This design comes from an exercise in tuning for small area, a short achievable clock period and few clock cycles per item on the open sky130 flow, not from production work.
At most, simulation tests tie the RTL to the original design; equivalence was not proved.
Some runs may be left out. An edit can pass the tests and still lose a function that they never use.
No functional check of the RTL was part of runs 8 and 10.

==> run_1/pdn.png <==
Scale: 1.5 px per um. Pins as bars on the die edge.
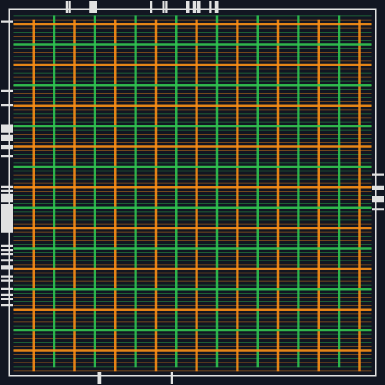
==> run_1/cell_classes.png <==
Scale: 2 px per um.
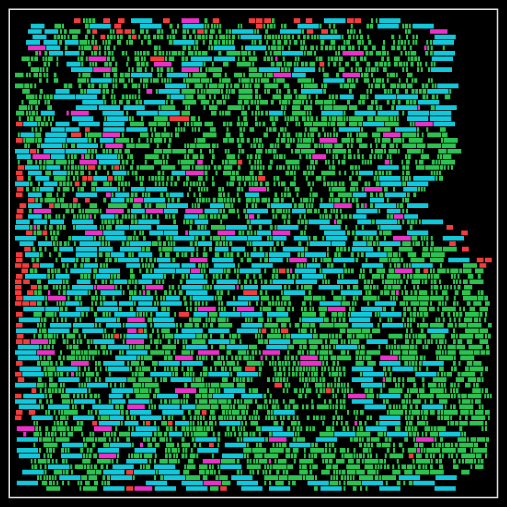
==> run_1/clock_map.png <==
Scale: 2 px per um.
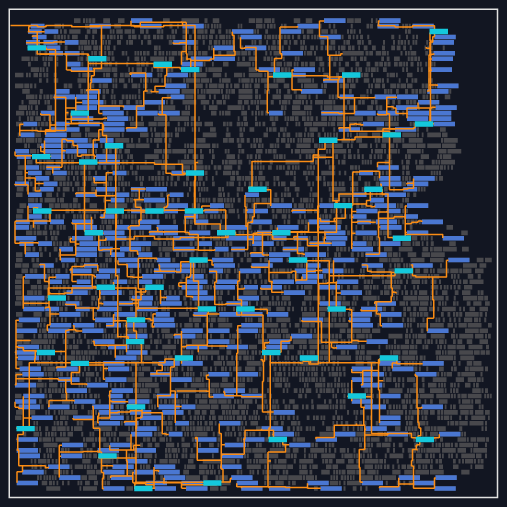
==> run_1/metal_stack.png <==
Scale: 2 px per um. Two of the layers only.
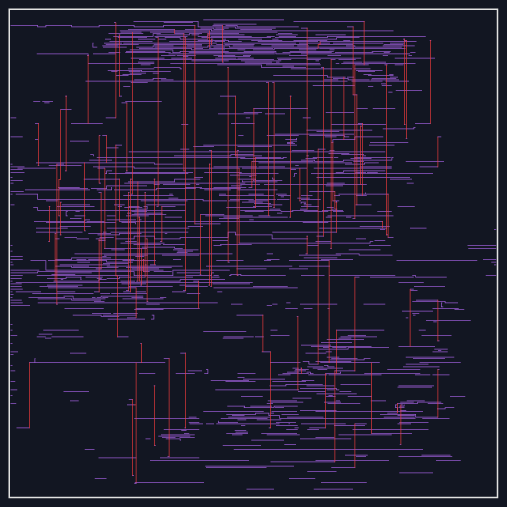
--- flow/config.mk ---
export PLATFORM = sky130hd
export DESIGN_NAME = pt100_temp
export DESIGN_NICKNAME = pt100_temp
export VERILOG_FILES = /design/flow/design.v
export SDC_FILE = /design/flow/constraint.sdc
export NUM_CORES = 4
export LEC_CHECK = 0
export ABC_AREA = 1
export CAP_MARGIN = 60
export CORE_MARGIN = 2
export CORE_UTILIZATION = 60
export PLACE_DENSITY = 0.75
export SLEW_MARGIN = 60
--- flow/constraint.sdc ---
create_clock -name core_clock -period 24.0 [get_ports {clk}]
set_input_delay 4.8000 -clock core_clock [delete_from_list [all_inputs] [get_ports {clk}]]
set_output_delay 4.8000 -clock core_clock [all_outputs]
set_load 0.01 [all_outputs]
--- flow/design.v ---
`timescale 1ns / 1ps
module qtwosComp(
    input [N-2:0] a,
    output [2*N-1:0] b
    );
	reg [2*N-1:0] data;
	reg [2*N-1:0] flip;
	reg [2*N-1:0] out;
	parameter Q = 15;
	parameter N = 32;
	assign b = out;
	always @*
	begin
		data <= a;		 
	end
	always @*
	begin
		flip <= ~a;
	end
	always @*
	begin
		out <= flip + 1;
	end
endmodule
`timescale 1ns / 1ps
module qmult(
    input [N-1:0] a,
    input [N-1:0] b,
    output [N-1:0] c
    );
	wire [2*N-1:0] a_ext;
	wire [2*N-1:0] b_ext;
	wire [2*N-1:0] r_ext;
	reg [2*N-1:0] a_mult;
	reg [2*N-1:0] b_mult;
	reg [2*N-1:0] result;
	reg [N-1:0] retVal;
	parameter Q = 8;
	parameter N = 20;
	qtwosComp #(Q,N) comp_a (a[N-2:0], a_ext);
	qtwosComp #(Q,N) comp_b (b[N-2:0], b_ext);
	qtwosComp #(Q,N) comp_r (result[N-2+Q:Q], r_ext);
	assign c = retVal;
	always @*
	begin
		if(a[N-1] == 1)
			a_mult <= a_ext;
		else
			a_mult <= a;
		if(b[N-1] == 1)
			b_mult <= b_ext;
		else
			b_mult <= b;		
	end 
	always @*
	begin
		result <= a_mult * b_mult;
	end
	always @*
	begin		
		if((a[N-1] == 1 && b[N-1] == 0) || (a[N-1] == 0 && b[N-1] == 1)) begin
			retVal[N-1] <= 1;
			retVal[N-2:0] <= r_ext[N-2:0];
		end
		else begin
			retVal[N-1] <= 0;
			retVal[N-2:0] <= result[N-2+Q:Q];
		end
	end
endmodule
`timescale 1ns / 1ps
module qadd(
    input [N-1:0] a,
    input [N-1:0] b,
    output reg [N-1:0] c
    );
	parameter Q = 15;
	parameter N = 28;
reg [N-1:0] res;
always @* begin
    if ( res[N-2:0] == 0 )
        c = 0;
    else
        c = res;
end
always @*
begin
	if(a[N-1] == 1 && b[N-1] == 1) begin
		res[N-1] = 1;
		res[N-2:0] = a[N-2:0] + b[N-2:0];
	end
	else if(a[N-1] == 0 && b[N-1] == 0) begin
		res[N-1] = 0;
		res[N-2:0] = a[N-2:0] + b[N-2:0];
	end
	else if(a[N-1] == 0 && b[N-1] == 1) begin
		if(a[N-2:0] > b[N-2:0]) begin
			res[N-1] = 0;
			res[N-2:0] = a[N-2:0] - b[N-2:0];
		end
		else begin
			res[N-1] = 1;
		    res[N-2:0] = b[N-2:0] - a[N-2:0];
        end
	end
	else begin
        if(a[N-2:0] > b[N-2:0]) begin
            res[N-1] = 1;
            res[N-2:0] = a[N-2:0] - b[N-2:0];
        end
        else begin
            res[N-1] = 0;
            res[N-2:0] = b[N-2:0] - a[N-2:0];
        end
    end
end
endmodule
`timescale 1ns / 1ps
module negar(
    in,
    neg_in
    );
input logic [N-1:0] in;
output logic [N-1:0] neg_in;
parameter Q = 15;
parameter N = 28;    
logic [N-1:0] aux;
always_comb begin
    if ( in[N-1] == 1) begin
        neg_in[N-1] = 0; 
        neg_in[N-2:0] = in[N-2:0];
    end
    else begin
        neg_in[N-1] = 1;
        neg_in[N-2:0] = in[N-2:0];
    end
end
endmodule
`timescale 1ns / 1ps
module qdiv(
	input [N-1:0] dividend,
	input [N-1:0] divisor,
	input rst,
	input start,
	input clk,
	output reg [N-1:0] quotient_out,
	output complete
	);
	parameter Q = 8;
	parameter N = 20;
	reg [N-1:0] quotient;
	reg [N-1:0] dividend_copy;
	reg [2*(N-1)-1:0] divider_copy;
	reg [5:0] bitn; 
	reg done;
	always @* begin
	   if (dividend[N-2:0] == 0 )
	       quotient_out = 0;
       else
           quotient_out = quotient;
	end
	assign complete = done;
	always @( posedge clk ) 
	begin
		if( rst )
			done <= 1'b1;
		else if( done && start ) begin
			done <= 1'b0;
			bitn <= N+Q-2;
			quotient <= 0;
			dividend_copy <= {1'b0,dividend[N-2:0]};
			divider_copy[2*(N-1)-1] <= 0;
			divider_copy[2*(N-1)-2:N-2] <= divisor[N-2:0];
			divider_copy[N-3:0] <= 0;
			if((dividend[N-1] == 1 && divisor[N-1] == 0) || (dividend[N-1] == 0 && divisor[N-1] == 1))
				quotient[N-1] <= 1;
			else
				quotient[N-1] <= 0;
		end 
		else if(!done) begin
			if(dividend_copy >= divider_copy) begin
				dividend_copy <= dividend_copy - divider_copy;
				quotient[bitn] <= 1'b1;
			end
			divider_copy <= divider_copy >> 1;
			if(bitn == 0)
				done <= 1'b1;
			bitn <= bitn - 1;	
		end
	end
endmodule
`timescale 1ns / 1ps
module bits2temp1(
    clk,
    rst,
    start,
    yk,
    done,
    yT
    );
input wire clk;
input wire rst;
input wire start;
input wire [11:0] yk;
output reg done;
output reg [N-1:0] yT;
parameter Q = 15;
parameter N = 28;
localparam V = 163840;   
localparam inv_res_V = 40662109;  
localparam gain = 9863168;  
localparam c = 32932;  
localparam b = 6619300;   
localparam betha = 8511169;  
localparam dos = 65536;  
localparam S_IDLE = 3'd0;
localparam S_D1S  = 3'd1;
localparam S_D1W  = 3'd2;
localparam S_D2S  = 3'd3;
localparam S_D2W  = 3'd4;
localparam S_D3S  = 3'd5;
localparam S_D3W  = 3'd6;
reg [2:0] state;
reg [N-1:0] bits;
reg [N-1:0] Vg;
reg [N-1:0] gain_Vg;
wire st1 = (state == S_D1S);
wire st2 = (state == S_D2S);
wire st3 = (state == S_D3S);
wire done1, done2, done3;
wire [N-1:0] q_Vg;
qdiv #(Q,N) div_Vg (bits, inv_res_V, rst, st1, clk, q_Vg, done1);
wire [N-1:0] q_gain_Vg;
qdiv #(Q,N) div1 (gain, Vg, rst, st2, clk, q_gain_Vg, done2);
wire [N-1:0] V_gain_Vg;
qmult #(Q,N) mult1 (V, gain_Vg, V_gain_Vg);
wire [N-1:0] neg_V_gain_Vg;
negar #(Q,N) neg2 (V_gain_Vg,neg_V_gain_Vg);
wire [N-1:0] den;
qadd #(Q,N) sum1 ( neg_V_gain_Vg, c, den);
wire [N-1:0] num;
negar #(Q,N) neg1 (b,num);
wire [N-1:0]  aux1;
qdiv #(Q,N) div2 (num, den, rst, st3, clk, aux1, done3);
wire [N-1:0] t_o;
qmult #(Q,N) mult2 (betha, aux1, t_o);
always @(posedge clk) begin
    done <= 1'b0;
    if (rst) begin
        state <= S_IDLE;
    end
    else begin
        case (state)
        S_IDLE: if (start) begin
                    bits <= {1'b0, (yk == 0) ? 12'd1 : yk, {Q{1'b0}}};
                    state <= S_D1S;
                end
        S_D1S:  state <= S_D1W;
        S_D1W:  if (done1) begin
                    Vg <= q_Vg;
                    state <= S_D2S;
                end
        S_D2S:  state <= S_D2W;
        S_D2W:  if (done2) begin
                    gain_Vg <= q_gain_Vg;
                    state <= S_D3S;
                end
        S_D3S:  state <= S_D3W;
        S_D3W:  if (done3) begin
                    yT <= t_o;
                    done <= 1'b1;
                    state <= S_IDLE;
                end
        default: state <= S_IDLE;
        endcase
    end
end
endmodule
`timescale 1ns / 1ps
module lowpass_filter(
    clk,
    rst,
    start,
    yT,
    yT_filt
    );
input logic clk;
input logic rst;
input logic start;
input logic [N-1:0] yT;
output logic [N-1:0] yT_filt;
parameter Q = 15; 
parameter N = 28;
localparam offset = 0;
localparam neg_a1 = 64567; 
localparam a2 = 31813;
localparam a3 = 0; 
localparam a4 = 0;
localparam a5 = 0; 
localparam b0 = 4;
localparam b1 = 7;
localparam b2 = 4;
localparam b3 = 0;
localparam b4 = 0;
localparam b5 = 0;
logic [N-1:0] a1; 
negar #(Q,N) neg0 (neg_a1,a1);
logic [N-1:0] y0; 
logic [N-1:0] y1; 
logic [N-1:0] y2; 
logic [N-1:0] y3;
logic [N-1:0] y4; 
logic [N-1:0] y5;
logic [N-1:0] u1;  
logic [N-1:0] u2;  
logic [N-1:0] u3;  
logic [N-1:0] u4;  
logic [N-1:0] u5; 
always_ff @(posedge clk) begin
    if (rst) begin
        y5 <= 0;
        y4 <= 0;
        y3 <= 0;
        y2 <= 0;
        y1 <= 0;
        y0 <= 0;
        u5 <= 0;
        u4 <= 0;
        u3 <= 0;
        u2 <= 0;
        u1 <= 0;
    end
    else if (start) begin
        y5 <= y4;
        y4 <= y3;
        y3 <= y2;
        y2 <= y1; 
        y1 <= y0;
        y0 <= yT;
        u5 <= u4; 
        u4 <= u3; 
        u3 <= u2;
        u2 <= u1;
        u1 <=  u0 + offset;
    end
end
logic [N-1:0] yb0; 
qmult #(Q,N) multb0 (b0, y0, yb0);
logic [N-1:0] yb1; 
qmult #(Q,N) multb1 (b1, y1, yb1);
logic [N-1:0] yb2; 
qmult #(Q,N) multb2 (b2, y2, yb2);
logic [N-1:0] yb3; 
qmult #(Q,N) multb3 (b3, y3, yb3);
logic [N-1:0] yb4; 
qmult #(Q,N) multb4 (b4, y4, yb4);
logic [N-1:0] yb5; 
qmult #(Q,N) multb5 (b5, y5, yb5);
logic [N-1:0] auxb0;  
qadd #(Q,N) sumb0 (yb0, yb1, auxb0);
logic [N-1:0] auxb1;  
qadd #(Q,N) sumb1 (yb2, yb3, auxb1);
logic [N-1:0] auxb2;  
qadd #(Q,N) sumb2 (yb4, yb5, auxb2);
logic [N-1:0] auxb3;  
qadd #(Q,N) sumb3 (auxb0, auxb1, auxb3);
logic [N-1:0] yb;  
qadd #(Q,N) sumb (auxb2, auxb3, yb);
logic [N-1:0] ua1; 
qmult #(Q,N) multa1 (a1, u1, ua1);
logic [N-1:0] ua2; 
qmult #(Q,N) multa2 (a2, u2, ua2);
logic [N-1:0] ua3; 
qmult #(Q,N) multa3 (a3, u3, ua3);
logic [N-1:0] ua4; 
qmult #(Q,N) multa4 (a4, u4, ua4);
logic [N-1:0] ua5; 
qmult #(Q,N) multa5 (a5, u5, ua5);
logic [N-1:0] auxa1;  
qadd #(Q,N) suma1 (ua1, ua2, auxa1);
logic [N-1:0] auxa2;  
qadd #(Q,N) suma2 (ua3, ua4, auxa2);
logic [N-1:0] auxa3;  
qadd #(Q,N) suma3 (auxa1, auxa2, auxa3);
logic [N-1:0] ua;  
qadd #(Q,N) suma (auxa3, ua5, ua);
logic [N-1:0] ya; 
negar #(Q,N) nega (ua,ya);
logic [N-1:0] u0;  
qadd #(Q,N) sum_ab (yb, ya, u0);
always_ff @(posedge clk) begin
    yT_filt <= u0; 
end
endmodule
`timescale 1ns / 1ps
module pt100_temp (
    input  wire        clk,
    input  wire        rst,
    input  wire        in_valid,
    output wire        in_ready,
    input  wire [11:0] yk,
    output wire        out_valid,
    output wire [27:0] temp,
    output wire [27:0] temp_filt,
    output wire        alarm
    );
localparam [26:0] C1 = 27'd40662109;     
localparam [26:0] HT = 27'd2457600;
localparam S_IDLE = 3'd0, S_D2 = 3'd1, S_T2 = 3'd2, S_T3 = 3'd3, S_D3 = 3'd4;
reg        rst_r;     
reg [2:0]  state;
reg [11:0] ybuf;      
reg        yv;
reg [27:0] P;         
reg [26:0] D;         
reg [27:0] Q;         
reg [5:0]  cnt;       
reg [15:0] KM;        
reg        dsign;     
reg        rdy;       
assign in_ready = rdy;
wire accept = in_valid & rdy;
wire [26:0] de1 = {D[26:15], D[14:0] & KM[15:1]};
wire [26:0] de2 = {D[26:15], D[14:0] & KM[14:0]};
reg nb1, nb2;
always @* begin
    nb1 = 1'b0; nb2 = 1'b0;
    if (state == S_D2) begin
        case (cnt)
        6'd31, 6'd33: nb1 = 1'b1;
        default: nb1 = 1'b0;
        endcase
        nb2 = (cnt == 6'd35);            
    end else if (state == S_D3) begin
        case (cnt)
        6'd21, 6'd23: nb1 = 1'b1;
        default: nb1 = 1'b0;
        endcase
        nb2 = (cnt == 6'd19);            
    end
end
wire [28:0] X = {P, nb1};
wire [27:0] s1;
wire        q1;
pt_add28 u_s1 (.a(P), .b(~{1'b0, de1}), .ci(1'b1), .s(s1), .co(q1));
wire [28:0] sA;
wire        qa;
pt_add29 u_sa (.a(X), .b(~{2'b0, de2}), .ci(1'b1), .s(sA), .co(qa));
wire [29:0] bx = {1'b0, X};
wire [29:0] by = ~{2'b0, de1, 1'b0};
wire [29:0] bz = ~{3'b0, de2};
wire [29:0] bs = bx ^ by ^ bz;
wire [29:0] bc = (bx & by) | (bx & bz) | (by & bz);
wire [29:0] sB;
wire        cB;
pt_add30 u_sb (.a(bs), .b({bc[28:0], 1'b1}), .ci(1'b1), .s(sB), .co(cB));
wire        q2  = q1 ? ~sB[29] : qa;
wire [26:0] r2  = q1 ? (q2 ? sB[26:0] : {s1[25:0], nb1})
                     : (q2 ? sA[26:0] : X[26:0]);
wire [27:0] pn  = {r2, nb2};
wire        last = (cnt == 6'd1);
wire [1:0]  km_in = {cnt >= 6'd17, cnt >= 6'd19};
reg [5:0]  p0_2;
reg [27:0] pi_2;
always @* begin
    casez (V1[16:5])
    12'b1???????????: begin p0_2 = 6'd23; pi_2 = 28'd38528; end
    12'b01??????????: begin p0_2 = 6'd23; pi_2 = 28'd38528; end
    12'b001?????????: begin p0_2 = 6'd25; pi_2 = 28'd9632;  end
    12'b0001????????: begin p0_2 = 6'd25; pi_2 = 28'd9632;  end
    12'b00001???????: begin p0_2 = 6'd27; pi_2 = 28'd2408;  end
    12'b000001??????: begin p0_2 = 6'd27; pi_2 = 28'd2408;  end
    12'b0000001?????: begin p0_2 = 6'd29; pi_2 = 28'd602;   end
    12'b00000001????: begin p0_2 = 6'd29; pi_2 = 28'd602;   end
    12'b000000001???: begin p0_2 = 6'd31; pi_2 = 28'd150;   end
    12'b0000000001??: begin p0_2 = 6'd31; pi_2 = 28'd150;   end
    12'b00000000001?: begin p0_2 = 6'd33; pi_2 = 28'd37;    end
    12'b000000000001: begin p0_2 = 6'd33; pi_2 = 28'd37;    end
    default:          begin p0_2 = 6'd35; pi_2 = 28'd9;     end
    endcase
end
wire [26:0] m5;
wire        m5c;
pt_add27 u_m5 (.a(Q[26:0]), .b({Q[24:0], 2'b00}), .ci(1'b0), .s(m5), .co(m5c));
wire [27:0] e;
wire        ec;
pt_add28 u_e (.a({1'b0, D}), .b(dsign ? 28'd32932 : 28'hfff7f5c), .ci(1'b0), .s(e), .co(ec));
wire        en  = ~dsign & e[27];
wire [15:0] eneg;
wire        enc;
pt_add16 u_en (.a(~e[15:0]), .b(16'd0), .ci(1'b1), .s(eneg), .co(enc));
wire [26:0] dm  = en ? {11'd0, eneg} : e[26:0];
wire        ds  = ~dsign & ~en & (e[26:0] != 27'd0);
reg [5:0]  p0_3;
reg [27:0] pi_3;
reg [15:0] km_3;
always @* begin
    km_3 = 16'hffff;
    casez (e[26:10] & {17{~en}})
    17'b1????????????????: begin p0_3 = 6'd11; pi_3 = 28'd105908800; km_3 = 16'hffe0; end
    17'b01???????????????: begin p0_3 = 6'd13; pi_3 = 28'd26477200; km_3 = 16'hfff8; end
    17'b001??????????????: begin p0_3 = 6'd13; pi_3 = 28'd26477200; km_3 = 16'hfff8; end
    17'b0001?????????????: begin p0_3 = 6'd15; pi_3 = 28'd6619300; km_3 = 16'hfffe; end
    17'b00001????????????: begin p0_3 = 6'd15; pi_3 = 28'd6619300; km_3 = 16'hfffe; end
    17'b000001???????????: begin p0_3 = 6'd17; pi_3 = 28'd1654825; end
    17'b0000001??????????: begin p0_3 = 6'd17; pi_3 = 28'd1654825; end
    17'b00000001?????????: begin p0_3 = 6'd19; pi_3 = 28'd413706; end
    17'b000000001????????: begin p0_3 = 6'd19; pi_3 = 28'd413706; end
    17'b0000000001???????: begin p0_3 = 6'd21; pi_3 = 28'd103426; end
    17'b00000000001??????: begin p0_3 = 6'd21; pi_3 = 28'd103426; end
    17'b000000000001?????: begin p0_3 = 6'd23; pi_3 = 28'd25856; end
    17'b0000000000001????: begin p0_3 = 6'd23; pi_3 = 28'd25856; end
    17'b00000000000001???: begin p0_3 = 6'd25; pi_3 = 28'd6464; end
    17'b000000000000001??: begin p0_3 = 6'd25; pi_3 = 28'd6464; end
    17'b0000000000000001?: begin p0_3 = 6'd27; pi_3 = 28'd1616; end
    17'b00000000000000001: begin p0_3 = 6'd27; pi_3 = 28'd1616; end
    default:               begin p0_3 = 6'd29; pi_3 = 28'd404; end
    endcase
    if (en) begin p0_3 = 6'd23; pi_3 = 28'd25856; km_3 = 16'hffff; end
end
localparam U_IDLE = 2'd0, U_RUN = 2'd1, U_DONE = 2'd2;
reg [1:0]  ust;
reg [26:0] P1;
reg [16:0] V1;        
reg [3:0]  c1;        
wire [11:0] y1  = (ybuf == 12'd0) ? 12'd1 : ybuf;
wire [12:0] yd;
wire        q16;
pt_add13 u_yd (.a({1'b0, y1}), .b(~13'd2482), .ci(1'b1), .s(yd), .co(q16));
integer k;
reg [14:0] km1;
always @* begin
    for (k = 0; k < 15; k = k + 1)
        km1[k] = (c1 >= 15 - k);
end
wire [26:0] de0 = {C1[26:15], C1[14:0] & km1};
wire [26:0] s0;
wire        q0;
pt_add27 u_s0 (.a(P1), .b(~de0), .ci(1'b1), .s(s0), .co(q0));
wire [25:0] r0  = q0 ? s0[25:0] : P1[25:0];
wire startm = ((state == S_IDLE) | ((state == S_D3) & last)) & (ust == U_DONE);
wire start1 = yv & ((ust == U_IDLE) | ((ust == U_DONE) & startm));
wire tload  = (state == S_D3) & last;
wire yv_n = ~rst_r & (accept | (yv & ~start1));
always @(posedge clk) begin
    rst_r <= rst;
    rdy   <= ~(yv_n | rst);
    if (~yv) ybuf <= yk;
    yv    <= yv_n;
    if (rst_r) begin
        state <= S_IDLE;
        ust   <= U_IDLE;
    end else begin
        if (start1) begin
            P1  <= q16 ? {yd[11:0], 15'd5958} : {y1, 15'd0};
            V1  <= {16'd0, q16};
            c1  <= 4'd15;
            ust <= U_RUN;
        end else if (ust == U_RUN) begin
            P1  <= {r0, 1'b0};
            V1  <= {V1[15:0], q0};
            c1  <= c1 - 4'd1;
            if (c1 == 4'd0) ust <= U_DONE;
        end else if (startm)
            ust <= U_IDLE;
        if (startm) begin
            D     <= {10'd0, V1};
            P     <= pi_2;
            cnt   <= p0_2;
            KM    <= 16'hffff;
            Q     <= 28'd0;
            state <= S_D2;
        end else begin
            case (state)
            S_D2: begin
                P   <= pn;
                Q   <= {Q[25:0], q1, q2};
                cnt <= cnt - 6'd2;
                KM  <= {KM[13:0], km_in};
                if (last) state <= S_T2;
            end
            S_T2: begin
                D     <= m5;
                dsign <= Q[27];
                state <= S_T3;
            end
            S_T3: begin
                D     <= dm;
                dsign <= ds;
                P     <= pi_3;
                cnt   <= p0_3;
                KM    <= km_3;
                Q     <= 28'd0;
                state <= S_D3;
            end
            S_D3: begin
                P   <= pn;
                Q   <= {Q[25:0], q1, q2};
                cnt <= cnt - 6'd2;
                KM  <= {KM[13:0], km_in};
                if (last) state <= S_IDLE;
            end
            default: ;
            endcase
        end
    end
end
reg [27:0] T;         
reg        alarm_r;
reg [27:0] TF;        
reg [27:0] U1;        
reg [27:0] UA;        
reg [16:0] Py;        
reg [14:0] v4p;       
reg [28:0] ACC;
reg        sticky;
reg [3:0]  fpc;       
reg        frun;
reg [3:0]  epc;       
reg        erun;
reg        ovr;
assign temp      = T;
assign alarm     = alarm_r;
assign temp_filt = TF;
assign out_valid = ovr;
localparam SRC_T = 3'd0, SRC_PY = 3'd1, SRC_V4 = 3'd2, SRC_UA = 3'd3,
           SRC_U1 = 3'd4, SRC_TF = 3'd5;
reg [2:0] f_src;
reg [2:0] f_ma, f_mb;
reg [1:0] f_sa;       
reg [2:0] f_sb;       
reg [1:0] f_rs;       
reg       f_acc;
reg       f_wr;
reg       f_abs;      
always @* begin
    f_src = SRC_T; f_ma = 3'd0; f_mb = 3'd0; f_sa = 2'd0; f_sb = 3'd0;
    f_rs = 2'd0; f_acc = 1'b1; f_wr = 1'b0; f_abs = 1'b0;
    case (fpc)
    4'd0:  begin f_src = SRC_T;  f_acc = 1'b0; f_ma = 3'd1; f_mb = 3'd2; f_sb = 3'd3; f_rs = 2'd1; end  
    4'd1:  begin f_src = SRC_T;  f_ma = 3'd2; f_sa = 2'd2; f_mb = 3'd2; f_sb = 3'd4; f_rs = 2'd2; end    
    4'd2:  begin f_src = SRC_T;  f_ma = 3'd1; f_sa = 2'd2; f_mb = 3'd1; f_sb = 3'd5; end                
    4'd3:  begin f_src = SRC_TF; f_acc = 1'b0; f_ma = 3'd3; f_mb = 3'd3; f_sb = 3'd0; f_rs = 2'd1; end  
    4'd4:  begin f_src = SRC_TF; f_ma = 3'd3; f_mb = 3'd4; f_sb = 3'd2; f_rs = 2'd2; end                
    4'd5:  begin f_src = SRC_TF; f_ma = 3'd3; f_wr = 1'b1; end
    4'd6:  begin f_src = SRC_T;  f_acc = 1'b0; f_ma = 3'd3; f_sa = 2'd2; f_rs = 2'd3; end
    4'd7:  begin f_src = SRC_PY; f_ma = 3'd1; end
    4'd8:  begin f_src = SRC_UA; f_ma = 3'd2; f_wr = 1'b1; end
    4'd9:  begin f_abs = 1'b1; end                                                                  
    4'd10: begin f_src = SRC_T;  f_acc = 1'b0; f_ma = 3'd4; f_mb = 3'd3; f_sb = 3'd1; f_rs = 2'd3; end
    4'd11: begin f_src = SRC_V4; f_ma = 3'd1; end
    4'd12: begin f_src = SRC_TF; f_acc = 1'b0; f_ma = 3'd3; f_mb = 3'd3; f_sb = 3'd1; f_rs = 2'd1; end  
    4'd13: begin f_src = SRC_TF; f_ma = 3'd4; f_mb = 3'd3; f_sb = 3'd2; f_rs = 2'd2; end                
    4'd14: begin f_src = SRC_TF; f_ma = 3'd4; f_sa = 2'd1; f_wr = 1'b1; end
    4'd15: begin f_src = SRC_U1; f_ma = 3'd1; f_wr = 1'b1; end
    default: ;
    endcase
end
reg [27:0] fv;        
reg        fsg;       
always @* begin
    case (f_src)
    SRC_T:   begin fv = {1'b0, T[26:0]};   fsg = T[27];  end
    SRC_PY:  begin fv = {{11{Py[16]}}, Py}; fsg = 1'b0;  end
    SRC_V4:  begin fv = {{13{v4p[14]}}, v4p}; fsg = 1'b0; end
    SRC_UA:  begin fv = UA;                fsg = 1'b0;   end
    SRC_U1:  begin fv = U1;                fsg = 1'b0;   end
    default: begin fv = {1'b0, TF[26:0]};  fsg = TF[27]; end
    endcase
end
function opneg(input [2:0] m, input sg);
    opneg = (m == 3'd2) | ((m == 3'd3) & sg) | ((m == 3'd4) & ~sg);
endfunction
wire [34:0] fsv = {{7{fv[27]}}, fv};
reg  [34:0] foa, fob;
always @* begin
    case (f_sa)
    2'd1:    foa = {fsv[33:0], 1'b0};
    2'd2:    foa = {fsv[32:0], 2'b00};
    default: foa = fsv;
    endcase
    case (f_sb)
    3'd0:    fob = {fsv[32:0], 2'd0};
    3'd1:    fob = {fsv[31:0], 3'd0};
    3'd2:    fob = {fsv[30:0], 4'd0};
    3'd3:    fob = {fsv[28:0], 6'd0};
    3'd4:    fob = {fsv[27:0], 7'd0};
    default: fob = {fsv[26:0], 8'd0};
    endcase
end
wire fna = opneg(f_ma, fsg);
wire fnb = opneg(f_mb, fsg);
reg [34:0] XA, XB;    
reg        ca, cb;    
reg [1:0]  rs;
reg        useacc;
reg        wr;
reg        absop;
wire        nbase = absop & ACC[28];
wire [34:0] xc = useacc ? ({{6{ACC[28]}}, ACC} ^ {35{nbase}}) : 35'd0;
wire        cx = (epc == 4'd2) & T[27] & sticky;
wire [34:0] cs = XA ^ XB ^ xc;
wire [34:0] cc = (XA & XB) | (XA & xc) | (XB & xc);
wire [34:0] sum;
wire        sco;
pt_add35 u_alu (.a(cs), .b({cc[33:0], ca | nbase}), .ci(cb | cx), .s(sum), .co(sco));
reg [28:0] shr;
reg        lost;
always @* begin
    lost = 1'b0;
    case (rs)
    2'd1:    begin shr = sum[34:6]; lost = |sum[5:0]; end
    2'd2:    begin shr = {{3{sum[34]}}, sum[34:9]}; lost = |sum[8:0]; end
    2'd3:    shr = {{9{sum[34]}}, sum[34:15]};
    default: shr = sum[28:0];
    endcase
end
localparam [28:0] KW = 29'h18000000;
wire [28:0] ea = cs[28:0];
wire [28:0] eb = {cc[27:0], ca | nbase};
wire [28:0] ecr = {(ea[27:0] & eb[27:0]) | ((ea[27:0] ^ eb[27:0]) & ~KW[27:0]),
                   cb | cx};
wire        eqk = ~|(ea ^ eb ^ KW ^ ecr);
reg [28:0] res;
always @* begin
    res = shr;
    if (wr) begin
        if (shr[28:27] == 2'b01)      res[27] = 1'b0;
        else if (shr[28:27] == 2'b10) res[27] = 1'b1;
        if (eqk) res = 29'd0;
    end
end
wire [26:0] tgt;
wire        tgtc;
pt_add27 u_ht (.a(T[26:0]), .b(~HT), .ci(1'b0), .s(tgt), .co(tgtc));    
always @(posedge clk) begin
    if (rst_r) begin
        frun <= 1'b0; erun <= 1'b0; fpc <= 4'd0; ovr <= 1'b0;
        TF <= 28'd0; UA <= 28'd0; Py <= 17'd0; v4p <= 15'd0;
    end else begin
        ovr <= erun & absop & ~rst;
        if (tload) begin
            T    <= {~dsign | Q[25], Q[24:0], q1, q2};
            frun <= 1'b1;
            fpc  <= 4'd0;
        end else if (frun) begin
            fpc <= fpc + 4'd1;
            if (fpc == 4'd15) frun <= 1'b0;
        end
        erun <= frun & ~tload;
        if (frun) begin
            XA     <= (f_ma == 3'd0) ? 35'd0 : (foa ^ {35{fna}});
            XB     <= (f_mb == 3'd0) ? 35'd0 : (fob ^ {35{fnb}});
            ca     <= (f_ma != 3'd0) & fna;
            cb     <= (f_mb != 3'd0) & fnb;
            epc    <= fpc;
            rs     <= f_rs;
            useacc <= f_acc;
            wr     <= f_wr;
            absop  <= f_abs;
        end
        if (erun) begin
            ACC <= res;
            case (epc)
            4'd0: sticky <= lost;
            4'd1: sticky <= sticky | lost;
            4'd2: T[26:0] <= res[26:0];
            4'd5: U1 <= res[27:0];
            4'd7: Py <= ACC[16:0];
            4'd9: begin
                TF      <= {ACC[28], res[26:0]};
                alarm_r <= T[27] | tgtc;
            end
            4'd11: begin Py <= res[16:0]; v4p <= Py[14:0]; end
            4'd15: UA <= res[27:0];
            default: ;
            endcase
        end
    end
end
endmodule
module pt_add13 (input [12:0] a, input [12:0] b, input ci, output [12:0] s, output co);
wire [12:0] p0 = a ^ b;
wire [12:0] g0 = a & b;
wire gci = g0[0] | (p0[0] & ci);
wire gx0 = g0[1] | (p0[1] & gci);
wire px0 = p0[1] & p0[0];
wire gx1 = g0[3] | (p0[3] & g0[2]);
wire px1 = p0[3] & p0[2];
wire gx2 = g0[5] | (p0[5] & g0[4]);
wire px2 = p0[5] & p0[4];
wire gx3 = g0[7] | (p0[7] & g0[6]);
wire px3 = p0[7] & p0[6];
wire gx4 = g0[9] | (p0[9] & g0[8]);
wire px4 = p0[9] & p0[8];
wire gx5 = g0[11] | (p0[11] & g0[10]);
wire px5 = p0[11] & p0[10];
wire gx6 = gx1 | (px1 & gx0);
wire px6 = px1 & px0;
wire gx7 = gx3 | (px3 & gx2);
wire px7 = px3 & px2;
wire gx8 = gx5 | (px5 & gx4);
wire px8 = px5 & px4;
wire gx9 = gx7 | (px7 & gx6);
wire px9 = px7 & px6;
wire gx10 = gx8 | (px8 & gx9);
wire px10 = px8 & px9;
wire gx11 = gx2 | (px2 & gx6);
wire px11 = px2 & px6;
wire gx12 = gx4 | (px4 & gx9);
wire px12 = px4 & px9;
wire gx13 = g0[2] | (p0[2] & gx0);
wire px13 = p0[2] & px0;
wire gx14 = g0[4] | (p0[4] & gx6);
wire px14 = p0[4] & px6;
wire gx15 = g0[6] | (p0[6] & gx11);
wire px15 = p0[6] & px11;
wire gx16 = g0[8] | (p0[8] & gx9);
wire px16 = p0[8] & px9;
wire gx17 = g0[10] | (p0[10] & gx12);
wire px17 = p0[10] & px12;
wire gx18 = g0[12] | (p0[12] & gx10);
wire px18 = p0[12] & px10;
assign s = p0 ^ {gx10, gx17, gx12, gx16, gx9, gx15, gx11, gx14, gx6, gx13, gx0, gci, ci};
assign co = gx18;
endmodule
module pt_add16 (input [15:0] a, input [15:0] b, input ci, output [15:0] s, output co);
wire [15:0] p0 = a ^ b;
wire [15:0] g0 = a & b;
wire gci = g0[0] | (p0[0] & ci);
wire gx0 = g0[1] | (p0[1] & gci);
wire px0 = p0[1] & p0[0];
wire gx1 = g0[3] | (p0[3] & g0[2]);
wire px1 = p0[3] & p0[2];
wire gx2 = g0[5] | (p0[5] & g0[4]);
wire px2 = p0[5] & p0[4];
wire gx3 = g0[7] | (p0[7] & g0[6]);
wire px3 = p0[7] & p0[6];
wire gx4 = g0[9] | (p0[9] & g0[8]);
wire px4 = p0[9] & p0[8];
wire gx5 = g0[11] | (p0[11] & g0[10]);
wire px5 = p0[11] & p0[10];
wire gx6 = g0[13] | (p0[13] & g0[12]);
wire px6 = p0[13] & p0[12];
wire gx7 = g0[15] | (p0[15] & g0[14]);
wire px7 = p0[15] & p0[14];
wire gx8 = gx1 | (px1 & gx0);
wire px8 = px1 & px0;
wire gx9 = gx3 | (px3 & gx2);
wire px9 = px3 & px2;
wire gx10 = gx5 | (px5 & gx4);
wire px10 = px5 & px4;
wire gx11 = gx7 | (px7 & gx6);
wire px11 = px7 & px6;
wire gx12 = gx9 | (px9 & gx8);
wire px12 = px9 & px8;
wire gx13 = gx11 | (px11 & gx10);
wire px13 = px11 & px10;
wire gx14 = gx13 | (px13 & gx12);
wire px14 = px13 & px12;
wire gx15 = gx10 | (px10 & gx12);
wire px15 = px10 & px12;
wire gx16 = gx2 | (px2 & gx8);
wire px16 = px2 & px8;
wire gx17 = gx4 | (px4 & gx12);
wire px17 = px4 & px12;
wire gx18 = gx6 | (px6 & gx15);
wire px18 = px6 & px15;
wire gx19 = g0[2] | (p0[2] & gx0);
wire px19 = p0[2] & px0;
wire gx20 = g0[4] | (p0[4] & gx8);
wire px20 = p0[4] & px8;
wire gx21 = g0[6] | (p0[6] & gx16);
wire px21 = p0[6] & px16;
wire gx22 = g0[8] | (p0[8] & gx12);
wire px22 = p0[8] & px12;
wire gx23 = g0[10] | (p0[10] & gx17);
wire px23 = p0[10] & px17;
wire gx24 = g0[12] | (p0[12] & gx15);
wire px24 = p0[12] & px15;
wire gx25 = g0[14] | (p0[14] & gx18);
wire px25 = p0[14] & px18;
assign s = p0 ^ {gx25, gx18, gx24, gx15, gx23, gx17, gx22, gx12, gx21, gx16, gx20, gx8, gx19, gx0, gci, ci};
assign co = gx14;
endmodule
module pt_add27 (input [26:0] a, input [26:0] b, input ci, output [26:0] s, output co);
wire [26:0] p0 = a ^ b;
wire [26:0] g0 = a & b;
wire gci = g0[0] | (p0[0] & ci);
wire gx0 = g0[1] | (p0[1] & gci);
wire px0 = p0[1] & p0[0];
wire gx1 = g0[3] | (p0[3] & g0[2]);
wire px1 = p0[3] & p0[2];
wire gx2 = g0[5] | (p0[5] & g0[4]);
wire px2 = p0[5] & p0[4];
wire gx3 = g0[7] | (p0[7] & g0[6]);
wire px3 = p0[7] & p0[6];
wire gx4 = g0[9] | (p0[9] & g0[8]);
wire px4 = p0[9] & p0[8];
wire gx5 = g0[11] | (p0[11] & g0[10]);
wire px5 = p0[11] & p0[10];
wire gx6 = g0[13] | (p0[13] & g0[12]);
wire px6 = p0[13] & p0[12];
wire gx7 = g0[15] | (p0[15] & g0[14]);
wire px7 = p0[15] & p0[14];
wire gx8 = g0[17] | (p0[17] & g0[16]);
wire px8 = p0[17] & p0[16];
wire gx9 = g0[19] | (p0[19] & g0[18]);
wire px9 = p0[19] & p0[18];
wire gx10 = g0[21] | (p0[21] & g0[20]);
wire px10 = p0[21] & p0[20];
wire gx11 = g0[23] | (p0[23] & g0[22]);
wire px11 = p0[23] & p0[22];
wire gx12 = g0[25] | (p0[25] & g0[24]);
wire px12 = p0[25] & p0[24];
wire gx13 = gx1 | (px1 & gx0);
wire px13 = px1 & px0;
wire gx14 = gx3 | (px3 & gx2);
wire px14 = px3 & px2;
wire gx15 = gx5 | (px5 & gx4);
wire px15 = px5 & px4;
wire gx16 = gx7 | (px7 & gx6);
wire px16 = px7 & px6;
wire gx17 = gx9 | (px9 & gx8);
wire px17 = px9 & px8;
wire gx18 = gx11 | (px11 & gx10);
wire px18 = px11 & px10;
wire gx19 = gx14 | (px14 & gx13);
wire px19 = px14 & px13;
wire gx20 = gx16 | (px16 & gx15);
wire px20 = px16 & px15;
wire gx21 = gx18 | (px18 & gx17);
wire px21 = px18 & px17;
wire gx22 = gx20 | (px20 & gx19);
wire px22 = px20 & px19;
wire gx23 = gx21 | (px21 & gx22);
wire px23 = px21 & px22;
wire gx24 = gx15 | (px15 & gx19);
wire px24 = px15 & px19;
wire gx25 = gx17 | (px17 & gx22);
wire px25 = px17 & px22;
wire gx26 = gx2 | (px2 & gx13);
wire px26 = px2 & px13;
wire gx27 = gx4 | (px4 & gx19);
wire px27 = px4 & px19;
wire gx28 = gx6 | (px6 & gx24);
wire px28 = px6 & px24;
wire gx29 = gx8 | (px8 & gx22);
wire px29 = px8 & px22;
wire gx30 = gx10 | (px10 & gx25);
wire px30 = px10 & px25;
wire gx31 = gx12 | (px12 & gx23);
wire px31 = px12 & px23;
wire gx32 = g0[2] | (p0[2] & gx0);
wire px32 = p0[2] & px0;
wire gx33 = g0[4] | (p0[4] & gx13);
wire px33 = p0[4] & px13;
wire gx34 = g0[6] | (p0[6] & gx26);
wire px34 = p0[6] & px26;
wire gx35 = g0[8] | (p0[8] & gx19);
wire px35 = p0[8] & px19;
wire gx36 = g0[10] | (p0[10] & gx27);
wire px36 = p0[10] & px27;
wire gx37 = g0[12] | (p0[12] & gx24);
wire px37 = p0[12] & px24;
wire gx38 = g0[14] | (p0[14] & gx28);
wire px38 = p0[14] & px28;
wire gx39 = g0[16] | (p0[16] & gx22);
wire px39 = p0[16] & px22;
wire gx40 = g0[18] | (p0[18] & gx29);
wire px40 = p0[18] & px29;
wire gx41 = g0[20] | (p0[20] & gx25);
wire px41 = p0[20] & px25;
wire gx42 = g0[22] | (p0[22] & gx30);
wire px42 = p0[22] & px30;
wire gx43 = g0[24] | (p0[24] & gx23);
wire px43 = p0[24] & px23;
wire gx44 = g0[26] | (p0[26] & gx31);
wire px44 = p0[26] & px31;
assign s = p0 ^ {gx31, gx43, gx23, gx42, gx30, gx41, gx25, gx40, gx29, gx39, gx22, gx38, gx28, gx37, gx24, gx36, gx27, gx35, gx19, gx34, gx26, gx33, gx13, gx32, gx0, gci, ci};
assign co = gx44;
endmodule
module pt_add28 (input [27:0] a, input [27:0] b, input ci, output [27:0] s, output co);
wire [27:0] p0 = a ^ b;
wire [27:0] g0 = a & b;
wire gci = g0[0] | (p0[0] & ci);
wire gx0 = g0[1] | (p0[1] & gci);
wire px0 = p0[1] & p0[0];
wire gx1 = g0[3] | (p0[3] & g0[2]);
wire px1 = p0[3] & p0[2];
wire gx2 = g0[5] | (p0[5] & g0[4]);
wire px2 = p0[5] & p0[4];
wire gx3 = g0[7] | (p0[7] & g0[6]);
wire px3 = p0[7] & p0[6];
wire gx4 = g0[9] | (p0[9] & g0[8]);
wire px4 = p0[9] & p0[8];
wire gx5 = g0[11] | (p0[11] & g0[10]);
wire px5 = p0[11] & p0[10];
wire gx6 = g0[13] | (p0[13] & g0[12]);
wire px6 = p0[13] & p0[12];
wire gx7 = g0[15] | (p0[15] & g0[14]);
wire px7 = p0[15] & p0[14];
wire gx8 = g0[17] | (p0[17] & g0[16]);
wire px8 = p0[17] & p0[16];
wire gx9 = g0[19] | (p0[19] & g0[18]);
wire px9 = p0[19] & p0[18];
wire gx10 = g0[21] | (p0[21] & g0[20]);
wire px10 = p0[21] & p0[20];
wire gx11 = g0[23] | (p0[23] & g0[22]);
wire px11 = p0[23] & p0[22];
wire gx12 = g0[25] | (p0[25] & g0[24]);
wire px12 = p0[25] & p0[24];
wire gx13 = g0[27] | (p0[27] & g0[26]);
wire px13 = p0[27] & p0[26];
wire gx14 = gx1 | (px1 & gx0);
wire px14 = px1 & px0;
wire gx15 = gx3 | (px3 & gx2);
wire px15 = px3 & px2;
wire gx16 = gx5 | (px5 & gx4);
wire px16 = px5 & px4;
wire gx17 = gx7 | (px7 & gx6);
wire px17 = px7 & px6;
wire gx18 = gx9 | (px9 & gx8);
wire px18 = px9 & px8;
wire gx19 = gx11 | (px11 & gx10);
wire px19 = px11 & px10;
wire gx20 = gx13 | (px13 & gx12);
wire px20 = px13 & px12;
wire gx21 = gx15 | (px15 & gx14);
wire px21 = px15 & px14;
wire gx22 = gx17 | (px17 & gx16);
wire px22 = px17 & px16;
wire gx23 = gx19 | (px19 & gx18);
wire px23 = px19 & px18;
wire gx24 = gx22 | (px22 & gx21);
wire px24 = px22 & px21;
wire gx25 = gx23 | (px23 & gx24);
wire px25 = px23 & px24;
wire gx26 = gx16 | (px16 & gx21);
wire px26 = px16 & px21;
wire gx27 = gx18 | (px18 & gx24);
wire px27 = px18 & px24;
wire gx28 = gx20 | (px20 & gx25);
wire px28 = px20 & px25;
wire gx29 = gx2 | (px2 & gx14);
wire px29 = px2 & px14;
wire gx30 = gx4 | (px4 & gx21);
wire px30 = px4 & px21;
wire gx31 = gx6 | (px6 & gx26);
wire px31 = px6 & px26;
wire gx32 = gx8 | (px8 & gx24);
wire px32 = px8 & px24;
wire gx33 = gx10 | (px10 & gx27);
wire px33 = px10 & px27;
wire gx34 = gx12 | (px12 & gx25);
wire px34 = px12 & px25;
wire gx35 = g0[2] | (p0[2] & gx0);
wire px35 = p0[2] & px0;
wire gx36 = g0[4] | (p0[4] & gx14);
wire px36 = p0[4] & px14;
wire gx37 = g0[6] | (p0[6] & gx29);
wire px37 = p0[6] & px29;
wire gx38 = g0[8] | (p0[8] & gx21);
wire px38 = p0[8] & px21;
wire gx39 = g0[10] | (p0[10] & gx30);
wire px39 = p0[10] & px30;
wire gx40 = g0[12] | (p0[12] & gx26);
wire px40 = p0[12] & px26;
wire gx41 = g0[14] | (p0[14] & gx31);
wire px41 = p0[14] & px31;
wire gx42 = g0[16] | (p0[16] & gx24);
wire px42 = p0[16] & px24;
wire gx43 = g0[18] | (p0[18] & gx32);
wire px43 = p0[18] & px32;
wire gx44 = g0[20] | (p0[20] & gx27);
wire px44 = p0[20] & px27;
wire gx45 = g0[22] | (p0[22] & gx33);
wire px45 = p0[22] & px33;
wire gx46 = g0[24] | (p0[24] & gx25);
wire px46 = p0[24] & px25;
wire gx47 = g0[26] | (p0[26] & gx34);
wire px47 = p0[26] & px34;
assign s = p0 ^ {gx47, gx34, gx46, gx25, gx45, gx33, gx44, gx27, gx43, gx32, gx42, gx24, gx41, gx31, gx40, gx26, gx39, gx30, gx38, gx21, gx37, gx29, gx36, gx14, gx35, gx0, gci, ci};
assign co = gx28;
endmodule
module pt_add29 (input [28:0] a, input [28:0] b, input ci, output [28:0] s, output co);
wire [28:0] p0 = a ^ b;
wire [28:0] g0 = a & b;
wire gci = g0[0] | (p0[0] & ci);
wire gx0 = g0[1] | (p0[1] & gci);
wire px0 = p0[1] & p0[0];
wire gx1 = g0[3] | (p0[3] & g0[2]);
wire px1 = p0[3] & p0[2];
wire gx2 = g0[5] | (p0[5] & g0[4]);
wire px2 = p0[5] & p0[4];
wire gx3 = g0[7] | (p0[7] & g0[6]);
wire px3 = p0[7] & p0[6];
wire gx4 = g0[9] | (p0[9] & g0[8]);
wire px4 = p0[9] & p0[8];
wire gx5 = g0[11] | (p0[11] & g0[10]);
wire px5 = p0[11] & p0[10];
wire gx6 = g0[13] | (p0[13] & g0[12]);
wire px6 = p0[13] & p0[12];
wire gx7 = g0[15] | (p0[15] & g0[14]);
wire px7 = p0[15] & p0[14];
wire gx8 = g0[17] | (p0[17] & g0[16]);
wire px8 = p0[17] & p0[16];
wire gx9 = g0[19] | (p0[19] & g0[18]);
wire px9 = p0[19] & p0[18];
wire gx10 = g0[21] | (p0[21] & g0[20]);
wire px10 = p0[21] & p0[20];
wire gx11 = g0[23] | (p0[23] & g0[22]);
wire px11 = p0[23] & p0[22];
wire gx12 = g0[25] | (p0[25] & g0[24]);
wire px12 = p0[25] & p0[24];
wire gx13 = g0[27] | (p0[27] & g0[26]);
wire px13 = p0[27] & p0[26];
wire gx14 = gx1 | (px1 & gx0);
wire px14 = px1 & px0;
wire gx15 = gx3 | (px3 & gx2);
wire px15 = px3 & px2;
wire gx16 = gx5 | (px5 & gx4);
wire px16 = px5 & px4;
wire gx17 = gx7 | (px7 & gx6);
wire px17 = px7 & px6;
wire gx18 = gx9 | (px9 & gx8);
wire px18 = px9 & px8;
wire gx19 = gx11 | (px11 & gx10);
wire px19 = px11 & px10;
wire gx20 = gx13 | (px13 & gx12);
wire px20 = px13 & px12;
wire gx21 = gx15 | (px15 & gx14);
wire px21 = px15 & px14;
wire gx22 = gx17 | (px17 & gx16);
wire px22 = px17 & px16;
wire gx23 = gx19 | (px19 & gx18);
wire px23 = px19 & px18;
wire gx24 = gx22 | (px22 & gx21);
wire px24 = px22 & px21;
wire gx25 = gx23 | (px23 & gx24);
wire px25 = px23 & px24;
wire gx26 = gx16 | (px16 & gx21);
wire px26 = px16 & px21;
wire gx27 = gx18 | (px18 & gx24);
wire px27 = px18 & px24;
wire gx28 = gx20 | (px20 & gx25);
wire px28 = px20 & px25;
wire gx29 = gx2 | (px2 & gx14);
wire px29 = px2 & px14;
wire gx30 = gx4 | (px4 & gx21);
wire px30 = px4 & px21;
wire gx31 = gx6 | (px6 & gx26);
wire px31 = px6 & px26;
wire gx32 = gx8 | (px8 & gx24);
wire px32 = px8 & px24;
wire gx33 = gx10 | (px10 & gx27);
wire px33 = px10 & px27;
wire gx34 = gx12 | (px12 & gx25);
wire px34 = px12 & px25;
wire gx35 = g0[2] | (p0[2] & gx0);
wire px35 = p0[2] & px0;
wire gx36 = g0[4] | (p0[4] & gx14);
wire px36 = p0[4] & px14;
wire gx37 = g0[6] | (p0[6] & gx29);
wire px37 = p0[6] & px29;
wire gx38 = g0[8] | (p0[8] & gx21);
wire px38 = p0[8] & px21;
wire gx39 = g0[10] | (p0[10] & gx30);
wire px39 = p0[10] & px30;
wire gx40 = g0[12] | (p0[12] & gx26);
wire px40 = p0[12] & px26;
wire gx41 = g0[14] | (p0[14] & gx31);
wire px41 = p0[14] & px31;
wire gx42 = g0[16] | (p0[16] & gx24);
wire px42 = p0[16] & px24;
wire gx43 = g0[18] | (p0[18] & gx32);
wire px43 = p0[18] & px32;
wire gx44 = g0[20] | (p0[20] & gx27);
wire px44 = p0[20] & px27;
wire gx45 = g0[22] | (p0[22] & gx33);
wire px45 = p0[22] & px33;
wire gx46 = g0[24] | (p0[24] & gx25);
wire px46 = p0[24] & px25;
wire gx47 = g0[26] | (p0[26] & gx34);
wire px47 = p0[26] & px34;
wire gx48 = g0[28] | (p0[28] & gx28);
wire px48 = p0[28] & px28;
assign s = p0 ^ {gx28, gx47, gx34, gx46, gx25, gx45, gx33, gx44, gx27, gx43, gx32, gx42, gx24, gx41, gx31, gx40, gx26, gx39, gx30, gx38, gx21, gx37, gx29, gx36, gx14, gx35, gx0, gci, ci};
assign co = gx48;
endmodule
module pt_add30 (input [29:0] a, input [29:0] b, input ci, output [29:0] s, output co);
wire [29:0] p0 = a ^ b;
wire [29:0] g0 = a & b;
wire gci = g0[0] | (p0[0] & ci);
wire gx0 = g0[1] | (p0[1] & gci);
wire px0 = p0[1] & p0[0];
wire gx1 = g0[3] | (p0[3] & g0[2]);
wire px1 = p0[3] & p0[2];
wire gx2 = g0[5] | (p0[5] & g0[4]);
wire px2 = p0[5] & p0[4];
wire gx3 = g0[7] | (p0[7] & g0[6]);
wire px3 = p0[7] & p0[6];
wire gx4 = g0[9] | (p0[9] & g0[8]);
wire px4 = p0[9] & p0[8];
wire gx5 = g0[11] | (p0[11] & g0[10]);
wire px5 = p0[11] & p0[10];
wire gx6 = g0[13] | (p0[13] & g0[12]);
wire px6 = p0[13] & p0[12];
wire gx7 = g0[15] | (p0[15] & g0[14]);
wire px7 = p0[15] & p0[14];
wire gx8 = g0[17] | (p0[17] & g0[16]);
wire px8 = p0[17] & p0[16];
wire gx9 = g0[19] | (p0[19] & g0[18]);
wire px9 = p0[19] & p0[18];
wire gx10 = g0[21] | (p0[21] & g0[20]);
wire px10 = p0[21] & p0[20];
wire gx11 = g0[23] | (p0[23] & g0[22]);
wire px11 = p0[23] & p0[22];
wire gx12 = g0[25] | (p0[25] & g0[24]);
wire px12 = p0[25] & p0[24];
wire gx13 = g0[27] | (p0[27] & g0[26]);
wire px13 = p0[27] & p0[26];
wire gx14 = g0[29] | (p0[29] & g0[28]);
wire px14 = p0[29] & p0[28];
wire gx15 = gx1 | (px1 & gx0);
wire px15 = px1 & px0;
wire gx16 = gx3 | (px3 & gx2);
wire px16 = px3 & px2;
wire gx17 = gx5 | (px5 & gx4);
wire px17 = px5 & px4;
wire gx18 = gx7 | (px7 & gx6);
wire px18 = px7 & px6;
wire gx19 = gx9 | (px9 & gx8);
wire px19 = px9 & px8;
wire gx20 = gx11 | (px11 & gx10);
wire px20 = px11 & px10;
wire gx21 = gx13 | (px13 & gx12);
wire px21 = px13 & px12;
wire gx22 = gx16 | (px16 & gx15);
wire px22 = px16 & px15;
wire gx23 = gx18 | (px18 & gx17);
wire px23 = px18 & px17;
wire gx24 = gx20 | (px20 & gx19);
wire px24 = px20 & px19;
wire gx25 = gx23 | (px23 & gx22);
wire px25 = px23 & px22;
wire gx26 = gx24 | (px24 & gx25);
wire px26 = px24 & px25;
wire gx27 = gx17 | (px17 & gx22);
wire px27 = px17 & px22;
wire gx28 = gx19 | (px19 & gx25);
wire px28 = px19 & px25;
wire gx29 = gx21 | (px21 & gx26);
wire px29 = px21 & px26;
wire gx30 = gx2 | (px2 & gx15);
wire px30 = px2 & px15;
wire gx31 = gx4 | (px4 & gx22);
wire px31 = px4 & px22;
wire gx32 = gx6 | (px6 & gx27);
wire px32 = px6 & px27;
wire gx33 = gx8 | (px8 & gx25);
wire px33 = px8 & px25;
wire gx34 = gx10 | (px10 & gx28);
wire px34 = px10 & px28;
wire gx35 = gx12 | (px12 & gx26);
wire px35 = px12 & px26;
wire gx36 = gx14 | (px14 & gx29);
wire px36 = px14 & px29;
wire gx37 = g0[2] | (p0[2] & gx0);
wire px37 = p0[2] & px0;
wire gx38 = g0[4] | (p0[4] & gx15);
wire px38 = p0[4] & px15;
wire gx39 = g0[6] | (p0[6] & gx30);
wire px39 = p0[6] & px30;
wire gx40 = g0[8] | (p0[8] & gx22);
wire px40 = p0[8] & px22;
wire gx41 = g0[10] | (p0[10] & gx31);
wire px41 = p0[10] & px31;
wire gx42 = g0[12] | (p0[12] & gx27);
wire px42 = p0[12] & px27;
wire gx43 = g0[14] | (p0[14] & gx32);
wire px43 = p0[14] & px32;
wire gx44 = g0[16] | (p0[16] & gx25);
wire px44 = p0[16] & px25;
wire gx45 = g0[18] | (p0[18] & gx33);
wire px45 = p0[18] & px33;
wire gx46 = g0[20] | (p0[20] & gx28);
wire px46 = p0[20] & px28;
wire gx47 = g0[22] | (p0[22] & gx34);
wire px47 = p0[22] & px34;
wire gx48 = g0[24] | (p0[24] & gx26);
wire px48 = p0[24] & px26;
wire gx49 = g0[26] | (p0[26] & gx35);
wire px49 = p0[26] & px35;
wire gx50 = g0[28] | (p0[28] & gx29);
wire px50 = p0[28] & px29;
assign s = p0 ^ {gx50, gx29, gx49, gx35, gx48, gx26, gx47, gx34, gx46, gx28, gx45, gx33, gx44, gx25, gx43, gx32, gx42, gx27, gx41, gx31, gx40, gx22, gx39, gx30, gx38, gx15, gx37, gx0, gci, ci};
assign co = gx36;
endmodule
module pt_add35 (input [34:0] a, input [34:0] b, input ci, output [34:0] s, output co);
wire [34:0] p0 = a ^ b;
wire [34:0] g0 = a & b;
wire gci = g0[0] | (p0[0] & ci);
wire gx0 = g0[1] | (p0[1] & gci);
wire px0 = p0[1] & p0[0];
wire gx1 = g0[3] | (p0[3] & g0[2]);
wire px1 = p0[3] & p0[2];
wire gx2 = g0[5] | (p0[5] & g0[4]);
wire px2 = p0[5] & p0[4];
wire gx3 = g0[7] | (p0[7] & g0[6]);
wire px3 = p0[7] & p0[6];
wire gx4 = g0[9] | (p0[9] & g0[8]);
wire px4 = p0[9] & p0[8];
wire gx5 = g0[11] | (p0[11] & g0[10]);
wire px5 = p0[11] & p0[10];
wire gx6 = g0[13] | (p0[13] & g0[12]);
wire px6 = p0[13] & p0[12];
wire gx7 = g0[15] | (p0[15] & g0[14]);
wire px7 = p0[15] & p0[14];
wire gx8 = g0[17] | (p0[17] & g0[16]);
wire px8 = p0[17] & p0[16];
wire gx9 = g0[19] | (p0[19] & g0[18]);
wire px9 = p0[19] & p0[18];
wire gx10 = g0[21] | (p0[21] & g0[20]);
wire px10 = p0[21] & p0[20];
wire gx11 = g0[23] | (p0[23] & g0[22]);
wire px11 = p0[23] & p0[22];
wire gx12 = g0[25] | (p0[25] & g0[24]);
wire px12 = p0[25] & p0[24];
wire gx13 = g0[27] | (p0[27] & g0[26]);
wire px13 = p0[27] & p0[26];
wire gx14 = g0[29] | (p0[29] & g0[28]);
wire px14 = p0[29] & p0[28];
wire gx15 = g0[31] | (p0[31] & g0[30]);
wire px15 = p0[31] & p0[30];
wire gx16 = g0[33] | (p0[33] & g0[32]);
wire px16 = p0[33] & p0[32];
wire gx17 = gx1 | (px1 & gx0);
wire px17 = px1 & px0;
wire gx18 = gx3 | (px3 & gx2);
wire px18 = px3 & px2;
wire gx19 = gx5 | (px5 & gx4);
wire px19 = px5 & px4;
wire gx20 = gx7 | (px7 & gx6);
wire px20 = px7 & px6;
wire gx21 = gx9 | (px9 & gx8);
wire px21 = px9 & px8;
wire gx22 = gx11 | (px11 & gx10);
wire px22 = px11 & px10;
wire gx23 = gx13 | (px13 & gx12);
wire px23 = px13 & px12;
wire gx24 = gx15 | (px15 & gx14);
wire px24 = px15 & px14;
wire gx25 = gx18 | (px18 & gx17);
wire px25 = px18 & px17;
wire gx26 = gx20 | (px20 & gx19);
wire px26 = px20 & px19;
wire gx27 = gx22 | (px22 & gx21);
wire px27 = px22 & px21;
wire gx28 = gx24 | (px24 & gx23);
wire px28 = px24 & px23;
wire gx29 = gx26 | (px26 & gx25);
wire px29 = px26 & px25;
wire gx30 = gx28 | (px28 & gx27);
wire px30 = px28 & px27;
wire gx31 = gx30 | (px30 & gx29);
wire px31 = px30 & px29;
wire gx32 = gx27 | (px27 & gx29);
wire px32 = px27 & px29;
wire gx33 = gx19 | (px19 & gx25);
wire px33 = px19 & px25;
wire gx34 = gx21 | (px21 & gx29);
wire px34 = px21 & px29;
wire gx35 = gx23 | (px23 & gx32);
wire px35 = px23 & px32;
wire gx36 = gx2 | (px2 & gx17);
wire px36 = px2 & px17;
wire gx37 = gx4 | (px4 & gx25);
wire px37 = px4 & px25;
wire gx38 = gx6 | (px6 & gx33);
wire px38 = px6 & px33;
wire gx39 = gx8 | (px8 & gx29);
wire px39 = px8 & px29;
wire gx40 = gx10 | (px10 & gx34);
wire px40 = px10 & px34;
wire gx41 = gx12 | (px12 & gx32);
wire px41 = px12 & px32;
wire gx42 = gx14 | (px14 & gx35);
wire px42 = px14 & px35;
wire gx43 = gx16 | (px16 & gx31);
wire px43 = px16 & px31;
wire gx44 = g0[2] | (p0[2] & gx0);
wire px44 = p0[2] & px0;
wire gx45 = g0[4] | (p0[4] & gx17);
wire px45 = p0[4] & px17;
wire gx46 = g0[6] | (p0[6] & gx36);
wire px46 = p0[6] & px36;
wire gx47 = g0[8] | (p0[8] & gx25);
wire px47 = p0[8] & px25;
wire gx48 = g0[10] | (p0[10] & gx37);
wire px48 = p0[10] & px37;
wire gx49 = g0[12] | (p0[12] & gx33);
wire px49 = p0[12] & px33;
wire gx50 = g0[14] | (p0[14] & gx38);
wire px50 = p0[14] & px38;
wire gx51 = g0[16] | (p0[16] & gx29);
wire px51 = p0[16] & px29;
wire gx52 = g0[18] | (p0[18] & gx39);
wire px52 = p0[18] & px39;
wire gx53 = g0[20] | (p0[20] & gx34);
wire px53 = p0[20] & px34;
wire gx54 = g0[22] | (p0[22] & gx40);
wire px54 = p0[22] & px40;
wire gx55 = g0[24] | (p0[24] & gx32);
wire px55 = p0[24] & px32;
wire gx56 = g0[26] | (p0[26] & gx41);
wire px56 = p0[26] & px41;
wire gx57 = g0[28] | (p0[28] & gx35);
wire px57 = p0[28] & px35;
wire gx58 = g0[30] | (p0[30] & gx42);
wire px58 = p0[30] & px42;
wire gx59 = g0[32] | (p0[32] & gx31);
wire px59 = p0[32] & px31;
wire gx60 = g0[34] | (p0[34] & gx43);
wire px60 = p0[34] & px43;
assign s = p0 ^ {gx43, gx59, gx31, gx58, gx42, gx57, gx35, gx56, gx41, gx55, gx32, gx54, gx40, gx53, gx34, gx52, gx39, gx51, gx29, gx50, gx38, gx49, gx33, gx48, gx37, gx47, gx25, gx46, gx36, gx45, gx17, gx44, gx0, gci, ci};
assign co = gx60;
endmodule
--- flow/run.sh ---
#!/bin/bash
# synth_recipe.tcl (not shown) runs the flow's synth.tcl, then flattens the netlist and writes it again
# the make line also repeats each setting of config.mk as NAME=value (left out here)
make -C /OpenROAD-flow-scripts/flow DESIGN_CONFIG=/design/flow/config.mk WORK_HOME=/design/flow/orfs CLKGATE_MAP_FILE= SYNTH_SCRIPT=/design/flow/synth_recipe.tcl finish
==> metrics.md, run 1 <==
| Metric | Value |
|---|---|
| Post-synth top area share | `0.285` |
| Mapped cell area | `34400 sq um` |
| Hold Startpoint | `f_rs[0]` |
| Delay-heaviest family, CP | `flip-flops` |
| Peak Freq | `0.149 GHz` |
| Initial DRC Count | `3905` |
| Uppermost routed layer | `met5` |
| Element type at the critical path end | `primary output` |
| Most numerous cell in the Yosys netlist | `nand2_1` |
| Area Overhead vs Synth | `9.55%` |
| Met3 WL post-DR | `12.6 mm` |
| Area after DPL | `35800 sq um` |
| Clock skew | `0.0229 ns` |
| Placed cells | `4951` |
| Final #Nets | `4653` |
| Syn. warnings | `1` |
| Final worst slack | `17.30 ns` |
| CP max stage delay | `0.64 ns` |
| Port Buf Inserts | `73` |
| GR Util met1 | `0.515` |
| Global route overflow | `0` |
| Reg-to-reg startpoint | `absop` |
| Largest net degree at the start of global routing | `69` |
| Hold_ws | `0.404 ns` |
| Maximum fanout along the worst path | `4` |
| Ratio of final minimum period to clock period | `0.279` |
| Pre-CTS setup slack | `17.98 ns` |
| Flop-to-flop setup slack | `18.07 ns` |
| Required time of the critical path | `19.20 ns` |
| Crit path depth | `1` |
| Startpoint types | `flip-flop` |
| WHS Endpoint | `rs[0]` |
| Final std cells w/o fill | `5054` |
| Cells after synthesis | `4246` |
| Asr flop ratio synth | `0` |
| Clock slew at reported path FFs | `0.06 ns` |
| Via-to-Cell Ratio | `6.08` |
| Max-cap violations | `0` |
| Total iterations of the first detailed-routing run | `7` |
| Share of cells above drive strength 1 | `0.0740` |
| Initial core utilization | `0.608` |
| Clk root buf | `clkbuf_16` |
| Cells along the critical path | `clkdlybuf4s50_1` |
| Relative slew slack | `0.564` |
| Routability cong. | `1.03` |
| Met2 GRT Util | `0.512` |
| Synthesized flop and latch total | `448` |
| Status | `no timing/DRC/antenna violations` |
| Synth top area cells | `edfxtp_1 28%, nand2_1 9.6%, ha_1 8.7%, fa_1 8.6%, dfxtp_1 7.1%` |
| DRC | `0` |
| Post-synthesis sequential area ratio | `0.356` |
Testbench counts for the RTL of run 1, summed over its fixed seeds: cycles 20,678, samples 960.
Notes on pdn.png above:
color	net
orange	VSS
green	VDD
met5 straps	17
signal pins	74
met4 straps	17
rows	87
Die W: 243 um
die extent in y: 243 um

Notes on cell_classes.png above:
color	class	cells
magenta	clock drivers and dummy loads	96
cyan	flops	448
red	other buffers and delay cells	111
green	all other logic	3641
Design Area, Final: 37600 sq um
sequential cell area share: 0.325
Final Util: 0.666
Core ar.: 56500 sq um
std cell rows: 87

Notes on clock_map.png above:
[cyan] cells driving clock nets | count: 51
[orange] clock wires | length: 6480 um
[blue] flip-flops | count: 448
routed clock nets	52
Worst-Skew Late Latency: 0.63 ns

Notes on metal_stack.png above:
color	layer	wire length
purple	met3	12600 um
red	met4	3900 um
WL/cell: 20.8 um
vias: 30711
WL final: 105 mm

[run 1: how the worst max path moves through the flow]
stage	from	endpoint
2_1_floorplan	T[19]	temp[19]
3_3_place_gp	T[27]	temp[27]
3_5_place_dp	T[27]	temp[27]
4_1_cts	T[27]	temp[27]
5_1_grt	T[27]	temp[27]
6_report	T[27]	temp[27]
[run 1: worst register-to-register path: cells and delay by family (launching register included)]
family / cells / cell delay (ns)
DFF: 1 / 0.41
adders and majority gates: 4 / 1.61
xor gates and xnor gates: 1 / 0.19
AOI/OAI and AO/OA: 5 / 0.65
buffers and inverters: 5 / 0.90
and+or+nand+nor: 15 / 2.02
[run 1: cell type report]
class	count	area [sq um]
repair buffers	111	1100
diodes	2	5.00
multi-input cells	3036	19300
inverters	605	2310
fillers	4758	18800
clock buffers	73	1530
well taps	756	946
flip-flops and latches	448	12200
clock inverters	23	241
[run 1: cell usage in the layout (no fill, tap or decap), types with 21 or more instances in the layout]
master           netlist  layout
o21ai_1               20      21
fa_1                 147     147
nor2_1               335     322
inv_1                567     555
nand3_1              225     224
inv_2                 24      28
ha_1                 238     238
nand4_1               36      36
nand2_2               17      21
xnor2_1               42      42
buf_4                 12      28
or2_2                 47      47
clkbuf_16              0      57
o22ai_1               50      50
o211ai_1              29      29
nand2_1              879     875
nor3_1                51      50
xor2_1                56      56
o21ai_0              279     277
a21oi_1              322     319
o221ai_1              41      41
dfxtp_1              122     120
edfxtp_1             326     326
a21o_1                22      22
clkdlybuf4s50_1        0      73
[run 1: kinds of logic (layout without fill, tap and decap cells)]
group | Yosys count | in the layout | synth area share
adder cells (fa/ha/maj) | 385 | 385 | 0.172
other | 0 | 2 | 0
AND/OR/NAND/NOR | 1670 | 1670 | 0.210
buffers and inverters | 762 | 812 | 0.0875
XOR/XNOR | 98 | 98 | 0.0250
flip-flops | 448 | 448 | 0.356
AO/OA/AOI/OAI | 883 | 883 | 0.149
[run 1: state kept, by name (all words and copies together) (netlist names), 4 cells and up]
name	count
XB	34
XA	30
ACC	29
P	28
Q	28
TF	28
T	28
U1	28
UA	28
D	27
P1	26
Py	17
V1	17
KM	16
v4p	15
ybuf	12
cnt	5
c1	4
epc	4
fpc	4
==> run_1/final_worst_path.png <==
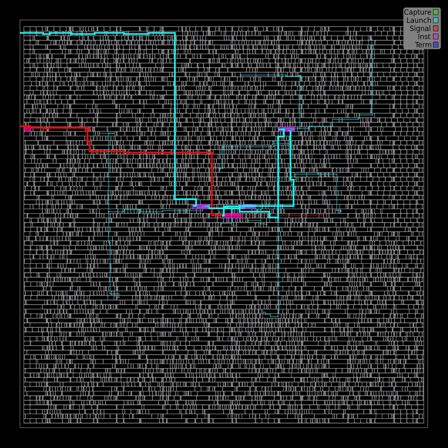

==> run 1 -> run 2 <==
--- a/flow/design.v
+++ b/flow/design.v
@@ -552,53 +552,18 @@
         ust   <= U_IDLE;
     end else begin
-        if (start1) begin
-            P1  <= q16 ? {yd[11:0], 15'd5958} : {y1, 15'd0};
-            V1  <= {16'd0, q16};
-            c1  <= 4'd15;
+        if (start1)
             ust <= U_RUN;
-        end else if (ust == U_RUN) begin
-            P1  <= {r0, 1'b0};
-            V1  <= {V1[15:0], q0};
-            c1  <= c1 - 4'd1;
+        else if (ust == U_RUN) begin
             if (c1 == 4'd0) ust <= U_DONE;
         end else if (startm)
             ust <= U_IDLE;
-        if (startm) begin
-            D     <= {10'd0, V1};
-            P     <= pi_2;
-            cnt   <= p0_2;
-            KM    <= 16'hffff;
-            Q     <= 28'd0;
+        if (startm)
             state <= S_D2;
-        end else begin
+        else begin
             case (state)
-            S_D2: begin
-                P   <= pn;
-                Q   <= {Q[25:0], q1, q2};
-                cnt <= cnt - 6'd2;
-                KM  <= {KM[13:0], km_in};
-                if (last) state <= S_T2;
-            end
-            S_T2: begin
-                D     <= m5;
-                dsign <= Q[27];
-                state <= S_T3;
-            end
-            S_T3: begin
-                D     <= dm;
-                dsign <= ds;
-                P     <= pi_3;
-                cnt   <= p0_3;
-                KM    <= km_3;
-                Q     <= 28'd0;
-                state <= S_D3;
-            end
-            S_D3: begin
-                P   <= pn;
-                Q   <= {Q[25:0], q1, q2};
-                cnt <= cnt - 6'd2;
-                KM  <= {KM[13:0], km_in};
-                if (last) state <= S_IDLE;
-            end
+            S_D2: if (last) state <= S_T2;
+            S_T2: state <= S_T3;
+            S_T3: state <= S_D3;
+            S_D3: if (last) state <= S_IDLE;
             default: ;
             endcase
@@ -606,4 +571,26 @@
     end
 end
+always @(posedge clk) begin
+    P1 <= start1 ? (q16 ? {yd[11:0], 15'd5958} : {y1, 15'd0}) : {r0, 1'b0};
+    c1 <= start1 ? 4'd15 : c1 - 4'd1;
+    if (start1)
+        V1 <= {16'd0, q16};
+    else if (ust == U_RUN)
+        V1 <= {V1[15:0], q0};
+    P   <= startm ? pi_2 : (state == S_T3) ? pi_3 : pn;
+    cnt <= startm ? p0_2 : (state == S_T3) ? p0_3 : cnt - 6'd2;
+    KM  <= startm ? 16'hffff : (state == S_T3) ? km_3 : {KM[13:0], km_in};
+    Q   <= (startm | (state == S_T3)) ? 28'd0 : {Q[25:0], q1, q2};
+    if (startm)
+        D <= {10'd0, V1};
+    else if (state == S_T2)
+        D <= m5;
+    else if (state == S_T3)
+        D <= dm;
+    if (state == S_T2)
+        dsign <= Q[27];
+    else if (state == S_T3)
+        dsign <= ds;
+end
 reg [27:0] T;         
 reg        alarm_r;
@@ -736,34 +723,19 @@
 always @(posedge clk) begin
     if (rst_r) begin
-        frun <= 1'b0; erun <= 1'b0; fpc <= 4'd0; ovr <= 1'b0;
+        frun <= 1'b0; erun <= 1'b0; ovr <= 1'b0;
         TF <= 28'd0; UA <= 28'd0; Py <= 17'd0; v4p <= 15'd0;
     end else begin
-        ovr <= erun & absop & ~rst;
-        if (tload) begin
-            T    <= {~dsign | Q[25], Q[24:0], q1, q2};
+        ovr  <= erun & absop & ~rst;
+        if (tload)
             frun <= 1'b1;
-            fpc  <= 4'd0;
-        end else if (frun) begin
-            fpc <= fpc + 4'd1;
-            if (fpc == 4'd15) frun <= 1'b0;
-        end
+        else if (fpc == 4'd15)
+            frun <= 1'b0;
         erun <= frun & ~tload;
-        if (frun) begin
-            XA     <= (f_ma == 3'd0) ? 35'd0 : (foa ^ {35{fna}});
-            XB     <= (f_mb == 3'd0) ? 35'd0 : (fob ^ {35{fnb}});
-            ca     <= (f_ma != 3'd0) & fna;
-            cb     <= (f_mb != 3'd0) & fnb;
-            epc    <= fpc;
-            rs     <= f_rs;
-            useacc <= f_acc;
-            wr     <= f_wr;
-            absop  <= f_abs;
-        end
+        if (tload)
+            T <= {~dsign | Q[25], Q[24:0], q1, q2};
+        else if (erun && epc == 4'd2)
+            T[26:0] <= res[26:0];
         if (erun) begin
-            ACC <= res;
             case (epc)
-            4'd0: sticky <= lost;
-            4'd1: sticky <= sticky | lost;
-            4'd2: T[26:0] <= res[26:0];
             4'd5: U1 <= res[27:0];
             4'd7: Py <= ACC[16:0];
@@ -779,4 +751,21 @@
     end
 end
+always @(posedge clk) begin
+    fpc    <= tload ? 4'd0 : fpc + 4'd1;
+    XA     <= (f_ma == 3'd0) ? 35'd0 : (foa ^ {35{fna}});
+    XB     <= (f_mb == 3'd0) ? 35'd0 : (fob ^ {35{fnb}});
+    ca     <= (f_ma != 3'd0) & fna;
+    cb     <= (f_mb != 3'd0) & fnb;
+    epc    <= fpc;
+    rs     <= f_rs;
+    useacc <= f_acc;
+    wr     <= f_wr;
+    absop  <= f_abs;
+    ACC    <= res;
+    if (epc == 4'd0)
+        sticky <= lost;
+    else if (epc == 4'd1)
+        sticky <= sticky | lost;
+end
 endmodule
 module pt_add13 (input [12:0] a, input [12:0] b, input ci, output [12:0] s, output co);
==> flow/flow/run.sh (new file) <==
#!/bin/bash
# The standard layout (standard.sh), with the input and output port
# buffers made of sky130_fd_sc_hd__buf_2 instead of the default cell.
set -euo pipefail
export BUFFER_PORTS_ARGS="-buffer_cell sky130_fd_sc_hd__buf_2"
bash standard.sh > standard_flow.log 2>&1
==> flow/standard.sh (new file) <==
#!/bin/bash
# synth_recipe.tcl (not shown) runs the flow's synth.tcl, then flattens the netlist and writes it again
# the make line also repeats each setting of config.mk as NAME=value (left out here)
make -C /OpenROAD-flow-scripts/flow DESIGN_CONFIG=/design/flow/config.mk WORK_HOME=/design/flow/orfs CLKGATE_MAP_FILE= SYNTH_SCRIPT=/design/flow/synth_recipe.tcl "${@:-finish}"
removed: flow/run.sh
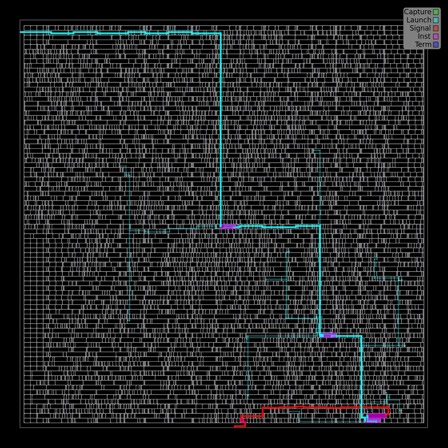
(run_2/final_worst_path.png)
final worst slack: 17.91 ns
Final Util: 0.658
Setup TNS Final: 0 ns
final std cells w/o fill: 4923

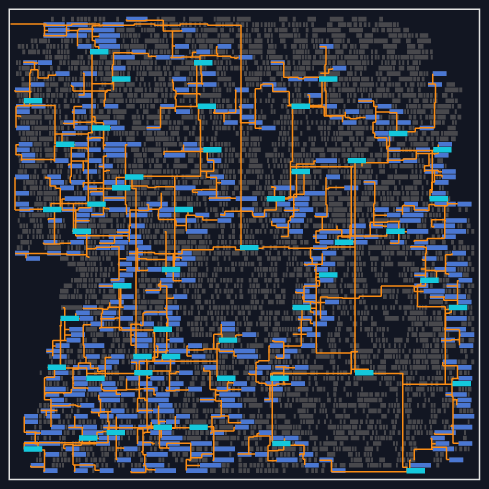
(run_2/clock_map.png)
Scale: 2 px per um.
Worst-Skew Late Latency: 0.62 ns
clock skew: 0.0258 ns

==> run 2 against run 1 <==
  * Non-clock buffer count shrank 6
  * Routed wire length shrank 2.7%
  * Via count shrank 4.3%
  * Global-route usage grew 2.0 points
  * First-iteration DRC count shrank 0.49%
  * Critical endpoint is now temp[18]
  * Sequential cell count is the same
  * Clock skew grew 0.0029 ns
  * Sequential share of layout area shrank 4.0 points
  * Count of clock-buffer cells in the layout grew 2
==> metrics.md, run 2 <==
| Metric | Value |
|---|---|
| Status | `no timing/DRC/antenna violations` |
| Synth top area cells | `dfxtp_1 23%, nand2_1 10%, ha_1 9.3%, fa_1 9.2%, edfxtp_1 8.4%` |
| Final #Nets | `4593 (-1.3%)` |
| Crit path depth | `1 (unchanged)` |
| Synthesized flop and latch total | `448 (unchanged)` |
| Std cell rows | `84 (-3.4%)` |
| CP max stage delay | `0.49 ns (-0.15 ns)` |
| Vias | `29405 (-4.3%)` |
| Top Registers | `XB (34), XA (30), ACC (29)` |
| Port Buf Inserts | `73 (unchanged)` |
| Cells after synthesis | `4197 (-1.2%)` |
| Reg-to-reg startpoint | `ACC[28]` |
| Total iterations of the first detailed-routing run | `8 (+1)` |
| Initial DRC Count | `3886 (-0.49%)` |
| Most numerous cell in the Yosys netlist | `nand2_1` |
| Post-synth top area share | `0.226 (-0.0593)` |
| DRC | `0 (unchanged)` |
| WL/cell | `20.8 um (-0.16%)` |
| WL final | `102 mm (-2.7%)` |
| HPWL after detailed placement | `76.7 mm` |
| First-pass GRT wire length | `156 mm` |
| Total GRT Usage | `0.371` |
| Worst EP arrival | `1.29 ns` |
| Startpoint types | `flip-flop` |
| Ratio of final minimum period to clock period | `0.254 (-0.0254)` |
| Most frequent cells in the layout | `860 x nand2_1, 527 x inv_1, 358 x dfxtp_1, 347 x nor2_1, 294 x a21oi_1` |
| Clock slew at reported path FFs | `0.06 ns (about the same)` |
| Crit path max-delay cell type | `edfxtp_1` |
| RSZ-0062 raised after global routing | `no` |
| Hold Startpoint | `f_rs[0]` |
| Relative slew slack | `0.542 (-0.0225)` |
| Pre-CTS setup slack | `18.39 ns (+0.404 ns)` |
| Element type at the critical path end | `primary output` |
| Area Overhead vs Synth | `8.54%` |
| # fillers | `4589 (-3.6%)` |
| Syn. warnings | `1 (unchanged)` |
| Number of gates resized after CTS | `0` |
| Cells along the critical path | `buf_2` |
| Via-to-Cell Ratio | `5.97 (-1.7%)` |
| Initial core utilization | `0.606 (-0.00207)` |
| Share of cells above drive strength 1 | `0.0945 (+0.0205)` |
| Peak Freq | `0.164 GHz (+10%)` |
| Required time of the critical path | `19.20 ns (about the same)` |
| Post-synthesis sequential area ratio | `0.309 (-0.0464)` |
| Commonest non-fill, non-tap cell in the layout | `nand2_1` |
| Flop-to-flop setup slack | `18.31 ns (+0.24 ns)` |
| Largest net degree at the start of global routing | `90 (+30%)` |
| Delay-heaviest family, CP | `flip-flops` |
| Maximum clock path buffer count | `3` |
| Number of flip-flops in the largest register | `34 (unchanged)` |
| Clk root buf | `clkbuf_16` |
| Fin. max-slew vios | `0` |
| Most flops, register | `XB` |
| Max-cap violations | `0 (unchanged)` |
| Mapped cell area | `31900 sq um (-7.3%)` |
| Asr flop ratio synth | `0 (unchanged)` |
| Routability cong. | `1.02 (-1.6%)` |
| Global route overflow | `0 (unchanged)` |
| Maximum fanout along the worst path | `3 (-1)` |
| WHS Endpoint | `rs[0]` |
| Antenna Violating Nets Remaining | `0` |
Testbench counts for the RTL of run 2, summed over its fixed seeds: cycles 20,678, samples 960.
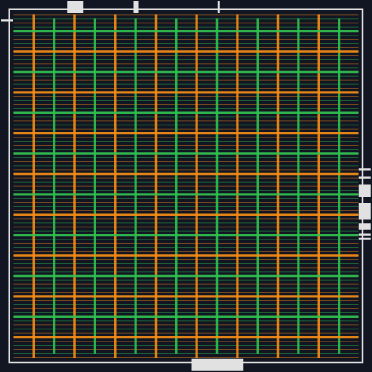
(run_2/pdn.png)
Scale: 1.5 px per um. Pins as bars on the die edge.
Die W: 234 um
Core ar.: 52600 sq um

-- run 2: changes by cell type in the layout (fill, tap and decap cells not counted), moves of 25 or more --
cell,delta
inv_1,-28
o21a_1,+25
a21oi_1,-25
o21ai_1,+36
edfxtp_1,-237
nand3_1,-45
nor2_1,+25
dfxtp_1,+238
o21ai_0,-28
buf_2,+74
clkdlybuf4s50_1,-73
-- run 2: metrics by stage --
stage / instances / hold WS (ns) / area [sq um]
global route: 4921 / 0.340 / 34600
floorplan: 4197 / 0.310 / 31900
finish: 4923 / 0.327 / 34600
detailed placement: 4828 / 0.314 / 32700
global placement: 4821 / 0.311 / 32500
CTS: 4920 / 0.327 / 34500
-- run 2: final cells by class --
cell class | instances | area, sq um | area share
Multi-Input combinational cell | 3019 | 19200 | 0.556
Tap cell | 688 | 861 | 0.0249
Inverter | 569 | 2150 | 0.0623
Clock buffer | 75 | 1560 | 0.0450
Timing Repair Buffer | 105 | 633 | 0.0183
Clock inverter | 17 | 293 | 0.00847
Antenna cell | 2 | 5.00 | 0.000145
Sequential cell | 448 | 9860 | 0.285
-- run 2: routing by layer --
metal | global-route usage | share of wire | up-vias
met5 | 0 | 0 | -
met3 | 0.102 | 0.12 | 246
met1 | 0.532 | 0.42 | 13726
li1 | - | - | 13823
met4 | 0.136 | 0.039 | 0
met2 | 0.533 | 0.41 | 1610
-- run 2: kinds of logic after synthesis --
kind of cell,after synthesis,share of synthesized area
adder cells (fa/ha/maj),385,0.186
AO/OA/AOI/OAI,892,0.164
XOR/XNOR,101,0.0278
flip-flops,448,0.309
buffers and inverters,730,0.0912
AND/OR/NAND/NOR,1641,0.221
-- run 2: worst max path at each step --
stage,to,start,slack [ns]
floorplan,temp[19],T[19],18.67
global placement,Py[16],ACC[28],18.49
detailed placement,Py[16],ACC[28],18.39
CTS,temp[18],T[18],17.90
global route,temp[18],T[18],17.90
finish,temp[18],T[18],17.91
==> run 2 -> run 3 <==
==> flow/run.sh (new file) <==
#!/bin/bash
# synth_recipe.tcl (not shown) runs the flow's synth.tcl, then flattens the netlist and writes it again
# the make line also repeats each setting of config.mk as NAME=value (left out here)
make -C /OpenROAD-flow-scripts/flow DESIGN_CONFIG=/design/flow/config.mk WORK_HOME=/design/flow/orfs CLKGATE_MAP_FILE= SYNTH_SCRIPT=/design/flow/synth_recipe.tcl finish
removed: flow/flow/run.sh
removed: flow/standard.sh
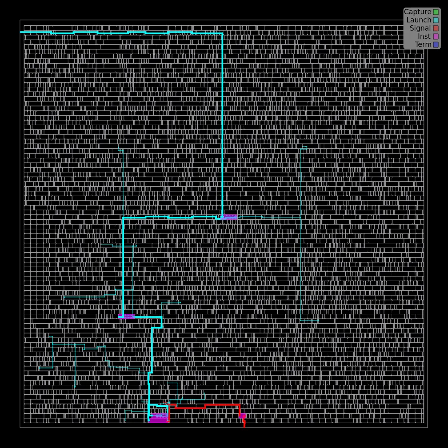
(run_3/final_worst_path.png)
min Tclk post-route: 6.45 ns
final worst slack: 17.55 ns
final std cells w/o fill: 4917
Final Util: 0.662

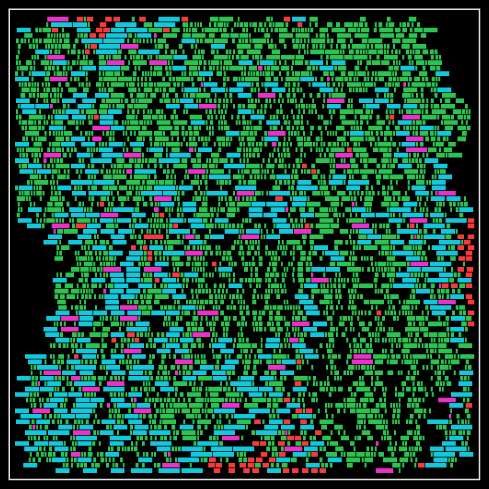
(run_3/cell_classes.png)
Scale: 2 px per um.
color	class	cells
green	all other logic	3588
cyan	flops	448
red	other buffers and delay cells	101
magenta	clock drivers and dummy loads	92
Design Area, Final: 34800 sq um
sequential cell area share: 0.283

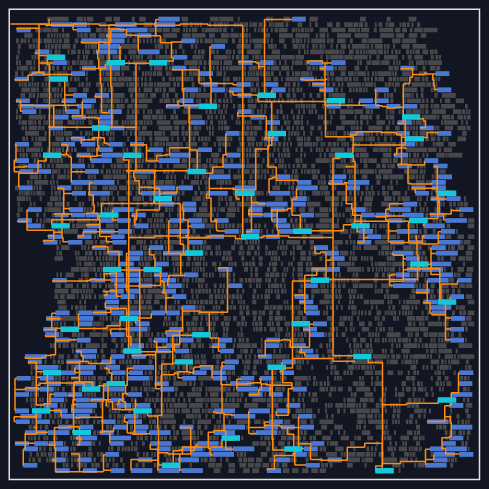
(run_3/clock_map.png)
Scale: 2 px per um.
[orange] clock wires | length: 6100 um
[blue] flip-flops | count: 448
[cyan] cells driving clock nets | count: 49
routed clock nets	50
flops lie	spread over the die
Worst-Skew Late Latency: 0.63 ns

==> run 3 against run 2 <==
  * Worst setup slack got worse by 0.36 ns
  * Count of clock-buffer cells in the layout fell by 10
  * Critical path depth did not move
  * First-iteration DRC count fell by 8.3%
  * Sequential cell count did not move
  * Critical path type unchanged
  * Sequential share of layout area fell by 0.17 points
  * Via count fell by 0.17%
  * Design area rose by 0.58%
  * Critical endpoint is now temp[7]
  * Cell count fell by 0.12%
  * Largest cell class unchanged
  * Register-to-register slack got worse by 0.12 ns
  * Fmax fell by 5.6%
==> metrics.md, run 3 <==
| Metric | Value |
|---|---|
| Port Buf Inserts | `73 (unchanged)` |
| Clk root buf | `clkbuf_16` |
| Asr flop ratio synth | `0 (unchanged)` |
| CP max stage delay | `0.58 ns (+0.09 ns)` |
| Cells along the critical path | `clkdlybuf4s50_1` |
| RSZ-0062 raised after global routing | `no` |
| Most flops, register | `XB` |
| Synth top area cells | `dfxtp_1 23%, nand2_1 10%, ha_1 9.3%, fa_1 9.2%, edfxtp_1 8.4%` |
| Crit Reg-Reg Endpoint | `T[16]` |
| WL/cell | `21.0 um (+1.3%)` |
| Most frequent cells in the layout | `860 x nand2_1, 526 x inv_1, 359 x dfxtp_1, 346 x nor2_1, 294 x a21oi_1` |
| Worst setup path start | `T[7]` |
| Post-synth top area share | `0.226 (unchanged)` |
| Total iterations of the first detailed-routing run | `6 (-2)` |
| Required time of the critical path | `19.20 ns (about the same)` |
| Std cell rows | `84 (unchanged)` |
| Crit path max-delay cell type | `clkdlybuf4s50_1` |
| Status | `no timing/DRC/antenna violations` |
| Setup TNS Final | `0 ns (unchanged)` |
| Number of flip-flops in the largest register | `34 (unchanged)` |
| Worst EP arrival | `1.65 ns (+0.36 ns)` |
| Ant. Diodes | `0 (-2)` |
| Initial DRC Count | `3562 (-8.3%)` |
| Fin. max-slew vios | `0 (unchanged)` |
| Ratio of final minimum period to clock period | `0.269 (+0.0149)` |
| Vias | `29356 (-0.17%)` |
| HPWL after detailed placement | `77.7 mm (+1.3%)` |
| Relative slew slack | `0.565 (+0.0232)` |
| Via-to-Cell Ratio | `5.97 (about the same)` |
| Initial core utilization | `0.606 (unchanged)` |
| CP endpoint | `temp[7]` |
| CTS tree | `yes` |
| Reg-to-reg startpoint | `ACC[28]` |
| Core ar. | `52600 sq um (unchanged)` |
| Global route overflow | `0 (unchanged)` |
| Top Registers | `XB (34), XA (30), ACC (29)` |
| Startpoint types | `flip-flop` |
| Die W | `234 um (unchanged)` |
| Flop-to-flop setup slack | `18.19 ns (-0.12 ns)` |
| Mapped cell area | `31900 sq um (unchanged)` |
| Hold Startpoint | `f_rs[0]` |
| Routability cong. | `1.04 (+2.3%)` |
| Hold_ws | `0.329 ns (+0.00161 ns)` |
| Cell variety after synth | `72` |
| Maximum clock path buffer count | `3 (unchanged)` |
| Number of gates resized after CTS | `0 (unchanged)` |
| Total GRT Usage | `0.373 (+0.00188)` |
| Delay-heaviest family, CP | `buffers and inverters` |
| Synthesized flop and latch total | `448 (unchanged)` |
| Clock slew at reported path FFs | `0.06 ns (about the same)` |
| Max-cap violations | `0 (unchanged)` |
| Largest net degree at the start of global routing | `90 (unchanged)` |
| Final #Nets | `4588 (-0.11%)` |
| Peak Freq | `0.155 GHz (-5.6%)` |
| Post-synthesis sequential area ratio | `0.309 (unchanged)` |
| Most numerous cell in the Yosys netlist | `nand2_1` |
| Area Overhead vs Synth | `9.17%` |
| Share of cells above drive strength 1 | `0.0766 (-0.0179)` |
| Maximum fanout along the worst path | `3 (unchanged)` |
| Crit path depth | `1 (unchanged)` |
| Element type at the critical path end | `primary output` |
| WL final | `103 mm (+1.2%)` |
| DRC | `0 (unchanged)` |
| Clock skew | `0.0324 ns (+0.00654 ns)` |
==> run 3: changes by cell type in the layout (fill, tap and decap cells not counted), moves of 3 or more <==
| cell | previous run | this run |
|---|---|---|
| clkinv_1 | 7 | 10 |
| clkbuf_8 | 10 | 5 |
| buf_6 | 6 | 3 |
| bufinv_16 | 6 | 3 |
| clkdlybuf4s50_1 | 0 | 73 |
| clkinvlp_4 | 1 | 4 |
| buf_2 | 74 | 0 |
| clkinv_2 | 9 | 16 |
==> run 3: worst reg2reg max path, delay by kind of cell, from the launching register on <==
family / cells / cell delay, ns
AOI/OAI and AO/OA: 5 / 0.80
buffers and inverters: 7 / 1.05
adders and majority gates: 4 / 1.63
xor gates and xnor gates: 1 / 0.21
and+or+nand+nor: 14 / 1.53
DFF: 1 / 0.35
==> run 3: final cells by class <==
class                           count  area [sq um]
Timing Repair Buffer              101           980
Multi-Input combinational cell   3019         19200
Sequential cell                   448          9860
Clock inverter                     27           260
Tap cell                          688           861
Inverter                          569          2160
Clock buffer                       65          1420
Fill cell                        4653         17800
==> run 3: cells by family (layout without fill, tap and decap cells) <==
logic type,after synthesis,count (layout),share of synthesized area
buffers and inverters,730,762,0.0912
flip-flops,448,448,0.309
AND/OR/NAND/NOR,1641,1641,0.221
AO/OA/AOI/OAI,892,892,0.164
adder cells (fa/ha/maj),385,385,0.186
XOR/XNOR,101,101,0.0278
==> run 3: through the flow <==
stage / std cells / instance area [sq um] / utilization / setup slack, ns
3_3_place_gp: 4819 / 32900 / 0.626 / 18.20
3_5_place_dp: 4823 / 33100 / 0.629 / 18.20
2_1_floorplan: 4197 / 31900 / - / 18.67
6_report: 4917 / 34800 / 0.662 / 17.55
5_1_grt: 4917 / 34800 / 0.662 / 17.52
4_1_cts: 4915 / 34800 / 0.661 / 17.54
==> run 3: how the worst min path moves through the flow <==
stage	end	slack (ns)
CTS	rs[0]	0.33
finish	rs[0]	0.33
floorplan	absop	0.31
detailed placement	rs[0]	0.31
global placement	wr	0.31
global route	rs[0]	0.33
==> run 3: per-layer routing <==
metal / track usage / routed length (um)
met5: 0.0152 / 110
met4: 0.139 / 3790
met3: 0.102 / 12600
met2: 0.527 / 42400
met1: 0.540 / 44600
==> run 3 -> run 4 <==
--- a/flow/design.v
+++ b/flow/design.v
@@ -659,34 +659,38 @@
     opneg = (m == 3'd2) | ((m == 3'd3) & sg) | ((m == 3'd4) & ~sg);
 endfunction
-wire [34:0] fsv = {{7{fv[27]}}, fv};
-reg  [34:0] foa, fob;
-always @* begin
-    case (f_sa)
-    2'd1:    foa = {fsv[33:0], 1'b0};
-    2'd2:    foa = {fsv[32:0], 2'b00};
-    default: foa = fsv;
-    endcase
-    case (f_sb)
-    3'd0:    fob = {fsv[32:0], 2'd0};
-    3'd1:    fob = {fsv[31:0], 3'd0};
-    3'd2:    fob = {fsv[30:0], 4'd0};
-    3'd3:    fob = {fsv[28:0], 6'd0};
-    3'd4:    fob = {fsv[27:0], 7'd0};
-    default: fob = {fsv[26:0], 8'd0};
-    endcase
-end
-wire fna = opneg(f_ma, fsg);
-wire fnb = opneg(f_mb, fsg);
-reg [34:0] XA, XB;    
-reg        ca, cb;    
+reg [27:0] OPR;       
+reg        ena, enb, na, nb;
+reg [1:0]  sa;
+reg [2:0]  sb;
 reg [1:0]  rs;
 reg        useacc;
 reg        wr;
 reg        absop;
+wire [34:0] sv = {{7{OPR[27]}}, OPR};
+reg  [34:0] oa, ob;
+always @* begin
+    case (sa)
+    2'd1:    oa = {sv[33:0], 1'b0};
+    2'd2:    oa = {sv[32:0], 2'b00};
+    default: oa = sv;
+    endcase
+    case (sb)
+    3'd0:    ob = {sv[32:0], 2'd0};
+    3'd1:    ob = {sv[31:0], 3'd0};
+    3'd2:    ob = {sv[30:0], 4'd0};
+    3'd3:    ob = {sv[28:0], 6'd0};
+    3'd4:    ob = {sv[27:0], 7'd0};
+    default: ob = {sv[26:0], 8'd0};
+    endcase
+end
+wire [34:0] xa = ena ? (oa ^ {35{na}}) : 35'd0;
+wire [34:0] xb = enb ? (ob ^ {35{nb}}) : 35'd0;
+wire        ca = ena & na;
+wire        cb = enb & nb;
 wire        nbase = absop & ACC[28];
 wire [34:0] xc = useacc ? ({{6{ACC[28]}}, ACC} ^ {35{nbase}}) : 35'd0;
 wire        cx = (epc == 4'd2) & T[27] & sticky;
-wire [34:0] cs = XA ^ XB ^ xc;
-wire [34:0] cc = (XA & XB) | (XA & xc) | (XB & xc);
+wire [34:0] cs = xa ^ xb ^ xc;
+wire [34:0] cc = (xa & xb) | (xa & xc) | (xb & xc);
 wire [34:0] sum;
 wire        sco;
@@ -753,8 +757,11 @@
 always @(posedge clk) begin
     fpc    <= tload ? 4'd0 : fpc + 4'd1;
-    XA     <= (f_ma == 3'd0) ? 35'd0 : (foa ^ {35{fna}});
-    XB     <= (f_mb == 3'd0) ? 35'd0 : (fob ^ {35{fnb}});
-    ca     <= (f_ma != 3'd0) & fna;
-    cb     <= (f_mb != 3'd0) & fnb;
+    OPR    <= fv;
+    ena    <= f_ma != 3'd0;
+    enb    <= f_mb != 3'd0;
+    na     <= opneg(f_ma, fsg);
+    nb     <= opneg(f_mb, fsg);
+    sa     <= f_sa;
+    sb     <= f_sb;
     epc    <= fpc;
     rs     <= f_rs;
==> flow/flow/run.sh (new file) <==
#!/bin/bash
# The standard layout (standard.sh), with the input and output port
# buffers made of sky130_fd_sc_hd__buf_2 instead of the default cell.
set -euo pipefail
export BUFFER_PORTS_ARGS="-buffer_cell sky130_fd_sc_hd__buf_2"
bash standard.sh > standard_flow.log 2>&1
==> flow/standard.sh (new file) <==
#!/bin/bash
# synth_recipe.tcl (not shown) runs the flow's synth.tcl, then flattens the netlist and writes it again
# the make line also repeats each setting of config.mk as NAME=value (left out here)
make -C /OpenROAD-flow-scripts/flow DESIGN_CONFIG=/design/flow/config.mk WORK_HOME=/design/flow/orfs CLKGATE_MAP_FILE= SYNTH_SCRIPT=/design/flow/synth_recipe.tcl "${@:-finish}"
removed: flow/run.sh
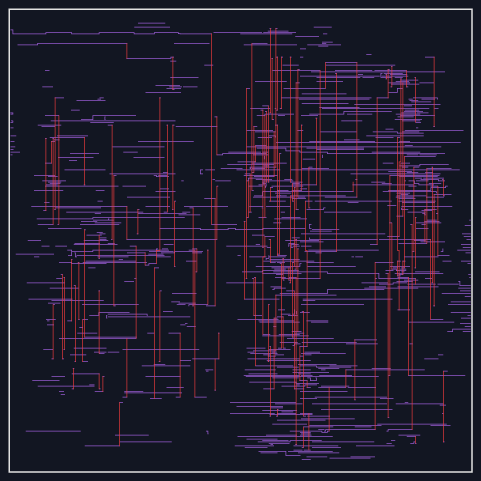
(run_4/metal_stack.png)
Scale: 2 px per um. Two of the layers only.
WL final: 98.6 mm
Total GRT Usage: 0.368

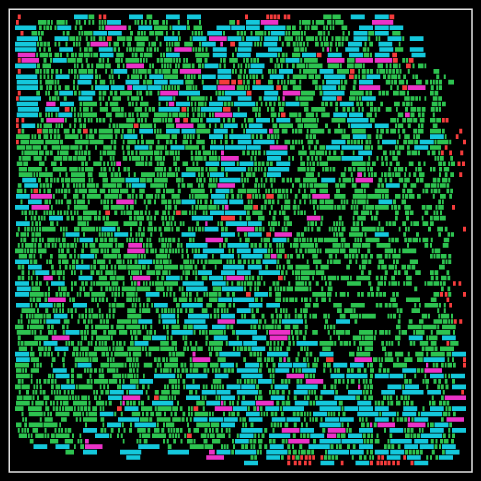
(run_4/cell_classes.png)
Scale: 2 px per um.
Final Util: 0.657
Core ar.: 51000 sq um
std cell rows: 83
sequential cell area share: 0.277

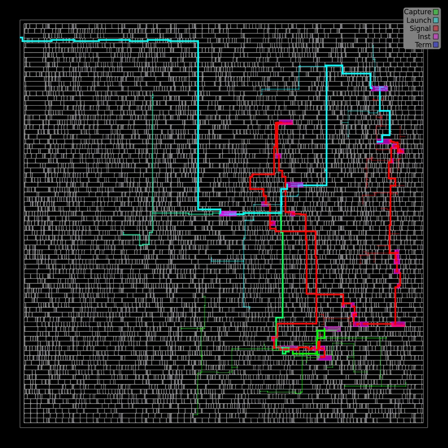
(run_4/final_worst_path.png)
min Tclk post-route: 6.62 ns
final std cells w/o fill: 4757
final worst slack: 17.38 ns

==> run 4 against run 3 <==
  * Routed wire length down 4.7%
  * Register-to-register slack worse by 0.81 ns
  * Still clean
  * Clock skew down 0.012 ns
  * Largest cell class unchanged
  * Worst setup slack worse by 0.16 ns
  * Critical endpoint is now Py[13]
  * Fmax down 2.5%
  * Highest routed layer unchanged
  * Design area down 3.7%
  * Synthesized cell count down 3.6%
==> metrics.md, run 4 <==
| Metric | Value |
|---|---|
| Post-CTS Hold Fix Bufs | `0` |
| Synthesized flop and latch total | `419 (-6.5%)` |
| Synth top area cells | `dfxtp_1 21%, nand2_1 9.7%, ha_1 9.7%, fa_1 9.6%, edfxtp_1 8.7%` |
| Most frequent cells in the layout | `792 x nand2_1, 517 x inv_1, 332 x o21ai_0, 328 x dfxtp_1, 274 x nor2_1` |
| Num CTS Buffers | `47` |
| Cell variety after synth | `69 (-4.2%)` |
| Ant. Diodes | `0 (unchanged)` |
| Post-synthesis sequential area ratio | `0.301 (-0.00824)` |
| Total iterations of the first detailed-routing run | `7 (+1)` |
| Port Buf Inserts | `73 (unchanged)` |
| Global route overflow | `0 (unchanged)` |
| Post-synth top area share | `0.214 (-0.0111)` |
| Commonest non-fill, non-tap cell in the layout | `nand2_1` |
| # fillers | `4482 (-3.7%)` |
| Clock skew | `0.0206 ns (-0.0117 ns)` |
| Die W | `231 um (-1.6%)` |
| Fin. max-slew vios | `0 (unchanged)` |
| Htree depth | `2` |
| Initial core utilization | `0.604 (-0.00216)` |
| Peak Freq | `0.151 GHz (-2.5%)` |
| Initial DRC Count | `3246 (-8.9%)` |
| Setup bufs post-CTS | `0` |
| Maximum clock path buffer count | `3 (unchanged)` |
| Max-cap violations | `0 (unchanged)` |
| Worst-Margin Slew | `0.642 ns` |
| Asr flop ratio synth | `0 (unchanged)` |
| Critical path class | `flip-flop to flip-flop` |
| Relative slew slack | `0.572 (+0.00656)` |
| Die ar. | `53200 sq um` |
| Required time of the critical path | `24.53 ns (+5.33 ns)` |
| First-pass GRT wire length | `152 mm` |
| Most frequent cells after synthesis | `795 x nand2_1, 528 x inv_1, 333 x o21ai_0` |
| Cell taking the most area after synthesis | `dfxtp_1` |
| Routability cong. | `1.03 (-1.4%)` |
| Ratio of final minimum period to clock period | `0.276 (+0.00685)` |
| Area Overhead vs Synth | `8.76%` |
| Most flops, register | `ACC` |
| Hold_ws | `0.325 ns (-0.00410 ns)` |
| Initial antenna violation count | `3` |
| IO Pins | `74` |
| Design Area, Final | `33500 sq um (-3.7%)` |
| Mapped cell area | `30800 sq um (-3.3%)` |
| Number of gates resized after CTS | `0 (unchanged)` |
| Die extent in y | `231 um` |
| Final #Nets | `4438 (-3.3%)` |
| Setup TNS Final | `0 ns (unchanged)` |
| Hold/Removal Path Class | `flip-flop to flip-flop` |
| Antenna Violating Nets Remaining | `0` |
| WL/cell | `20.7 um (-1.5%)` |
| Cells after synthesis | `4044` |
| Startpoint types | `flip-flop` |
| Maximum fanout along the worst path | `18 (+15)` |
| Clock slew at reported path FFs | `0.06 ns (about the same)` |
| Placed cells | `4668 (-3.2%)` |
| Setup violations, final | `0` |
| FF/Latch Area | `9280 sq um (-5.9%)` |
| Status | `no timing/DRC/antenna violations` |
| Largest net degree at the start of global routing | `90 (unchanged)` |
| RSZ-0062 raised after global routing | `no` |
| Number of flip-flops in the largest register | `29 (-15%)` |
| Element type at the critical path end | `flip-flop` |
| Synth Net Count | `4444` |
| Clock sink count | `419` |
| Worst-Skew Late Latency | `0.61 ns (-0.02 ns)` |
| Worst EP arrival | `7.15 ns (+5.50 ns)` |
| Area of the multi-input gates | `18900 sq um (-1.9%)` |
| Most numerous cell in the Yosys netlist | `nand2_1` |
| Share of cells above drive strength 1 | `0.0846 (+0.00801)` |
| Area after DPL | `31800 sq um (-3.9%)` |
| CTS tree | `yes` |
| Main synth FF type | `dfxtp_1` |
| Final hold vios | `0` |
| Pre-CTS setup slack | `17.59 ns (-0.608 ns)` |
| Clk root buf | `clkbuf_16` |
| HPWL after detailed placement | `73.8 mm (-5.0%)` |
| DRC | `0 (unchanged)` |
| Via-to-Cell Ratio | `5.98 (about the same)` |
| Vias in the first global route | `26997` |
| Number of synthesized flops with an enable pin | `89` |
| Vias | `28429 (-3.2%)` |
| Syn. warnings | `1` |
| Syn_area_per_cell | `7.62 sq um` |
Testbench counts for the RTL of run 4, summed over its fixed seeds: cycles 20,678, samples 960.
## run 4: changes by cell type after synthesis, moves of 22 or more
cell / change
clkbuf_1: +25
dfxtp_1: -29
nand2_1: -72
nand3_1: +27
nor2_1: -73
o21a_1: -22
o21ai_0: +82
o21ai_1: -37
## run 4: cells by family (layout without fill, tap and decap cells)
group	count (synthesis)	count (layout)	share of synthesized area
xor+xnor	120	120	0.0341
simple gates	1463	1463	0.203
buf+inv	725	758	0.0910
flops	419	419	0.301
compound gates	932	932	0.178
fa+ha+maj	385	385	0.192
## run 4: worst max-delay path, stage by stage (launching register included)
cell      delay (ns)
dfxtp_1         0.33
inv_1           0.19
nand2_2         0.14
nor2_2          0.44
clkinv_1        0.61
o22ai_1         0.34
a21oi_1         0.06
a32oi_1         0.22
xor2_1          0.10
nor2_1          0.19
fa_1            0.49
ha_1            0.39
a21o_1          0.20
nand2_1         0.05
nand2_1         0.05
a21oi_1         0.13
nand2_1         0.16
a31oi_1         0.39
o21bai_1        0.20
fa_1            0.70
a221oi_1        0.14
a22oi_1         0.45
nand2_1         0.22
inv_1           0.14
nand2_1         0.06
a31oi_1         0.13
## run 4: routing by layer
layer | wire [um] | part of all wire | GRT usage
met1 | 39700 | 0.40 | 0.480
met4 | 5090 | 0.052 | 0.178
met3 | 8530 | 0.086 | 0.0581
met2 | 45200 | 0.46 | 0.597
met5 | 31 | 0.00031 | 0
## run 4: path summary, 6_finish.rpt
| path | startpoint | endpoint | slack, ns | cells after the start |
|---|---|---|---|---|
| min reg2reg | f_sa[0] | sa[0] | 0.32 | 0 |
| min | f_sa[0] | sa[0] | 0.32 | 0 |
| max reg2reg | sb[1] | Py[13] | 17.38 | 25 |
| max | sb[1] | Py[13] | 17.38 | 25 |
## run 4: final cells by class
class	instances	area share
multi-input cells	2900	0.564
inverters	555	0.0624
well taps	680	0.0254
clock buffers	57	0.0384
repair buffers	115	0.0211
clock inverters	31	0.0121
flip-flops and latches	419	0.277
==> run 4 -> run 5 <==
==> flow/flow/run.sh (replaced) <==
#!/bin/bash
# The standard layout (standard.sh), with the input and output port
# buffers made of sky130_fd_sc_hd__buf_2 instead of the default cell, and
# timing repair asked to leave 17.8 ns of setup slack (a 6.2 ns target) on
# the design's own 24 ns clock and constraints.
set -euo pipefail
export BUFFER_PORTS_ARGS="-buffer_cell sky130_fd_sc_hd__buf_2"
export SETUP_SLACK_MARGIN=17.8
bash standard.sh > standard_flow.log 2>&1
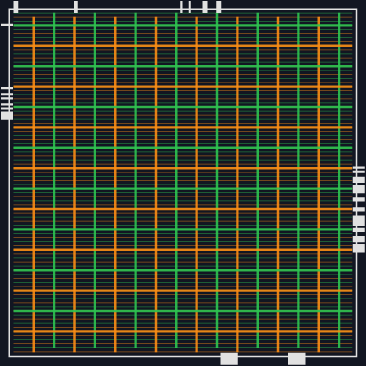
(run_5/pdn.png)
Scale: 1.5 px per um. Pins as bars on the die edge.
color	net
orange	VSS
green	VDD
met4 straps	16
met1 rails	84
met5 straps	16
signal pins	74
rows	83
die extent in y: 231 um
Die W: 231 um

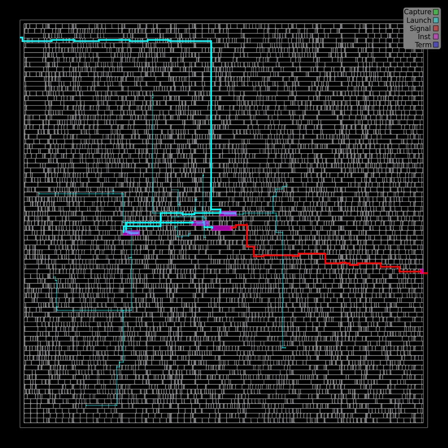
(run_5/final_worst_path.png)
final std cells w/o fill: 4770
final worst slack: 17.84 ns

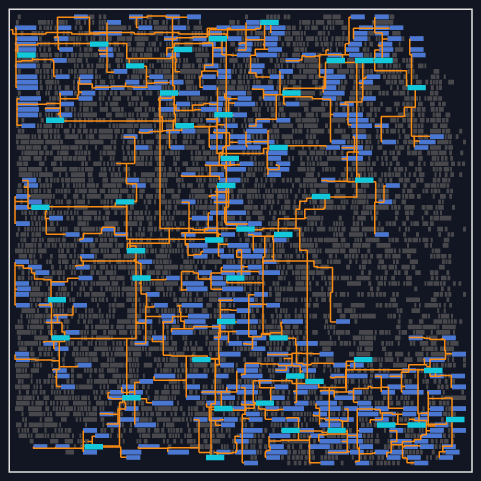
(run_5/clock_map.png)
Scale: 2 px per um.
[cyan] cells driving clock nets | count: 47
[orange] clock wires | length: 5650 um
[blue] flip-flops | count: 419
flops lie	spread over the die
routed clock nets	48
clock skew: 0.0223 ns

==> run 5 against run 4 <==
  * Critical path type is now flip-flop to primary output
  * Routed wire length increased by 0.17%
  * Via count up 0.94%
  * Still clean on timing, DRC and antenna
  * Non-clock buffer count increased by 12
==> metrics.md, run 5 <==
| Metric | Value |
|---|---|
| Maximum fanout along the worst path | `3 (-15)` |
| Cell taking the most area after synthesis | `dfxtp_1` |
| Relative slew slack | `0.567 (-0.00453)` |
| Simple-Gate Fraction of Synth Area | `0.203 (unchanged)` |
| CP max stage delay | `0.54 ns (-0.16 ns)` |
| Synth Net Count | `4444 (unchanged)` |
| WL final | `98.7 mm (+0.17%)` |
| Critical path class | `flip-flop to primary output` |
| Setup violations, final | `0 (unchanged)` |
| Peak Freq | `0.162 GHz (+7.4%)` |
| Syn_area_per_cell | `7.62 sq um (unchanged)` |
| Mapped cell area | `30800 sq um (unchanged)` |
| Share of cells above drive strength 1 | `0.0905 (+0.00584)` |
| Delay-heaviest family, CP | `flip-flops` |
| Port Buf Inserts | `73 (unchanged)` |
| Fin. max-slew vios | `0 (unchanged)` |
| Synth top area cells | `dfxtp_1 21%, nand2_1 9.7%, ha_1 9.7%, fa_1 9.6%, edfxtp_1 8.7%` |
| Post-synthesis mux area share | `0 (unchanged)` |
| Main synth FF type | `dfxtp_1` |
| Post-synthesis sequential area ratio | `0.301 (unchanged)` |
| Most flops, register | `ACC` |
| Asr flop ratio synth | `0 (unchanged)` |
| Synthesized flop and latch total | `419 (unchanged)` |
| Startpoint types | `flip-flop` |
| HPWL after detailed placement | `73.8 mm (unchanged)` |
| WL/cell | `20.7 um (-0.11%)` |
| Num CTS Buffers | `47 (unchanged)` |
| Final hold vios | `0 (unchanged)` |
| Cells along the critical path | `buf_2` |
| Ratio of final minimum period to clock period | `0.257 (-0.0191)` |
| IO Pins | `74 (unchanged)` |
| Synth Area in Compound Gates | `0.178 (unchanged)` |
| Clock sink count | `419 (unchanged)` |
| # fillers | `4469 (-0.29%)` |
| Clock slew at reported path FFs | `0.06 ns (about the same)` |
| Clk root buf | `clkbuf_16` |
| Status | `no timing/DRC/antenna violations` |
| Largest net degree at the start of global routing | `90 (unchanged)` |
| Max-cap violations | `0 (unchanged)` |
| Ant. Diodes | `0 (unchanged)` |
| Post-synthesis xor/xnor area fraction | `0.0341 (unchanged)` |
| Required time of the critical path | `19.20 ns (-5.33 ns)` |
| Cells after synthesis | `4044 (unchanged)` |
| Post-synth top area share | `0.214 (unchanged)` |
| Final #Nets | `4451 (+0.29%)` |
| Commonest non-fill, non-tap cell in the layout | `nand2_1` |
| Worst-Skew Late Latency | `0.61 ns (about the same)` |
| Crit path max-delay cell type | `edfxtp_1` |
| Worst-Margin Slew | `0.649 ns (+0.00679 ns)` |
| Area Overhead vs Synth | `9.37%` |
| Antenna Violating Nets Remaining | `0 (unchanged)` |
| Syn. warnings | `1 (unchanged)` |
| Initial core utilization | `0.604 (unchanged)` |
| RSZ-0062 raised after global routing | `no` |
| Synth Area in Adders | `0.192 (unchanged)` |
run 5: stage by stage:
step	instance area [sq um]	utilization	setup slack [ns]	cells	hold slack, ns
2_1_floorplan	30800	-	18.67	4044	0.310
3_3_place_gp	31600	0.620	17.31	4664	0.312
3_5_place_dp	31800	0.623	17.59	4668	0.312
4_1_cts	33500	0.657	17.86	4756	0.325
5_1_grt	33700	0.661	17.81	4770	0.330
6_report	33700	0.661	17.84	4770	0.324
run 5: worst paths after layout:
| kind | slack (ns) | start | to | cells after the start |
|---|---|---|---|---|
| min | 0.32 | f_sa[0] | sa[0] | 0 |
| max | 17.84 | T[16] | temp[16] | 1 |
| min reg2reg | 0.32 | f_sa[0] | sa[0] | 0 |
| max reg2reg | 18.16 | sb[0] | T[11] | 24 |
run 5: cell families after synthesis:
family                     Yosys count
DFF                                419
AOI/OAI and AO/OA                  932
xor gates and xnor gates           120
adders and majority gates          385
and+or+nand+nor                   1463
buffers and inverters              725
run 5: layout make-up:
type                    count  share of cell area
well taps                 680              0.0253
repair buffers            127              0.0238
clock buffers              57              0.0382
repair inverters            1            0.000149
inverters                 555              0.0623
flip-flops and latches    419               0.276
clock inverters            31              0.0120
multi-input cells        2900               0.563
run 5: metal layers:
metal	track usage	vias up	routed length [um]
met5	0	-	32
met4	0.178	6	5180
met3	0.0582	312	8710
met2	0.597	1475	45200
met1	0.481	13392	39600
li1	-	13510	-
run 5: repair_timing:
action | in CTS | in global routing
hold buffers | 0 | 0
cloned | 0 | 1
endpoints found under the setup margin | 32 | 114
buffers inserted | 0 | 12
gates resized for setup | 3 | 20
pin swaps | 0 | 5
==> run 5 -> run 6 <==
--- a/flow/design.v
+++ b/flow/design.v
@@ -407,7 +407,9 @@
 localparam [26:0] C1 = 27'd40662109;     
 localparam [26:0] HT = 27'd2457600;
-localparam S_IDLE = 3'd0, S_D2 = 3'd1, S_T2 = 3'd2, S_T3 = 3'd3, S_D3 = 3'd4;
+localparam S_IDLE = 2'd0, S_D2 = 2'd1, S_D3 = 2'd2;
 reg        rst_r;     
-reg [2:0]  state;
+reg [1:0]  state;
+reg [3:0]  fpc;       
+reg        frun;
 reg [11:0] ybuf;      
 reg        yv;
@@ -480,16 +482,20 @@
     endcase
 end
+reg [26:0] G;
+reg        gsf;       
+reg        dsg;       
+reg [1:0]  bst;
 wire [26:0] m5;
 wire        m5c;
-pt_add27 u_m5 (.a(Q[26:0]), .b({Q[24:0], 2'b00}), .ci(1'b0), .s(m5), .co(m5c));
+pt_add27 u_m5 (.a(G), .b({G[24:0], 2'b00}), .ci(1'b0), .s(m5), .co(m5c));
 wire [27:0] e;
 wire        ec;
-pt_add28 u_e (.a({1'b0, D}), .b(dsign ? 28'd32932 : 28'hfff7f5c), .ci(1'b0), .s(e), .co(ec));
-wire        en  = ~dsign & e[27];
+pt_add28 u_e (.a({1'b0, G}), .b(gsf ? 28'd32932 : 28'hfff7f5c), .ci(1'b0), .s(e), .co(ec));
+wire        en  = ~gsf & e[27];
 wire [15:0] eneg;
 wire        enc;
 pt_add16 u_en (.a(~e[15:0]), .b(16'd0), .ci(1'b1), .s(eneg), .co(enc));
 wire [26:0] dm  = en ? {11'd0, eneg} : e[26:0];
-wire        ds  = ~dsign & ~en & (e[26:0] != 27'd0);
+wire        ds  = ~gsf & ~en & (e[26:0] != 27'd0);
 reg [5:0]  p0_3;
 reg [27:0] pi_3;
@@ -497,5 +503,5 @@
 always @* begin
     km_3 = 16'hffff;
-    casez (e[26:10] & {17{~en}})
+    casez (G[26:10])
     17'b1????????????????: begin p0_3 = 6'd11; pi_3 = 28'd105908800; km_3 = 16'hffe0; end
     17'b01???????????????: begin p0_3 = 6'd13; pi_3 = 28'd26477200; km_3 = 16'hfff8; end
@@ -517,5 +523,4 @@
     default:               begin p0_3 = 6'd29; pi_3 = 28'd404; end
     endcase
-    if (en) begin p0_3 = 6'd23; pi_3 = 28'd25856; km_3 = 16'hffff; end
 end
 localparam U_IDLE = 2'd0, U_RUN = 2'd1, U_DONE = 2'd2;
@@ -539,7 +544,11 @@
 pt_add27 u_s0 (.a(P1), .b(~de0), .ci(1'b1), .s(s0), .co(q0));
 wire [25:0] r0  = q0 ? s0[25:0] : P1[25:0];
-wire startm = ((state == S_IDLE) | ((state == S_D3) & last)) & (ust == U_DONE);
+wire d2end  = (state == S_D2) & last;
+wire d3end  = (state == S_D3) & last;
+wire aluok  = ~frun | (fpc >= 4'd10);
+wire start3 = (((state == S_IDLE) & (ust == U_IDLE) & aluok) | d2end) & (bst == 2'd3);
+wire startm = ((state == S_IDLE) | d3end) & (ust == U_DONE);
 wire start1 = yv & ((ust == U_IDLE) | ((ust == U_DONE) & startm));
-wire tload  = (state == S_D3) & last;
+wire tload  = d3end;
 wire yv_n = ~rst_r & (accept | (yv & ~start1));
 always @(posedge clk) begin
@@ -551,4 +560,5 @@
         state <= S_IDLE;
         ust   <= U_IDLE;
+        bst   <= 2'd0;
     end else begin
         if (start1)
@@ -558,15 +568,16 @@
         end else if (startm)
             ust <= U_IDLE;
-        if (startm)
+        if (start3)
+            state <= S_D3;
+        else if (startm)
             state <= S_D2;
-        else begin
-            case (state)
-            S_D2: if (last) state <= S_T2;
-            S_T2: state <= S_T3;
-            S_T3: state <= S_D3;
-            S_D3: if (last) state <= S_IDLE;
-            default: ;
-            endcase
-        end
+        else if (last)
+            state <= S_IDLE;
+        if (d2end)
+            bst <= 2'd1;
+        else if (bst == 2'd1 || bst == 2'd2)
+            bst <= bst + 2'd1;
+        else if (start3)
+            bst <= 2'd0;
     end
 end
@@ -578,18 +589,22 @@
     else if (ust == U_RUN)
         V1 <= {V1[15:0], q0};
-    P   <= startm ? pi_2 : (state == S_T3) ? pi_3 : pn;
-    cnt <= startm ? p0_2 : (state == S_T3) ? p0_3 : cnt - 6'd2;
-    KM  <= startm ? 16'hffff : (state == S_T3) ? km_3 : {KM[13:0], km_in};
-    Q   <= (startm | (state == S_T3)) ? 28'd0 : {Q[25:0], q1, q2};
-    if (startm)
+    P   <= start3 ? pi_3 : startm ? pi_2 : pn;
+    cnt <= start3 ? p0_3 : startm ? p0_2 : cnt - 6'd2;
+    KM  <= start3 ? km_3 : startm ? 16'hffff : {KM[13:0], km_in};
+    Q   <= (start3 | startm) ? 28'd0 : {Q[25:0], q1, q2};
+    if (start3) begin
+        D     <= G;
+        dsign <= dsg;
+    end else if (startm)
         D <= {10'd0, V1};
-    else if (state == S_T2)
-        D <= m5;
-    else if (state == S_T3)
-        D <= dm;
-    if (state == S_T2)
-        dsign <= Q[27];
-    else if (state == S_T3)
-        dsign <= ds;
+    if (d2end) begin
+        G   <= {Q[24:0], q1, q2};
+        gsf <= Q[25];
+    end else if (bst == 2'd1)
+        G   <= m5;
+    else if (bst == 2'd2) begin
+        G   <= dm;
+        dsg <= ds;
+    end
 end
 reg [27:0] T;         
@@ -602,6 +617,4 @@
 reg [28:0] ACC;
 reg        sticky;
-reg [3:0]  fpc;       
-reg        frun;
 reg [3:0]  epc;       
 reg        erun;
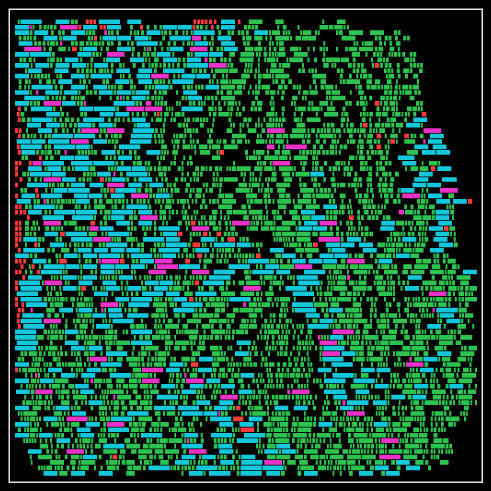
(run_6/cell_classes.png)
Scale: 2 px per um.
std cell rows: 84
Final Util: 0.660
sequential cell area share: 0.293
Design Area, Final: 34900 sq um

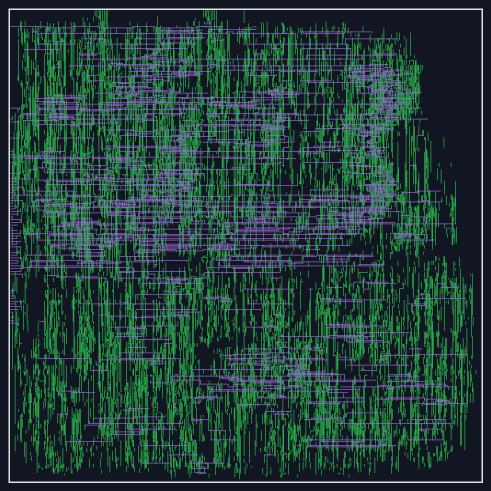
(run_6/metal_stack.png)
Scale: 2 px per um. Two of the layers only.
color	layer	wire length
green	met2	41.1 mm
purple	met3	12900 um
WL/cell: 20.4 um
Total GRT Usage: 0.357
vias: 29776

==> run 6 against run 5 <==
  * Still clean on timing, DRC and antenna
  * Register-to-register slack better by 0.07 ns
  * Design area up 3.6%
  * Count of clock-buffer cells in the layout is 8 higher
  * Critical endpoint is now temp[9]
  * Highest routed layer is now met4
==> metrics.md, run 6 <==
| Metric | Value |
|---|---|
| Clock sink count | `447 (+6.7%)` |
| Delay-heaviest family, CP | `flip-flops` |
| Main synth FF type | `dfxtp_1` |
| Area Overhead vs Synth | `8.32%` |
| Syn. warnings | `1 (unchanged)` |
| Final #Nets | `4599 (+3.3%)` |
| Status | `no timing/DRC/antenna violations` |
| Met2 GRT Util | `0.512 (-0.0847)` |
| Antenna Violating Nets Remaining | `0 (unchanged)` |
| Setup violations, final | `0 (unchanged)` |
| Clock slew at reported path FFs | `0.06 ns (about the same)` |
| Maximum fanout along the worst path | `3 (unchanged)` |
| Worst-Skew Late Latency | `0.65 ns (+0.04 ns)` |
| Pre-CTS setup slack | `18.01 ns (+0.424 ns)` |
| Most flops, register | `ACC` |
| Syn_area_per_cell | `7.66 sq um (+0.63%)` |
| Post-synth top area share | `0.198 (-0.0163)` |
| Commonest non-fill, non-tap cell in the layout | `nand2_1` |
| Post-synthesis sequential area ratio | `0.317 (+0.0162)` |
| Fin. max-slew vios | `0 (unchanged)` |
| Peak Freq | `0.162 GHz (-0.48%)` |
| CP endpoint | `temp[9]` |
| Reg-to-reg startpoint | `sb[1]` |
| Crit path max-delay cell type | `edfxtp_1` |
| Crit path depth | `1 (unchanged)` |
| WL final | `101 mm (+1.8%)` |
| Post-CTS Hold Fix Bufs | `0 (unchanged)` |
| CP max stage delay | `0.54 ns (about the same)` |
| Ant. Diodes | `0 (unchanged)` |
| Synth Net Count | `4608 (+3.7%)` |
| Mapped cell area | `32200 sq um (+4.6%)` |
| Num CTS Buffers | `50 (+6.4%)` |
| Port Buf Inserts | `73 (unchanged)` |
| Critical path class | `flip-flop to primary output` |
| Share of cells above drive strength 1 | `0.0763 (-0.0142)` |
| Asr flop ratio synth | `0 (unchanged)` |
| GR Util met1 | `0.532 (+0.0512)` |
| Final hold vios | `0 (unchanged)` |
| IO Pins | `74 (unchanged)` |
| Synth top area cells | `dfxtp_1 20%, edfxtp_1 12%, nand2_1 10%, ha_1 9.4%, fa_1 9.1%` |
| Flop-to-flop setup slack | `18.23 ns (+0.07 ns)` |
| Reg2Reg Depth | `28 (+17%)` |
Testbench counts for the RTL of run 6, summed over its fixed seeds: cycles 18,885, samples 960.
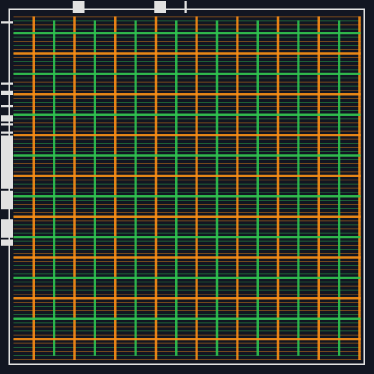
(run_6/pdn.png)
Scale: 1.5 px per um. Pins as bars on the die edge.
color	net
orange	VSS
green	VDD
met4 straps	17
met1 rails	85
rows	84
Die W: 236 um
die extent in y: 236 um
Core ar.: 52900 sq um

-- run 6: what timing repair did --
action                     CTS  global route
setup endpoints to repair    0            43
buffers inserted             0             5
hold endpoints to repair     0             0
resized for setup            0            12
-- run 6: per-stage QoR --
step / cells / utilization
3_3_place_gp: 4824 / 0.623
6_report: 4924 / 0.660
4_1_cts: 4918 / 0.657
3_5_place_dp: 4825 / 0.625
5_1_grt: 4924 / 0.660
2_1_floorplan: 4204 / -
-- run 6: layer usage --
metal	up-vias	wire (um)
met2	1707	41100
met4	0	2900
met3	207	12900
met1	13860	43600
li1	14002	-
met5	-	0
-- run 6: worst min-delay path by stage --
stage	from	endpoint	slack (ns)	cells past startpoint
detailed placement	f_sb[1]	sb[1]	0.31	0
CTS	f_rs[0]	rs[0]	0.33	0
global placement	f_rs[0]	rs[0]	0.31	0
finish	f_rs[0]	rs[0]	0.33	0
floorplan	f_abs	absop	0.31	0
global route	f_sa[1]	sa[1]	0.34	0
-- run 6: kinds of logic (layout without fill, tap and decap cells) --
logic type / Yosys count / after routing / synth area share
fa+ha+maj: 389 / 389 / 0.185
buf+inv: 758 / 790 / 0.0914
xor+xnor: 115 / 115 / 0.0313
compound gates: 967 / 967 / 0.173
flops: 447 / 447 / 0.317
simple gates: 1528 / 1528 / 0.202
-- run 6: layout make-up --
cell class / instances / area [sq um]
timing repair buffer: 112 / 691
inverter: 585 / 2210
clock buffer: 65 / 1380
fill: 4618 / 18000
tap: 688 / 861
clock inverter: 28 / 317
sequential: 447 / 10200
multi-input combinational: 2999 / 19200
==> run_6/clock_map.png <==
Scale: 2 px per um.
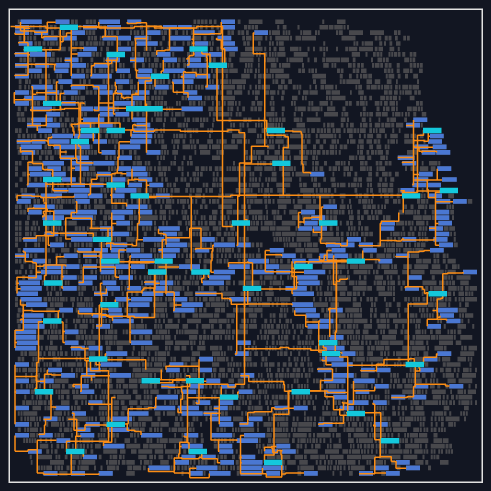

==> run 6 -> run 7 <==
--- a/flow/design.v
+++ b/flow/design.v
@@ -484,18 +484,20 @@
 reg [26:0] G;
 reg        gsf;       
+reg        gneg;      
 reg        dsg;       
-reg [1:0]  bst;
-wire [26:0] m5;
-wire        m5c;
-pt_add27 u_m5 (.a(G), .b({G[24:0], 2'b00}), .ci(1'b0), .s(m5), .co(m5c));
-wire [27:0] e;
-wire        ec;
-pt_add28 u_e (.a({1'b0, G}), .b(gsf ? 28'd32932 : 28'hfff7f5c), .ci(1'b0), .s(e), .co(ec));
-wire        en  = ~gsf & e[27];
-wire [15:0] eneg;
-wire        enc;
-pt_add16 u_en (.a(~e[15:0]), .b(16'd0), .ci(1'b1), .s(eneg), .co(enc));
-wire [26:0] dm  = en ? {11'd0, eneg} : e[26:0];
-wire        ds  = ~gsf & ~en & (e[26:0] != 27'd0);
+reg [2:0]  bst;
+reg [26:0] ga, gb;
+reg        gci;
+always @* begin
+    case (bst)
+    3'd1:    begin ga = G;  gb = {G[24:0], 2'b00}; gci = 1'b0; end
+    3'd2:    begin ga = G;  gb = gsf ? 27'd32932 : 27'h7ff7f5c; gci = 1'b0; end
+    default: begin ga = ~G; gb = 27'd0; gci = 1'b1; end
+    endcase
+end
+wire [26:0] gs;
+wire        gco;
+pt_add27 u_g (.a(ga), .b(gb), .ci(gci), .s(gs), .co(gco));
+wire        e_neg = ~gsf & ~gco;
 reg [5:0]  p0_3;
 reg [27:0] pi_3;
@@ -547,5 +549,5 @@
 wire d3end  = (state == S_D3) & last;
 wire aluok  = ~frun | (fpc >= 4'd10);
-wire start3 = (((state == S_IDLE) & (ust == U_IDLE) & aluok) | d2end) & (bst == 2'd3);
+wire start3 = (((state == S_IDLE) & (ust == U_IDLE) & aluok) | d2end) & (bst == 3'd4);
 wire startm = ((state == S_IDLE) | d3end) & (ust == U_DONE);
 wire start1 = yv & ((ust == U_IDLE) | ((ust == U_DONE) & startm));
@@ -560,5 +562,5 @@
         state <= S_IDLE;
         ust   <= U_IDLE;
-        bst   <= 2'd0;
+        bst   <= 3'd0;
     end else begin
         if (start1)
@@ -575,9 +577,13 @@
             state <= S_IDLE;
         if (d2end)
-            bst <= 2'd1;
-        else if (bst == 2'd1 || bst == 2'd2)
-            bst <= bst + 2'd1;
+            bst <= 3'd1;
+        else if (bst == 3'd1)
+            bst <= 3'd2;
+        else if (bst == 3'd2)
+            bst <= e_neg ? 3'd3 : 3'd4;
+        else if (bst == 3'd3)
+            bst <= 3'd4;
         else if (start3)
-            bst <= 2'd0;
+            bst <= 3'd0;
     end
 end
@@ -601,10 +607,11 @@
         G   <= {Q[24:0], q1, q2};
         gsf <= Q[25];
-    end else if (bst == 2'd1)
-        G   <= m5;
-    else if (bst == 2'd2) begin
-        G   <= dm;
-        dsg <= ds;
-    end
+    end else if (bst == 3'd1)
+        G   <= gs;
+    else if (bst == 3'd2) begin
+        G   <= gs;
+        dsg <= ~gsf & gco & (gs != 27'd0);
+    end else if (bst == 3'd3)
+        G   <= gs;
 end
 reg [27:0] T;         
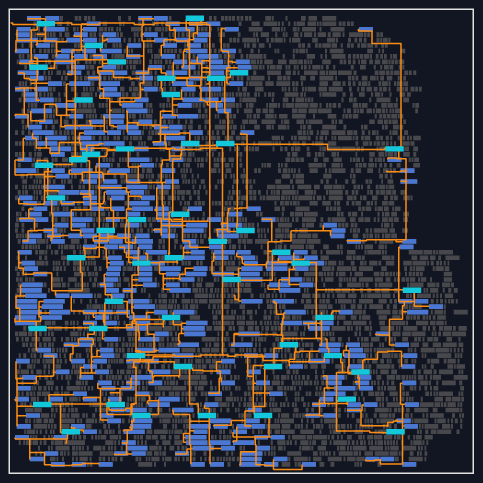
(run_7/clock_map.png)
Scale: 2 px per um.
[cyan] cells driving clock nets | count: 49
[blue] flip-flops | count: 448
[orange] clock wires | length: 5780 um
routed clock nets	50
flops lie	spread over the die
Worst-Skew Late Latency: 0.61 ns

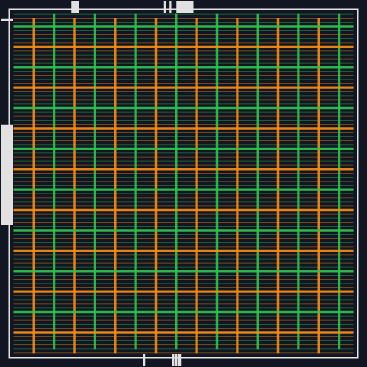
(run_7/pdn.png)
Scale: 1.5 px per um. Pins as bars on the die edge.
color	net
green	VDD
orange	VSS
met5 straps	16
met1 rails	84
Die W: 231 um
die extent in y: 231 um

==> run 7 against run 6 <==
  * Critical path type unchanged
  * Still clean on timing, DRC and antenna
  * Design area shrank 3.6%
  * Register-to-register slack worse by 0.16 ns
  * Via count is 3.5% lower
  * Largest cell class unchanged
  * Cell count decreased by 4.4%
==> metrics.md, run 7 <==
| Metric | Value |
|---|---|
| Status | `no timing/DRC/antenna violations` |
| Clock sink count | `448 (+0.22%)` |
| Syn. warnings | `1 (unchanged)` |
| Area Overhead vs Synth | `8.57%` |
| Std cell rows | `83 (-1.2%)` |
| Element type at the critical path end | `primary output` |
| Core ar. | `51200 sq um (-3.2%)` |
| Mapped cell area | `31000 sq um (-3.8%)` |
| Most flops, register | `ACC` |
| Die ar. | `53500 sq um` |
| Setup violations, final | `0 (unchanged)` |
| Crit path max-delay cell type | `edfxtp_1` |
| Initial core utilization | `0.605` |
| Flop-to-flop setup slack | `18.07 ns (-0.16 ns)` |
| Final #Nets | `4348 (-5.5%)` |
| Worst EP arrival | `1.33 ns` |
| Commonest non-fill, non-tap cell in the layout | `nand2_1` |
| Number of synthesized flops with an enable pin | `128` |
| Delay-heaviest family, CP | `flip-flops` |
| Final hold vios | `0 (unchanged)` |
| Cells along the critical path | `buf_2` |
| Fin. max-slew vios | `0 (unchanged)` |
| Final std cells w/o fill | `4709 (-4.4%)` |
| First-pass GRT wire length | `152 mm` |
| Worst-Margin Slew | `0.621 ns` |
| Share of cells above drive strength 1 | `0.0834 (+0.00714)` |
| CP max stage delay | `0.53 ns (about the same)` |
| Maximum fanout along the worst path | `3 (unchanged)` |
| Antenna Violating Nets Remaining | `0 (unchanged)` |
| Pre-CTS setup slack | `17.72 ns (-0.292 ns)` |
| Startpoint types | `flip-flop` |
| Peak Freq | `0.163 GHz (+0.95%)` |
| Critical path class | `flip-flop to primary output` |
| Required time of the critical path | `19.20 ns` |
| Htree depth | `2` |
| Routability cong. | `1.03` |
| Port Buf Inserts | `73 (unchanged)` |
| Synth Net Count | `4353 (-5.5%)` |
| Post-synth top area share | `0.207 (+0.00848)` |
| Clk root buf | `clkbuf_16` |
| Synthesized flop and latch total | `448` |
| Synth top area cells | `dfxtp_1 21%, edfxtp_1 12%, fa_1 8.7%, nand2_1 8.6%, ha_1 8.4%` |
| Main synth FF type | `dfxtp_1` |
| IO Pins | `74 (unchanged)` |
| Hold_ws | `0.328 ns` |
| RSZ-0062 raised after global routing | `no` |
| Ant. Diodes | `0 (unchanged)` |
| # fillers | `4413 (-4.4%)` |
| Asr flop ratio synth | `0 (unchanged)` |
| Syn_area_per_cell | `7.76 sq um (+1.3%)` |
| Placed cells | `4616 (-4.3%)` |
| Post-synthesis sequential area ratio | `0.331 (+0.0132)` |
| Num CTS Buffers | `49 (-2.0%)` |
| Vias in the first global route | `26355` |
| Clock slew at reported path FFs | `0.06 ns (about the same)` |
| Initial antenna violation count | `5` |
| Most numerous cell in the Yosys netlist | `nand2_1` |
Testbench counts for the RTL of run 7, summed over its fixed seeds: cycles 18,885, samples 960.
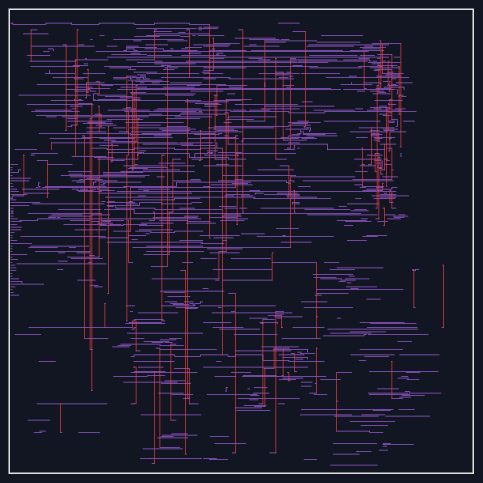
(run_7/metal_stack.png)
Scale: 2 px per um. Two of the layers only.
color	layer	wire length
purple	met3	11600 um
red	met4	3510 um
WL/cell: 20.8 um
Total GRT Usage: 0.365
vias: 28730
WL final: 98.2 mm

## run 7: path summary, 6_finish.rpt
check	from	to	depth (start not counted)
max reg2reg	sb[2]	T[8]	25
max	T[22]	temp[22]	1
min reg2reg	f_abs	absop	0
min	f_abs	absop	0
## run 7: what timing repair did
action,CTS,global route
buffers inserted,0,1
endpoints found under the setup margin,4,91
hold buffers,0,0
resized for setup,1,11
cloned,0,0
## run 7: layout make-up
type / count / area [sq um] / area share
Multi-Input combinational cell: 2776 / 17900 / 0.532
Sequential cell: 448 / 10300 / 0.305
Inverter: 602 / 2280 / 0.0677
Clock buffer: 67 / 1420 / 0.0422
Tap cell: 680 / 851 / 0.0253
Timing Repair Buffer: 112 / 697 / 0.0207
Clock inverter: 24 / 245 / 0.00729
## run 7: cell families (layout without fill, tap and decap cells)
logic type	Yosys count	after routing	synth area share
xor gates and xnor gates	122	122	0.0345
and+or+nand+nor	1321	1321	0.182
DFF	448	448	0.331
AOI/OAI and AO/OA	989	989	0.185
adders and majority gates	344	344	0.172
buffers and inverters	770	805	0.0960
## run 7: layer usage
layer	up-vias	GRT usage	wire, um
li1	13284	-	-
met1	13452	0.538	41800
met2	1749	0.539	41200
met3	241	0.0715	11600
met4	4	0.117	3510
met5	-	0	21
## run 7: through the flow
step	utilization	cell area, sq um
5_1_grt	0.657	33700
3_5_place_dp	0.623	31900
3_3_place_gp	0.621	31800
4_1_cts	0.655	33600
2_1_floorplan	-	31000
6_report	0.657	33700
## run 7: worst register-to-register path: stages, from the launching register on
cell,delay [ns]
dfxtp_4,0.41
nor3_2,0.16
buf_4,0.25
clkinvlp_4,0.34
o221ai_1,0.26
o22ai_1,0.11
nand2_1,0.08
nand3_1,0.17
fa_1,0.64
inv_1,0.07
ha_1,0.35
nand2_1,0.08
nor3_1,0.20
nand4_1,0.14
o21ai_2,0.31
a21oi_1,0.20
inv_1,0.09
a31oi_1,0.10
fa_1,0.47
or2_2,0.31
nand2_1,0.15
o221ai_1,0.16
a21oi_2,0.25
inv_1,0.08
nand2_1,0.17
o21ai_0,0.10
==> run 7 -> run 8 <==
--- a/flow/design.v
+++ b/flow/design.v
@@ -650,5 +650,5 @@
     4'd3:  begin f_src = SRC_TF; f_acc = 1'b0; f_ma = 3'd3; f_mb = 3'd3; f_sb = 3'd0; f_rs = 2'd1; end  
     4'd4:  begin f_src = SRC_TF; f_ma = 3'd3; f_mb = 3'd4; f_sb = 3'd2; f_rs = 2'd2; end                
-    4'd5:  begin f_src = SRC_TF; f_ma = 3'd3; f_wr = 1'b1; end
+    4'd5:  begin f_src = SRC_TF; f_ma = 3'd3; end                                  
     4'd6:  begin f_src = SRC_T;  f_acc = 1'b0; f_ma = 3'd3; f_sa = 2'd2; f_rs = 2'd3; end
     4'd7:  begin f_src = SRC_PY; f_ma = 3'd1; end
@@ -727,10 +727,4 @@
     endcase
 end
-localparam [28:0] KW = 29'h18000000;
-wire [28:0] ea = cs[28:0];
-wire [28:0] eb = {cc[27:0], ca | nbase};
-wire [28:0] ecr = {(ea[27:0] & eb[27:0]) | ((ea[27:0] ^ eb[27:0]) & ~KW[27:0]),
-                   cb | cx};
-wire        eqk = ~|(ea ^ eb ^ KW ^ ecr);
 reg [28:0] res;
 always @* begin
@@ -739,5 +733,5 @@
         if (shr[28:27] == 2'b01)      res[27] = 1'b0;
         else if (shr[28:27] == 2'b10) res[27] = 1'b1;
-        if (eqk) res = 29'd0;
+        if (shr[28:27] == 2'b11 && shr[26:0] == 27'd0) res = 29'd0;
     end
 end
==> run 8 against run 7 <==
  * Worst hold slack worse by 0.0048 ns
  * Utilization is 0.86 points higher
  * Largest cell class unchanged
  * Still clean
  * Design area is 2.9% lower
  * Routed wire length is 6.5% lower
  * Worst setup slack worse by 0.029 ns
  * Sequential share of layout area is 0.92 points higher
  * Register-to-register slack better by 0.12 ns
==> metrics.md, run 8 <==
| Metric | Value |
|---|---|
| Critical path class | `flip-flop to primary output` |
| Post-synth top area share | `0.215 (+0.00806)` |
| Share of cells above drive strength 1 | `0.0880 (+0.00460)` |
| WL/cell | `20.4 um (-2.3%)` |
| Final hold vios | `0 (unchanged)` |
| Synth top area cells | `dfxtp_1 21%, edfxtp_1 13%, fa_1 9.1%, o21ai_0 7.7%, ha_1 7.6%` |
| Ant. Diodes | `0 (unchanged)` |
| Syn. warnings | `1 (unchanged)` |
| Die ar. | `51500 sq um (-3.7%)` |
| Num CTS Buffers | `48 (-2.0%)` |
| Final #Nets | `4132 (-5.0%)` |
| WL final | `91.8 mm (-6.5%)` |
| Via-to-Cell Ratio | `6.03` |
| Worst-Margin Slew | `0.610 ns (-0.0110 ns)` |
| Commonest non-fill, non-tap cell in the layout | `nand2_1` |
| Cells along the critical path | `buf_2` |
| Vias | `27158 (-5.5%)` |
| Startpoint types | `flip-flop` |
| Number of synthesized flops with an enable pin | `128 (unchanged)` |
| Area Overhead vs Synth | `9.49%` |
| Initial antenna violation count | `0 (-5)` |
| IO Pins | `74 (unchanged)` |
| CP max stage delay | `0.53 ns (about the same)` |
| Crit path max-delay cell type | `edfxtp_1` |
| CTS tree | `yes` |
| Delay-heaviest family, CP | `flip-flops` |
| Worst EP arrival | `1.36 ns (+0.03 ns)` |
| Routability cong. | `0.967 (-6.0%)` |
| Synth Net Count | `4120 (-5.4%)` |
| Initial DRC Count | `3531` |
| First-pass GRT wire length | `141 mm (-7.0%)` |
| Antenna Violating Nets Remaining | `0 (unchanged)` |
| Number of flip-flops in the largest register | `29` |
| RSZ-0062 raised after global routing | `no` |
| Peak Freq | `0.162 GHz (-0.48%)` |
| # fillers | `4203 (-4.8%)` |
| Synth Area in Adders | `0.167 (-0.00505)` |
| Status | `no timing/DRC/antenna violations` |
| Asr flop ratio synth | `0 (unchanged)` |
| Element type at the critical path end | `primary output` |
| Largest family of logic cells by synthesized area | `compound AO/OA/AOI/OAI gates` |
| Clock sink count | `448 (unchanged)` |
| Total GRT Usage | `0.356 (-0.00926)` |
| Main synth FF type | `dfxtp_1` |
| Required time of the critical path | `19.20 ns (about the same)` |
| Maximum fanout along the worst path | `3 (unchanged)` |
| HPWL after detailed placement | `67.6 mm` |
| Worst path buffer plus inverter count | `1` |
| Clk root buf | `clkbuf_16` |
| Synth Area in Compound Gates | `0.209 (+0.0241)` |
| Post-synthesis mux area share | `0 (unchanged)` |
| Post-synthesis xor/xnor area fraction | `0.0311 (-0.00335)` |
| Fin. max-slew vios | `0 (unchanged)` |
| Port Buf Inserts | `73 (unchanged)` |
| Vias in the first global route | `24944 (-5.4%)` |
| Most numerous cell in the Yosys netlist | `nand2_1` |
| Synthesized flop and latch total | `448 (unchanged)` |
| Most frequent cells in the layout | `565 x nand2_1, 514 x inv_1, 444 x o21ai_0, 335 x a21oi_1, 319 x dfxtp_1` |
| Mapped cell area | `29800 sq um (-3.8%)` |
| Most flops, register | `ACC` |
| Post-synthesis sequential area ratio | `0.344 (+0.0129)` |
| Initial core utilization | `0.608 (+0.00276)` |
| Clock slew at reported path FFs | `0.06 ns (about the same)` |
| Setup violations, final | `0 (unchanged)` |
| Htree depth | `2 (unchanged)` |
| Pre-CTS setup slack | `17.44 ns (-0.285 ns)` |
| Simple-Gate Fraction of Synth Area | `0.155 (-0.0266)` |
run 8: cell count changes after synthesis, sizes merged, moves of 13 or more:
| cell | before | now |
|---|---|---|
| o21ai | 420 | 492 |
| nand3 | 165 | 119 |
| ha | 209 | 181 |
| o221ai | 54 | 38 |
| nand2 | 724 | 587 |
| a21oi | 285 | 339 |
| or2 | 60 | 22 |
| xor2 | 75 | 62 |
| inv | 587 | 535 |
run 8: cell type report:
class	count	area, sq um	share of cell area
Clock inverter	22	328	0.0100
Timing Repair inverter	1	5.00	0.000153
Clock buffer	68	1340	0.0410
Inverter	547	2090	0.0639
Multi-Input combinational cell	2622	17000	0.519
Sequential cell	448	10300	0.314
Timing Repair Buffer	133	856	0.0262
Tap cell	664	831	0.0254
run 8: layer usage:
metal	vias to the layer above	wire, um	GRT usage
met5	-	0	0
met4	0	3200	0.120
met3	232	11100	0.0852
met2	1489	38500	0.517
met1	12637	39000	0.521
li1	12800	-	-
run 8: cell families after synthesis:
| group | Yosys count |
|---|---|
| adders and majority gates | 316 |
| buffers and inverters | 719 |
| and+or+nand+nor | 1101 |
| DFF | 448 |
| xor gates and xnor gates | 106 |
| AOI/OAI and AO/OA | 1099 |
run 8: final timing paths:
| path | start | end | slack (ns) | cells after the start |
|---|---|---|---|---|
| worst max register to register | absop | U1[27] | 18.19 | 31 |
| worst min-delay path | f_rs[0] | rs[0] | 0.32 | 0 |
| worst max-delay path | T[22] | temp[22] | 17.84 | 1 |
| worst min register to register | f_rs[0] | rs[0] | 0.32 | 0 |
run 8: timing repair:
item | 4_1_cts | 5_1_grt
gates cloned | 0 | 1
endpoints found under the setup margin | 4 | 6
hold buffers | 0 | 0
gates resized for setup | 8 | 24
setup buffers | 9 | 7
pin swaps | 1 | 5
run 8: per-stage QoR:
step	area, sq um	hold slack (ns)	util	cells
6_report	32700	0.323	0.666	4505
3_5_place_dp	30700	0.313	0.626	4396
2_1_floorplan	29800	0.310	-	3789
3_3_place_gp	30600	0.310	0.624	4392
4_1_cts	32500	0.329	0.662	4495
5_1_grt	32700	0.336	0.666	4505
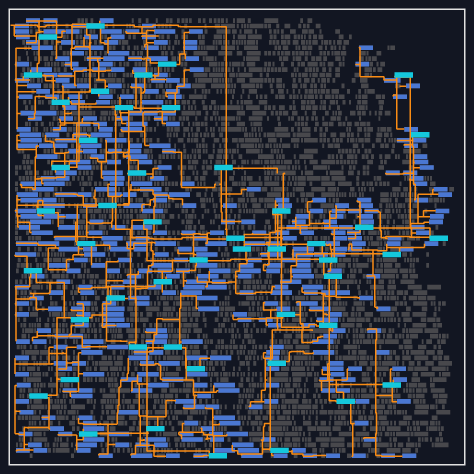
(run_8/clock_map.png)
Scale: 2 px per um.
[blue] flip-flops | count: 448
[cyan] cells driving clock nets | count: 48
[orange] clock wires | length: 5870 um
routed clock nets	49
clock skew: 0.0208 ns
Worst-Skew Late Latency: 0.62 ns

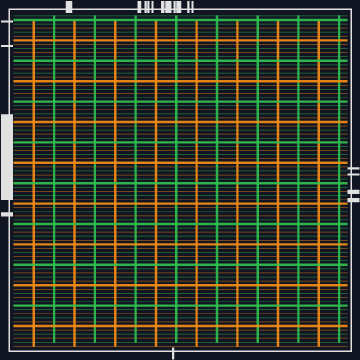
(run_8/pdn.png)
Scale: 1.5 px per um. Pins as bars on the die edge.
color	net
green	VDD
orange	VSS
rows	81
met1 rails	82
met4 straps	16
die extent in y: 227 um
Core ar.: 49100 sq um
Die W: 227 um

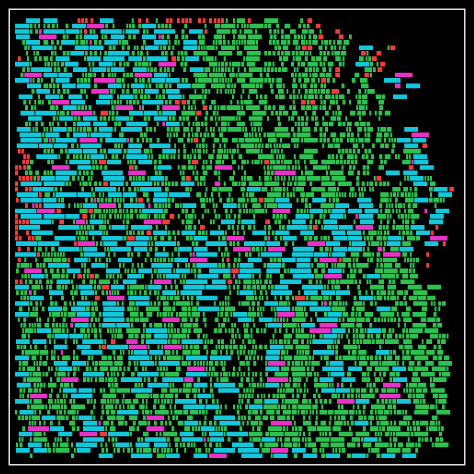
(run_8/cell_classes.png)
Scale: 2 px per um.
std cell rows: 81
Design Area, Final: 32700 sq um

==> run_8/metal_stack.png <==
Scale: 2 px per um. Two of the layers only.
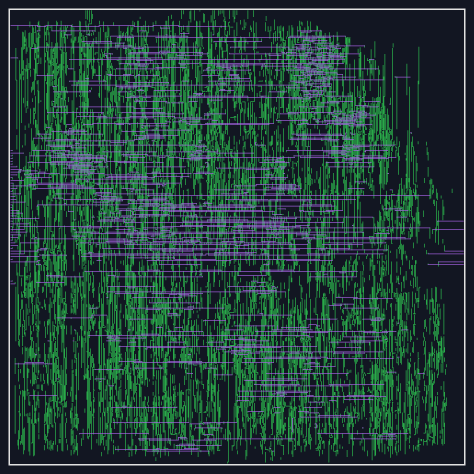

==> run 8 -> run 9 <==
--- a/flow/design.v
+++ b/flow/design.v
@@ -530,14 +530,11 @@
 reg [26:0] P1;
 reg [16:0] V1;        
-reg [3:0]  c1;        
+reg [4:0]  c1;        
 wire [11:0] y1  = (ybuf == 12'd0) ? 12'd1 : ybuf;
-wire [12:0] yd;
-wire        q16;
-pt_add13 u_yd (.a({1'b0, y1}), .b(~13'd2482), .ci(1'b1), .s(yd), .co(q16));
 integer k;
 reg [14:0] km1;
 always @* begin
     for (k = 0; k < 15; k = k + 1)
-        km1[k] = (c1 >= 15 - k);
+        km1[k] = (c1 >= 5'd15 - k);
 end
 wire [26:0] de0 = {C1[26:15], C1[14:0] & km1};
@@ -567,5 +564,5 @@
             ust <= U_RUN;
         else if (ust == U_RUN) begin
-            if (c1 == 4'd0) ust <= U_DONE;
+            if (c1 == 5'd0) ust <= U_DONE;
         end else if (startm)
             ust <= U_IDLE;
@@ -589,9 +586,7 @@
 end
 always @(posedge clk) begin
-    P1 <= start1 ? (q16 ? {yd[11:0], 15'd5958} : {y1, 15'd0}) : {r0, 1'b0};
-    c1 <= start1 ? 4'd15 : c1 - 4'd1;
-    if (start1)
-        V1 <= {16'd0, q16};
-    else if (ust == U_RUN)
+    P1 <= start1 ? {1'b0, y1, 14'd0} : {r0, 1'b0};
+    c1 <= start1 ? 5'd16 : c1 - 5'd1;
+    if (ust == U_RUN)
         V1 <= {V1[15:0], q0};
     P   <= start3 ? pi_3 : startm ? pi_2 : pn;
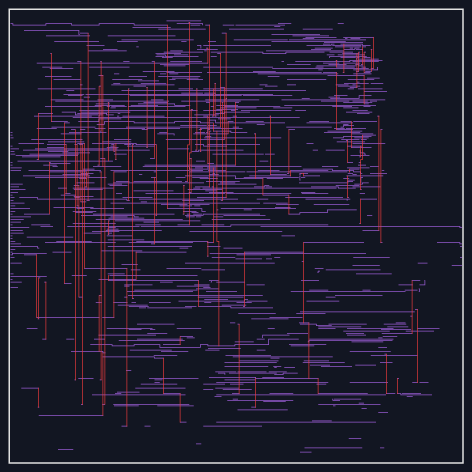
(run_9/metal_stack.png)
Scale: 2 px per um. Two of the layers only.
color	layer	wire length
purple	met3	11000 um
red	met4	3290 um
WL final: 90.6 mm
Total GRT Usage: 0.353
vias: 26755

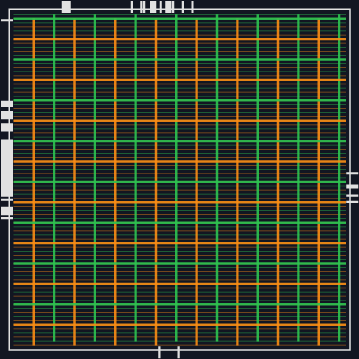
(run_9/pdn.png)
Scale: 1.5 px per um. Pins as bars on the die edge.
Core ar.: 48800 sq um
die extent in y: 226 um

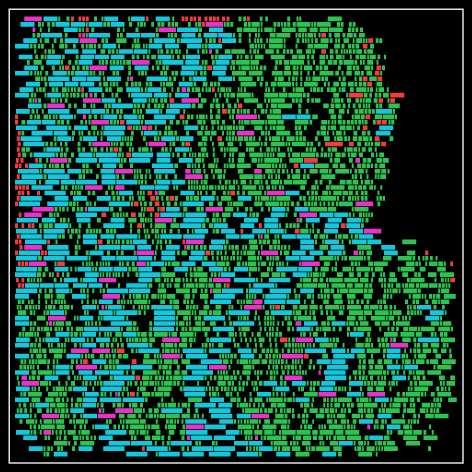
(run_9/cell_classes.png)
Scale: 2 px per um.
Design Area, Final: 32600 sq um
sequential cell area share: 0.320

==> run 9 against run 8 <==
  * Via count fell by 1.5%
  * Critical endpoint is now temp[2]
  * Still clean on timing, DRC and antenna
  * Largest cell class unchanged
  * Worst hold slack improved by 0.0089 ns
  * Synthesized cell count fell by 1.8%
  * Global-route usage fell by 0.33 points
==> metrics.md, run 9 <==
| Metric | Value |
|---|---|
| Flop-to-flop setup slack | `18.13 ns (-0.06 ns)` |
| Via-to-Cell Ratio | `6.02 (-0.20%)` |
| WL/cell | `20.4 um (about the same)` |
| Synth top area cells | `dfxtp_1 21%, edfxtp_1 15%, fa_1 9.1%, o21ai_0 7.6%, ha_1 7.5%` |
| Hold Startpoint | `f_sa[0]` |
| Post-synthesis sequential area ratio | `0.352 (+0.00873)` |
| Post-synth top area share | `0.206 (-0.00849)` |
| Share of cells above drive strength 1 | `0.0891 (+0.00111)` |
| Initial core utilization | `0.606 (-0.00214)` |
| Mapped cell area | `29600 sq um (-0.76%)` |
| Asr flop ratio synth | `0 (unchanged)` |
| Startpoint types | `flip-flop` |
| # fillers | `4161 (-1.0%)` |
| Worst path buffer plus inverter count | `1 (unchanged)` |
| Clock slew at reported path FFs | `0.07 ns (about the same)` |
| CTS tree | `yes` |
| WHS Endpoint | `sa[0]` |
| Fin. max-slew vios | `0 (unchanged)` |
| Clock sink count | `449 (+0.22%)` |
| Std cell rows | `81 (unchanged)` |
| Required time of the critical path | `19.20 ns (about the same)` |
| Status | `no timing/DRC/antenna violations` |
| CP max stage delay | `0.53 ns (about the same)` |
| Most flops, register | `ACC` |
| Hold Path Cell Cnt | `0 (unchanged)` |
| Commonest non-fill, non-tap cell in the layout | `nand2_1` |
| RSZ-0062 raised after global routing | `no` |
| Delay-heaviest family, CP | `flip-flops` |
| Area Overhead vs Synth | `10.0%` |
| Clock skew | `0.0322 ns (+0.0115 ns)` |
| Maximum fanout along the worst path | `3 (unchanged)` |
| Reg2Reg Depth | `33 (+6.5%)` |
| Antenna Violating Nets Remaining | `0 (unchanged)` |
| Initial antenna violation count | `1 (+1)` |
| Pre-CTS setup slack | `17.15 ns (-0.282 ns)` |
| First-pass GRT wire length | `140 mm (-1.2%)` |
| Number of synthesized flops with an enable pin | `144 (+13%)` |
| Clk root buf | `clkbuf_16` |
| Crit Reg-Reg Endpoint | `U1[27]` |
| Vias in the first global route | `24447 (-2.0%)` |
Testbench counts for the RTL of run 9, summed over its fixed seeds: cycles 18,901, samples 960.
==> run 9: changes by cell type after synthesis, sizes merged, moves of 11 or more <==
cell and delta:
edfxtp +16, dfxtp -15, xor2 +11, a21oi -20, inv +12, o21ai -26
nand2 -28
==> run 9: cell families after synthesis <==
| logic type | count (synthesis) | share of synthesized area |
|---|---|---|
| fa+ha+maj | 312 | 0.166 |
| buf+inv | 723 | 0.0948 |
| flops | 449 | 0.352 |
| simple gates | 1062 | 0.150 |
| xor+xnor | 118 | 0.0349 |
| compound gates | 1055 | 0.202 |
==> run 9: worst max-delay path by stage <==
stage	startpoint	end	slack [ns]	cells after the start
global placement	sb[0]	U1[27]	16.98	30
floorplan	sb[2]	U1[27]	18.30	32
detailed placement	sb[0]	U1[27]	17.15	30
CTS	sb[2]	U1[27]	17.83	32
finish	T[2]	temp[2]	17.85	1
global route	sb[0]	U1[27]	17.71	33
==> run 9: repair_timing <==
action | CTS | global route
cloned | 0 | 1
setup buffers | 1 | 20
pin swaps | 1 | 6
setup endpoints to repair | 8 | 15
resized for setup | 9 | 47
==> run 9: worst reg2reg max path: cells and delay by family (launching register included) <==
family / cells / cell delay (ns)
AOI/OAI and AO/OA: 10 / 1.63
buffers and inverters: 5 / 0.60
adders and majority gates: 3 / 1.30
DFF: 1 / 0.33
xor gates and xnor gates: 1 / 0.18
and+or+nand+nor: 14 / 1.62
==> run 9: area by class of cell <==
cell class              count  area (sq um)  area share
multi-input cells        2547         16700       0.511
flip-flops and latches    449         10400       0.320
inverters                 559          2120      0.0651
clock buffers              59          1340      0.0410
repair buffers            137           911      0.0280
well taps                 664           831      0.0255
clock inverters            31           283     0.00868
diodes                      1          2.50   0.0000768
==> run 9: routing by layer <==
| metal | vias up | part of all wire | track usage |
|---|---|---|---|
| met5 | - | 0.00012 | 0 |
| met4 | 2 | 0.036 | 0.122 |
| met3 | 223 | 0.12 | 0.0783 |
| met2 | 1566 | 0.41 | 0.499 |
| met1 | 12434 | 0.43 | 0.528 |
| li1 | 12530 | - | - |
==> run_9/clock_map.png <==
Scale: 2 px per um.
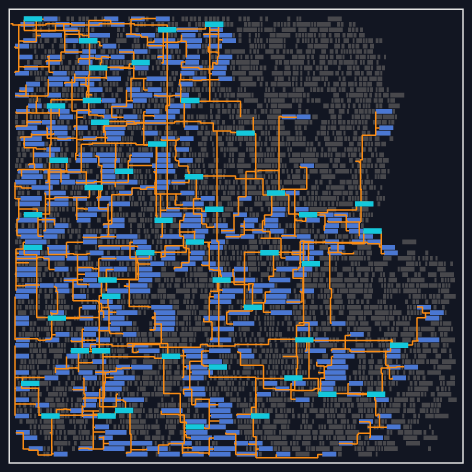

==> run 9 -> run 10 <==
--- a/flow/design.v
+++ b/flow/design.v
@@ -418,9 +418,14 @@
 reg [27:0] Q;         
 reg [5:0]  cnt;       
-reg [15:0] KM;        
 reg        dsign;     
 reg        rdy;       
 assign in_ready = rdy;
 wire accept = in_valid & rdy;
+reg  [15:0] KM;       
+integer j;
+always @* begin
+    for (j = 0; j < 16; j = j + 1)
+        KM[j] = (cnt >= 6'd16 - j);
+end
 wire [26:0] de1 = {D[26:15], D[14:0] & KM[15:1]};
 wire [26:0] de2 = {D[26:15], D[14:0] & KM[14:0]};
@@ -462,5 +467,4 @@
 wire [27:0] pn  = {r2, nb2};
 wire        last = (cnt == 6'd1);
-wire [1:0]  km_in = {cnt >= 6'd17, cnt >= 6'd19};
 reg [5:0]  p0_2;
 reg [27:0] pi_2;
@@ -502,13 +506,11 @@
 reg [5:0]  p0_3;
 reg [27:0] pi_3;
-reg [15:0] km_3;
 always @* begin
-    km_3 = 16'hffff;
     casez (G[26:10])
-    17'b1????????????????: begin p0_3 = 6'd11; pi_3 = 28'd105908800; km_3 = 16'hffe0; end
-    17'b01???????????????: begin p0_3 = 6'd13; pi_3 = 28'd26477200; km_3 = 16'hfff8; end
-    17'b001??????????????: begin p0_3 = 6'd13; pi_3 = 28'd26477200; km_3 = 16'hfff8; end
-    17'b0001?????????????: begin p0_3 = 6'd15; pi_3 = 28'd6619300; km_3 = 16'hfffe; end
-    17'b00001????????????: begin p0_3 = 6'd15; pi_3 = 28'd6619300; km_3 = 16'hfffe; end
+    17'b1????????????????: begin p0_3 = 6'd11; pi_3 = 28'd105908800; end
+    17'b01???????????????: begin p0_3 = 6'd13; pi_3 = 28'd26477200; end
+    17'b001??????????????: begin p0_3 = 6'd13; pi_3 = 28'd26477200; end
+    17'b0001?????????????: begin p0_3 = 6'd15; pi_3 = 28'd6619300; end
+    17'b00001????????????: begin p0_3 = 6'd15; pi_3 = 28'd6619300; end
     17'b000001???????????: begin p0_3 = 6'd17; pi_3 = 28'd1654825; end
     17'b0000001??????????: begin p0_3 = 6'd17; pi_3 = 28'd1654825; end
@@ -592,5 +594,4 @@
     P   <= start3 ? pi_3 : startm ? pi_2 : pn;
     cnt <= start3 ? p0_3 : startm ? p0_2 : cnt - 6'd2;
-    KM  <= start3 ? km_3 : startm ? 16'hffff : {KM[13:0], km_in};
     Q   <= (start3 | startm) ? 28'd0 : {Q[25:0], q1, q2};
     if (start3) begin
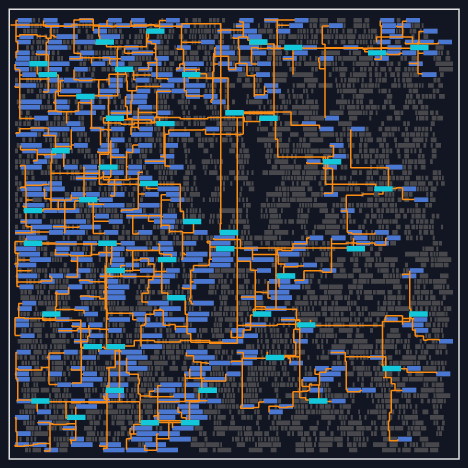
(run_10/clock_map.png)
Scale: 2 px per um.
[blue] flip-flops | count: 433
[cyan] cells driving clock nets | count: 47
[orange] clock wires | length: 5870 um
routed clock nets	48
Worst-Skew Late Latency: 0.61 ns
clock skew: 0.0278 ns

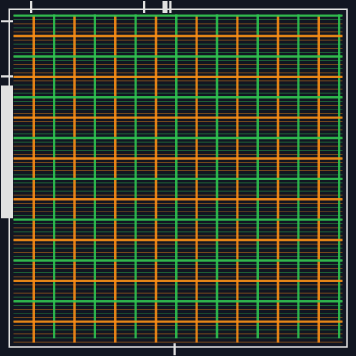
(run_10/pdn.png)
Scale: 1.5 px per um. Pins as bars on the die edge.
color	net
orange	VSS
green	VDD
rows	80
signal pins	74
met5 straps	16
met1 rails	81
Core ar.: 47700 sq um
die extent in y: 224 um

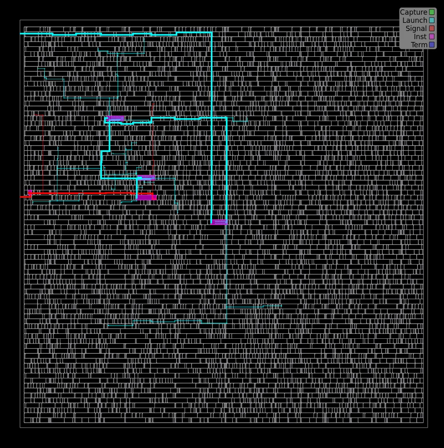
(run_10/final_worst_path.png)
final worst slack: 17.84 ns
Final Util: 0.668

==> run 10 against run 9 <==
  * Utilization grew 0.14 points
  * Cell count decreased by 2.8%
  * Register-to-register slack improved by 0.09 ns
  * Via count about the same
  * Critical endpoint is now temp[0]
==> metrics.md, run 10 <==
| Metric | Value |
|---|---|
| Vias | `26771 (+0.060%)` |
| CP max stage delay | `0.54 ns (about the same)` |
| # fillers | `4035 (-3.0%)` |
| IO Pins | `74` |
| Hold/Removal Path Class | `flip-flop to flip-flop` |
| Element type at the critical path end | `primary output` |
| Final #Nets | `3994` |
| Synth Area in Compound Gates | `0.204 (+0.00191)` |
| Die W | `224 um` |
| Worst path buffer plus inverter count | `1 (unchanged)` |
| Htree depth | `2` |
| HPWL after detailed placement | `71.3 mm` |
| Antenna Violating Nets Remaining | `0 (unchanged)` |
| Synthesized flop and latch total | `433` |
| Clock slew at reported path FFs | `0.07 ns (about the same)` |
| Maximum fanout along the worst path | `3 (unchanged)` |
| Ratio of final minimum period to clock period | `0.257` |
| Port Buf Inserts | `73` |
| Cells along the critical path | `buf_2` |
| Most frequent cells after synthesis | `541 x nand2_1, 524 x inv_1, 439 x o21ai_0` |
| Worst-Margin Slew | `0.611 ns` |
| Initial core utilization | `0.609 (+0.00266)` |
| Clock sink count | `433 (-3.6%)` |
| Cell taking the most area after synthesis | `dfxtp_1` |
| Post-synthesis mux area share | `0 (unchanged)` |
| Post-synthesis sequential area ratio | `0.348 (-0.00445)` |
| Syn_area_per_cell | `7.97 sq um` |
| Reg2Reg Depth | `31 (-6.1%)` |
| Total GRT Usage | `0.378 (+0.0255)` |
| WL final | `95.9 mm (+5.8%)` |
| Area Overhead vs Synth | `9.78%` |
| WL/cell | `22.2 um (+8.9%)` |
| Relative slew slack | `0.593` |
| Asr flop ratio synth | `0 (unchanged)` |
| CTS tree | `yes` |
| Maximum clock path buffer count | `3` |
| Most numerous cell in the Yosys netlist | `nand2_1` |
| Initial antenna violation count | `6 (+5)` |
| Post-CTS Hold Fix Bufs | `0` |
| Clk root buf | `clkbuf_16` |
| Most frequent cells in the layout | `535 x nand2_1, 518 x inv_1, 422 x o21ai_0, 315 x a21oi_1, 286 x dfxtp_1` |
| Peak Freq | `0.162 GHz` |
| Routability cong. | `1.00` |
| Status | `no timing/DRC/antenna violations` |
| RSZ-0062 raised after global routing | `no` |
| Reg-to-reg startpoint | `sa[0]` |
| Critical path class | `flip-flop to primary output` |
| Global route overflow | `0` |
| Required time of the critical path | `19.20 ns (about the same)` |
| Area after DPL | `29900 sq um` |
| Number of synthesized flops with an enable pin | `144 (unchanged)` |
| First-pass GRT wire length | `146 mm (+4.8%)` |
| Worst EP arrival | `1.36 ns` |
| Post-synthesis xor/xnor area fraction | `0.0350 (+0.0000480)` |
| Cell variety after synth | `63` |
| Setup violations, final | `0` |
| Cells after synthesis | `3645` |
| FF/Latch Area | `10100 sq um (-3.1%)` |
| Synth top area cells | `dfxtp_1 20%, edfxtp_1 15%, fa_1 9.3%, ha_1 7.6%, o21ai_0 7.6%` |
| Mapped cell area | `29100 sq um (-1.8%)` |
| Crit path max-delay cell type | `edfxtp_1` |
| Fin. max-slew vios | `0 (unchanged)` |
| Total iterations of the first detailed-routing run | `9` |
| Area of the multi-input gates | `16500 sq um (-0.86%)` |
| Synth Area in Adders | `0.169 (+0.00310)` |
| Flop-to-flop setup slack | `18.22 ns (+0.09 ns)` |
| Num CTS Buffers | `47` |
| WHS Endpoint | `sa[0]` |
| Vias in the first global route | `25070 (+2.5%)` |
| Share of cells above drive strength 1 | `0.0907 (+0.00158)` |
| Std cell rows | `80 (-1.2%)` |
| Die ar. | `50200 sq um` |
| Via-to-Cell Ratio | `6.20 (+3.0%)` |
| Simple-Gate Fraction of Synth Area | `0.150 (-0.000215)` |
| Crit Reg-Reg Endpoint | `U1[27]` |
| Largest family of logic cells by synthesized area | `compound AO/OA/AOI/OAI gates` |
| Synth Net Count | `3972` |
| Post-synth top area share | `0.199 (-0.00718)` |
| Hold Startpoint | `f_sa[0]` |
| DRC | `0` |
| Min Tclk post-route | `6.16 ns` |
| Delay-heaviest family, CP | `flip-flops` |
| Design Area, Final | `31900 sq um (-2.1%)` |
| Hold Path Cell Cnt | `0 (unchanged)` |
| Crit path depth | `1 (unchanged)` |
| Most flops, register | `ACC` |
| Max-cap violations | `0` |
| Final hold vios | `0` |
| Syn. warnings | `1` |
| Number of flip-flops in the largest register | `29` |
| Main synth FF type | `dfxtp_1` |
| Setup TNS Final | `0 ns` |
| Initial DRC Count | `3640` |
| Commonest non-fill, non-tap cell in the layout | `nand2_1` |
| Largest net degree at the start of global routing | `74` |
| Startpoint types | `flip-flop` |
## run 10: area by class of cell
class / count / share of cell area
Antenna cell: 1 / 0.0000784
Clock buffer: 68 / 0.0426
Clock inverter: 19 / 0.00573
Inverter: 547 / 0.0653
Multi-Input combinational cell: 2504 / 0.517
Sequential cell: 433 / 0.317
Tap cell: 615 / 0.0241
Timing Repair Buffer: 134 / 0.0276
## run 10: layer usage
layer  wire (um)  up-vias  global-route usage
met5          36        -                   0
met4        3150        6               0.116
met3       13500      203               0.126
met2       38800     1645               0.530
met1       40400    12610               0.551
li1            -    12307                   -
## run 10: how the worst max path moves through the flow
stage / from / endpoint / slack (ns)
floorplan: sa[0] / U1[27] / 18.49
global placement: sb[2] / U1[27] / 17.27
detailed placement: sb[2] / U1[27] / 17.54
CTS: sa[0] / U1[27] / 17.82
global route: sa[0] / U1[27] / 17.74
finish: T[0] / temp[0] / 17.84
## run 10: logic make-up after synthesis
| kind of cell | Yosys count |
|---|---|
| compound gates | 1043 |
| xor+xnor | 116 |
| flops | 433 |
| buf+inv | 708 |
| fa+ha+maj | 312 |
| simple gates | 1033 |
## run 10: stage by stage
step	utilization	hold WS [ns]	cells	worst slack, ns
after floorplan	-	0.310	3645	18.49
after global placement	0.624	0.313	4205	17.27
after detailed placement	0.625	0.312	4206	17.54
after CTS	0.659	0.329	4293	17.82
after global routing	0.668	0.348	4320	17.74
final	0.668	0.328	4321	17.84
## run 10: timing repair
action                                  4_1_cts  5_1_grt
gates cloned                                  0        1
pin swaps                                     0       12
hold endpoints to repair                      0        0
endpoints found under the setup margin        4       15
gates resized for setup                      12       55
buffers inserted                              0       22
==> run 10 -> run 11 <==
--- a/flow/design.v
+++ b/flow/design.v
@@ -488,5 +488,4 @@
 reg [26:0] G;
 reg        gsf;       
-reg        gneg;      
 reg        dsg;       
 reg [2:0]  bst;
--- a/flow/config.mk
+++ b/flow/config.mk
@@ -10,4 +10,5 @@
 export CORE_MARGIN = 2
 export CORE_UTILIZATION = 60
+export CTS_BUF_LIST = sky130_fd_sc_hd__clkbuf_8
 export PLACE_DENSITY = 0.75
 export SLEW_MARGIN = 60
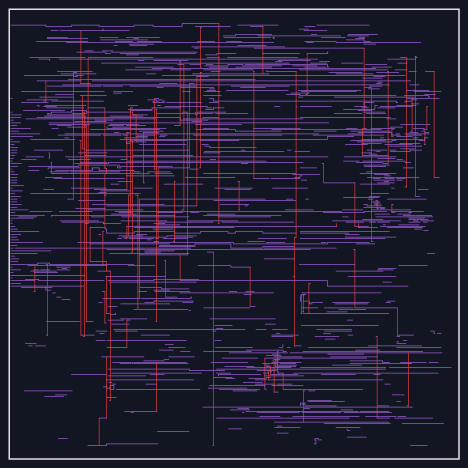
(run_11/metal_stack.png)
Scale: 2 px per um. Two of the layers only.
color	layer	wire length
purple	met3	13600 um
red	met4	2880 um
vias: 27000
Total GRT Usage: 0.381
WL/cell: 22.0 um
WL final: 96.4 mm

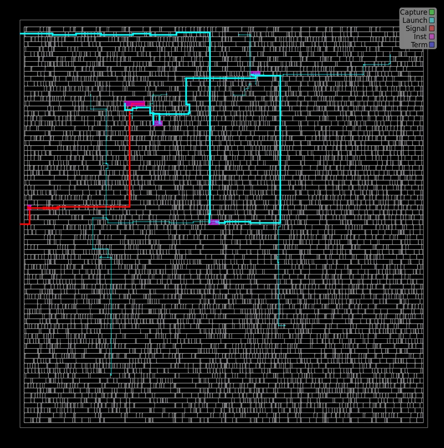
(run_11/final_worst_path.png)
final std cells w/o fill: 4377
min Tclk post-route: 6.20 ns
final worst slack: 17.80 ns
Final Util: 0.669

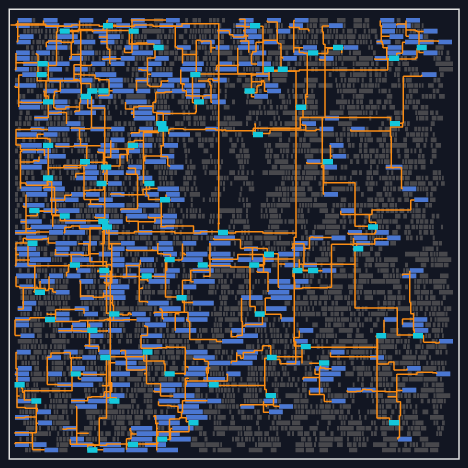
(run_11/clock_map.png)
Scale: 2 px per um.
[orange] clock wires | length: 6310 um
[cyan] cells driving clock nets | count: 76
[blue] flip-flops | count: 433
routed clock nets	77
clock skew: 0.0432 ns
Worst-Skew Late Latency: 0.69 ns

==> run 11 against run 10 <==
  * Global-route usage up 0.26 points
  * Highest routed layer unchanged
  * First-iteration DRC count down 0.38%
  * Critical path depth unchanged
  * Still clean
  * Synthesized area unchanged
==> metrics.md, run 11 <==
| Metric | Value |
|---|---|
| Asr flop ratio synth | `0 (unchanged)` |
| Worst path buffer plus inverter count | `1 (unchanged)` |
| Most frequent cells in the layout | `546 x inv_1, 535 x nand2_1, 422 x o21ai_0, 315 x a21oi_1, 286 x dfxtp_1` |
| Status | `no timing/DRC/antenna violations` |
| Startpoint types | `flip-flop` |
| Flop-to-flop setup slack | `18.19 ns (-0.03 ns)` |
| Cell taking the most area after synthesis | `dfxtp_1` |
| Maximum clock path buffer count | `3 (unchanged)` |
| CP max stage delay | `0.51 ns (-0.03 ns)` |
| Worst EP arrival | `1.40 ns (+0.04 ns)` |
| Fin. max-slew vios | `0 (unchanged)` |
| Ratio of final minimum period to clock period | `0.258 (+0.00156)` |
| Htree depth | `3 (+1)` |
| Post-synthesis sequential area ratio | `0.348 (unchanged)` |
| Post-synth top area share | `0.199 (unchanged)` |
| First-pass GRT wire length | `147 mm (+0.40%)` |
| Setup TNS Final | `0 ns (unchanged)` |
| Cells along the critical path | `buf_2` |
| Final hold vios | `0 (unchanged)` |
| Delay-heaviest family, CP | `flip-flops` |
| Most flops, register | `ACC` |
| Setup violations, final | `0 (unchanged)` |
| Commonest non-fill, non-tap cell in the layout | `inv_1` |
| Routability cong. | `1.00 (unchanged)` |
| Design Area, Final | `31900 sq um (+0.11%)` |
| Syn. warnings | `1 (unchanged)` |
| Main synth FF type | `dfxtp_1` |
| HPWL after detailed placement | `71.3 mm (unchanged)` |
| Clk root buf | `clkbuf_8` |
| Peak Freq | `0.161 GHz (-0.61%)` |
| Clock sink count | `433 (unchanged)` |
| Cell variety after synth | `63 (unchanged)` |
| CTS tree | `yes` |
| Synth Net Count | `3972 (unchanged)` |
| Most numerous cell in the Yosys netlist | `nand2_1` |
| Die ar. | `50200 sq um (unchanged)` |
| Hold/Removal Path Class | `flip-flop to flip-flop` |
| Num CTS Buffers | `76 (+62%)` |
| Die W | `224 um (unchanged)` |
| Max-cap violations | `0 (unchanged)` |
| Reg2Reg Depth | `31 (unchanged)` |
| Std cell rows | `80 (unchanged)` |
| Final #Nets | `4025 (+0.78%)` |
| Area of the multi-input gates | `16500 sq um (about the same)` |
| Required time of the critical path | `19.20 ns (about the same)` |
| Post-CTS Hold Fix Bufs | `0 (unchanged)` |
| Worst-Margin Slew | `0.629 ns (+0.0181 ns)` |
| WHS Endpoint | `sa[0]` |
| FF/Latch Area | `10100 sq um (unchanged)` |
| Placed cells | `4206 (unchanged)` |
| Clock slew at reported path FFs | `0.06 ns (about the same)` |
| Area after DPL | `29900 sq um (unchanged)` |
| # fillers | `4056 (+0.52%)` |
| Element type at the critical path end | `primary output` |
| Initial DRC Count | `3626 (-0.38%)` |
| Vias in the first global route | `25315 (+0.98%)` |
| Pre-CTS setup slack | `17.54 ns (unchanged)` |
| Share of cells above drive strength 1 | `0.0994 (+0.00875)` |
| Initial core utilization | `0.609 (unchanged)` |
| Global route overflow | `0 (unchanged)` |
| Initial antenna violation count | `7 (+1)` |
| Die extent in y | `224 um (unchanged)` |
| Critical path class | `flip-flop to primary output` |
| Largest net degree at the start of global routing | `74 (unchanged)` |
| Most frequent cells after synthesis | `541 x nand2_1, 524 x inv_1, 439 x o21ai_0` |
| Maximum fanout along the worst path | `2 (-1)` |
| Synth top area cells | `dfxtp_1 20%, edfxtp_1 15%, fa_1 9.3%, ha_1 7.6%, o21ai_0 7.6%` |
| IO Pins | `74 (unchanged)` |
| Antenna Violating Nets Remaining | `0 (unchanged)` |
| Synthesized flop and latch total | `433 (unchanged)` |
| Crit Reg-Reg Endpoint | `U1[27]` |
| Cells after synthesis | `3645 (unchanged)` |
| Number of synthesized flops with an enable pin | `144 (unchanged)` |
| Reg-to-reg startpoint | `sa[0]` |
| Relative slew slack | `0.581 (-0.0121)` |
| Hold Startpoint | `f_sa[0]` |
| DRC | `0 (unchanged)` |
| Hold Path Cell Cnt | `0 (unchanged)` |
| Core ar. | `47700 sq um (unchanged)` |
| Total iterations of the first detailed-routing run | `8 (-1)` |
| Mapped cell area | `29100 sq um (unchanged)` |
| Number of flip-flops in the largest register | `29 (unchanged)` |
| Via-to-Cell Ratio | `6.17 (-0.43%)` |
| Port Buf Inserts | `73 (unchanged)` |
| Area Overhead vs Synth | `9.90%` |
| RSZ-0062 raised after global routing | `yes` |
| Crit path max-delay cell type | `edfxtp_1` |
| Syn_area_per_cell | `7.97 sq um (unchanged)` |
Testbench counts for the RTL of run 11, summed over its fixed seeds: cycles 18,901, samples 960.
==> run 11: final cells by class <==
class                      count  area share
clock inverter                54      0.0109
timing repair buffer         136      0.0290
inverter                     547      0.0653
tap                          615      0.0241
clock buffer                  87      0.0375
sequential                   433       0.317
antenna                        1   0.0000783
multi-input combinational   2504       0.516
==> run 11: worst max path at each step <==
| stage | start | to | slack, ns | depth (start not counted) |
|---|---|---|---|---|
| floorplan | sa[0] | U1[27] | 18.49 | 31 |
| CTS | T[1] | temp[1] | 17.80 | 1 |
| detailed placement | sb[2] | U1[27] | 17.54 | 31 |
| global route | sa[0] | U1[27] | 17.76 | 31 |
| global placement | sb[2] | U1[27] | 17.27 | 31 |
| finish | T[1] | temp[1] | 17.80 | 1 |
==> run 11: repair_timing <==
item	in CTS	in global routing
gates cloned	0	1
resized for setup	12	52
endpoints found under the setup margin	8	19
buffers inserted	4	19
pin swaps	0	13
==> run 11: logic make-up after synthesis <==
logic type	after synthesis	synth area share
adders and majority gates	312	0.169
AOI/OAI and AO/OA	1043	0.204
xor gates and xnor gates	116	0.0350
DFF	433	0.348
and+or+nand+nor	1033	0.150
buffers and inverters	708	0.0944
==> run 11: metal layers <==
| layer | track usage | up-vias | routed length [um] |
|---|---|---|---|
| met5 | 0 | - | 18 |
| met4 | 0.122 | 4 | 2880 |
| met3 | 0.125 | 181 | 13600 |
| met2 | 0.536 | 1648 | 39000 |
| met1 | 0.551 | 12770 | 40900 |
| li1 | - | 12397 | - |
==> run 11: through the flow <==
stage | hold slack [ns]
after floorplan | 0.310
after global placement | 0.313
after detailed placement | 0.312
after CTS | 0.329
after global routing | 0.349
final | 0.331
==> run_11/cell_classes.png <==
Scale: 2 px per um.
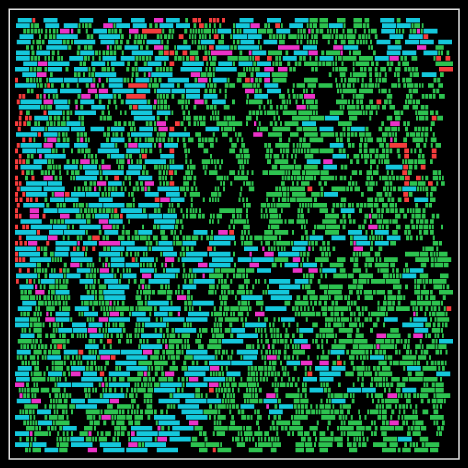

==> run 11 -> run 12 <==
--- a/flow/config.mk
+++ b/flow/config.mk
@@ -10,5 +10,5 @@
 export CORE_MARGIN = 2
 export CORE_UTILIZATION = 60
-export CTS_BUF_LIST = sky130_fd_sc_hd__clkbuf_8
+export GPL_TIMING_DRIVEN = 1
 export PLACE_DENSITY = 0.75
 export SLEW_MARGIN = 60
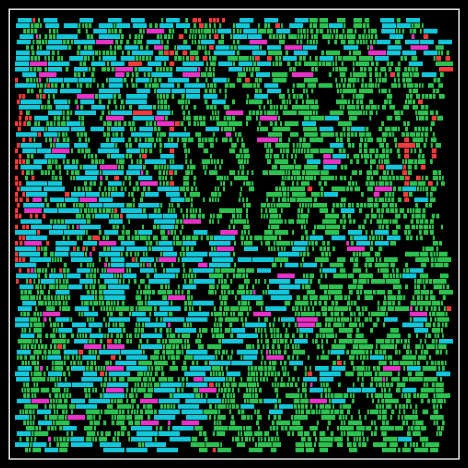
(run_12/cell_classes.png)
Scale: 2 px per um.
color	class	cells
magenta	clock drivers and dummy loads	87
cyan	flops	433
red	other buffers and delay cells	134
green	all other logic	3051
std cell rows: 80
sequential cell area share: 0.317
Design Area, Final: 31900 sq um
Final Util: 0.668

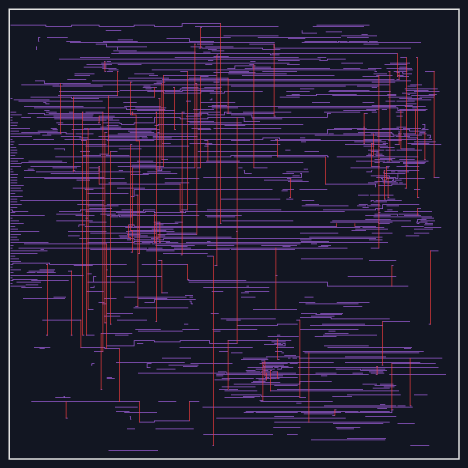
(run_12/metal_stack.png)
Scale: 2 px per um. Two of the layers only.
color	layer	wire length
purple	met3	13500 um
red	met4	3150 um
WL/cell: 22.2 um
WL final: 95.9 mm

==> run 12 against run 11 <==
  * Register-to-register slack improved by 0.03 ns
  * Routed wire length decreased by 0.55%
  * Synthesized cell count unchanged
  * Critical path depth unchanged
  * Largest cell class unchanged
  * Highest routed layer unchanged
==> metrics.md, run 12 <==
| Metric | Value |
|---|---|
| CTS tree | `yes` |
| Hold_ws | `0.328 ns (-0.00316 ns)` |
| Setup violations, final | `0 (unchanged)` |
| CP max stage delay | `0.54 ns (+0.03 ns)` |
| Total GRT Usage | `0.378 (-0.00259)` |
| Ratio of final minimum period to clock period | `0.257 (-0.00156)` |
| Port Buf Inserts | `73 (unchanged)` |
| Routability cong. | `1.00 (unchanged)` |
| Setup TNS Final | `0 ns (unchanged)` |
| Delay-heaviest family, CP | `flip-flops` |
| # fillers | `4035 (-0.52%)` |
| Number of flip-flops in the largest register | `29 (unchanged)` |
| Vias | `26771 (-0.85%)` |
| Maximum fanout along the worst path | `3 (+1)` |
| Post-CTS Hold Fix Bufs | `0 (unchanged)` |
| Cells along the critical path | `buf_2` |
| Antenna Violating Nets Remaining | `0 (unchanged)` |
| Commonest non-fill, non-tap cell in the layout | `nand2_1` |
| Peak Freq | `0.162 GHz (+0.61%)` |
| RSZ-0062 raised after global routing | `no` |
| Initial DRC Count | `3640 (+0.39%)` |
| Placed cells | `4206 (unchanged)` |
| Main synth FF type | `dfxtp_1` |
| Worst-Margin Slew | `0.611 ns (-0.0181 ns)` |
| Crit path depth | `1 (unchanged)` |
| Vias in the first global route | `25070 (-0.97%)` |
| Area after DPL | `29900 sq um (unchanged)` |
| Share of cells above drive strength 1 | `0.0907 (-0.00875)` |
| Clock sink count | `433 (unchanged)` |
| Synth top area cells | `dfxtp_1 20%, edfxtp_1 15%, fa_1 9.3%, ha_1 7.6%, o21ai_0 7.6%` |
| Most frequent cells after synthesis | `541 x nand2_1, 524 x inv_1, 439 x o21ai_0` |
| Most numerous cell in the Yosys netlist | `nand2_1` |
| Die ar. | `50200 sq um (unchanged)` |
| Cell variety after synth | `63 (unchanged)` |
| Fin. max-slew vios | `0 (unchanged)` |
| Cell taking the most area after synthesis | `dfxtp_1` |
| Worst path buffer plus inverter count | `1 (unchanged)` |
| First-pass GRT wire length | `146 mm (-0.40%)` |
| Post-synthesis sequential area ratio | `0.348 (unchanged)` |
| Final #Nets | `3994 (-0.77%)` |
| Relative slew slack | `0.593 (+0.0121)` |
| Startpoint types | `flip-flop` |
| Synth Net Count | `3972 (unchanged)` |
| Final std cells w/o fill | `4321 (-1.3%)` |
| Die extent in y | `224 um (unchanged)` |
| Crit Reg-Reg Endpoint | `U1[27]` |
| Reg-to-reg startpoint | `sa[0]` |
| Total iterations of the first detailed-routing run | `9 (+1)` |
| Status | `no timing/DRC/antenna violations` |
| IO Pins | `74 (unchanged)` |
| Mapped cell area | `29100 sq um (unchanged)` |
| Worst-Skew Late Latency | `0.61 ns (-0.08 ns)` |
| Initial core utilization | `0.609 (unchanged)` |
| Final hold vios | `0 (unchanged)` |
| Htree depth | `2 (-1)` |
| Required time of the critical path | `19.20 ns (about the same)` |
| Worst setup path start | `T[0]` |
| Number of synthesized flops with an enable pin | `144 (unchanged)` |
| Area Overhead vs Synth | `9.78%` |
| Clk root buf | `clkbuf_16` |
| Most frequent cells in the layout | `535 x nand2_1, 518 x inv_1, 422 x o21ai_0, 315 x a21oi_1, 286 x dfxtp_1` |
| HPWL after detailed placement | `71.3 mm (unchanged)` |
| Num CTS Buffers | `47 (-38%)` |
| Hold/Removal Path Class | `flip-flop to flip-flop` |
| Crit path max-delay cell type | `edfxtp_1` |
| Maximum clock path buffer count | `3 (unchanged)` |
| Syn. warnings | `1 (unchanged)` |
| Cells after synthesis | `3645 (unchanged)` |
| Most flops, register | `ACC` |
| Core ar. | `47700 sq um (unchanged)` |
| Min Tclk post-route | `6.16 ns (-0.0375 ns)` |
| Initial antenna violation count | `6 (-1)` |
| Global route overflow | `0 (unchanged)` |
| DRC | `0 (unchanged)` |
| Flop-to-flop setup slack | `18.22 ns (+0.03 ns)` |
| Asr flop ratio synth | `0 (unchanged)` |
| Syn_area_per_cell | `7.97 sq um (unchanged)` |
| Synthesized flop and latch total | `433 (unchanged)` |
| Max-cap violations | `0 (unchanged)` |
| Worst EP arrival | `1.36 ns (-0.04 ns)` |
| Die W | `224 um (unchanged)` |
| Reg2Reg Depth | `31 (unchanged)` |
| Element type at the critical path end | `primary output` |
| Clock slew at reported path FFs | `0.07 ns (about the same)` |
| Largest net degree at the start of global routing | `74 (unchanged)` |
| Critical path class | `flip-flop to primary output` |
run 12: cell counts after synthesis:
No cell type changed its count.
run 12: cell type report:
class                   count  area, sq um  area share
diodes                      1         2.50   0.0000784
clock buffers              68         1360      0.0426
clock inverters            19          183     0.00573
inverters                 547         2080      0.0653
multi-input cells        2504        16500       0.517
flip-flops and latches    433        10100       0.317
well taps                 615          769      0.0241
repair buffers            134          882      0.0276
run 12: worst min path at each step:
stage	endpoint	start	cells past startpoint	slack, ns
2_1_floorplan	absop	f_abs	0	0.31
3_3_place_gp	sa[1]	f_sa[1]	0	0.31
3_5_place_dp	rs[1]	f_rs[1]	0	0.31
4_1_cts	sa[0]	f_sa[0]	0	0.33
5_1_grt	sa[0]	f_sa[0]	0	0.35
6_report	sa[0]	f_sa[0]	0	0.33
run 12: per-stage QoR:
step	setup WS, ns	util
floorplan	18.49	-
global placement	17.27	0.624
detailed placement	17.54	0.625
CTS	17.82	0.659
global route	17.74	0.668
finish	17.84	0.668
run 12: layer usage:
layer	part of all wire	track usage	vias to the layer above	wire (um)
met1	0.42	0.551	12610	40400
met5	0.00038	0	-	36
li1	-	-	12307	-
met2	0.40	0.530	1645	38800
met4	0.033	0.116	6	3150
met3	0.14	0.126	203	13500
run 12: what timing repair did:
item | CTS | global route
buffers inserted | 0 | 22
setup endpoints to repair | 4 | 15
gates resized for setup | 12 | 55
gates cloned | 0 | 1
pin swaps | 0 | 12
run 12: logic make-up (layout without fill, tap and decap cells):
logic type | Yosys count | after routing | synth area share
other | 0 | 1 | 0
AOI/OAI and AO/OA | 1043 | 1043 | 0.204
adders and majority gates | 312 | 312 | 0.169
DFF | 433 | 433 | 0.348
xor gates and xnor gates | 116 | 116 | 0.0350
buffers and inverters | 708 | 768 | 0.0944
and+or+nand+nor | 1033 | 1033 | 0.150
==> run 12 -> run 13 <==
--- a/flow/config.mk
+++ b/flow/config.mk
@@ -10,5 +10,4 @@
 export CORE_MARGIN = 2
 export CORE_UTILIZATION = 60
-export GPL_TIMING_DRIVEN = 1
 export PLACE_DENSITY = 0.75
 export SLEW_MARGIN = 60
==> run 13 against run 12 <==
  * Design area unchanged
  * Sequential share of layout area unchanged
  * Worst setup slack unchanged
  * Critical endpoint unchanged
  * Clock skew stayed put
  * Highest routed layer unchanged
  * Cell count is the same
  * Utilization did not move
  * Via count unchanged
==> metrics.md, run 13 <==
| Metric | Value |
|---|---|
| Status | `no timing/DRC/antenna violations` |
| Peak Freq | `0.162 GHz (unchanged)` |
| Area Overhead vs Synth | `9.78% (unchanged)` |
| Flop-to-flop setup slack | `18.22 ns (about the same)` |
| Syn_area_per_cell | `7.97 sq um (unchanged)` |
| IO Pins | `74 (unchanged)` |
| Antenna Violating Nets Remaining | `0 (unchanged)` |
| Synth Net Count | `3972 (unchanged)` |
| Mapped cell area | `29100 sq um (unchanged)` |
| RSZ-0062 raised after global routing | `no` |
| CTS tree | `yes` |
| Initial antenna violation count | `6 (unchanged)` |
| Most flops, register | `ACC` |
| Hold Startpoint | `f_sa[0]` |
| WHS Endpoint | `sa[0]` |
| Ratio of final minimum period to clock period | `0.257 (unchanged)` |
| Synthesized flop and latch total | `433 (unchanged)` |
| Clk root buf | `clkbuf_16` |
| Reg-to-reg startpoint | `sa[0]` |
| Commonest non-fill, non-tap cell in the layout | `nand2_1` |
| Final std cells w/o fill | `4321 (unchanged)` |
| Placed cells | `4206 (unchanged)` |
| Worst-Margin Slew | `0.611 ns (unchanged)` |
| Worst path buffer plus inverter count | `1 (unchanged)` |
| Cell variety after synth | `63 (unchanged)` |
| Routability cong. | `1.00 (unchanged)` |
| Total iterations of the first detailed-routing run | `9 (unchanged)` |
| Startpoint types | `flip-flop` |
| Maximum clock path buffer count | `3 (unchanged)` |
| Most frequent cells in the layout | `535 x nand2_1, 518 x inv_1, 422 x o21ai_0, 315 x a21oi_1, 286 x dfxtp_1` |
| Setup TNS Final | `0 ns (unchanged)` |
| Relative slew slack | `0.593 (unchanged)` |
| CP max stage delay | `0.54 ns (about the same)` |
| Vias in the first global route | `25070 (unchanged)` |
| HPWL after detailed placement | `71.3 mm (unchanged)` |
| Max-cap violations | `0 (unchanged)` |
| Most frequent cells after synthesis | `541 x nand2_1, 524 x inv_1, 439 x o21ai_0` |
| Final hold vios | `0 (unchanged)` |
| Core ar. | `47700 sq um (unchanged)` |
| Port Buf Inserts | `73 (unchanged)` |
| Post-synthesis sequential area ratio | `0.348 (unchanged)` |
| Clock slew at reported path FFs | `0.07 ns (about the same)` |
| Required time of the critical path | `19.20 ns (about the same)` |
| Std cell rows | `80 (unchanged)` |
| Crit Reg-Reg Endpoint | `U1[27]` |
| Initial core utilization | `0.609 (unchanged)` |
| Global route overflow | `0 (unchanged)` |
| Die W | `224 um (unchanged)` |
| Post-CTS Hold Fix Bufs | `0 (unchanged)` |
| Area of the multi-input gates | `16500 sq um (unchanged)` |
| Min Tclk post-route | `6.16 ns (unchanged)` |
| Total GRT Usage | `0.378 (unchanged)` |
| Number of synthesized flops with an enable pin | `144 (unchanged)` |
| Syn. warnings | `1 (unchanged)` |
==> run 13: cell counts after synthesis <==
No cell type changed its count.
==> run 13: layout make-up <==
class,instances,area share
Timing Repair Buffer,134,0.0276
Antenna cell,1,0.0000784
Clock inverter,19,0.00573
Sequential cell,433,0.317
Multi-Input combinational cell,2504,0.517
Inverter,547,0.0653
Tap cell,615,0.0241
Clock buffer,68,0.0426
==> run 13: cell families (layout without fill, tap and decap cells) <==
| group | count (synthesis) | in the layout | share of synthesized area |
|---|---|---|---|
| AO/OA/AOI/OAI | 1043 | 1043 | 0.204 |
| AND/OR/NAND/NOR | 1033 | 1033 | 0.150 |
| buffers and inverters | 708 | 768 | 0.0944 |
| flip-flops | 433 | 433 | 0.348 |
| adder cells (fa/ha/maj) | 312 | 312 | 0.169 |
| XOR/XNOR | 116 | 116 | 0.0350 |
| other | 0 | 1 | 0 |
==> run 13: worst reg2reg max path: cells and delay by family, from the launching register on <==
family                     cells  cell delay (ns)
AOI/OAI and AO/OA              5             0.94
adders and majority gates      5             2.18
buffers and inverters          5             0.45
DFF                            1             0.33
and+or+nand+nor               16             1.66
==> run 13: how the worst max path moves through the flow <==
stage | to | slack [ns]
global route | U1[27] | 17.74
finish | temp[0] | 17.84
floorplan | U1[27] | 18.49
CTS | U1[27] | 17.82
detailed placement | U1[27] | 17.54
global placement | U1[27] | 17.27
==> run 13: per-stage QoR <==
stage	area, sq um	utilization	setup slack [ns]
after floorplan	29100	-	18.49
after global placement	29800	0.624	17.27
after detailed placement	29900	0.625	17.54
after CTS	31400	0.659	17.82
after global routing	31900	0.668	17.74
final	31900	0.668	17.84
==> run 13: metal layers <==
layer	global-route usage	wire length, um	vias to the layer above
li1	-	-	12307
met1	0.551	40400	12610
met2	0.530	38800	1645
met3	0.126	13500	203
met4	0.116	3150	6
met5	0	36	-
==> run 13 -> run 14 <==
--- a/flow/config.mk
+++ b/flow/config.mk
@@ -7,7 +7,7 @@
 export LEC_CHECK = 0
 export ABC_AREA = 1
-export CAP_MARGIN = 60
+export CAP_MARGIN = 20
 export CORE_MARGIN = 2
 export CORE_UTILIZATION = 60
 export PLACE_DENSITY = 0.75
-export SLEW_MARGIN = 60
+export SLEW_MARGIN = 20
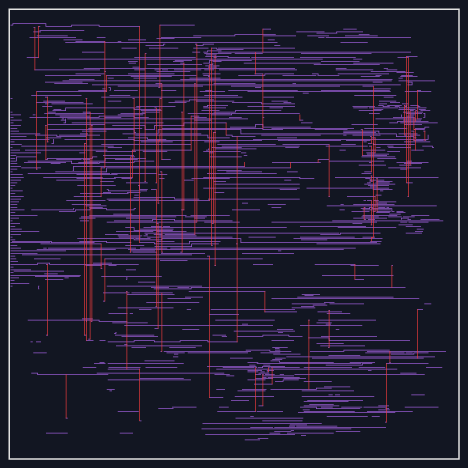
(run_14/metal_stack.png)
Scale: 2 px per um. Two of the layers only.
color	layer	wire length
red	met4	2860 um
purple	met3	13500 um
vias: 26836
WL final: 96.1 mm
WL/cell: 22.2 um

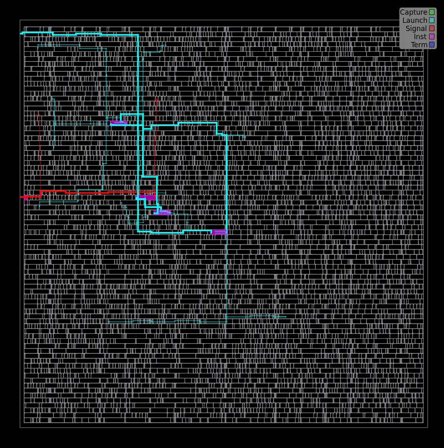
(run_14/final_worst_path.png)
final worst slack: 17.82 ns
Final Util: 0.668
min Tclk post-route: 6.18 ns

==> run 14 against run 13 <==
  * Still clean
  * Fmax decreased by 0.26%
  * Synthesized area unchanged
  * Worst hold slack gained 0.00058 ns
  * Via count grew 0.24%
  * Largest cell class unchanged
==> metrics.md, run 14 <==
| Metric | Value |
|---|---|
| Status | `no timing/DRC/antenna violations` |
| RSZ-0062 raised after global routing | `yes` |
| Global route overflow | `0 (unchanged)` |
| Hold Startpoint | `f_sa[0]` |
| Total GRT Usage | `0.378 (about the same)` |
| Setup TNS Final | `0 ns (unchanged)` |
| Most flops, register | `ACC` |
| Vias in the first global route | `25124 (+0.22%)` |
| Std cell rows | `80 (unchanged)` |
| Largest family of logic cells by synthesized area | `compound AO/OA/AOI/OAI gates` |
| Synthesized flop and latch total | `433 (unchanged)` |
| Initial core utilization | `0.609 (unchanged)` |
| Peak Freq | `0.162 GHz (-0.26%)` |
| Crit path depth | `1` |
| Clock skew | `0.0263 ns` |
| Crit path max-delay cell type | `edfxtp_1` |
| Total iterations of the first detailed-routing run | `8 (-1)` |
| CTS tree | `yes` |
| Maximum clock path buffer count | `3 (unchanged)` |
| Post-synthesis sequential area ratio | `0.348 (unchanged)` |
| HPWL after detailed placement | `71.3 mm (about the same)` |
| Syn. warnings | `1 (unchanged)` |
| Final hold vios | `0 (unchanged)` |
| Initial antenna violation count | `5 (-1)` |
| Most frequent cells after synthesis | `541 x nand2_1, 524 x inv_1, 439 x o21ai_0` |
| Synth Net Count | `3972 (unchanged)` |
| Ratio of final minimum period to clock period | `0.257 (+0.000663)` |
| Worst-Skew Late Latency | `0.61 ns` |
| Required time of the critical path | `19.20 ns (about the same)` |
| DRC | `0` |
| Num CTS Buffers | `48` |
| Max-cap violations | `0 (unchanged)` |
| Clk root buf | `clkbuf_16` |
| Via-to-Cell Ratio | `6.21` |
| Antenna Violating Nets Remaining | `0 (unchanged)` |
| Startpoint types | `flip-flop` |
| CP endpoint | `temp[0]` |
| First-pass GRT wire length | `146 mm` |
| Worst EP arrival | `1.38 ns` |
| Port Buf Inserts | `73 (unchanged)` |
| Htree depth | `2` |
| Synth Area in Adders | `0.169 (unchanged)` |
| # fillers | `4026` |
| Syn_area_per_cell | `7.97 sq um (unchanged)` |
| Commonest non-fill, non-tap cell in the layout | `nand2_1` |
| Simple-Gate Fraction of Synth Area | `0.150 (unchanged)` |
| Synth Area in Compound Gates | `0.204 (unchanged)` |
| Mapped cell area | `29100 sq um (unchanged)` |
| Post-synthesis xor/xnor area fraction | `0.0350 (unchanged)` |
| Area after DPL | `29800 sq um (-0.28%)` |
| Cell taking the most area after synthesis | `dfxtp_1` |
| Worst-Margin Slew | `1.08 ns (+0.472 ns)` |
| CP max stage delay | `0.55 ns (about the same)` |
| Final std cells w/o fill | `4321 (unchanged)` |
| Most frequent cells in the layout | `538 x nand2_1, 521 x inv_1, 424 x o21ai_0, 315 x a21oi_1, 288 x dfxtp_1` |
| Number of synthesized flops with an enable pin | `144 (unchanged)` |
| Cell variety after synth | `63 (unchanged)` |
| Routability cong. | `1.00 (unchanged)` |
| Synth top area cells | `dfxtp_1 20%, edfxtp_1 15%, fa_1 9.3%, ha_1 7.6%, o21ai_0 7.6%` |
| Post-synthesis mux area share | `0 (unchanged)` |
| Worst path buffer plus inverter count | `1 (unchanged)` |
| Flop-to-flop setup slack | `18.12 ns (-0.10 ns)` |
| Relative slew slack | `0.270 (-0.323)` |
| Die W | `224 um (unchanged)` |
| Crit Reg-Reg Endpoint | `P[15]` |
| Post-CTS Hold Fix Bufs | `0 (unchanged)` |
| Cells after synthesis | `3645` |
| Placed cells | `4205 (-0.024%)` |
| Reg-to-reg startpoint | `cnt[4]` |
| Worst setup path start | `T[0]` |
| Core ar. | `47700 sq um (unchanged)` |
| Delay-heaviest family, CP | `flip-flops` |
| IO Pins | `74 (unchanged)` |
| Clock slew at reported path FFs | `0.06 ns (about the same)` |
| Area Overhead vs Synth | `9.75% (about the same)` |
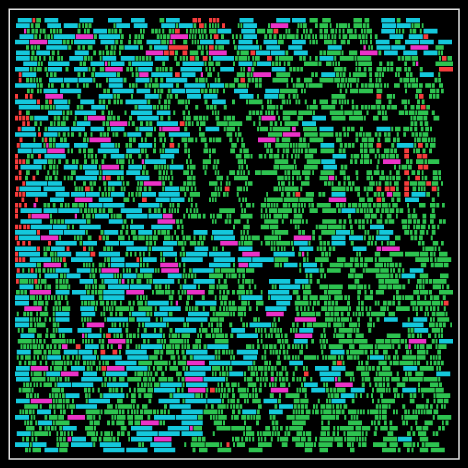
(run_14/cell_classes.png)
Scale: 2 px per um.
color	class	cells
red	other buffers and delay cells	131
cyan	flops	433
green	all other logic	3053
magenta	clock drivers and dummy loads	88
Design Area, Final: 31900 sq um
sequential cell area share: 0.317

-- run 14: cell counts after synthesis --
Identical to the previous run, type by type.
-- run 14: final cells by class --
type / count / area [sq um] / share of cell area
clock inverter: 24 / 246 / 0.00773
inverter: 547 / 2080 / 0.0652
sequential: 433 / 10100 / 0.317
tap: 615 / 769 / 0.0241
clock buffer: 64 / 1380 / 0.0432
timing repair buffer: 131 / 833 / 0.0261
timing repair inverter: 2 / 12.5 / 0.000392
multi-input combinational: 2504 / 16500 / 0.516
antenna: 1 / 2.50 / 0.0000785
-- run 14: worst min-delay path by stage --
| stage | endpoint | slack [ns] | cells after the start |
|---|---|---|---|
| final | sa[0] | 0.33 | 0 |
| after global routing | wr | 0.34 | 0 |
| after CTS | sa[0] | 0.33 | 0 |
| after detailed placement | absop | 0.31 | 0 |
| after global placement | sa[1] | 0.31 | 0 |
| after floorplan | absop | 0.31 | 0 |
-- run 14: repair_timing --
item	in CTS	in global routing
setup endpoints to repair	21	30
cloned	0	2
setup buffers	0	24
resized for setup	24	60
pin swaps	0	12
-- run 14: cell families (layout without fill, tap and decap cells) --
logic type                 after synthesis  after routing
AOI/OAI and AO/OA                     1043           1043
and+or+nand+nor                       1033           1033
buffers and inverters                  708            768
DFF                                    433            433
adders and majority gates              312            312
xor gates and xnor gates               116            116
other                                    0              1
-- run 14: per-stage QoR --
stage | hold WS [ns] | setup slack, ns | util
2_1_floorplan | 0.310 | 18.49 | -
3_3_place_gp | 0.313 | 17.27 | 0.624
3_5_place_dp | 0.314 | 17.22 | 0.624
4_1_cts | 0.328 | 17.81 | 0.659
5_1_grt | 0.344 | 17.67 | 0.668
6_report | 0.328 | 17.82 | 0.668
-- run 14: layer usage --
metal | vias up | track usage | share of wire
met5 | - | 0.0196 | 0.0017
met4 | 6 | 0.105 | 0.030
met3 | 184 | 0.120 | 0.14
met2 | 1609 | 0.539 | 0.41
met1 | 12717 | 0.549 | 0.42
li1 | 12320 | - | -
==> run 14 -> run 15 <==
--- a/flow/config.mk
+++ b/flow/config.mk
@@ -7,7 +7,7 @@
 export LEC_CHECK = 0
 export ABC_AREA = 1
-export CAP_MARGIN = 20
+export CAP_MARGIN = 60
 export CORE_MARGIN = 2
-export CORE_UTILIZATION = 60
-export PLACE_DENSITY = 0.75
-export SLEW_MARGIN = 20
+export CORE_UTILIZATION = 70
+export PLACE_DENSITY = 0.82
+export SLEW_MARGIN = 60
==> run 15 against run 14 <==
  * Utilization up 11 points
  * Critical endpoint is now temp[27]
  * Die area down 14%
  * Non-clock buffer count down 2
  * Worst hold slack worse by 0.0013 ns
  * Still clean
  * Fmax up 0.11%
==> metrics.md, run 15 <==
| Metric | Value |
|---|---|
| Status | `no timing/DRC/antenna violations` |
| Cell variety after synth | `63 (unchanged)` |
| Routability cong. | `1.03 (+2.8%)` |
| Setup TNS Final | `0 ns (unchanged)` |
| Cell taking the most area after synthesis | `dfxtp_1` |
| Worst path buffer plus inverter count | `1 (unchanged)` |
| Antenna Violating Nets Remaining | `0 (unchanged)` |
| Number of synthesized flops with an enable pin | `144 (unchanged)` |
| Synth top area cells | `dfxtp_1 20%, edfxtp_1 15%, fa_1 9.3%, ha_1 7.6%, o21ai_0 7.6%` |
| Maximum clock path buffer count | `3 (unchanged)` |
| HPWL after detailed placement | `71.3 mm (about the same)` |
| Startpoint types | `flip-flop` |
| Cells after synthesis | `3645 (unchanged)` |
| Post-synthesis sequential area ratio | `0.348 (unchanged)` |
| Synth Net Count | `3972 (unchanged)` |
| CTS tree | `yes` |
| CP max stage delay | `0.53 ns (-0.02 ns)` |
| Global route overflow | `0 (unchanged)` |
| Htree depth | `2 (unchanged)` |
| Port Buf Inserts | `73 (unchanged)` |
| Mapped cell area | `29100 sq um (unchanged)` |
| Std cell rows | `74 (-7.5%)` |
| Most frequent cells in the layout | `537 x nand2_1, 516 x inv_1, 424 x o21ai_0, 315 x a21oi_1, 287 x dfxtp_1` |
| Min Tclk post-route | `6.17 ns (-0.00650 ns)` |
| Commonest non-fill, non-tap cell in the layout | `nand2_1` |
| RSZ-0062 raised after global routing | `yes` |
| Worst-Margin Slew | `0.694 ns (-0.390 ns)` |
| Most frequent cells after synthesis | `541 x nand2_1, 524 x inv_1, 439 x o21ai_0` |
| Initial antenna violation count | `0 (-5)` |
| Via-to-Cell Ratio | `6.60 (+6.2%)` |
| IO Pins | `74 (unchanged)` |
| Clock slew at reported path FFs | `0.07 ns (about the same)` |
| Peak Freq | `0.162 GHz (+0.11%)` |
| Total iterations of the first detailed-routing run | `8 (unchanged)` |
| Delay-heaviest family, CP | `flip-flops` |
| Crit path max-delay cell type | `edfxtp_1` |
| Syn. warnings | `1 (unchanged)` |
| Worst EP arrival | `1.37 ns (about the same)` |
| Vias in the first global route | `27162 (+8.1%)` |
| Max-cap violations | `0 (unchanged)` |
==> run 15: cell counts after synthesis <==
Identical to the previous run, type by type.
==> run 15: stage by stage <==
stage / setup slack [ns] / hold WS (ns) / std cells / utilization
6_report: 17.83 / 0.327 / 4229 / 0.774
5_1_grt: 17.67 / 0.337 / 4229 / 0.774
4_1_cts: 17.81 / 0.327 / 4207 / 0.766
3_5_place_dp: 17.54 / 0.312 / 4123 / 0.727
3_3_place_gp: 17.11 / 0.312 / 4122 / 0.725
2_1_floorplan: 18.49 / 0.310 / 3645 / -
==> run 15: final cells by class <==
| type | instances | area [sq um] | area share |
|---|---|---|---|
| multi-input cells | 2504 | 16400 | 0.519 |
| clock buffers | 65 | 1330 | 0.0419 |
| clock inverters | 19 | 200 | 0.00632 |
| well taps | 532 | 666 | 0.0210 |
| inverters | 547 | 2110 | 0.0664 |
| flip-flops and latches | 433 | 10100 | 0.319 |
| repair buffers | 129 | 836 | 0.0264 |
==> run 15: cells by family after synthesis <==
| group | Yosys count | share of synthesized area |
|---|---|---|
| AOI/OAI and AO/OA | 1043 | 0.204 |
| xor gates and xnor gates | 116 | 0.0350 |
| buffers and inverters | 708 | 0.0944 |
| DFF | 433 | 0.348 |
| adders and majority gates | 312 | 0.169 |
| and+or+nand+nor | 1033 | 0.150 |
==> run 15: worst paths after layout <==
path | startpoint | cells past startpoint | end | slack [ns]
setup / recovery | T[27] | 1 | temp[27] | 17.83
hold / removal | f_acc | 0 | useacc | 0.33
setup reg to reg | sb[0] | 30 | U1[27] | 17.92
hold reg to reg | f_acc | 0 | useacc | 0.33
==> run 15: repair_timing <==
item                                    4_1_cts  5_1_grt
setup buffers                                 0       20
pin swaps                                     0        5
gates resized for setup                      13       32
endpoints found under the setup margin        4        7
==> run 15: metal layers <==
layer	track usage	wire length, um	vias up
met5	0	0	-
met4	0.306	7830	0
met3	0.124	12600	508
met2	0.694	44100	2132
met1	0.538	33900	12961
li1	-	-	12302
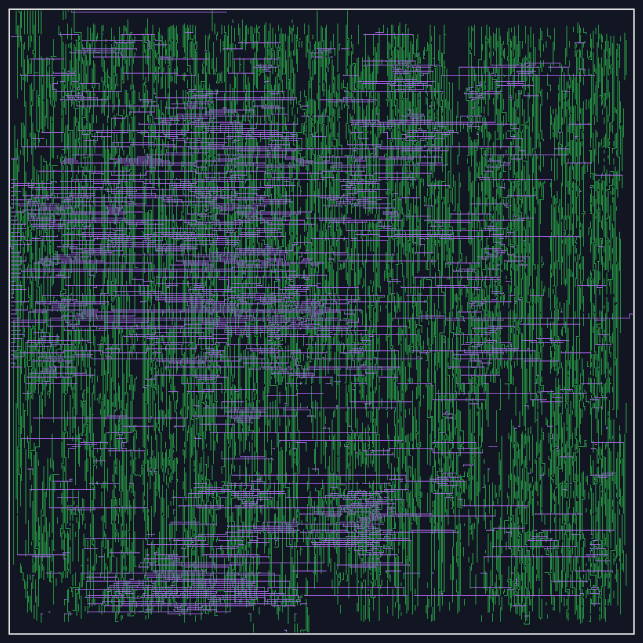
(run_15/metal_stack.png)
Scale: 3 px per um. Two of the layers only.
color	layer	wire length
purple	met3	12600 um
green	met2	44.1 mm
Total GRT Usage: 0.445
vias: 27903
WL final: 98.4 mm
WL/cell: 23.3 um

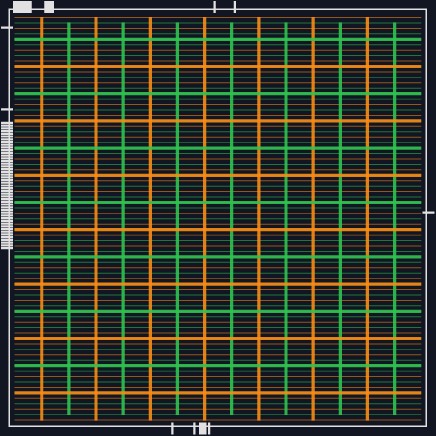
(run_15/pdn.png)
Scale: 2 px per um. Pins as bars on the die edge.
color	net
orange	VSS
green	VDD
met4 straps	14
met1 rails	75
rows	74
signal pins	74
die extent in y: 208 um
Core ar.: 40900 sq um
Die W: 208 um

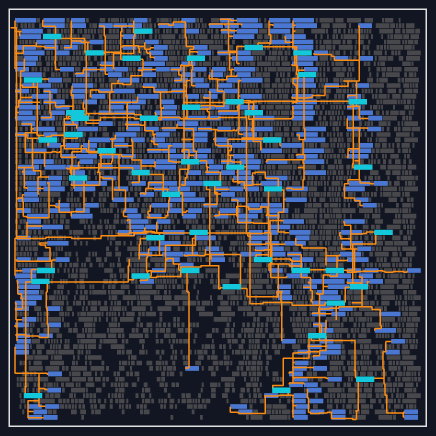
(run_15/clock_map.png)
Scale: 2 px per um.
[orange] clock wires | length: 5490 um
[blue] flip-flops | count: 433
[cyan] cells driving clock nets | count: 45
routed clock nets	46
flops lie	spread over the die
clock skew: 0.0318 ns

==> run 15 -> run 16 <==
--- a/flow/config.mk
+++ b/flow/config.mk
@@ -9,5 +9,5 @@
 export CAP_MARGIN = 60
 export CORE_MARGIN = 2
-export CORE_UTILIZATION = 70
-export PLACE_DENSITY = 0.82
+export CORE_UTILIZATION = 66
+export PLACE_DENSITY = 0.8
 export SLEW_MARGIN = 60
==> run 16 against run 15 <==
  * Sequential cell count is the same
  * Utilization shrank 3.9 points
  * Still clean on timing, DRC and antenna
  * Cell count grew 1.3%
  * Die area grew 5.9%
  * Synthesized cell count is the same
  * Via count shrank 2.9%
  * Design area grew 0.37%
  * Critical path depth is the same
  * Routed wire length shrank 2.6%
==> metrics.md, run 16 <==
| Metric | Value |
|---|---|
| Worst-Margin Slew | `0.635 ns (-0.0581 ns)` |
| Startpoint types | `flip-flop` |
| IO Pins | `74 (unchanged)` |
| Post-synthesis sequential area ratio | `0.348 (unchanged)` |
| Worst path buffer plus inverter count | `1 (unchanged)` |
| Clock slew at reported path FFs | `0.06 ns (about the same)` |
| Total iterations of the first detailed-routing run | `9 (+1)` |
| Global route overflow | `0 (unchanged)` |
| Clock skew | `0.0244 ns (-0.00742 ns)` |
| Crit path depth | `1 (unchanged)` |
| Pre-CTS setup slack | `17.29 ns (-0.251 ns)` |
| Most frequent cells in the layout | `535 x nand2_1, 518 x inv_1, 421 x o21ai_0, 314 x a21oi_1, 286 x dfxtp_1` |
| Reg-to-reg startpoint | `sb[1]` |
| Htree depth | `2 (unchanged)` |
| Via-to-Cell Ratio | `6.32 (-4.2%)` |
| Final worst slack | `17.81 ns (-0.0162 ns)` |
| Crit Reg-Reg Endpoint | `U1[27]` |
| Setup TNS Final | `0 ns (unchanged)` |
| Number of synthesized flops with an enable pin | `144 (unchanged)` |
| Min Tclk post-route | `6.19 ns (+0.0162 ns)` |
| Synth top area cells | `dfxtp_1 20%, edfxtp_1 15%, fa_1 9.3%, ha_1 7.6%, o21ai_0 7.6%` |
| Delay-heaviest family, CP | `flip-flops` |
| Max-cap violations | `0 (unchanged)` |
| RSZ-0062 raised after global routing | `yes` |
| Most frequent cells after synthesis | `541 x nand2_1, 524 x inv_1, 439 x o21ai_0` |
| Maximum clock path buffer count | `3 (unchanged)` |
| Placed cells | `4176 (+1.3%)` |
| Reg2Reg Depth | `30 (unchanged)` |
| Cell taking the most area after synthesis | `dfxtp_1` |
| CTS tree | `yes` |
| Status | `no timing/DRC/antenna violations` |
| Worst setup path start | `TF[27]` |
| Final std cells w/o fill | `4284 (+1.3%)` |
| Initial antenna violation count | `7 (+7)` |
| Synth Net Count | `3972 (unchanged)` |
| Crit path max-delay cell type | `dfxtp_1` |
| CP max stage delay | `0.55 ns (+0.02 ns)` |
| CP endpoint | `temp_filt[27]` |
| Mapped cell area | `29100 sq um (unchanged)` |
| Std cell rows | `76 (+2.7%)` |
| Syn. warnings | `1 (unchanged)` |
## run 16: changes by cell type in the layout (fill, tap and decap cells not counted), moves of 3 or more
cell       change
o21ai_0        -3
bufinv_16      +3
nor2_1         -4
clkbuf_16      -3
nor2_2         +4
clkinv_2       +3
buf_12         -3
clkinv_1       -3
inv_4          +3
## run 16: how the worst min path moves through the flow
| stage | start | endpoint | cells after the start |
|---|---|---|---|
| global placement | f_acc | useacc | 0 |
| floorplan | f_abs | absop | 0 |
| finish | f_sa[1] | sa[1] | 0 |
| detailed placement | f_sa[1] | sa[1] | 0 |
| global route | f_rs[0] | rs[0] | 0 |
| CTS | f_sa[1] | sa[1] | 0 |
## run 16: cell families (layout without fill, tap and decap cells)
family,after synthesis,count (layout),share of synthesized area
AOI/OAI and AO/OA,1043,1043,0.204
and+or+nand+nor,1033,1035,0.150
buffers and inverters,708,758,0.0944
DFF,433,433,0.348
adders and majority gates,312,312,0.169
xor gates and xnor gates,116,116,0.0350
other,0,2,0
## run 16: final cells by class
class	count	area share
Inverter	547	0.0656
Timing Repair Buffer	127	0.0246
Sequential cell	433	0.318
Clock inverter	21	0.00861
Multi-Input combinational cell	2506	0.520
Clock buffer	62	0.0399
Tap cell	585	0.0230
Antenna cell	2	0.000157
Timing Repair inverter	1	0.000236
## run 16: routing by layer
layer | vias up | global-route usage | wire, um
li1 | 12307 | - | -
met1 | 12630 | 0.523 | 35900
met2 | 1762 | 0.645 | 42000
met3 | 383 | 0.115 | 11600
met4 | 6 | 0.248 | 6310
met5 | - | 0 | 39
## run 16: through the flow
step | hold slack (ns)
floorplan | 0.310
global placement | 0.311
detailed placement | 0.312
CTS | 0.323
global route | 0.339
finish | 0.322
## run 16: repair_timing
action	4_1_cts	5_1_grt
pin swaps	0	8
resized for setup	17	47
hold buffers	0	0
setup buffers	0	19
endpoints found under the setup margin	4	6
cloned	0	3
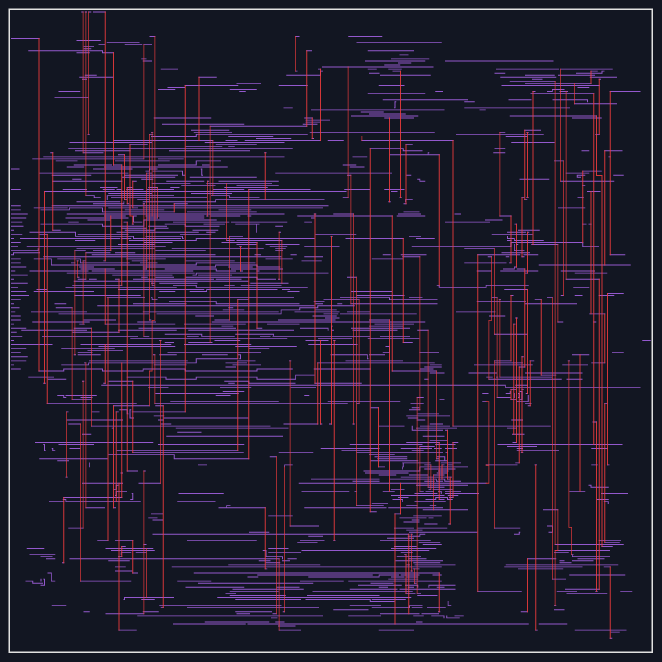
(run_16/metal_stack.png)
Scale: 3 px per um. Two of the layers only.
WL/cell: 22.4 um
WL final: 95.9 mm
Total GRT Usage: 0.417

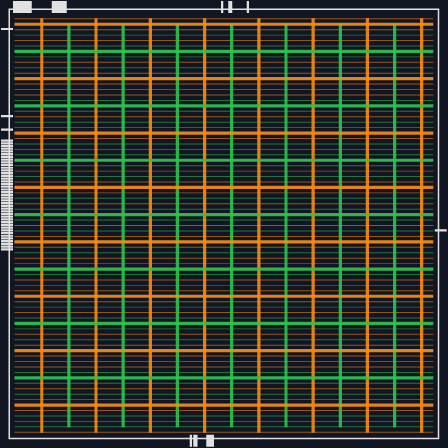
(run_16/pdn.png)
Scale: 2 px per um. Pins as bars on the die edge.
color	net
orange	VSS
green	VDD
met4 straps	15
rows	76
signal pins	74
met5 straps	15
Die W: 214 um
Core ar.: 43300 sq um
die extent in y: 214 um

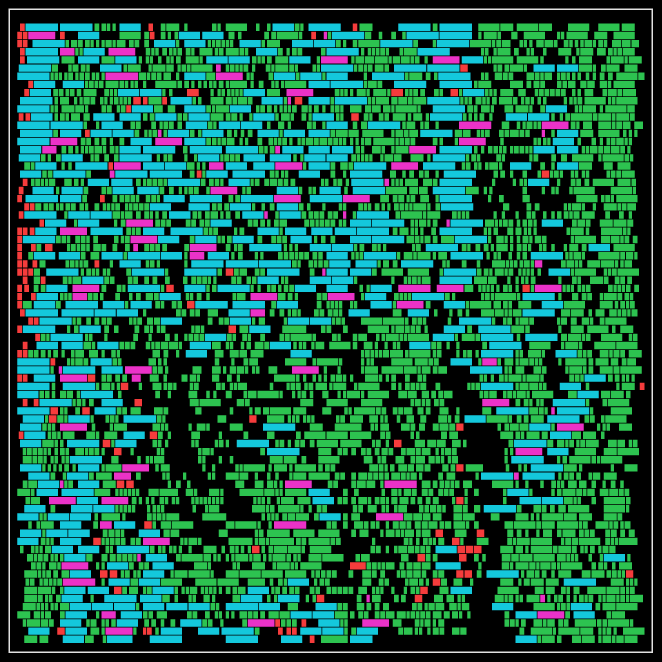
(run_16/cell_classes.png)
Scale: 3 px per um.
color	class	cells
magenta	clock drivers and dummy loads	83
red	other buffers and delay cells	127
green	all other logic	3054
cyan	flops	433
Final Util: 0.735
Design Area, Final: 31800 sq um

==> run 16 -> run 17 <==
--- a/flow/config.mk
+++ b/flow/config.mk
@@ -10,4 +10,6 @@
 export CORE_MARGIN = 2
 export CORE_UTILIZATION = 66
+export CTS_CLUSTER_DIAMETER = 60
+export CTS_CLUSTER_SIZE = 30
 export PLACE_DENSITY = 0.8
 export SLEW_MARGIN = 60
==> run 17 against run 16 <==
  * Still clean on timing, DRC and antenna
  * Critical path depth unchanged
  * Sequential cell count unchanged
  * Fmax down 0.11%
  * First-iteration DRC count up 5.4%
  * Routed wire length down 0.57%
  * Register-to-register slack worse by 0.02 ns
  * Highest routed layer unchanged
==> metrics.md, run 17 <==
| Metric | Value |
|---|---|
| Status | `no timing/DRC/antenna violations` |
| Crit path max-delay cell type | `dfxtp_1` |
| Delay-heaviest family, CP | `flip-flops` |
| DRC | `0` |
| Initial antenna violation count | `8 (+1)` |
| Cell taking the most area after synthesis | `dfxtp_1` |
| Clock skew | `0.0448 ns (+0.0204 ns)` |
| Most numerous cell in the Yosys netlist | `nand2_1` |
| Clock sink count | `433` |
| Synth Net Count | `3972 (unchanged)` |
| Synth top area cells | `dfxtp_1 20%, edfxtp_1 15%, fa_1 9.3%, ha_1 7.6%, o21ai_0 7.6%` |
| Htree depth | `2 (unchanged)` |
| Initial DRC Count | `3554` |
| Final hold vios | `0` |
| Number of synthesized flops with an enable pin | `144 (unchanged)` |
| Area after DPL | `29800 sq um` |
| HPWL after detailed placement | `71.2 mm` |
| Syn. warnings | `1 (unchanged)` |
| Most frequent cells after synthesis | `541 x nand2_1, 524 x inv_1, 439 x o21ai_0` |
| CTS tree | `yes` |
| CP max stage delay | `0.56 ns (about the same)` |
| First-pass GRT wire length | `145 mm` |
| GR Util met3 | `0.119 (+0.00381)` |
| GR Util met1 | `0.522 (-0.000577)` |
| Core ar. | `43300 sq um (unchanged)` |
| Clk root buf | `clkbuf_16` |
| Asr flop ratio synth | `0` |
| Relative slew slack | `0.600` |
| Routability cong. | `1.02` |
| GR peak layer | `met2` |
| Worst-Skew Late Latency | `0.60 ns` |
| Global route overflow | `0 (unchanged)` |
| RSZ-0062 raised after global routing | `yes` |
| Maximum fanout along the worst path | `3` |
| Post-synthesis sequential area ratio | `0.348 (unchanged)` |
| Commonest non-fill, non-tap cell in the layout | `nand2_1` |
| Share of cells above drive strength 1 | `0.0846` |
| Worst EP arrival | `1.39 ns` |
| Met2 GRT Util | `0.642 (-0.00313)` |
| Min Tclk post-route | `6.19 ns (+0.00680 ns)` |
| Ratio of final minimum period to clock period | `0.258` |
| Final #Nets | `3975` |
| Setup violations, final | `0` |
| Startpoint types | `flip-flop` |
| Die W | `214 um (unchanged)` |
| Largest net degree at the start of global routing | `75` |
| Critical path class | `flip-flop to primary output` |
| Fin. max-slew vios | `0` |
| Peak Freq | `0.161 GHz` |
| Most flops, register | `ACC` |
| Most frequent cells in the layout | `535 x nand2_1, 518 x inv_1, 419 x o21ai_0, 315 x a21oi_1, 286 x dfxtp_1` |
| Area of the multi-input gates | `16500 sq um` |
| Via-to-Cell Ratio | `6.33 (+0.14%)` |
| Mapped cell area | `29100 sq um (unchanged)` |
| Cells along the critical path | `buf_2` |
| Worst path buffer plus inverter count | `1 (unchanged)` |
| Maximum clock path buffer count | `3 (unchanged)` |
| Number of flip-flops in the largest register | `29` |
| Synthesized flop and latch total | `433` |
| Clock slew at reported path FFs | `0.10 ns (+0.04 ns)` |
| Die extent in y | `214 um (unchanged)` |
| Syn_area_per_cell | `7.97 sq um` |
| Max-cap violations | `0 (unchanged)` |
| Antenna Violating Nets Remaining | `0` |
| IO Pins | `74 (unchanged)` |
| Vias in the first global route | `25947` |
| Port Buf Inserts | `73` |
| Cell variety after synth | `63` |
| Cells after synthesis | `3645` |
| Die ar. | `45700 sq um` |
| Total iterations of the first detailed-routing run | `6 (-3)` |
| Main synth FF type | `dfxtp_1` |
| Hold/Removal Path Class | `flip-flop to flip-flop` |
| Worst-Margin Slew | `0.595 ns (-0.0403 ns)` |
| # fillers | `3296` |
| Element type at the critical path end | `primary output` |
| FF/Latch Area | `10100 sq um` |
| Num CTS Buffers | `34` |
| Setup TNS Final | `0 ns (unchanged)` |
[run 17: cell type report]
| cell class | instances | share of cell area |
|---|---|---|
| tap | 585 | 0.0231 |
| antenna | 2 | 0.000158 |
| timing repair buffer | 125 | 0.0250 |
| multi-input combinational | 2506 | 0.522 |
| inverter | 547 | 0.0659 |
| sequential | 433 | 0.320 |
| clock buffer | 36 | 0.0285 |
| timing repair inverter | 1 | 0.000237 |
| clock inverter | 26 | 0.0151 |
[run 17: stage by stage]
step           setup slack, ns  hold WS [ns]  cells
2_1_floorplan            18.49         0.310   3645
3_3_place_gp             17.22         0.311   4174
3_5_place_dp             17.29         0.312   4176
4_1_cts                  17.80         0.335   4238
5_1_grt                  17.72         0.349   4259
6_report                 17.81         0.335   4261
[run 17: per-layer routing]
metal,vias up,share of wire
met5,-,0.00073
met4,10,0.058
met3,356,0.12
met1,12604,0.37
met2,1735,0.45
li1,12275,-
[run 17: worst paths after layout]
check	to	cells past startpoint	slack, ns	start
worst max-delay path	temp_filt[27]	1	17.81	TF[27]
worst min-delay path	wr	0	0.33	f_wr
worst max register to register	U1[27]	31	18.04	sb[0]
worst min register to register	wr	0	0.33	f_wr
[run 17: repair_timing]
item                                    CTS  global route
gates resized for setup                  16            45
cloned                                    0             3
pin swaps                                 0             7
hold buffers                              0             0
setup buffers                             0            16
endpoints found under the setup margin    4             8
[run 17: logic make-up (layout without fill, tap and decap cells)]
logic type	after synthesis	in the layout	share of synthesized area
AOI/OAI and AO/OA	1043	1043	0.204
xor gates and xnor gates	116	116	0.0350
adders and majority gates	312	312	0.169
buffers and inverters	708	735	0.0944
DFF	433	433	0.348
other	0	2	0
and+or+nand+nor	1033	1035	0.150
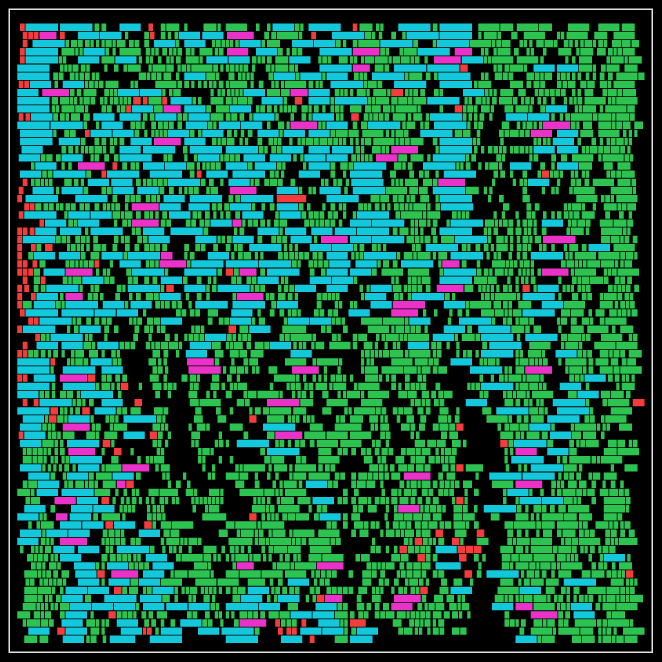
(run_17/cell_classes.png)
Scale: 3 px per um.
color	class	cells
magenta	clock drivers and dummy loads	62
green	all other logic	3054
cyan	flops	433
red	other buffers and delay cells	125
Final Util: 0.731
sequential cell area share: 0.320
Design Area, Final: 31600 sq um
std cell rows: 76

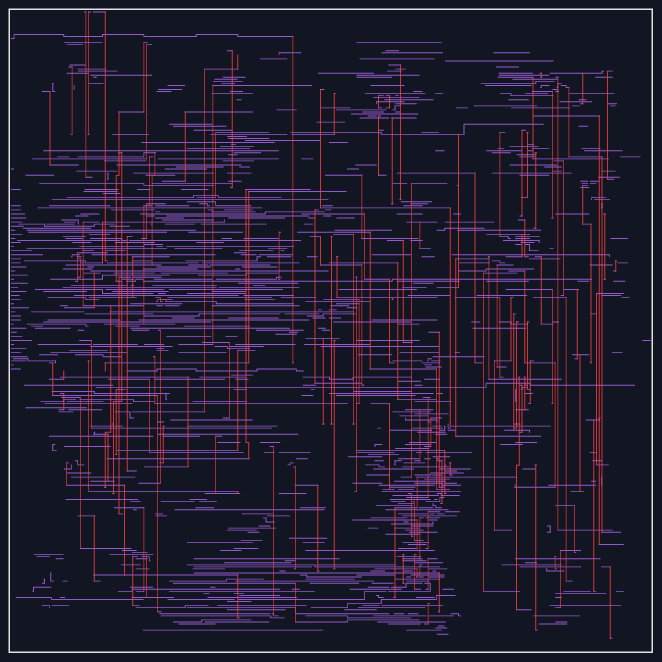
(run_17/metal_stack.png)
Scale: 3 px per um. Two of the layers only.
color	layer	wire length
red	met4	5550 um
purple	met3	11600 um
WL/cell: 22.4 um
vias: 26980
WL final: 95.3 mm
Total GRT Usage: 0.415

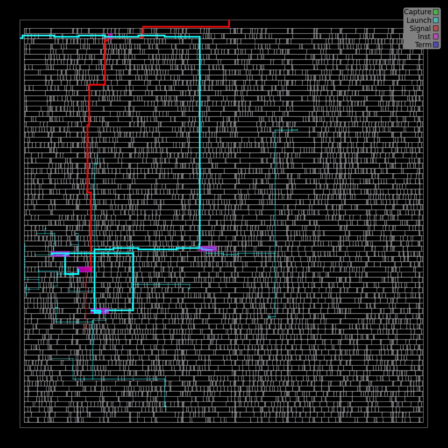
(run_17/final_worst_path.png)
final std cells w/o fill: 4261
final worst slack: 17.81 ns

==> run 17 -> run 18 <==
==> flow/flow/run.sh (replaced) <==
#!/bin/bash
# The standard layout (standard.sh), with the input and output port
# buffers made of sky130_fd_sc_hd__buf_2 instead of the default cell, and
# timing repair asked to leave 18.1 ns of setup slack (a 5.9 ns target) on
# the design's own 24 ns clock and constraints.
set -euo pipefail
export BUFFER_PORTS_ARGS="-buffer_cell sky130_fd_sc_hd__buf_2"
export SETUP_SLACK_MARGIN=18.1
bash standard.sh > standard_flow.log 2>&1
--- a/flow/config.mk
+++ b/flow/config.mk
@@ -10,6 +10,4 @@
 export CORE_MARGIN = 2
 export CORE_UTILIZATION = 66
-export CTS_CLUSTER_DIAMETER = 60
-export CTS_CLUSTER_SIZE = 30
 export PLACE_DENSITY = 0.8
 export SLEW_MARGIN = 60
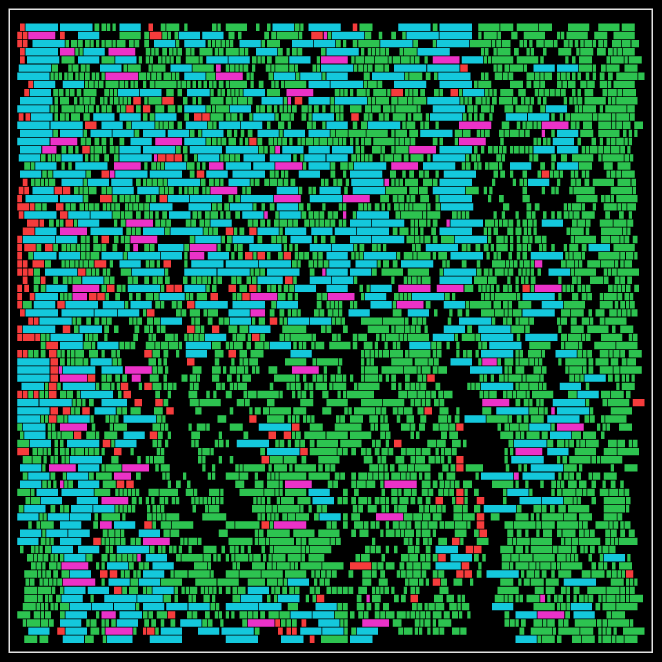
(run_18/cell_classes.png)
Scale: 3 px per um.
color	class	cells
red	other buffers and delay cells	187
green	all other logic	3052
magenta	clock drivers and dummy loads	83
cyan	flops	433
sequential cell area share: 0.313
Final Util: 0.752
Design Area, Final: 32500 sq um

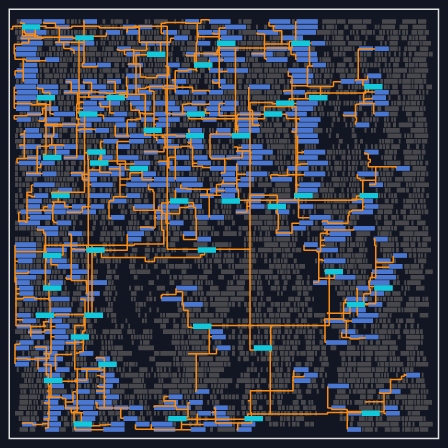
(run_18/clock_map.png)
Scale: 2 px per um.
[orange] clock wires | length: 5420 um
[cyan] cells driving clock nets | count: 45
[blue] flip-flops | count: 433
routed clock nets	46
Worst-Skew Late Latency: 0.61 ns

==> run 18 against run 17 <==
  * Clock skew is 0.019 ns lower
  * First-iteration DRC count grew 6.2%
  * Still clean on timing, DRC and antenna
  * Via count grew 2.3%
  * Design area is 2.9% higher
  * Worst setup slack gained 0.022 ns
  * Cell count grew 1.9%
==> metrics.md, run 18 <==
| Metric | Value |
|---|---|
| HPWL after detailed placement | `71.2 mm (unchanged)` |
| Largest family of logic cells by synthesized area | `compound AO/OA/AOI/OAI gates` |
| Clock sink count | `433 (unchanged)` |
| Vias in the first global route | `26452 (+1.9%)` |
| Maximum fanout along the worst path | `1 (-2)` |
| Largest net degree at the start of global routing | `75 (unchanged)` |
| Post-synthesis xor/xnor area fraction | `0.0350 (unchanged)` |
| Mapped cell area | `29100 sq um (unchanged)` |
| Synth Area in Compound Gates | `0.204 (unchanged)` |
| Cell taking the most area after synthesis | `dfxtp_1` |
| Core ar. | `43300 sq um (unchanged)` |
| Global route overflow | `0 (unchanged)` |
| Antenna Violating Nets Remaining | `0 (unchanged)` |
| Clk root buf | `clkbuf_16` |
| Setup TNS Final | `0 ns (unchanged)` |
| Syn. warnings | `1 (unchanged)` |
| Setup violations, final | `0 (unchanged)` |
| Simple-Gate Fraction of Synth Area | `0.150 (unchanged)` |
| Synth top area cells | `dfxtp_1 20%, edfxtp_1 15%, fa_1 9.3%, ha_1 7.6%, o21ai_0 7.6%` |
| Delay-heaviest family, CP | `flip-flops` |
| Routability cong. | `1.02 (unchanged)` |
| Most frequent cells in the layout | `533 x nand2_1, 513 x inv_1, 416 x o21ai_0, 313 x a21oi_1, 258 x dfxtp_1` |
| Reg-to-reg startpoint | `sb[0]` |
| RSZ-0062 raised after global routing | `yes` |
| Element type at the critical path end | `primary output` |
| Most numerous cell in the Yosys netlist | `nand2_1` |
| Maximum clock path buffer count | `3 (unchanged)` |
| Crit path max-delay cell type | `edfxtp_1` |
| Synth Area in Adders | `0.169 (unchanged)` |
| Max-cap violations | `0 (unchanged)` |
| CP max stage delay | `0.57 ns (about the same)` |
| Crit Reg-Reg Endpoint | `U1[27]` |
| Synth Net Count | `3972 (unchanged)` |
| Min Tclk post-route | `6.17 ns (-0.0218 ns)` |
| Total GRT Usage | `0.426 (+0.0103)` |
| Main synth FF type | `dfxtp_1` |
| Port Buf Inserts | `73 (unchanged)` |
| Htree depth | `2 (unchanged)` |
| Asr flop ratio synth | `0 (unchanged)` |
| Worst-Margin Slew | `0.641 ns (+0.0453 ns)` |
| Syn_area_per_cell | `7.97 sq um (unchanged)` |
| Reg2Reg Depth | `35 (+13%)` |
| Cells along the critical path | `buf_6` |
| WHS Endpoint | `sa[1]` |
| Startpoint types | `flip-flop` |
| Critical path class | `flip-flop to primary output` |
| Synthesized flop and latch total | `433 (unchanged)` |
| Initial DRC Count | `3776 (+6.2%)` |
| Number of flip-flops in the largest register | `29 (unchanged)` |
| Final hold vios | `0 (unchanged)` |
| Num CTS Buffers | `45 (+32%)` |
| Post-CTS Hold Fix Bufs | `0 (unchanged)` |
| Die extent in y | `214 um (unchanged)` |
| First-pass GRT wire length | `148 mm (+2.0%)` |
| Peak Freq | `0.162 GHz (+0.35%)` |
| Commonest non-fill, non-tap cell in the layout | `nand2_1` |
| Hold Path Cell Cnt | `0 (unchanged)` |
| Worst EP arrival | `1.37 ns (-0.02 ns)` |
| Share of cells above drive strength 1 | `0.117 (+0.0323)` |
| Std cell rows | `76 (unchanged)` |
| IO Pins | `74 (unchanged)` |
| Fin. max-slew vios | `0 (unchanged)` |
| Worst path buffer plus inverter count | `1 (unchanged)` |
| Die ar. | `45700 sq um (unchanged)` |
| Most frequent cells after synthesis | `541 x nand2_1, 524 x inv_1, 439 x o21ai_0` |
| Most flops, register | `ACC` |
| Hold_ws | `0.325 ns (-0.00978 ns)` |
| Initial antenna violation count | `6 (-2)` |
| Ratio of final minimum period to clock period | `0.257 (-0.000908)` |
| CTS tree | `yes` |
| Cells after synthesis | `3645 (unchanged)` |
| DRC | `0 (unchanged)` |
| Status | `no timing/DRC/antenna violations` |
| Die W | `214 um (unchanged)` |
| Hold/Removal Path Class | `flip-flop to flip-flop` |
| Flop-to-flop setup slack | `18.29 ns (+0.25 ns)` |
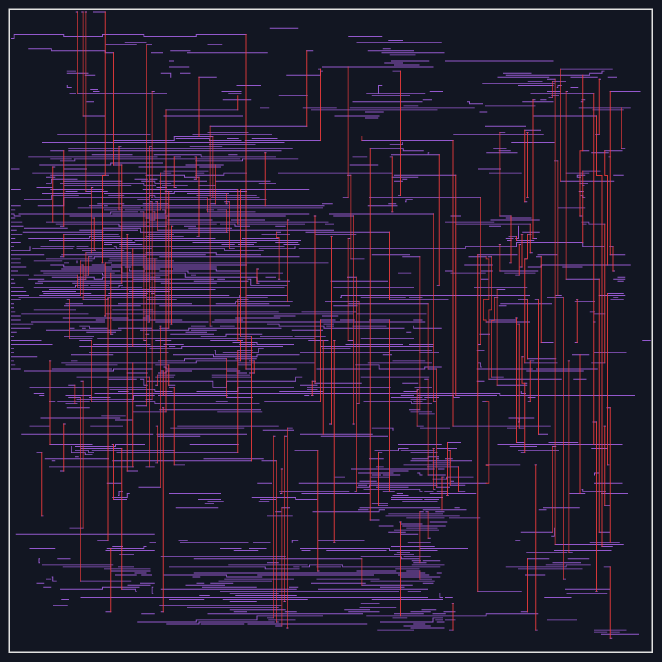
(run_18/metal_stack.png)
Scale: 3 px per um. Two of the layers only.
vias: 27612
WL/cell: 22.7 um
WL final: 98.5 mm

[run 18: layout make-up]
class,instances,area (sq um)
Clock buffer,62,1270
Sequential cell,433,10200
Inverter,547,2090
Timing Repair inverter,1,3.75
Fill cell,3137,10700
Tap cell,585,732
Multi-Input combinational cell,2504,16700
Timing Repair Buffer,187,1340
Clock inverter,21,274
Antenna cell,3,7.51
[run 18: kinds of logic (layout without fill, tap and decap cells)]
kind of cell               count (synthesis)  in the layout
adders and majority gates                312            312
and+or+nand+nor                         1033           1033
xor gates and xnor gates                 116            116
DFF                                      433            433
AOI/OAI and AO/OA                       1043           1043
buffers and inverters                    708            818
other                                      0              3
[run 18: metrics by stage]
stage | util | cells | instance area, sq um | setup slack (ns)
global route | 0.752 | 4340 | 32500 | 17.83
finish | 0.752 | 4343 | 32500 | 17.83
detailed placement | 0.689 | 4176 | 29800 | 17.29
global placement | 0.687 | 4174 | 29700 | 17.22
CTS | 0.738 | 4300 | 31900 | 17.86
floorplan | - | 3645 | 29100 | 18.49
[run 18: layer usage]
layer / vias to the layer above / track usage / part of all wire
met3: 395 / 0.122 / 0.13
met4: 4 / 0.253 / 0.063
li1: 12424 / - / -
met2: 1862 / 0.663 / 0.44
met5: - / 0 / 0.00027
met1: 12927 / 0.528 / 0.36
[run 18: how the worst max path moves through the flow]
stage,startpoint,endpoint,slack [ns],depth (start not counted)
after floorplan,sa[0],U1[27],18.49,31
after global placement,sb[0],U1[27],17.22,31
after detailed placement,sb[2],U1[27],17.29,31
after CTS,alarm_r,alarm,17.86,1
after global routing,alarm_r,alarm,17.83,1
final,alarm_r,alarm,17.83,1
[run 18: timing repair]
action / CTS / global route
gates cloned: 1 / 0
gates resized for setup: 86 / 70
pin swaps: 5 / 19
endpoints found under the setup margin: 92 / 46
buffers inserted: 40 / 40

==> screenshots <==
Clock network drawn from the DEF.
Scale: 2 px per um.
image #1
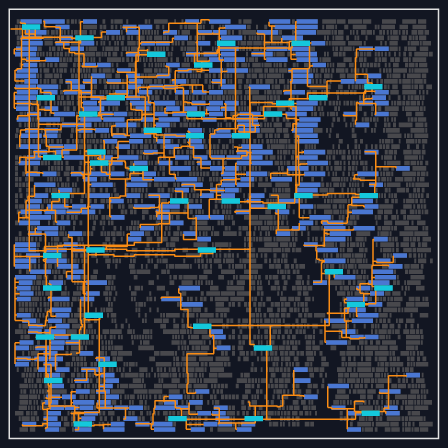
image #2
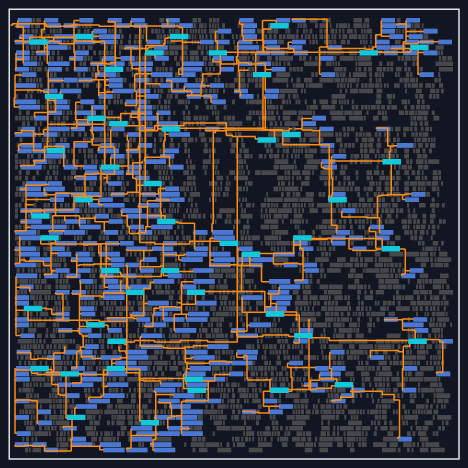
image #3
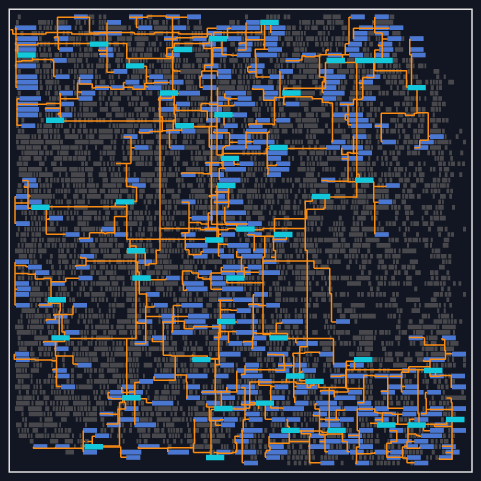
Run 16 is image #1.
Run 14 is image #2.
Run 4 is image #3.


==> screenshots <==
Cells colored by class.
shot_01.png
Scale: 2 px per um.
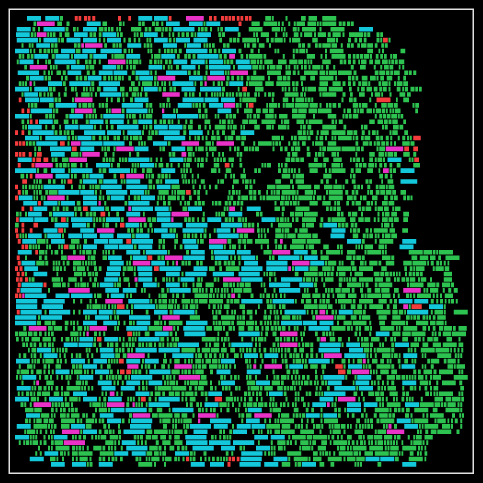
shot_02.png
Scale: 3 px per um.
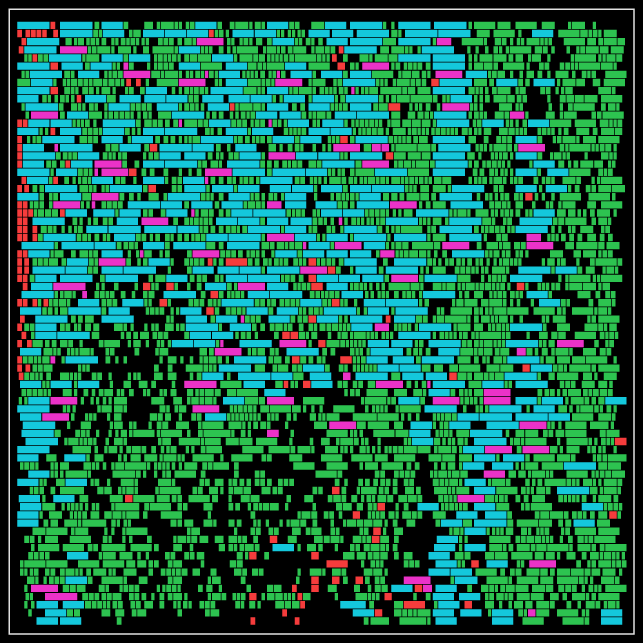
shot_03.png
Scale: 2 px per um.
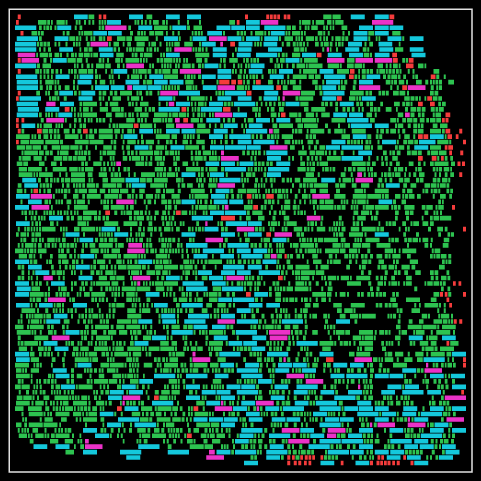
shot_04.png
Scale: 2 px per um.
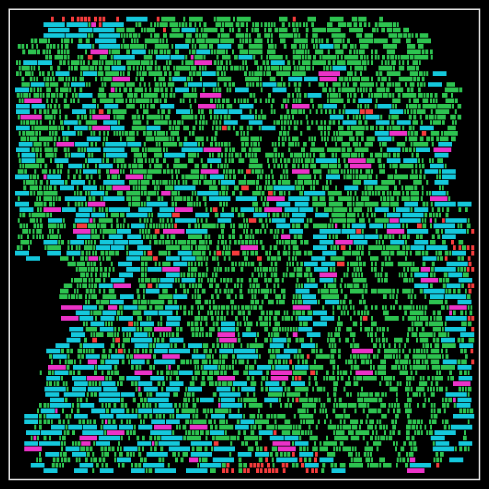
- shot_03.png = run 5
- shot_01.png = run 7
- shot_02.png = run 15
- shot_04.png = run 2
The one with the smallest die is shot_02.png.
The one with the highest utilization is shot_02.png.

re-timing with driven ports:
Ports are ideal in the flow. The routed layouts listed here were re-timed in OpenROAD.
Step 1: set_driving_cell puts a clkbuf_16 on clk and a buf_2 on each other input, an assumption about the parent block.
Step 2 moves the port delays by t, midway between the first and last clock arrival at a register: inputs arrive t later, outputs are due t later. That takes back most of the time a late clock gives input paths.
Slacks: ideal / step 1 / step 2; pairs: ideal / step 1.
run | t (ns) | setup WS [ns] | cell pins on the clock port's net
run 1 | 0.678 | 17.299 / 17.240 / 17.918 | 1
run 2 | 0.672 | 17.908 / 17.843 / 18.310 | 1
run 3 | 0.677 | 17.549 / 17.487 / 18.156 | 1
run 4 | 0.662 | 17.385 / 17.385 / 17.385 | 1
run 5 | 0.657 | 17.843 / 17.783 / 18.162 | 1
run 6 | 0.692 | 17.814 / 17.752 / 18.233 | 1
run 7 | 0.653 | 17.872 / 17.810 / 18.074 | 1
run 8 | 0.667 | 17.843 / 17.782 / 18.195 | 1
run 9 | 0.661 | 17.846 / 17.787 / 18.134 | 1
run 10 | 0.659 | 17.839 / 17.781 / 18.217 | 1
run 11 | 0.728 | 17.802 / 17.744 / 18.193 | 1
run 12 | 0.659 | 17.839 / 17.781 / 18.217 | 1
run 13 | 0.659 | 17.839 / 17.781 / 18.217 | 1
run 14 | 0.665 | 17.823 / 17.760 / 18.118 | 1
run 15 | 0.658 | 17.830 / 17.766 / 17.917 | 1
run 16 | 0.653 | 17.814 / 17.754 / 18.060 | 1
run 17 | 0.641 | 17.807 / 17.748 / 18.036 | 1
run 18 | 0.661 | 17.829 / 17.766 / 18.291 | 1
After both steps setup and hold are still met in every run listed.
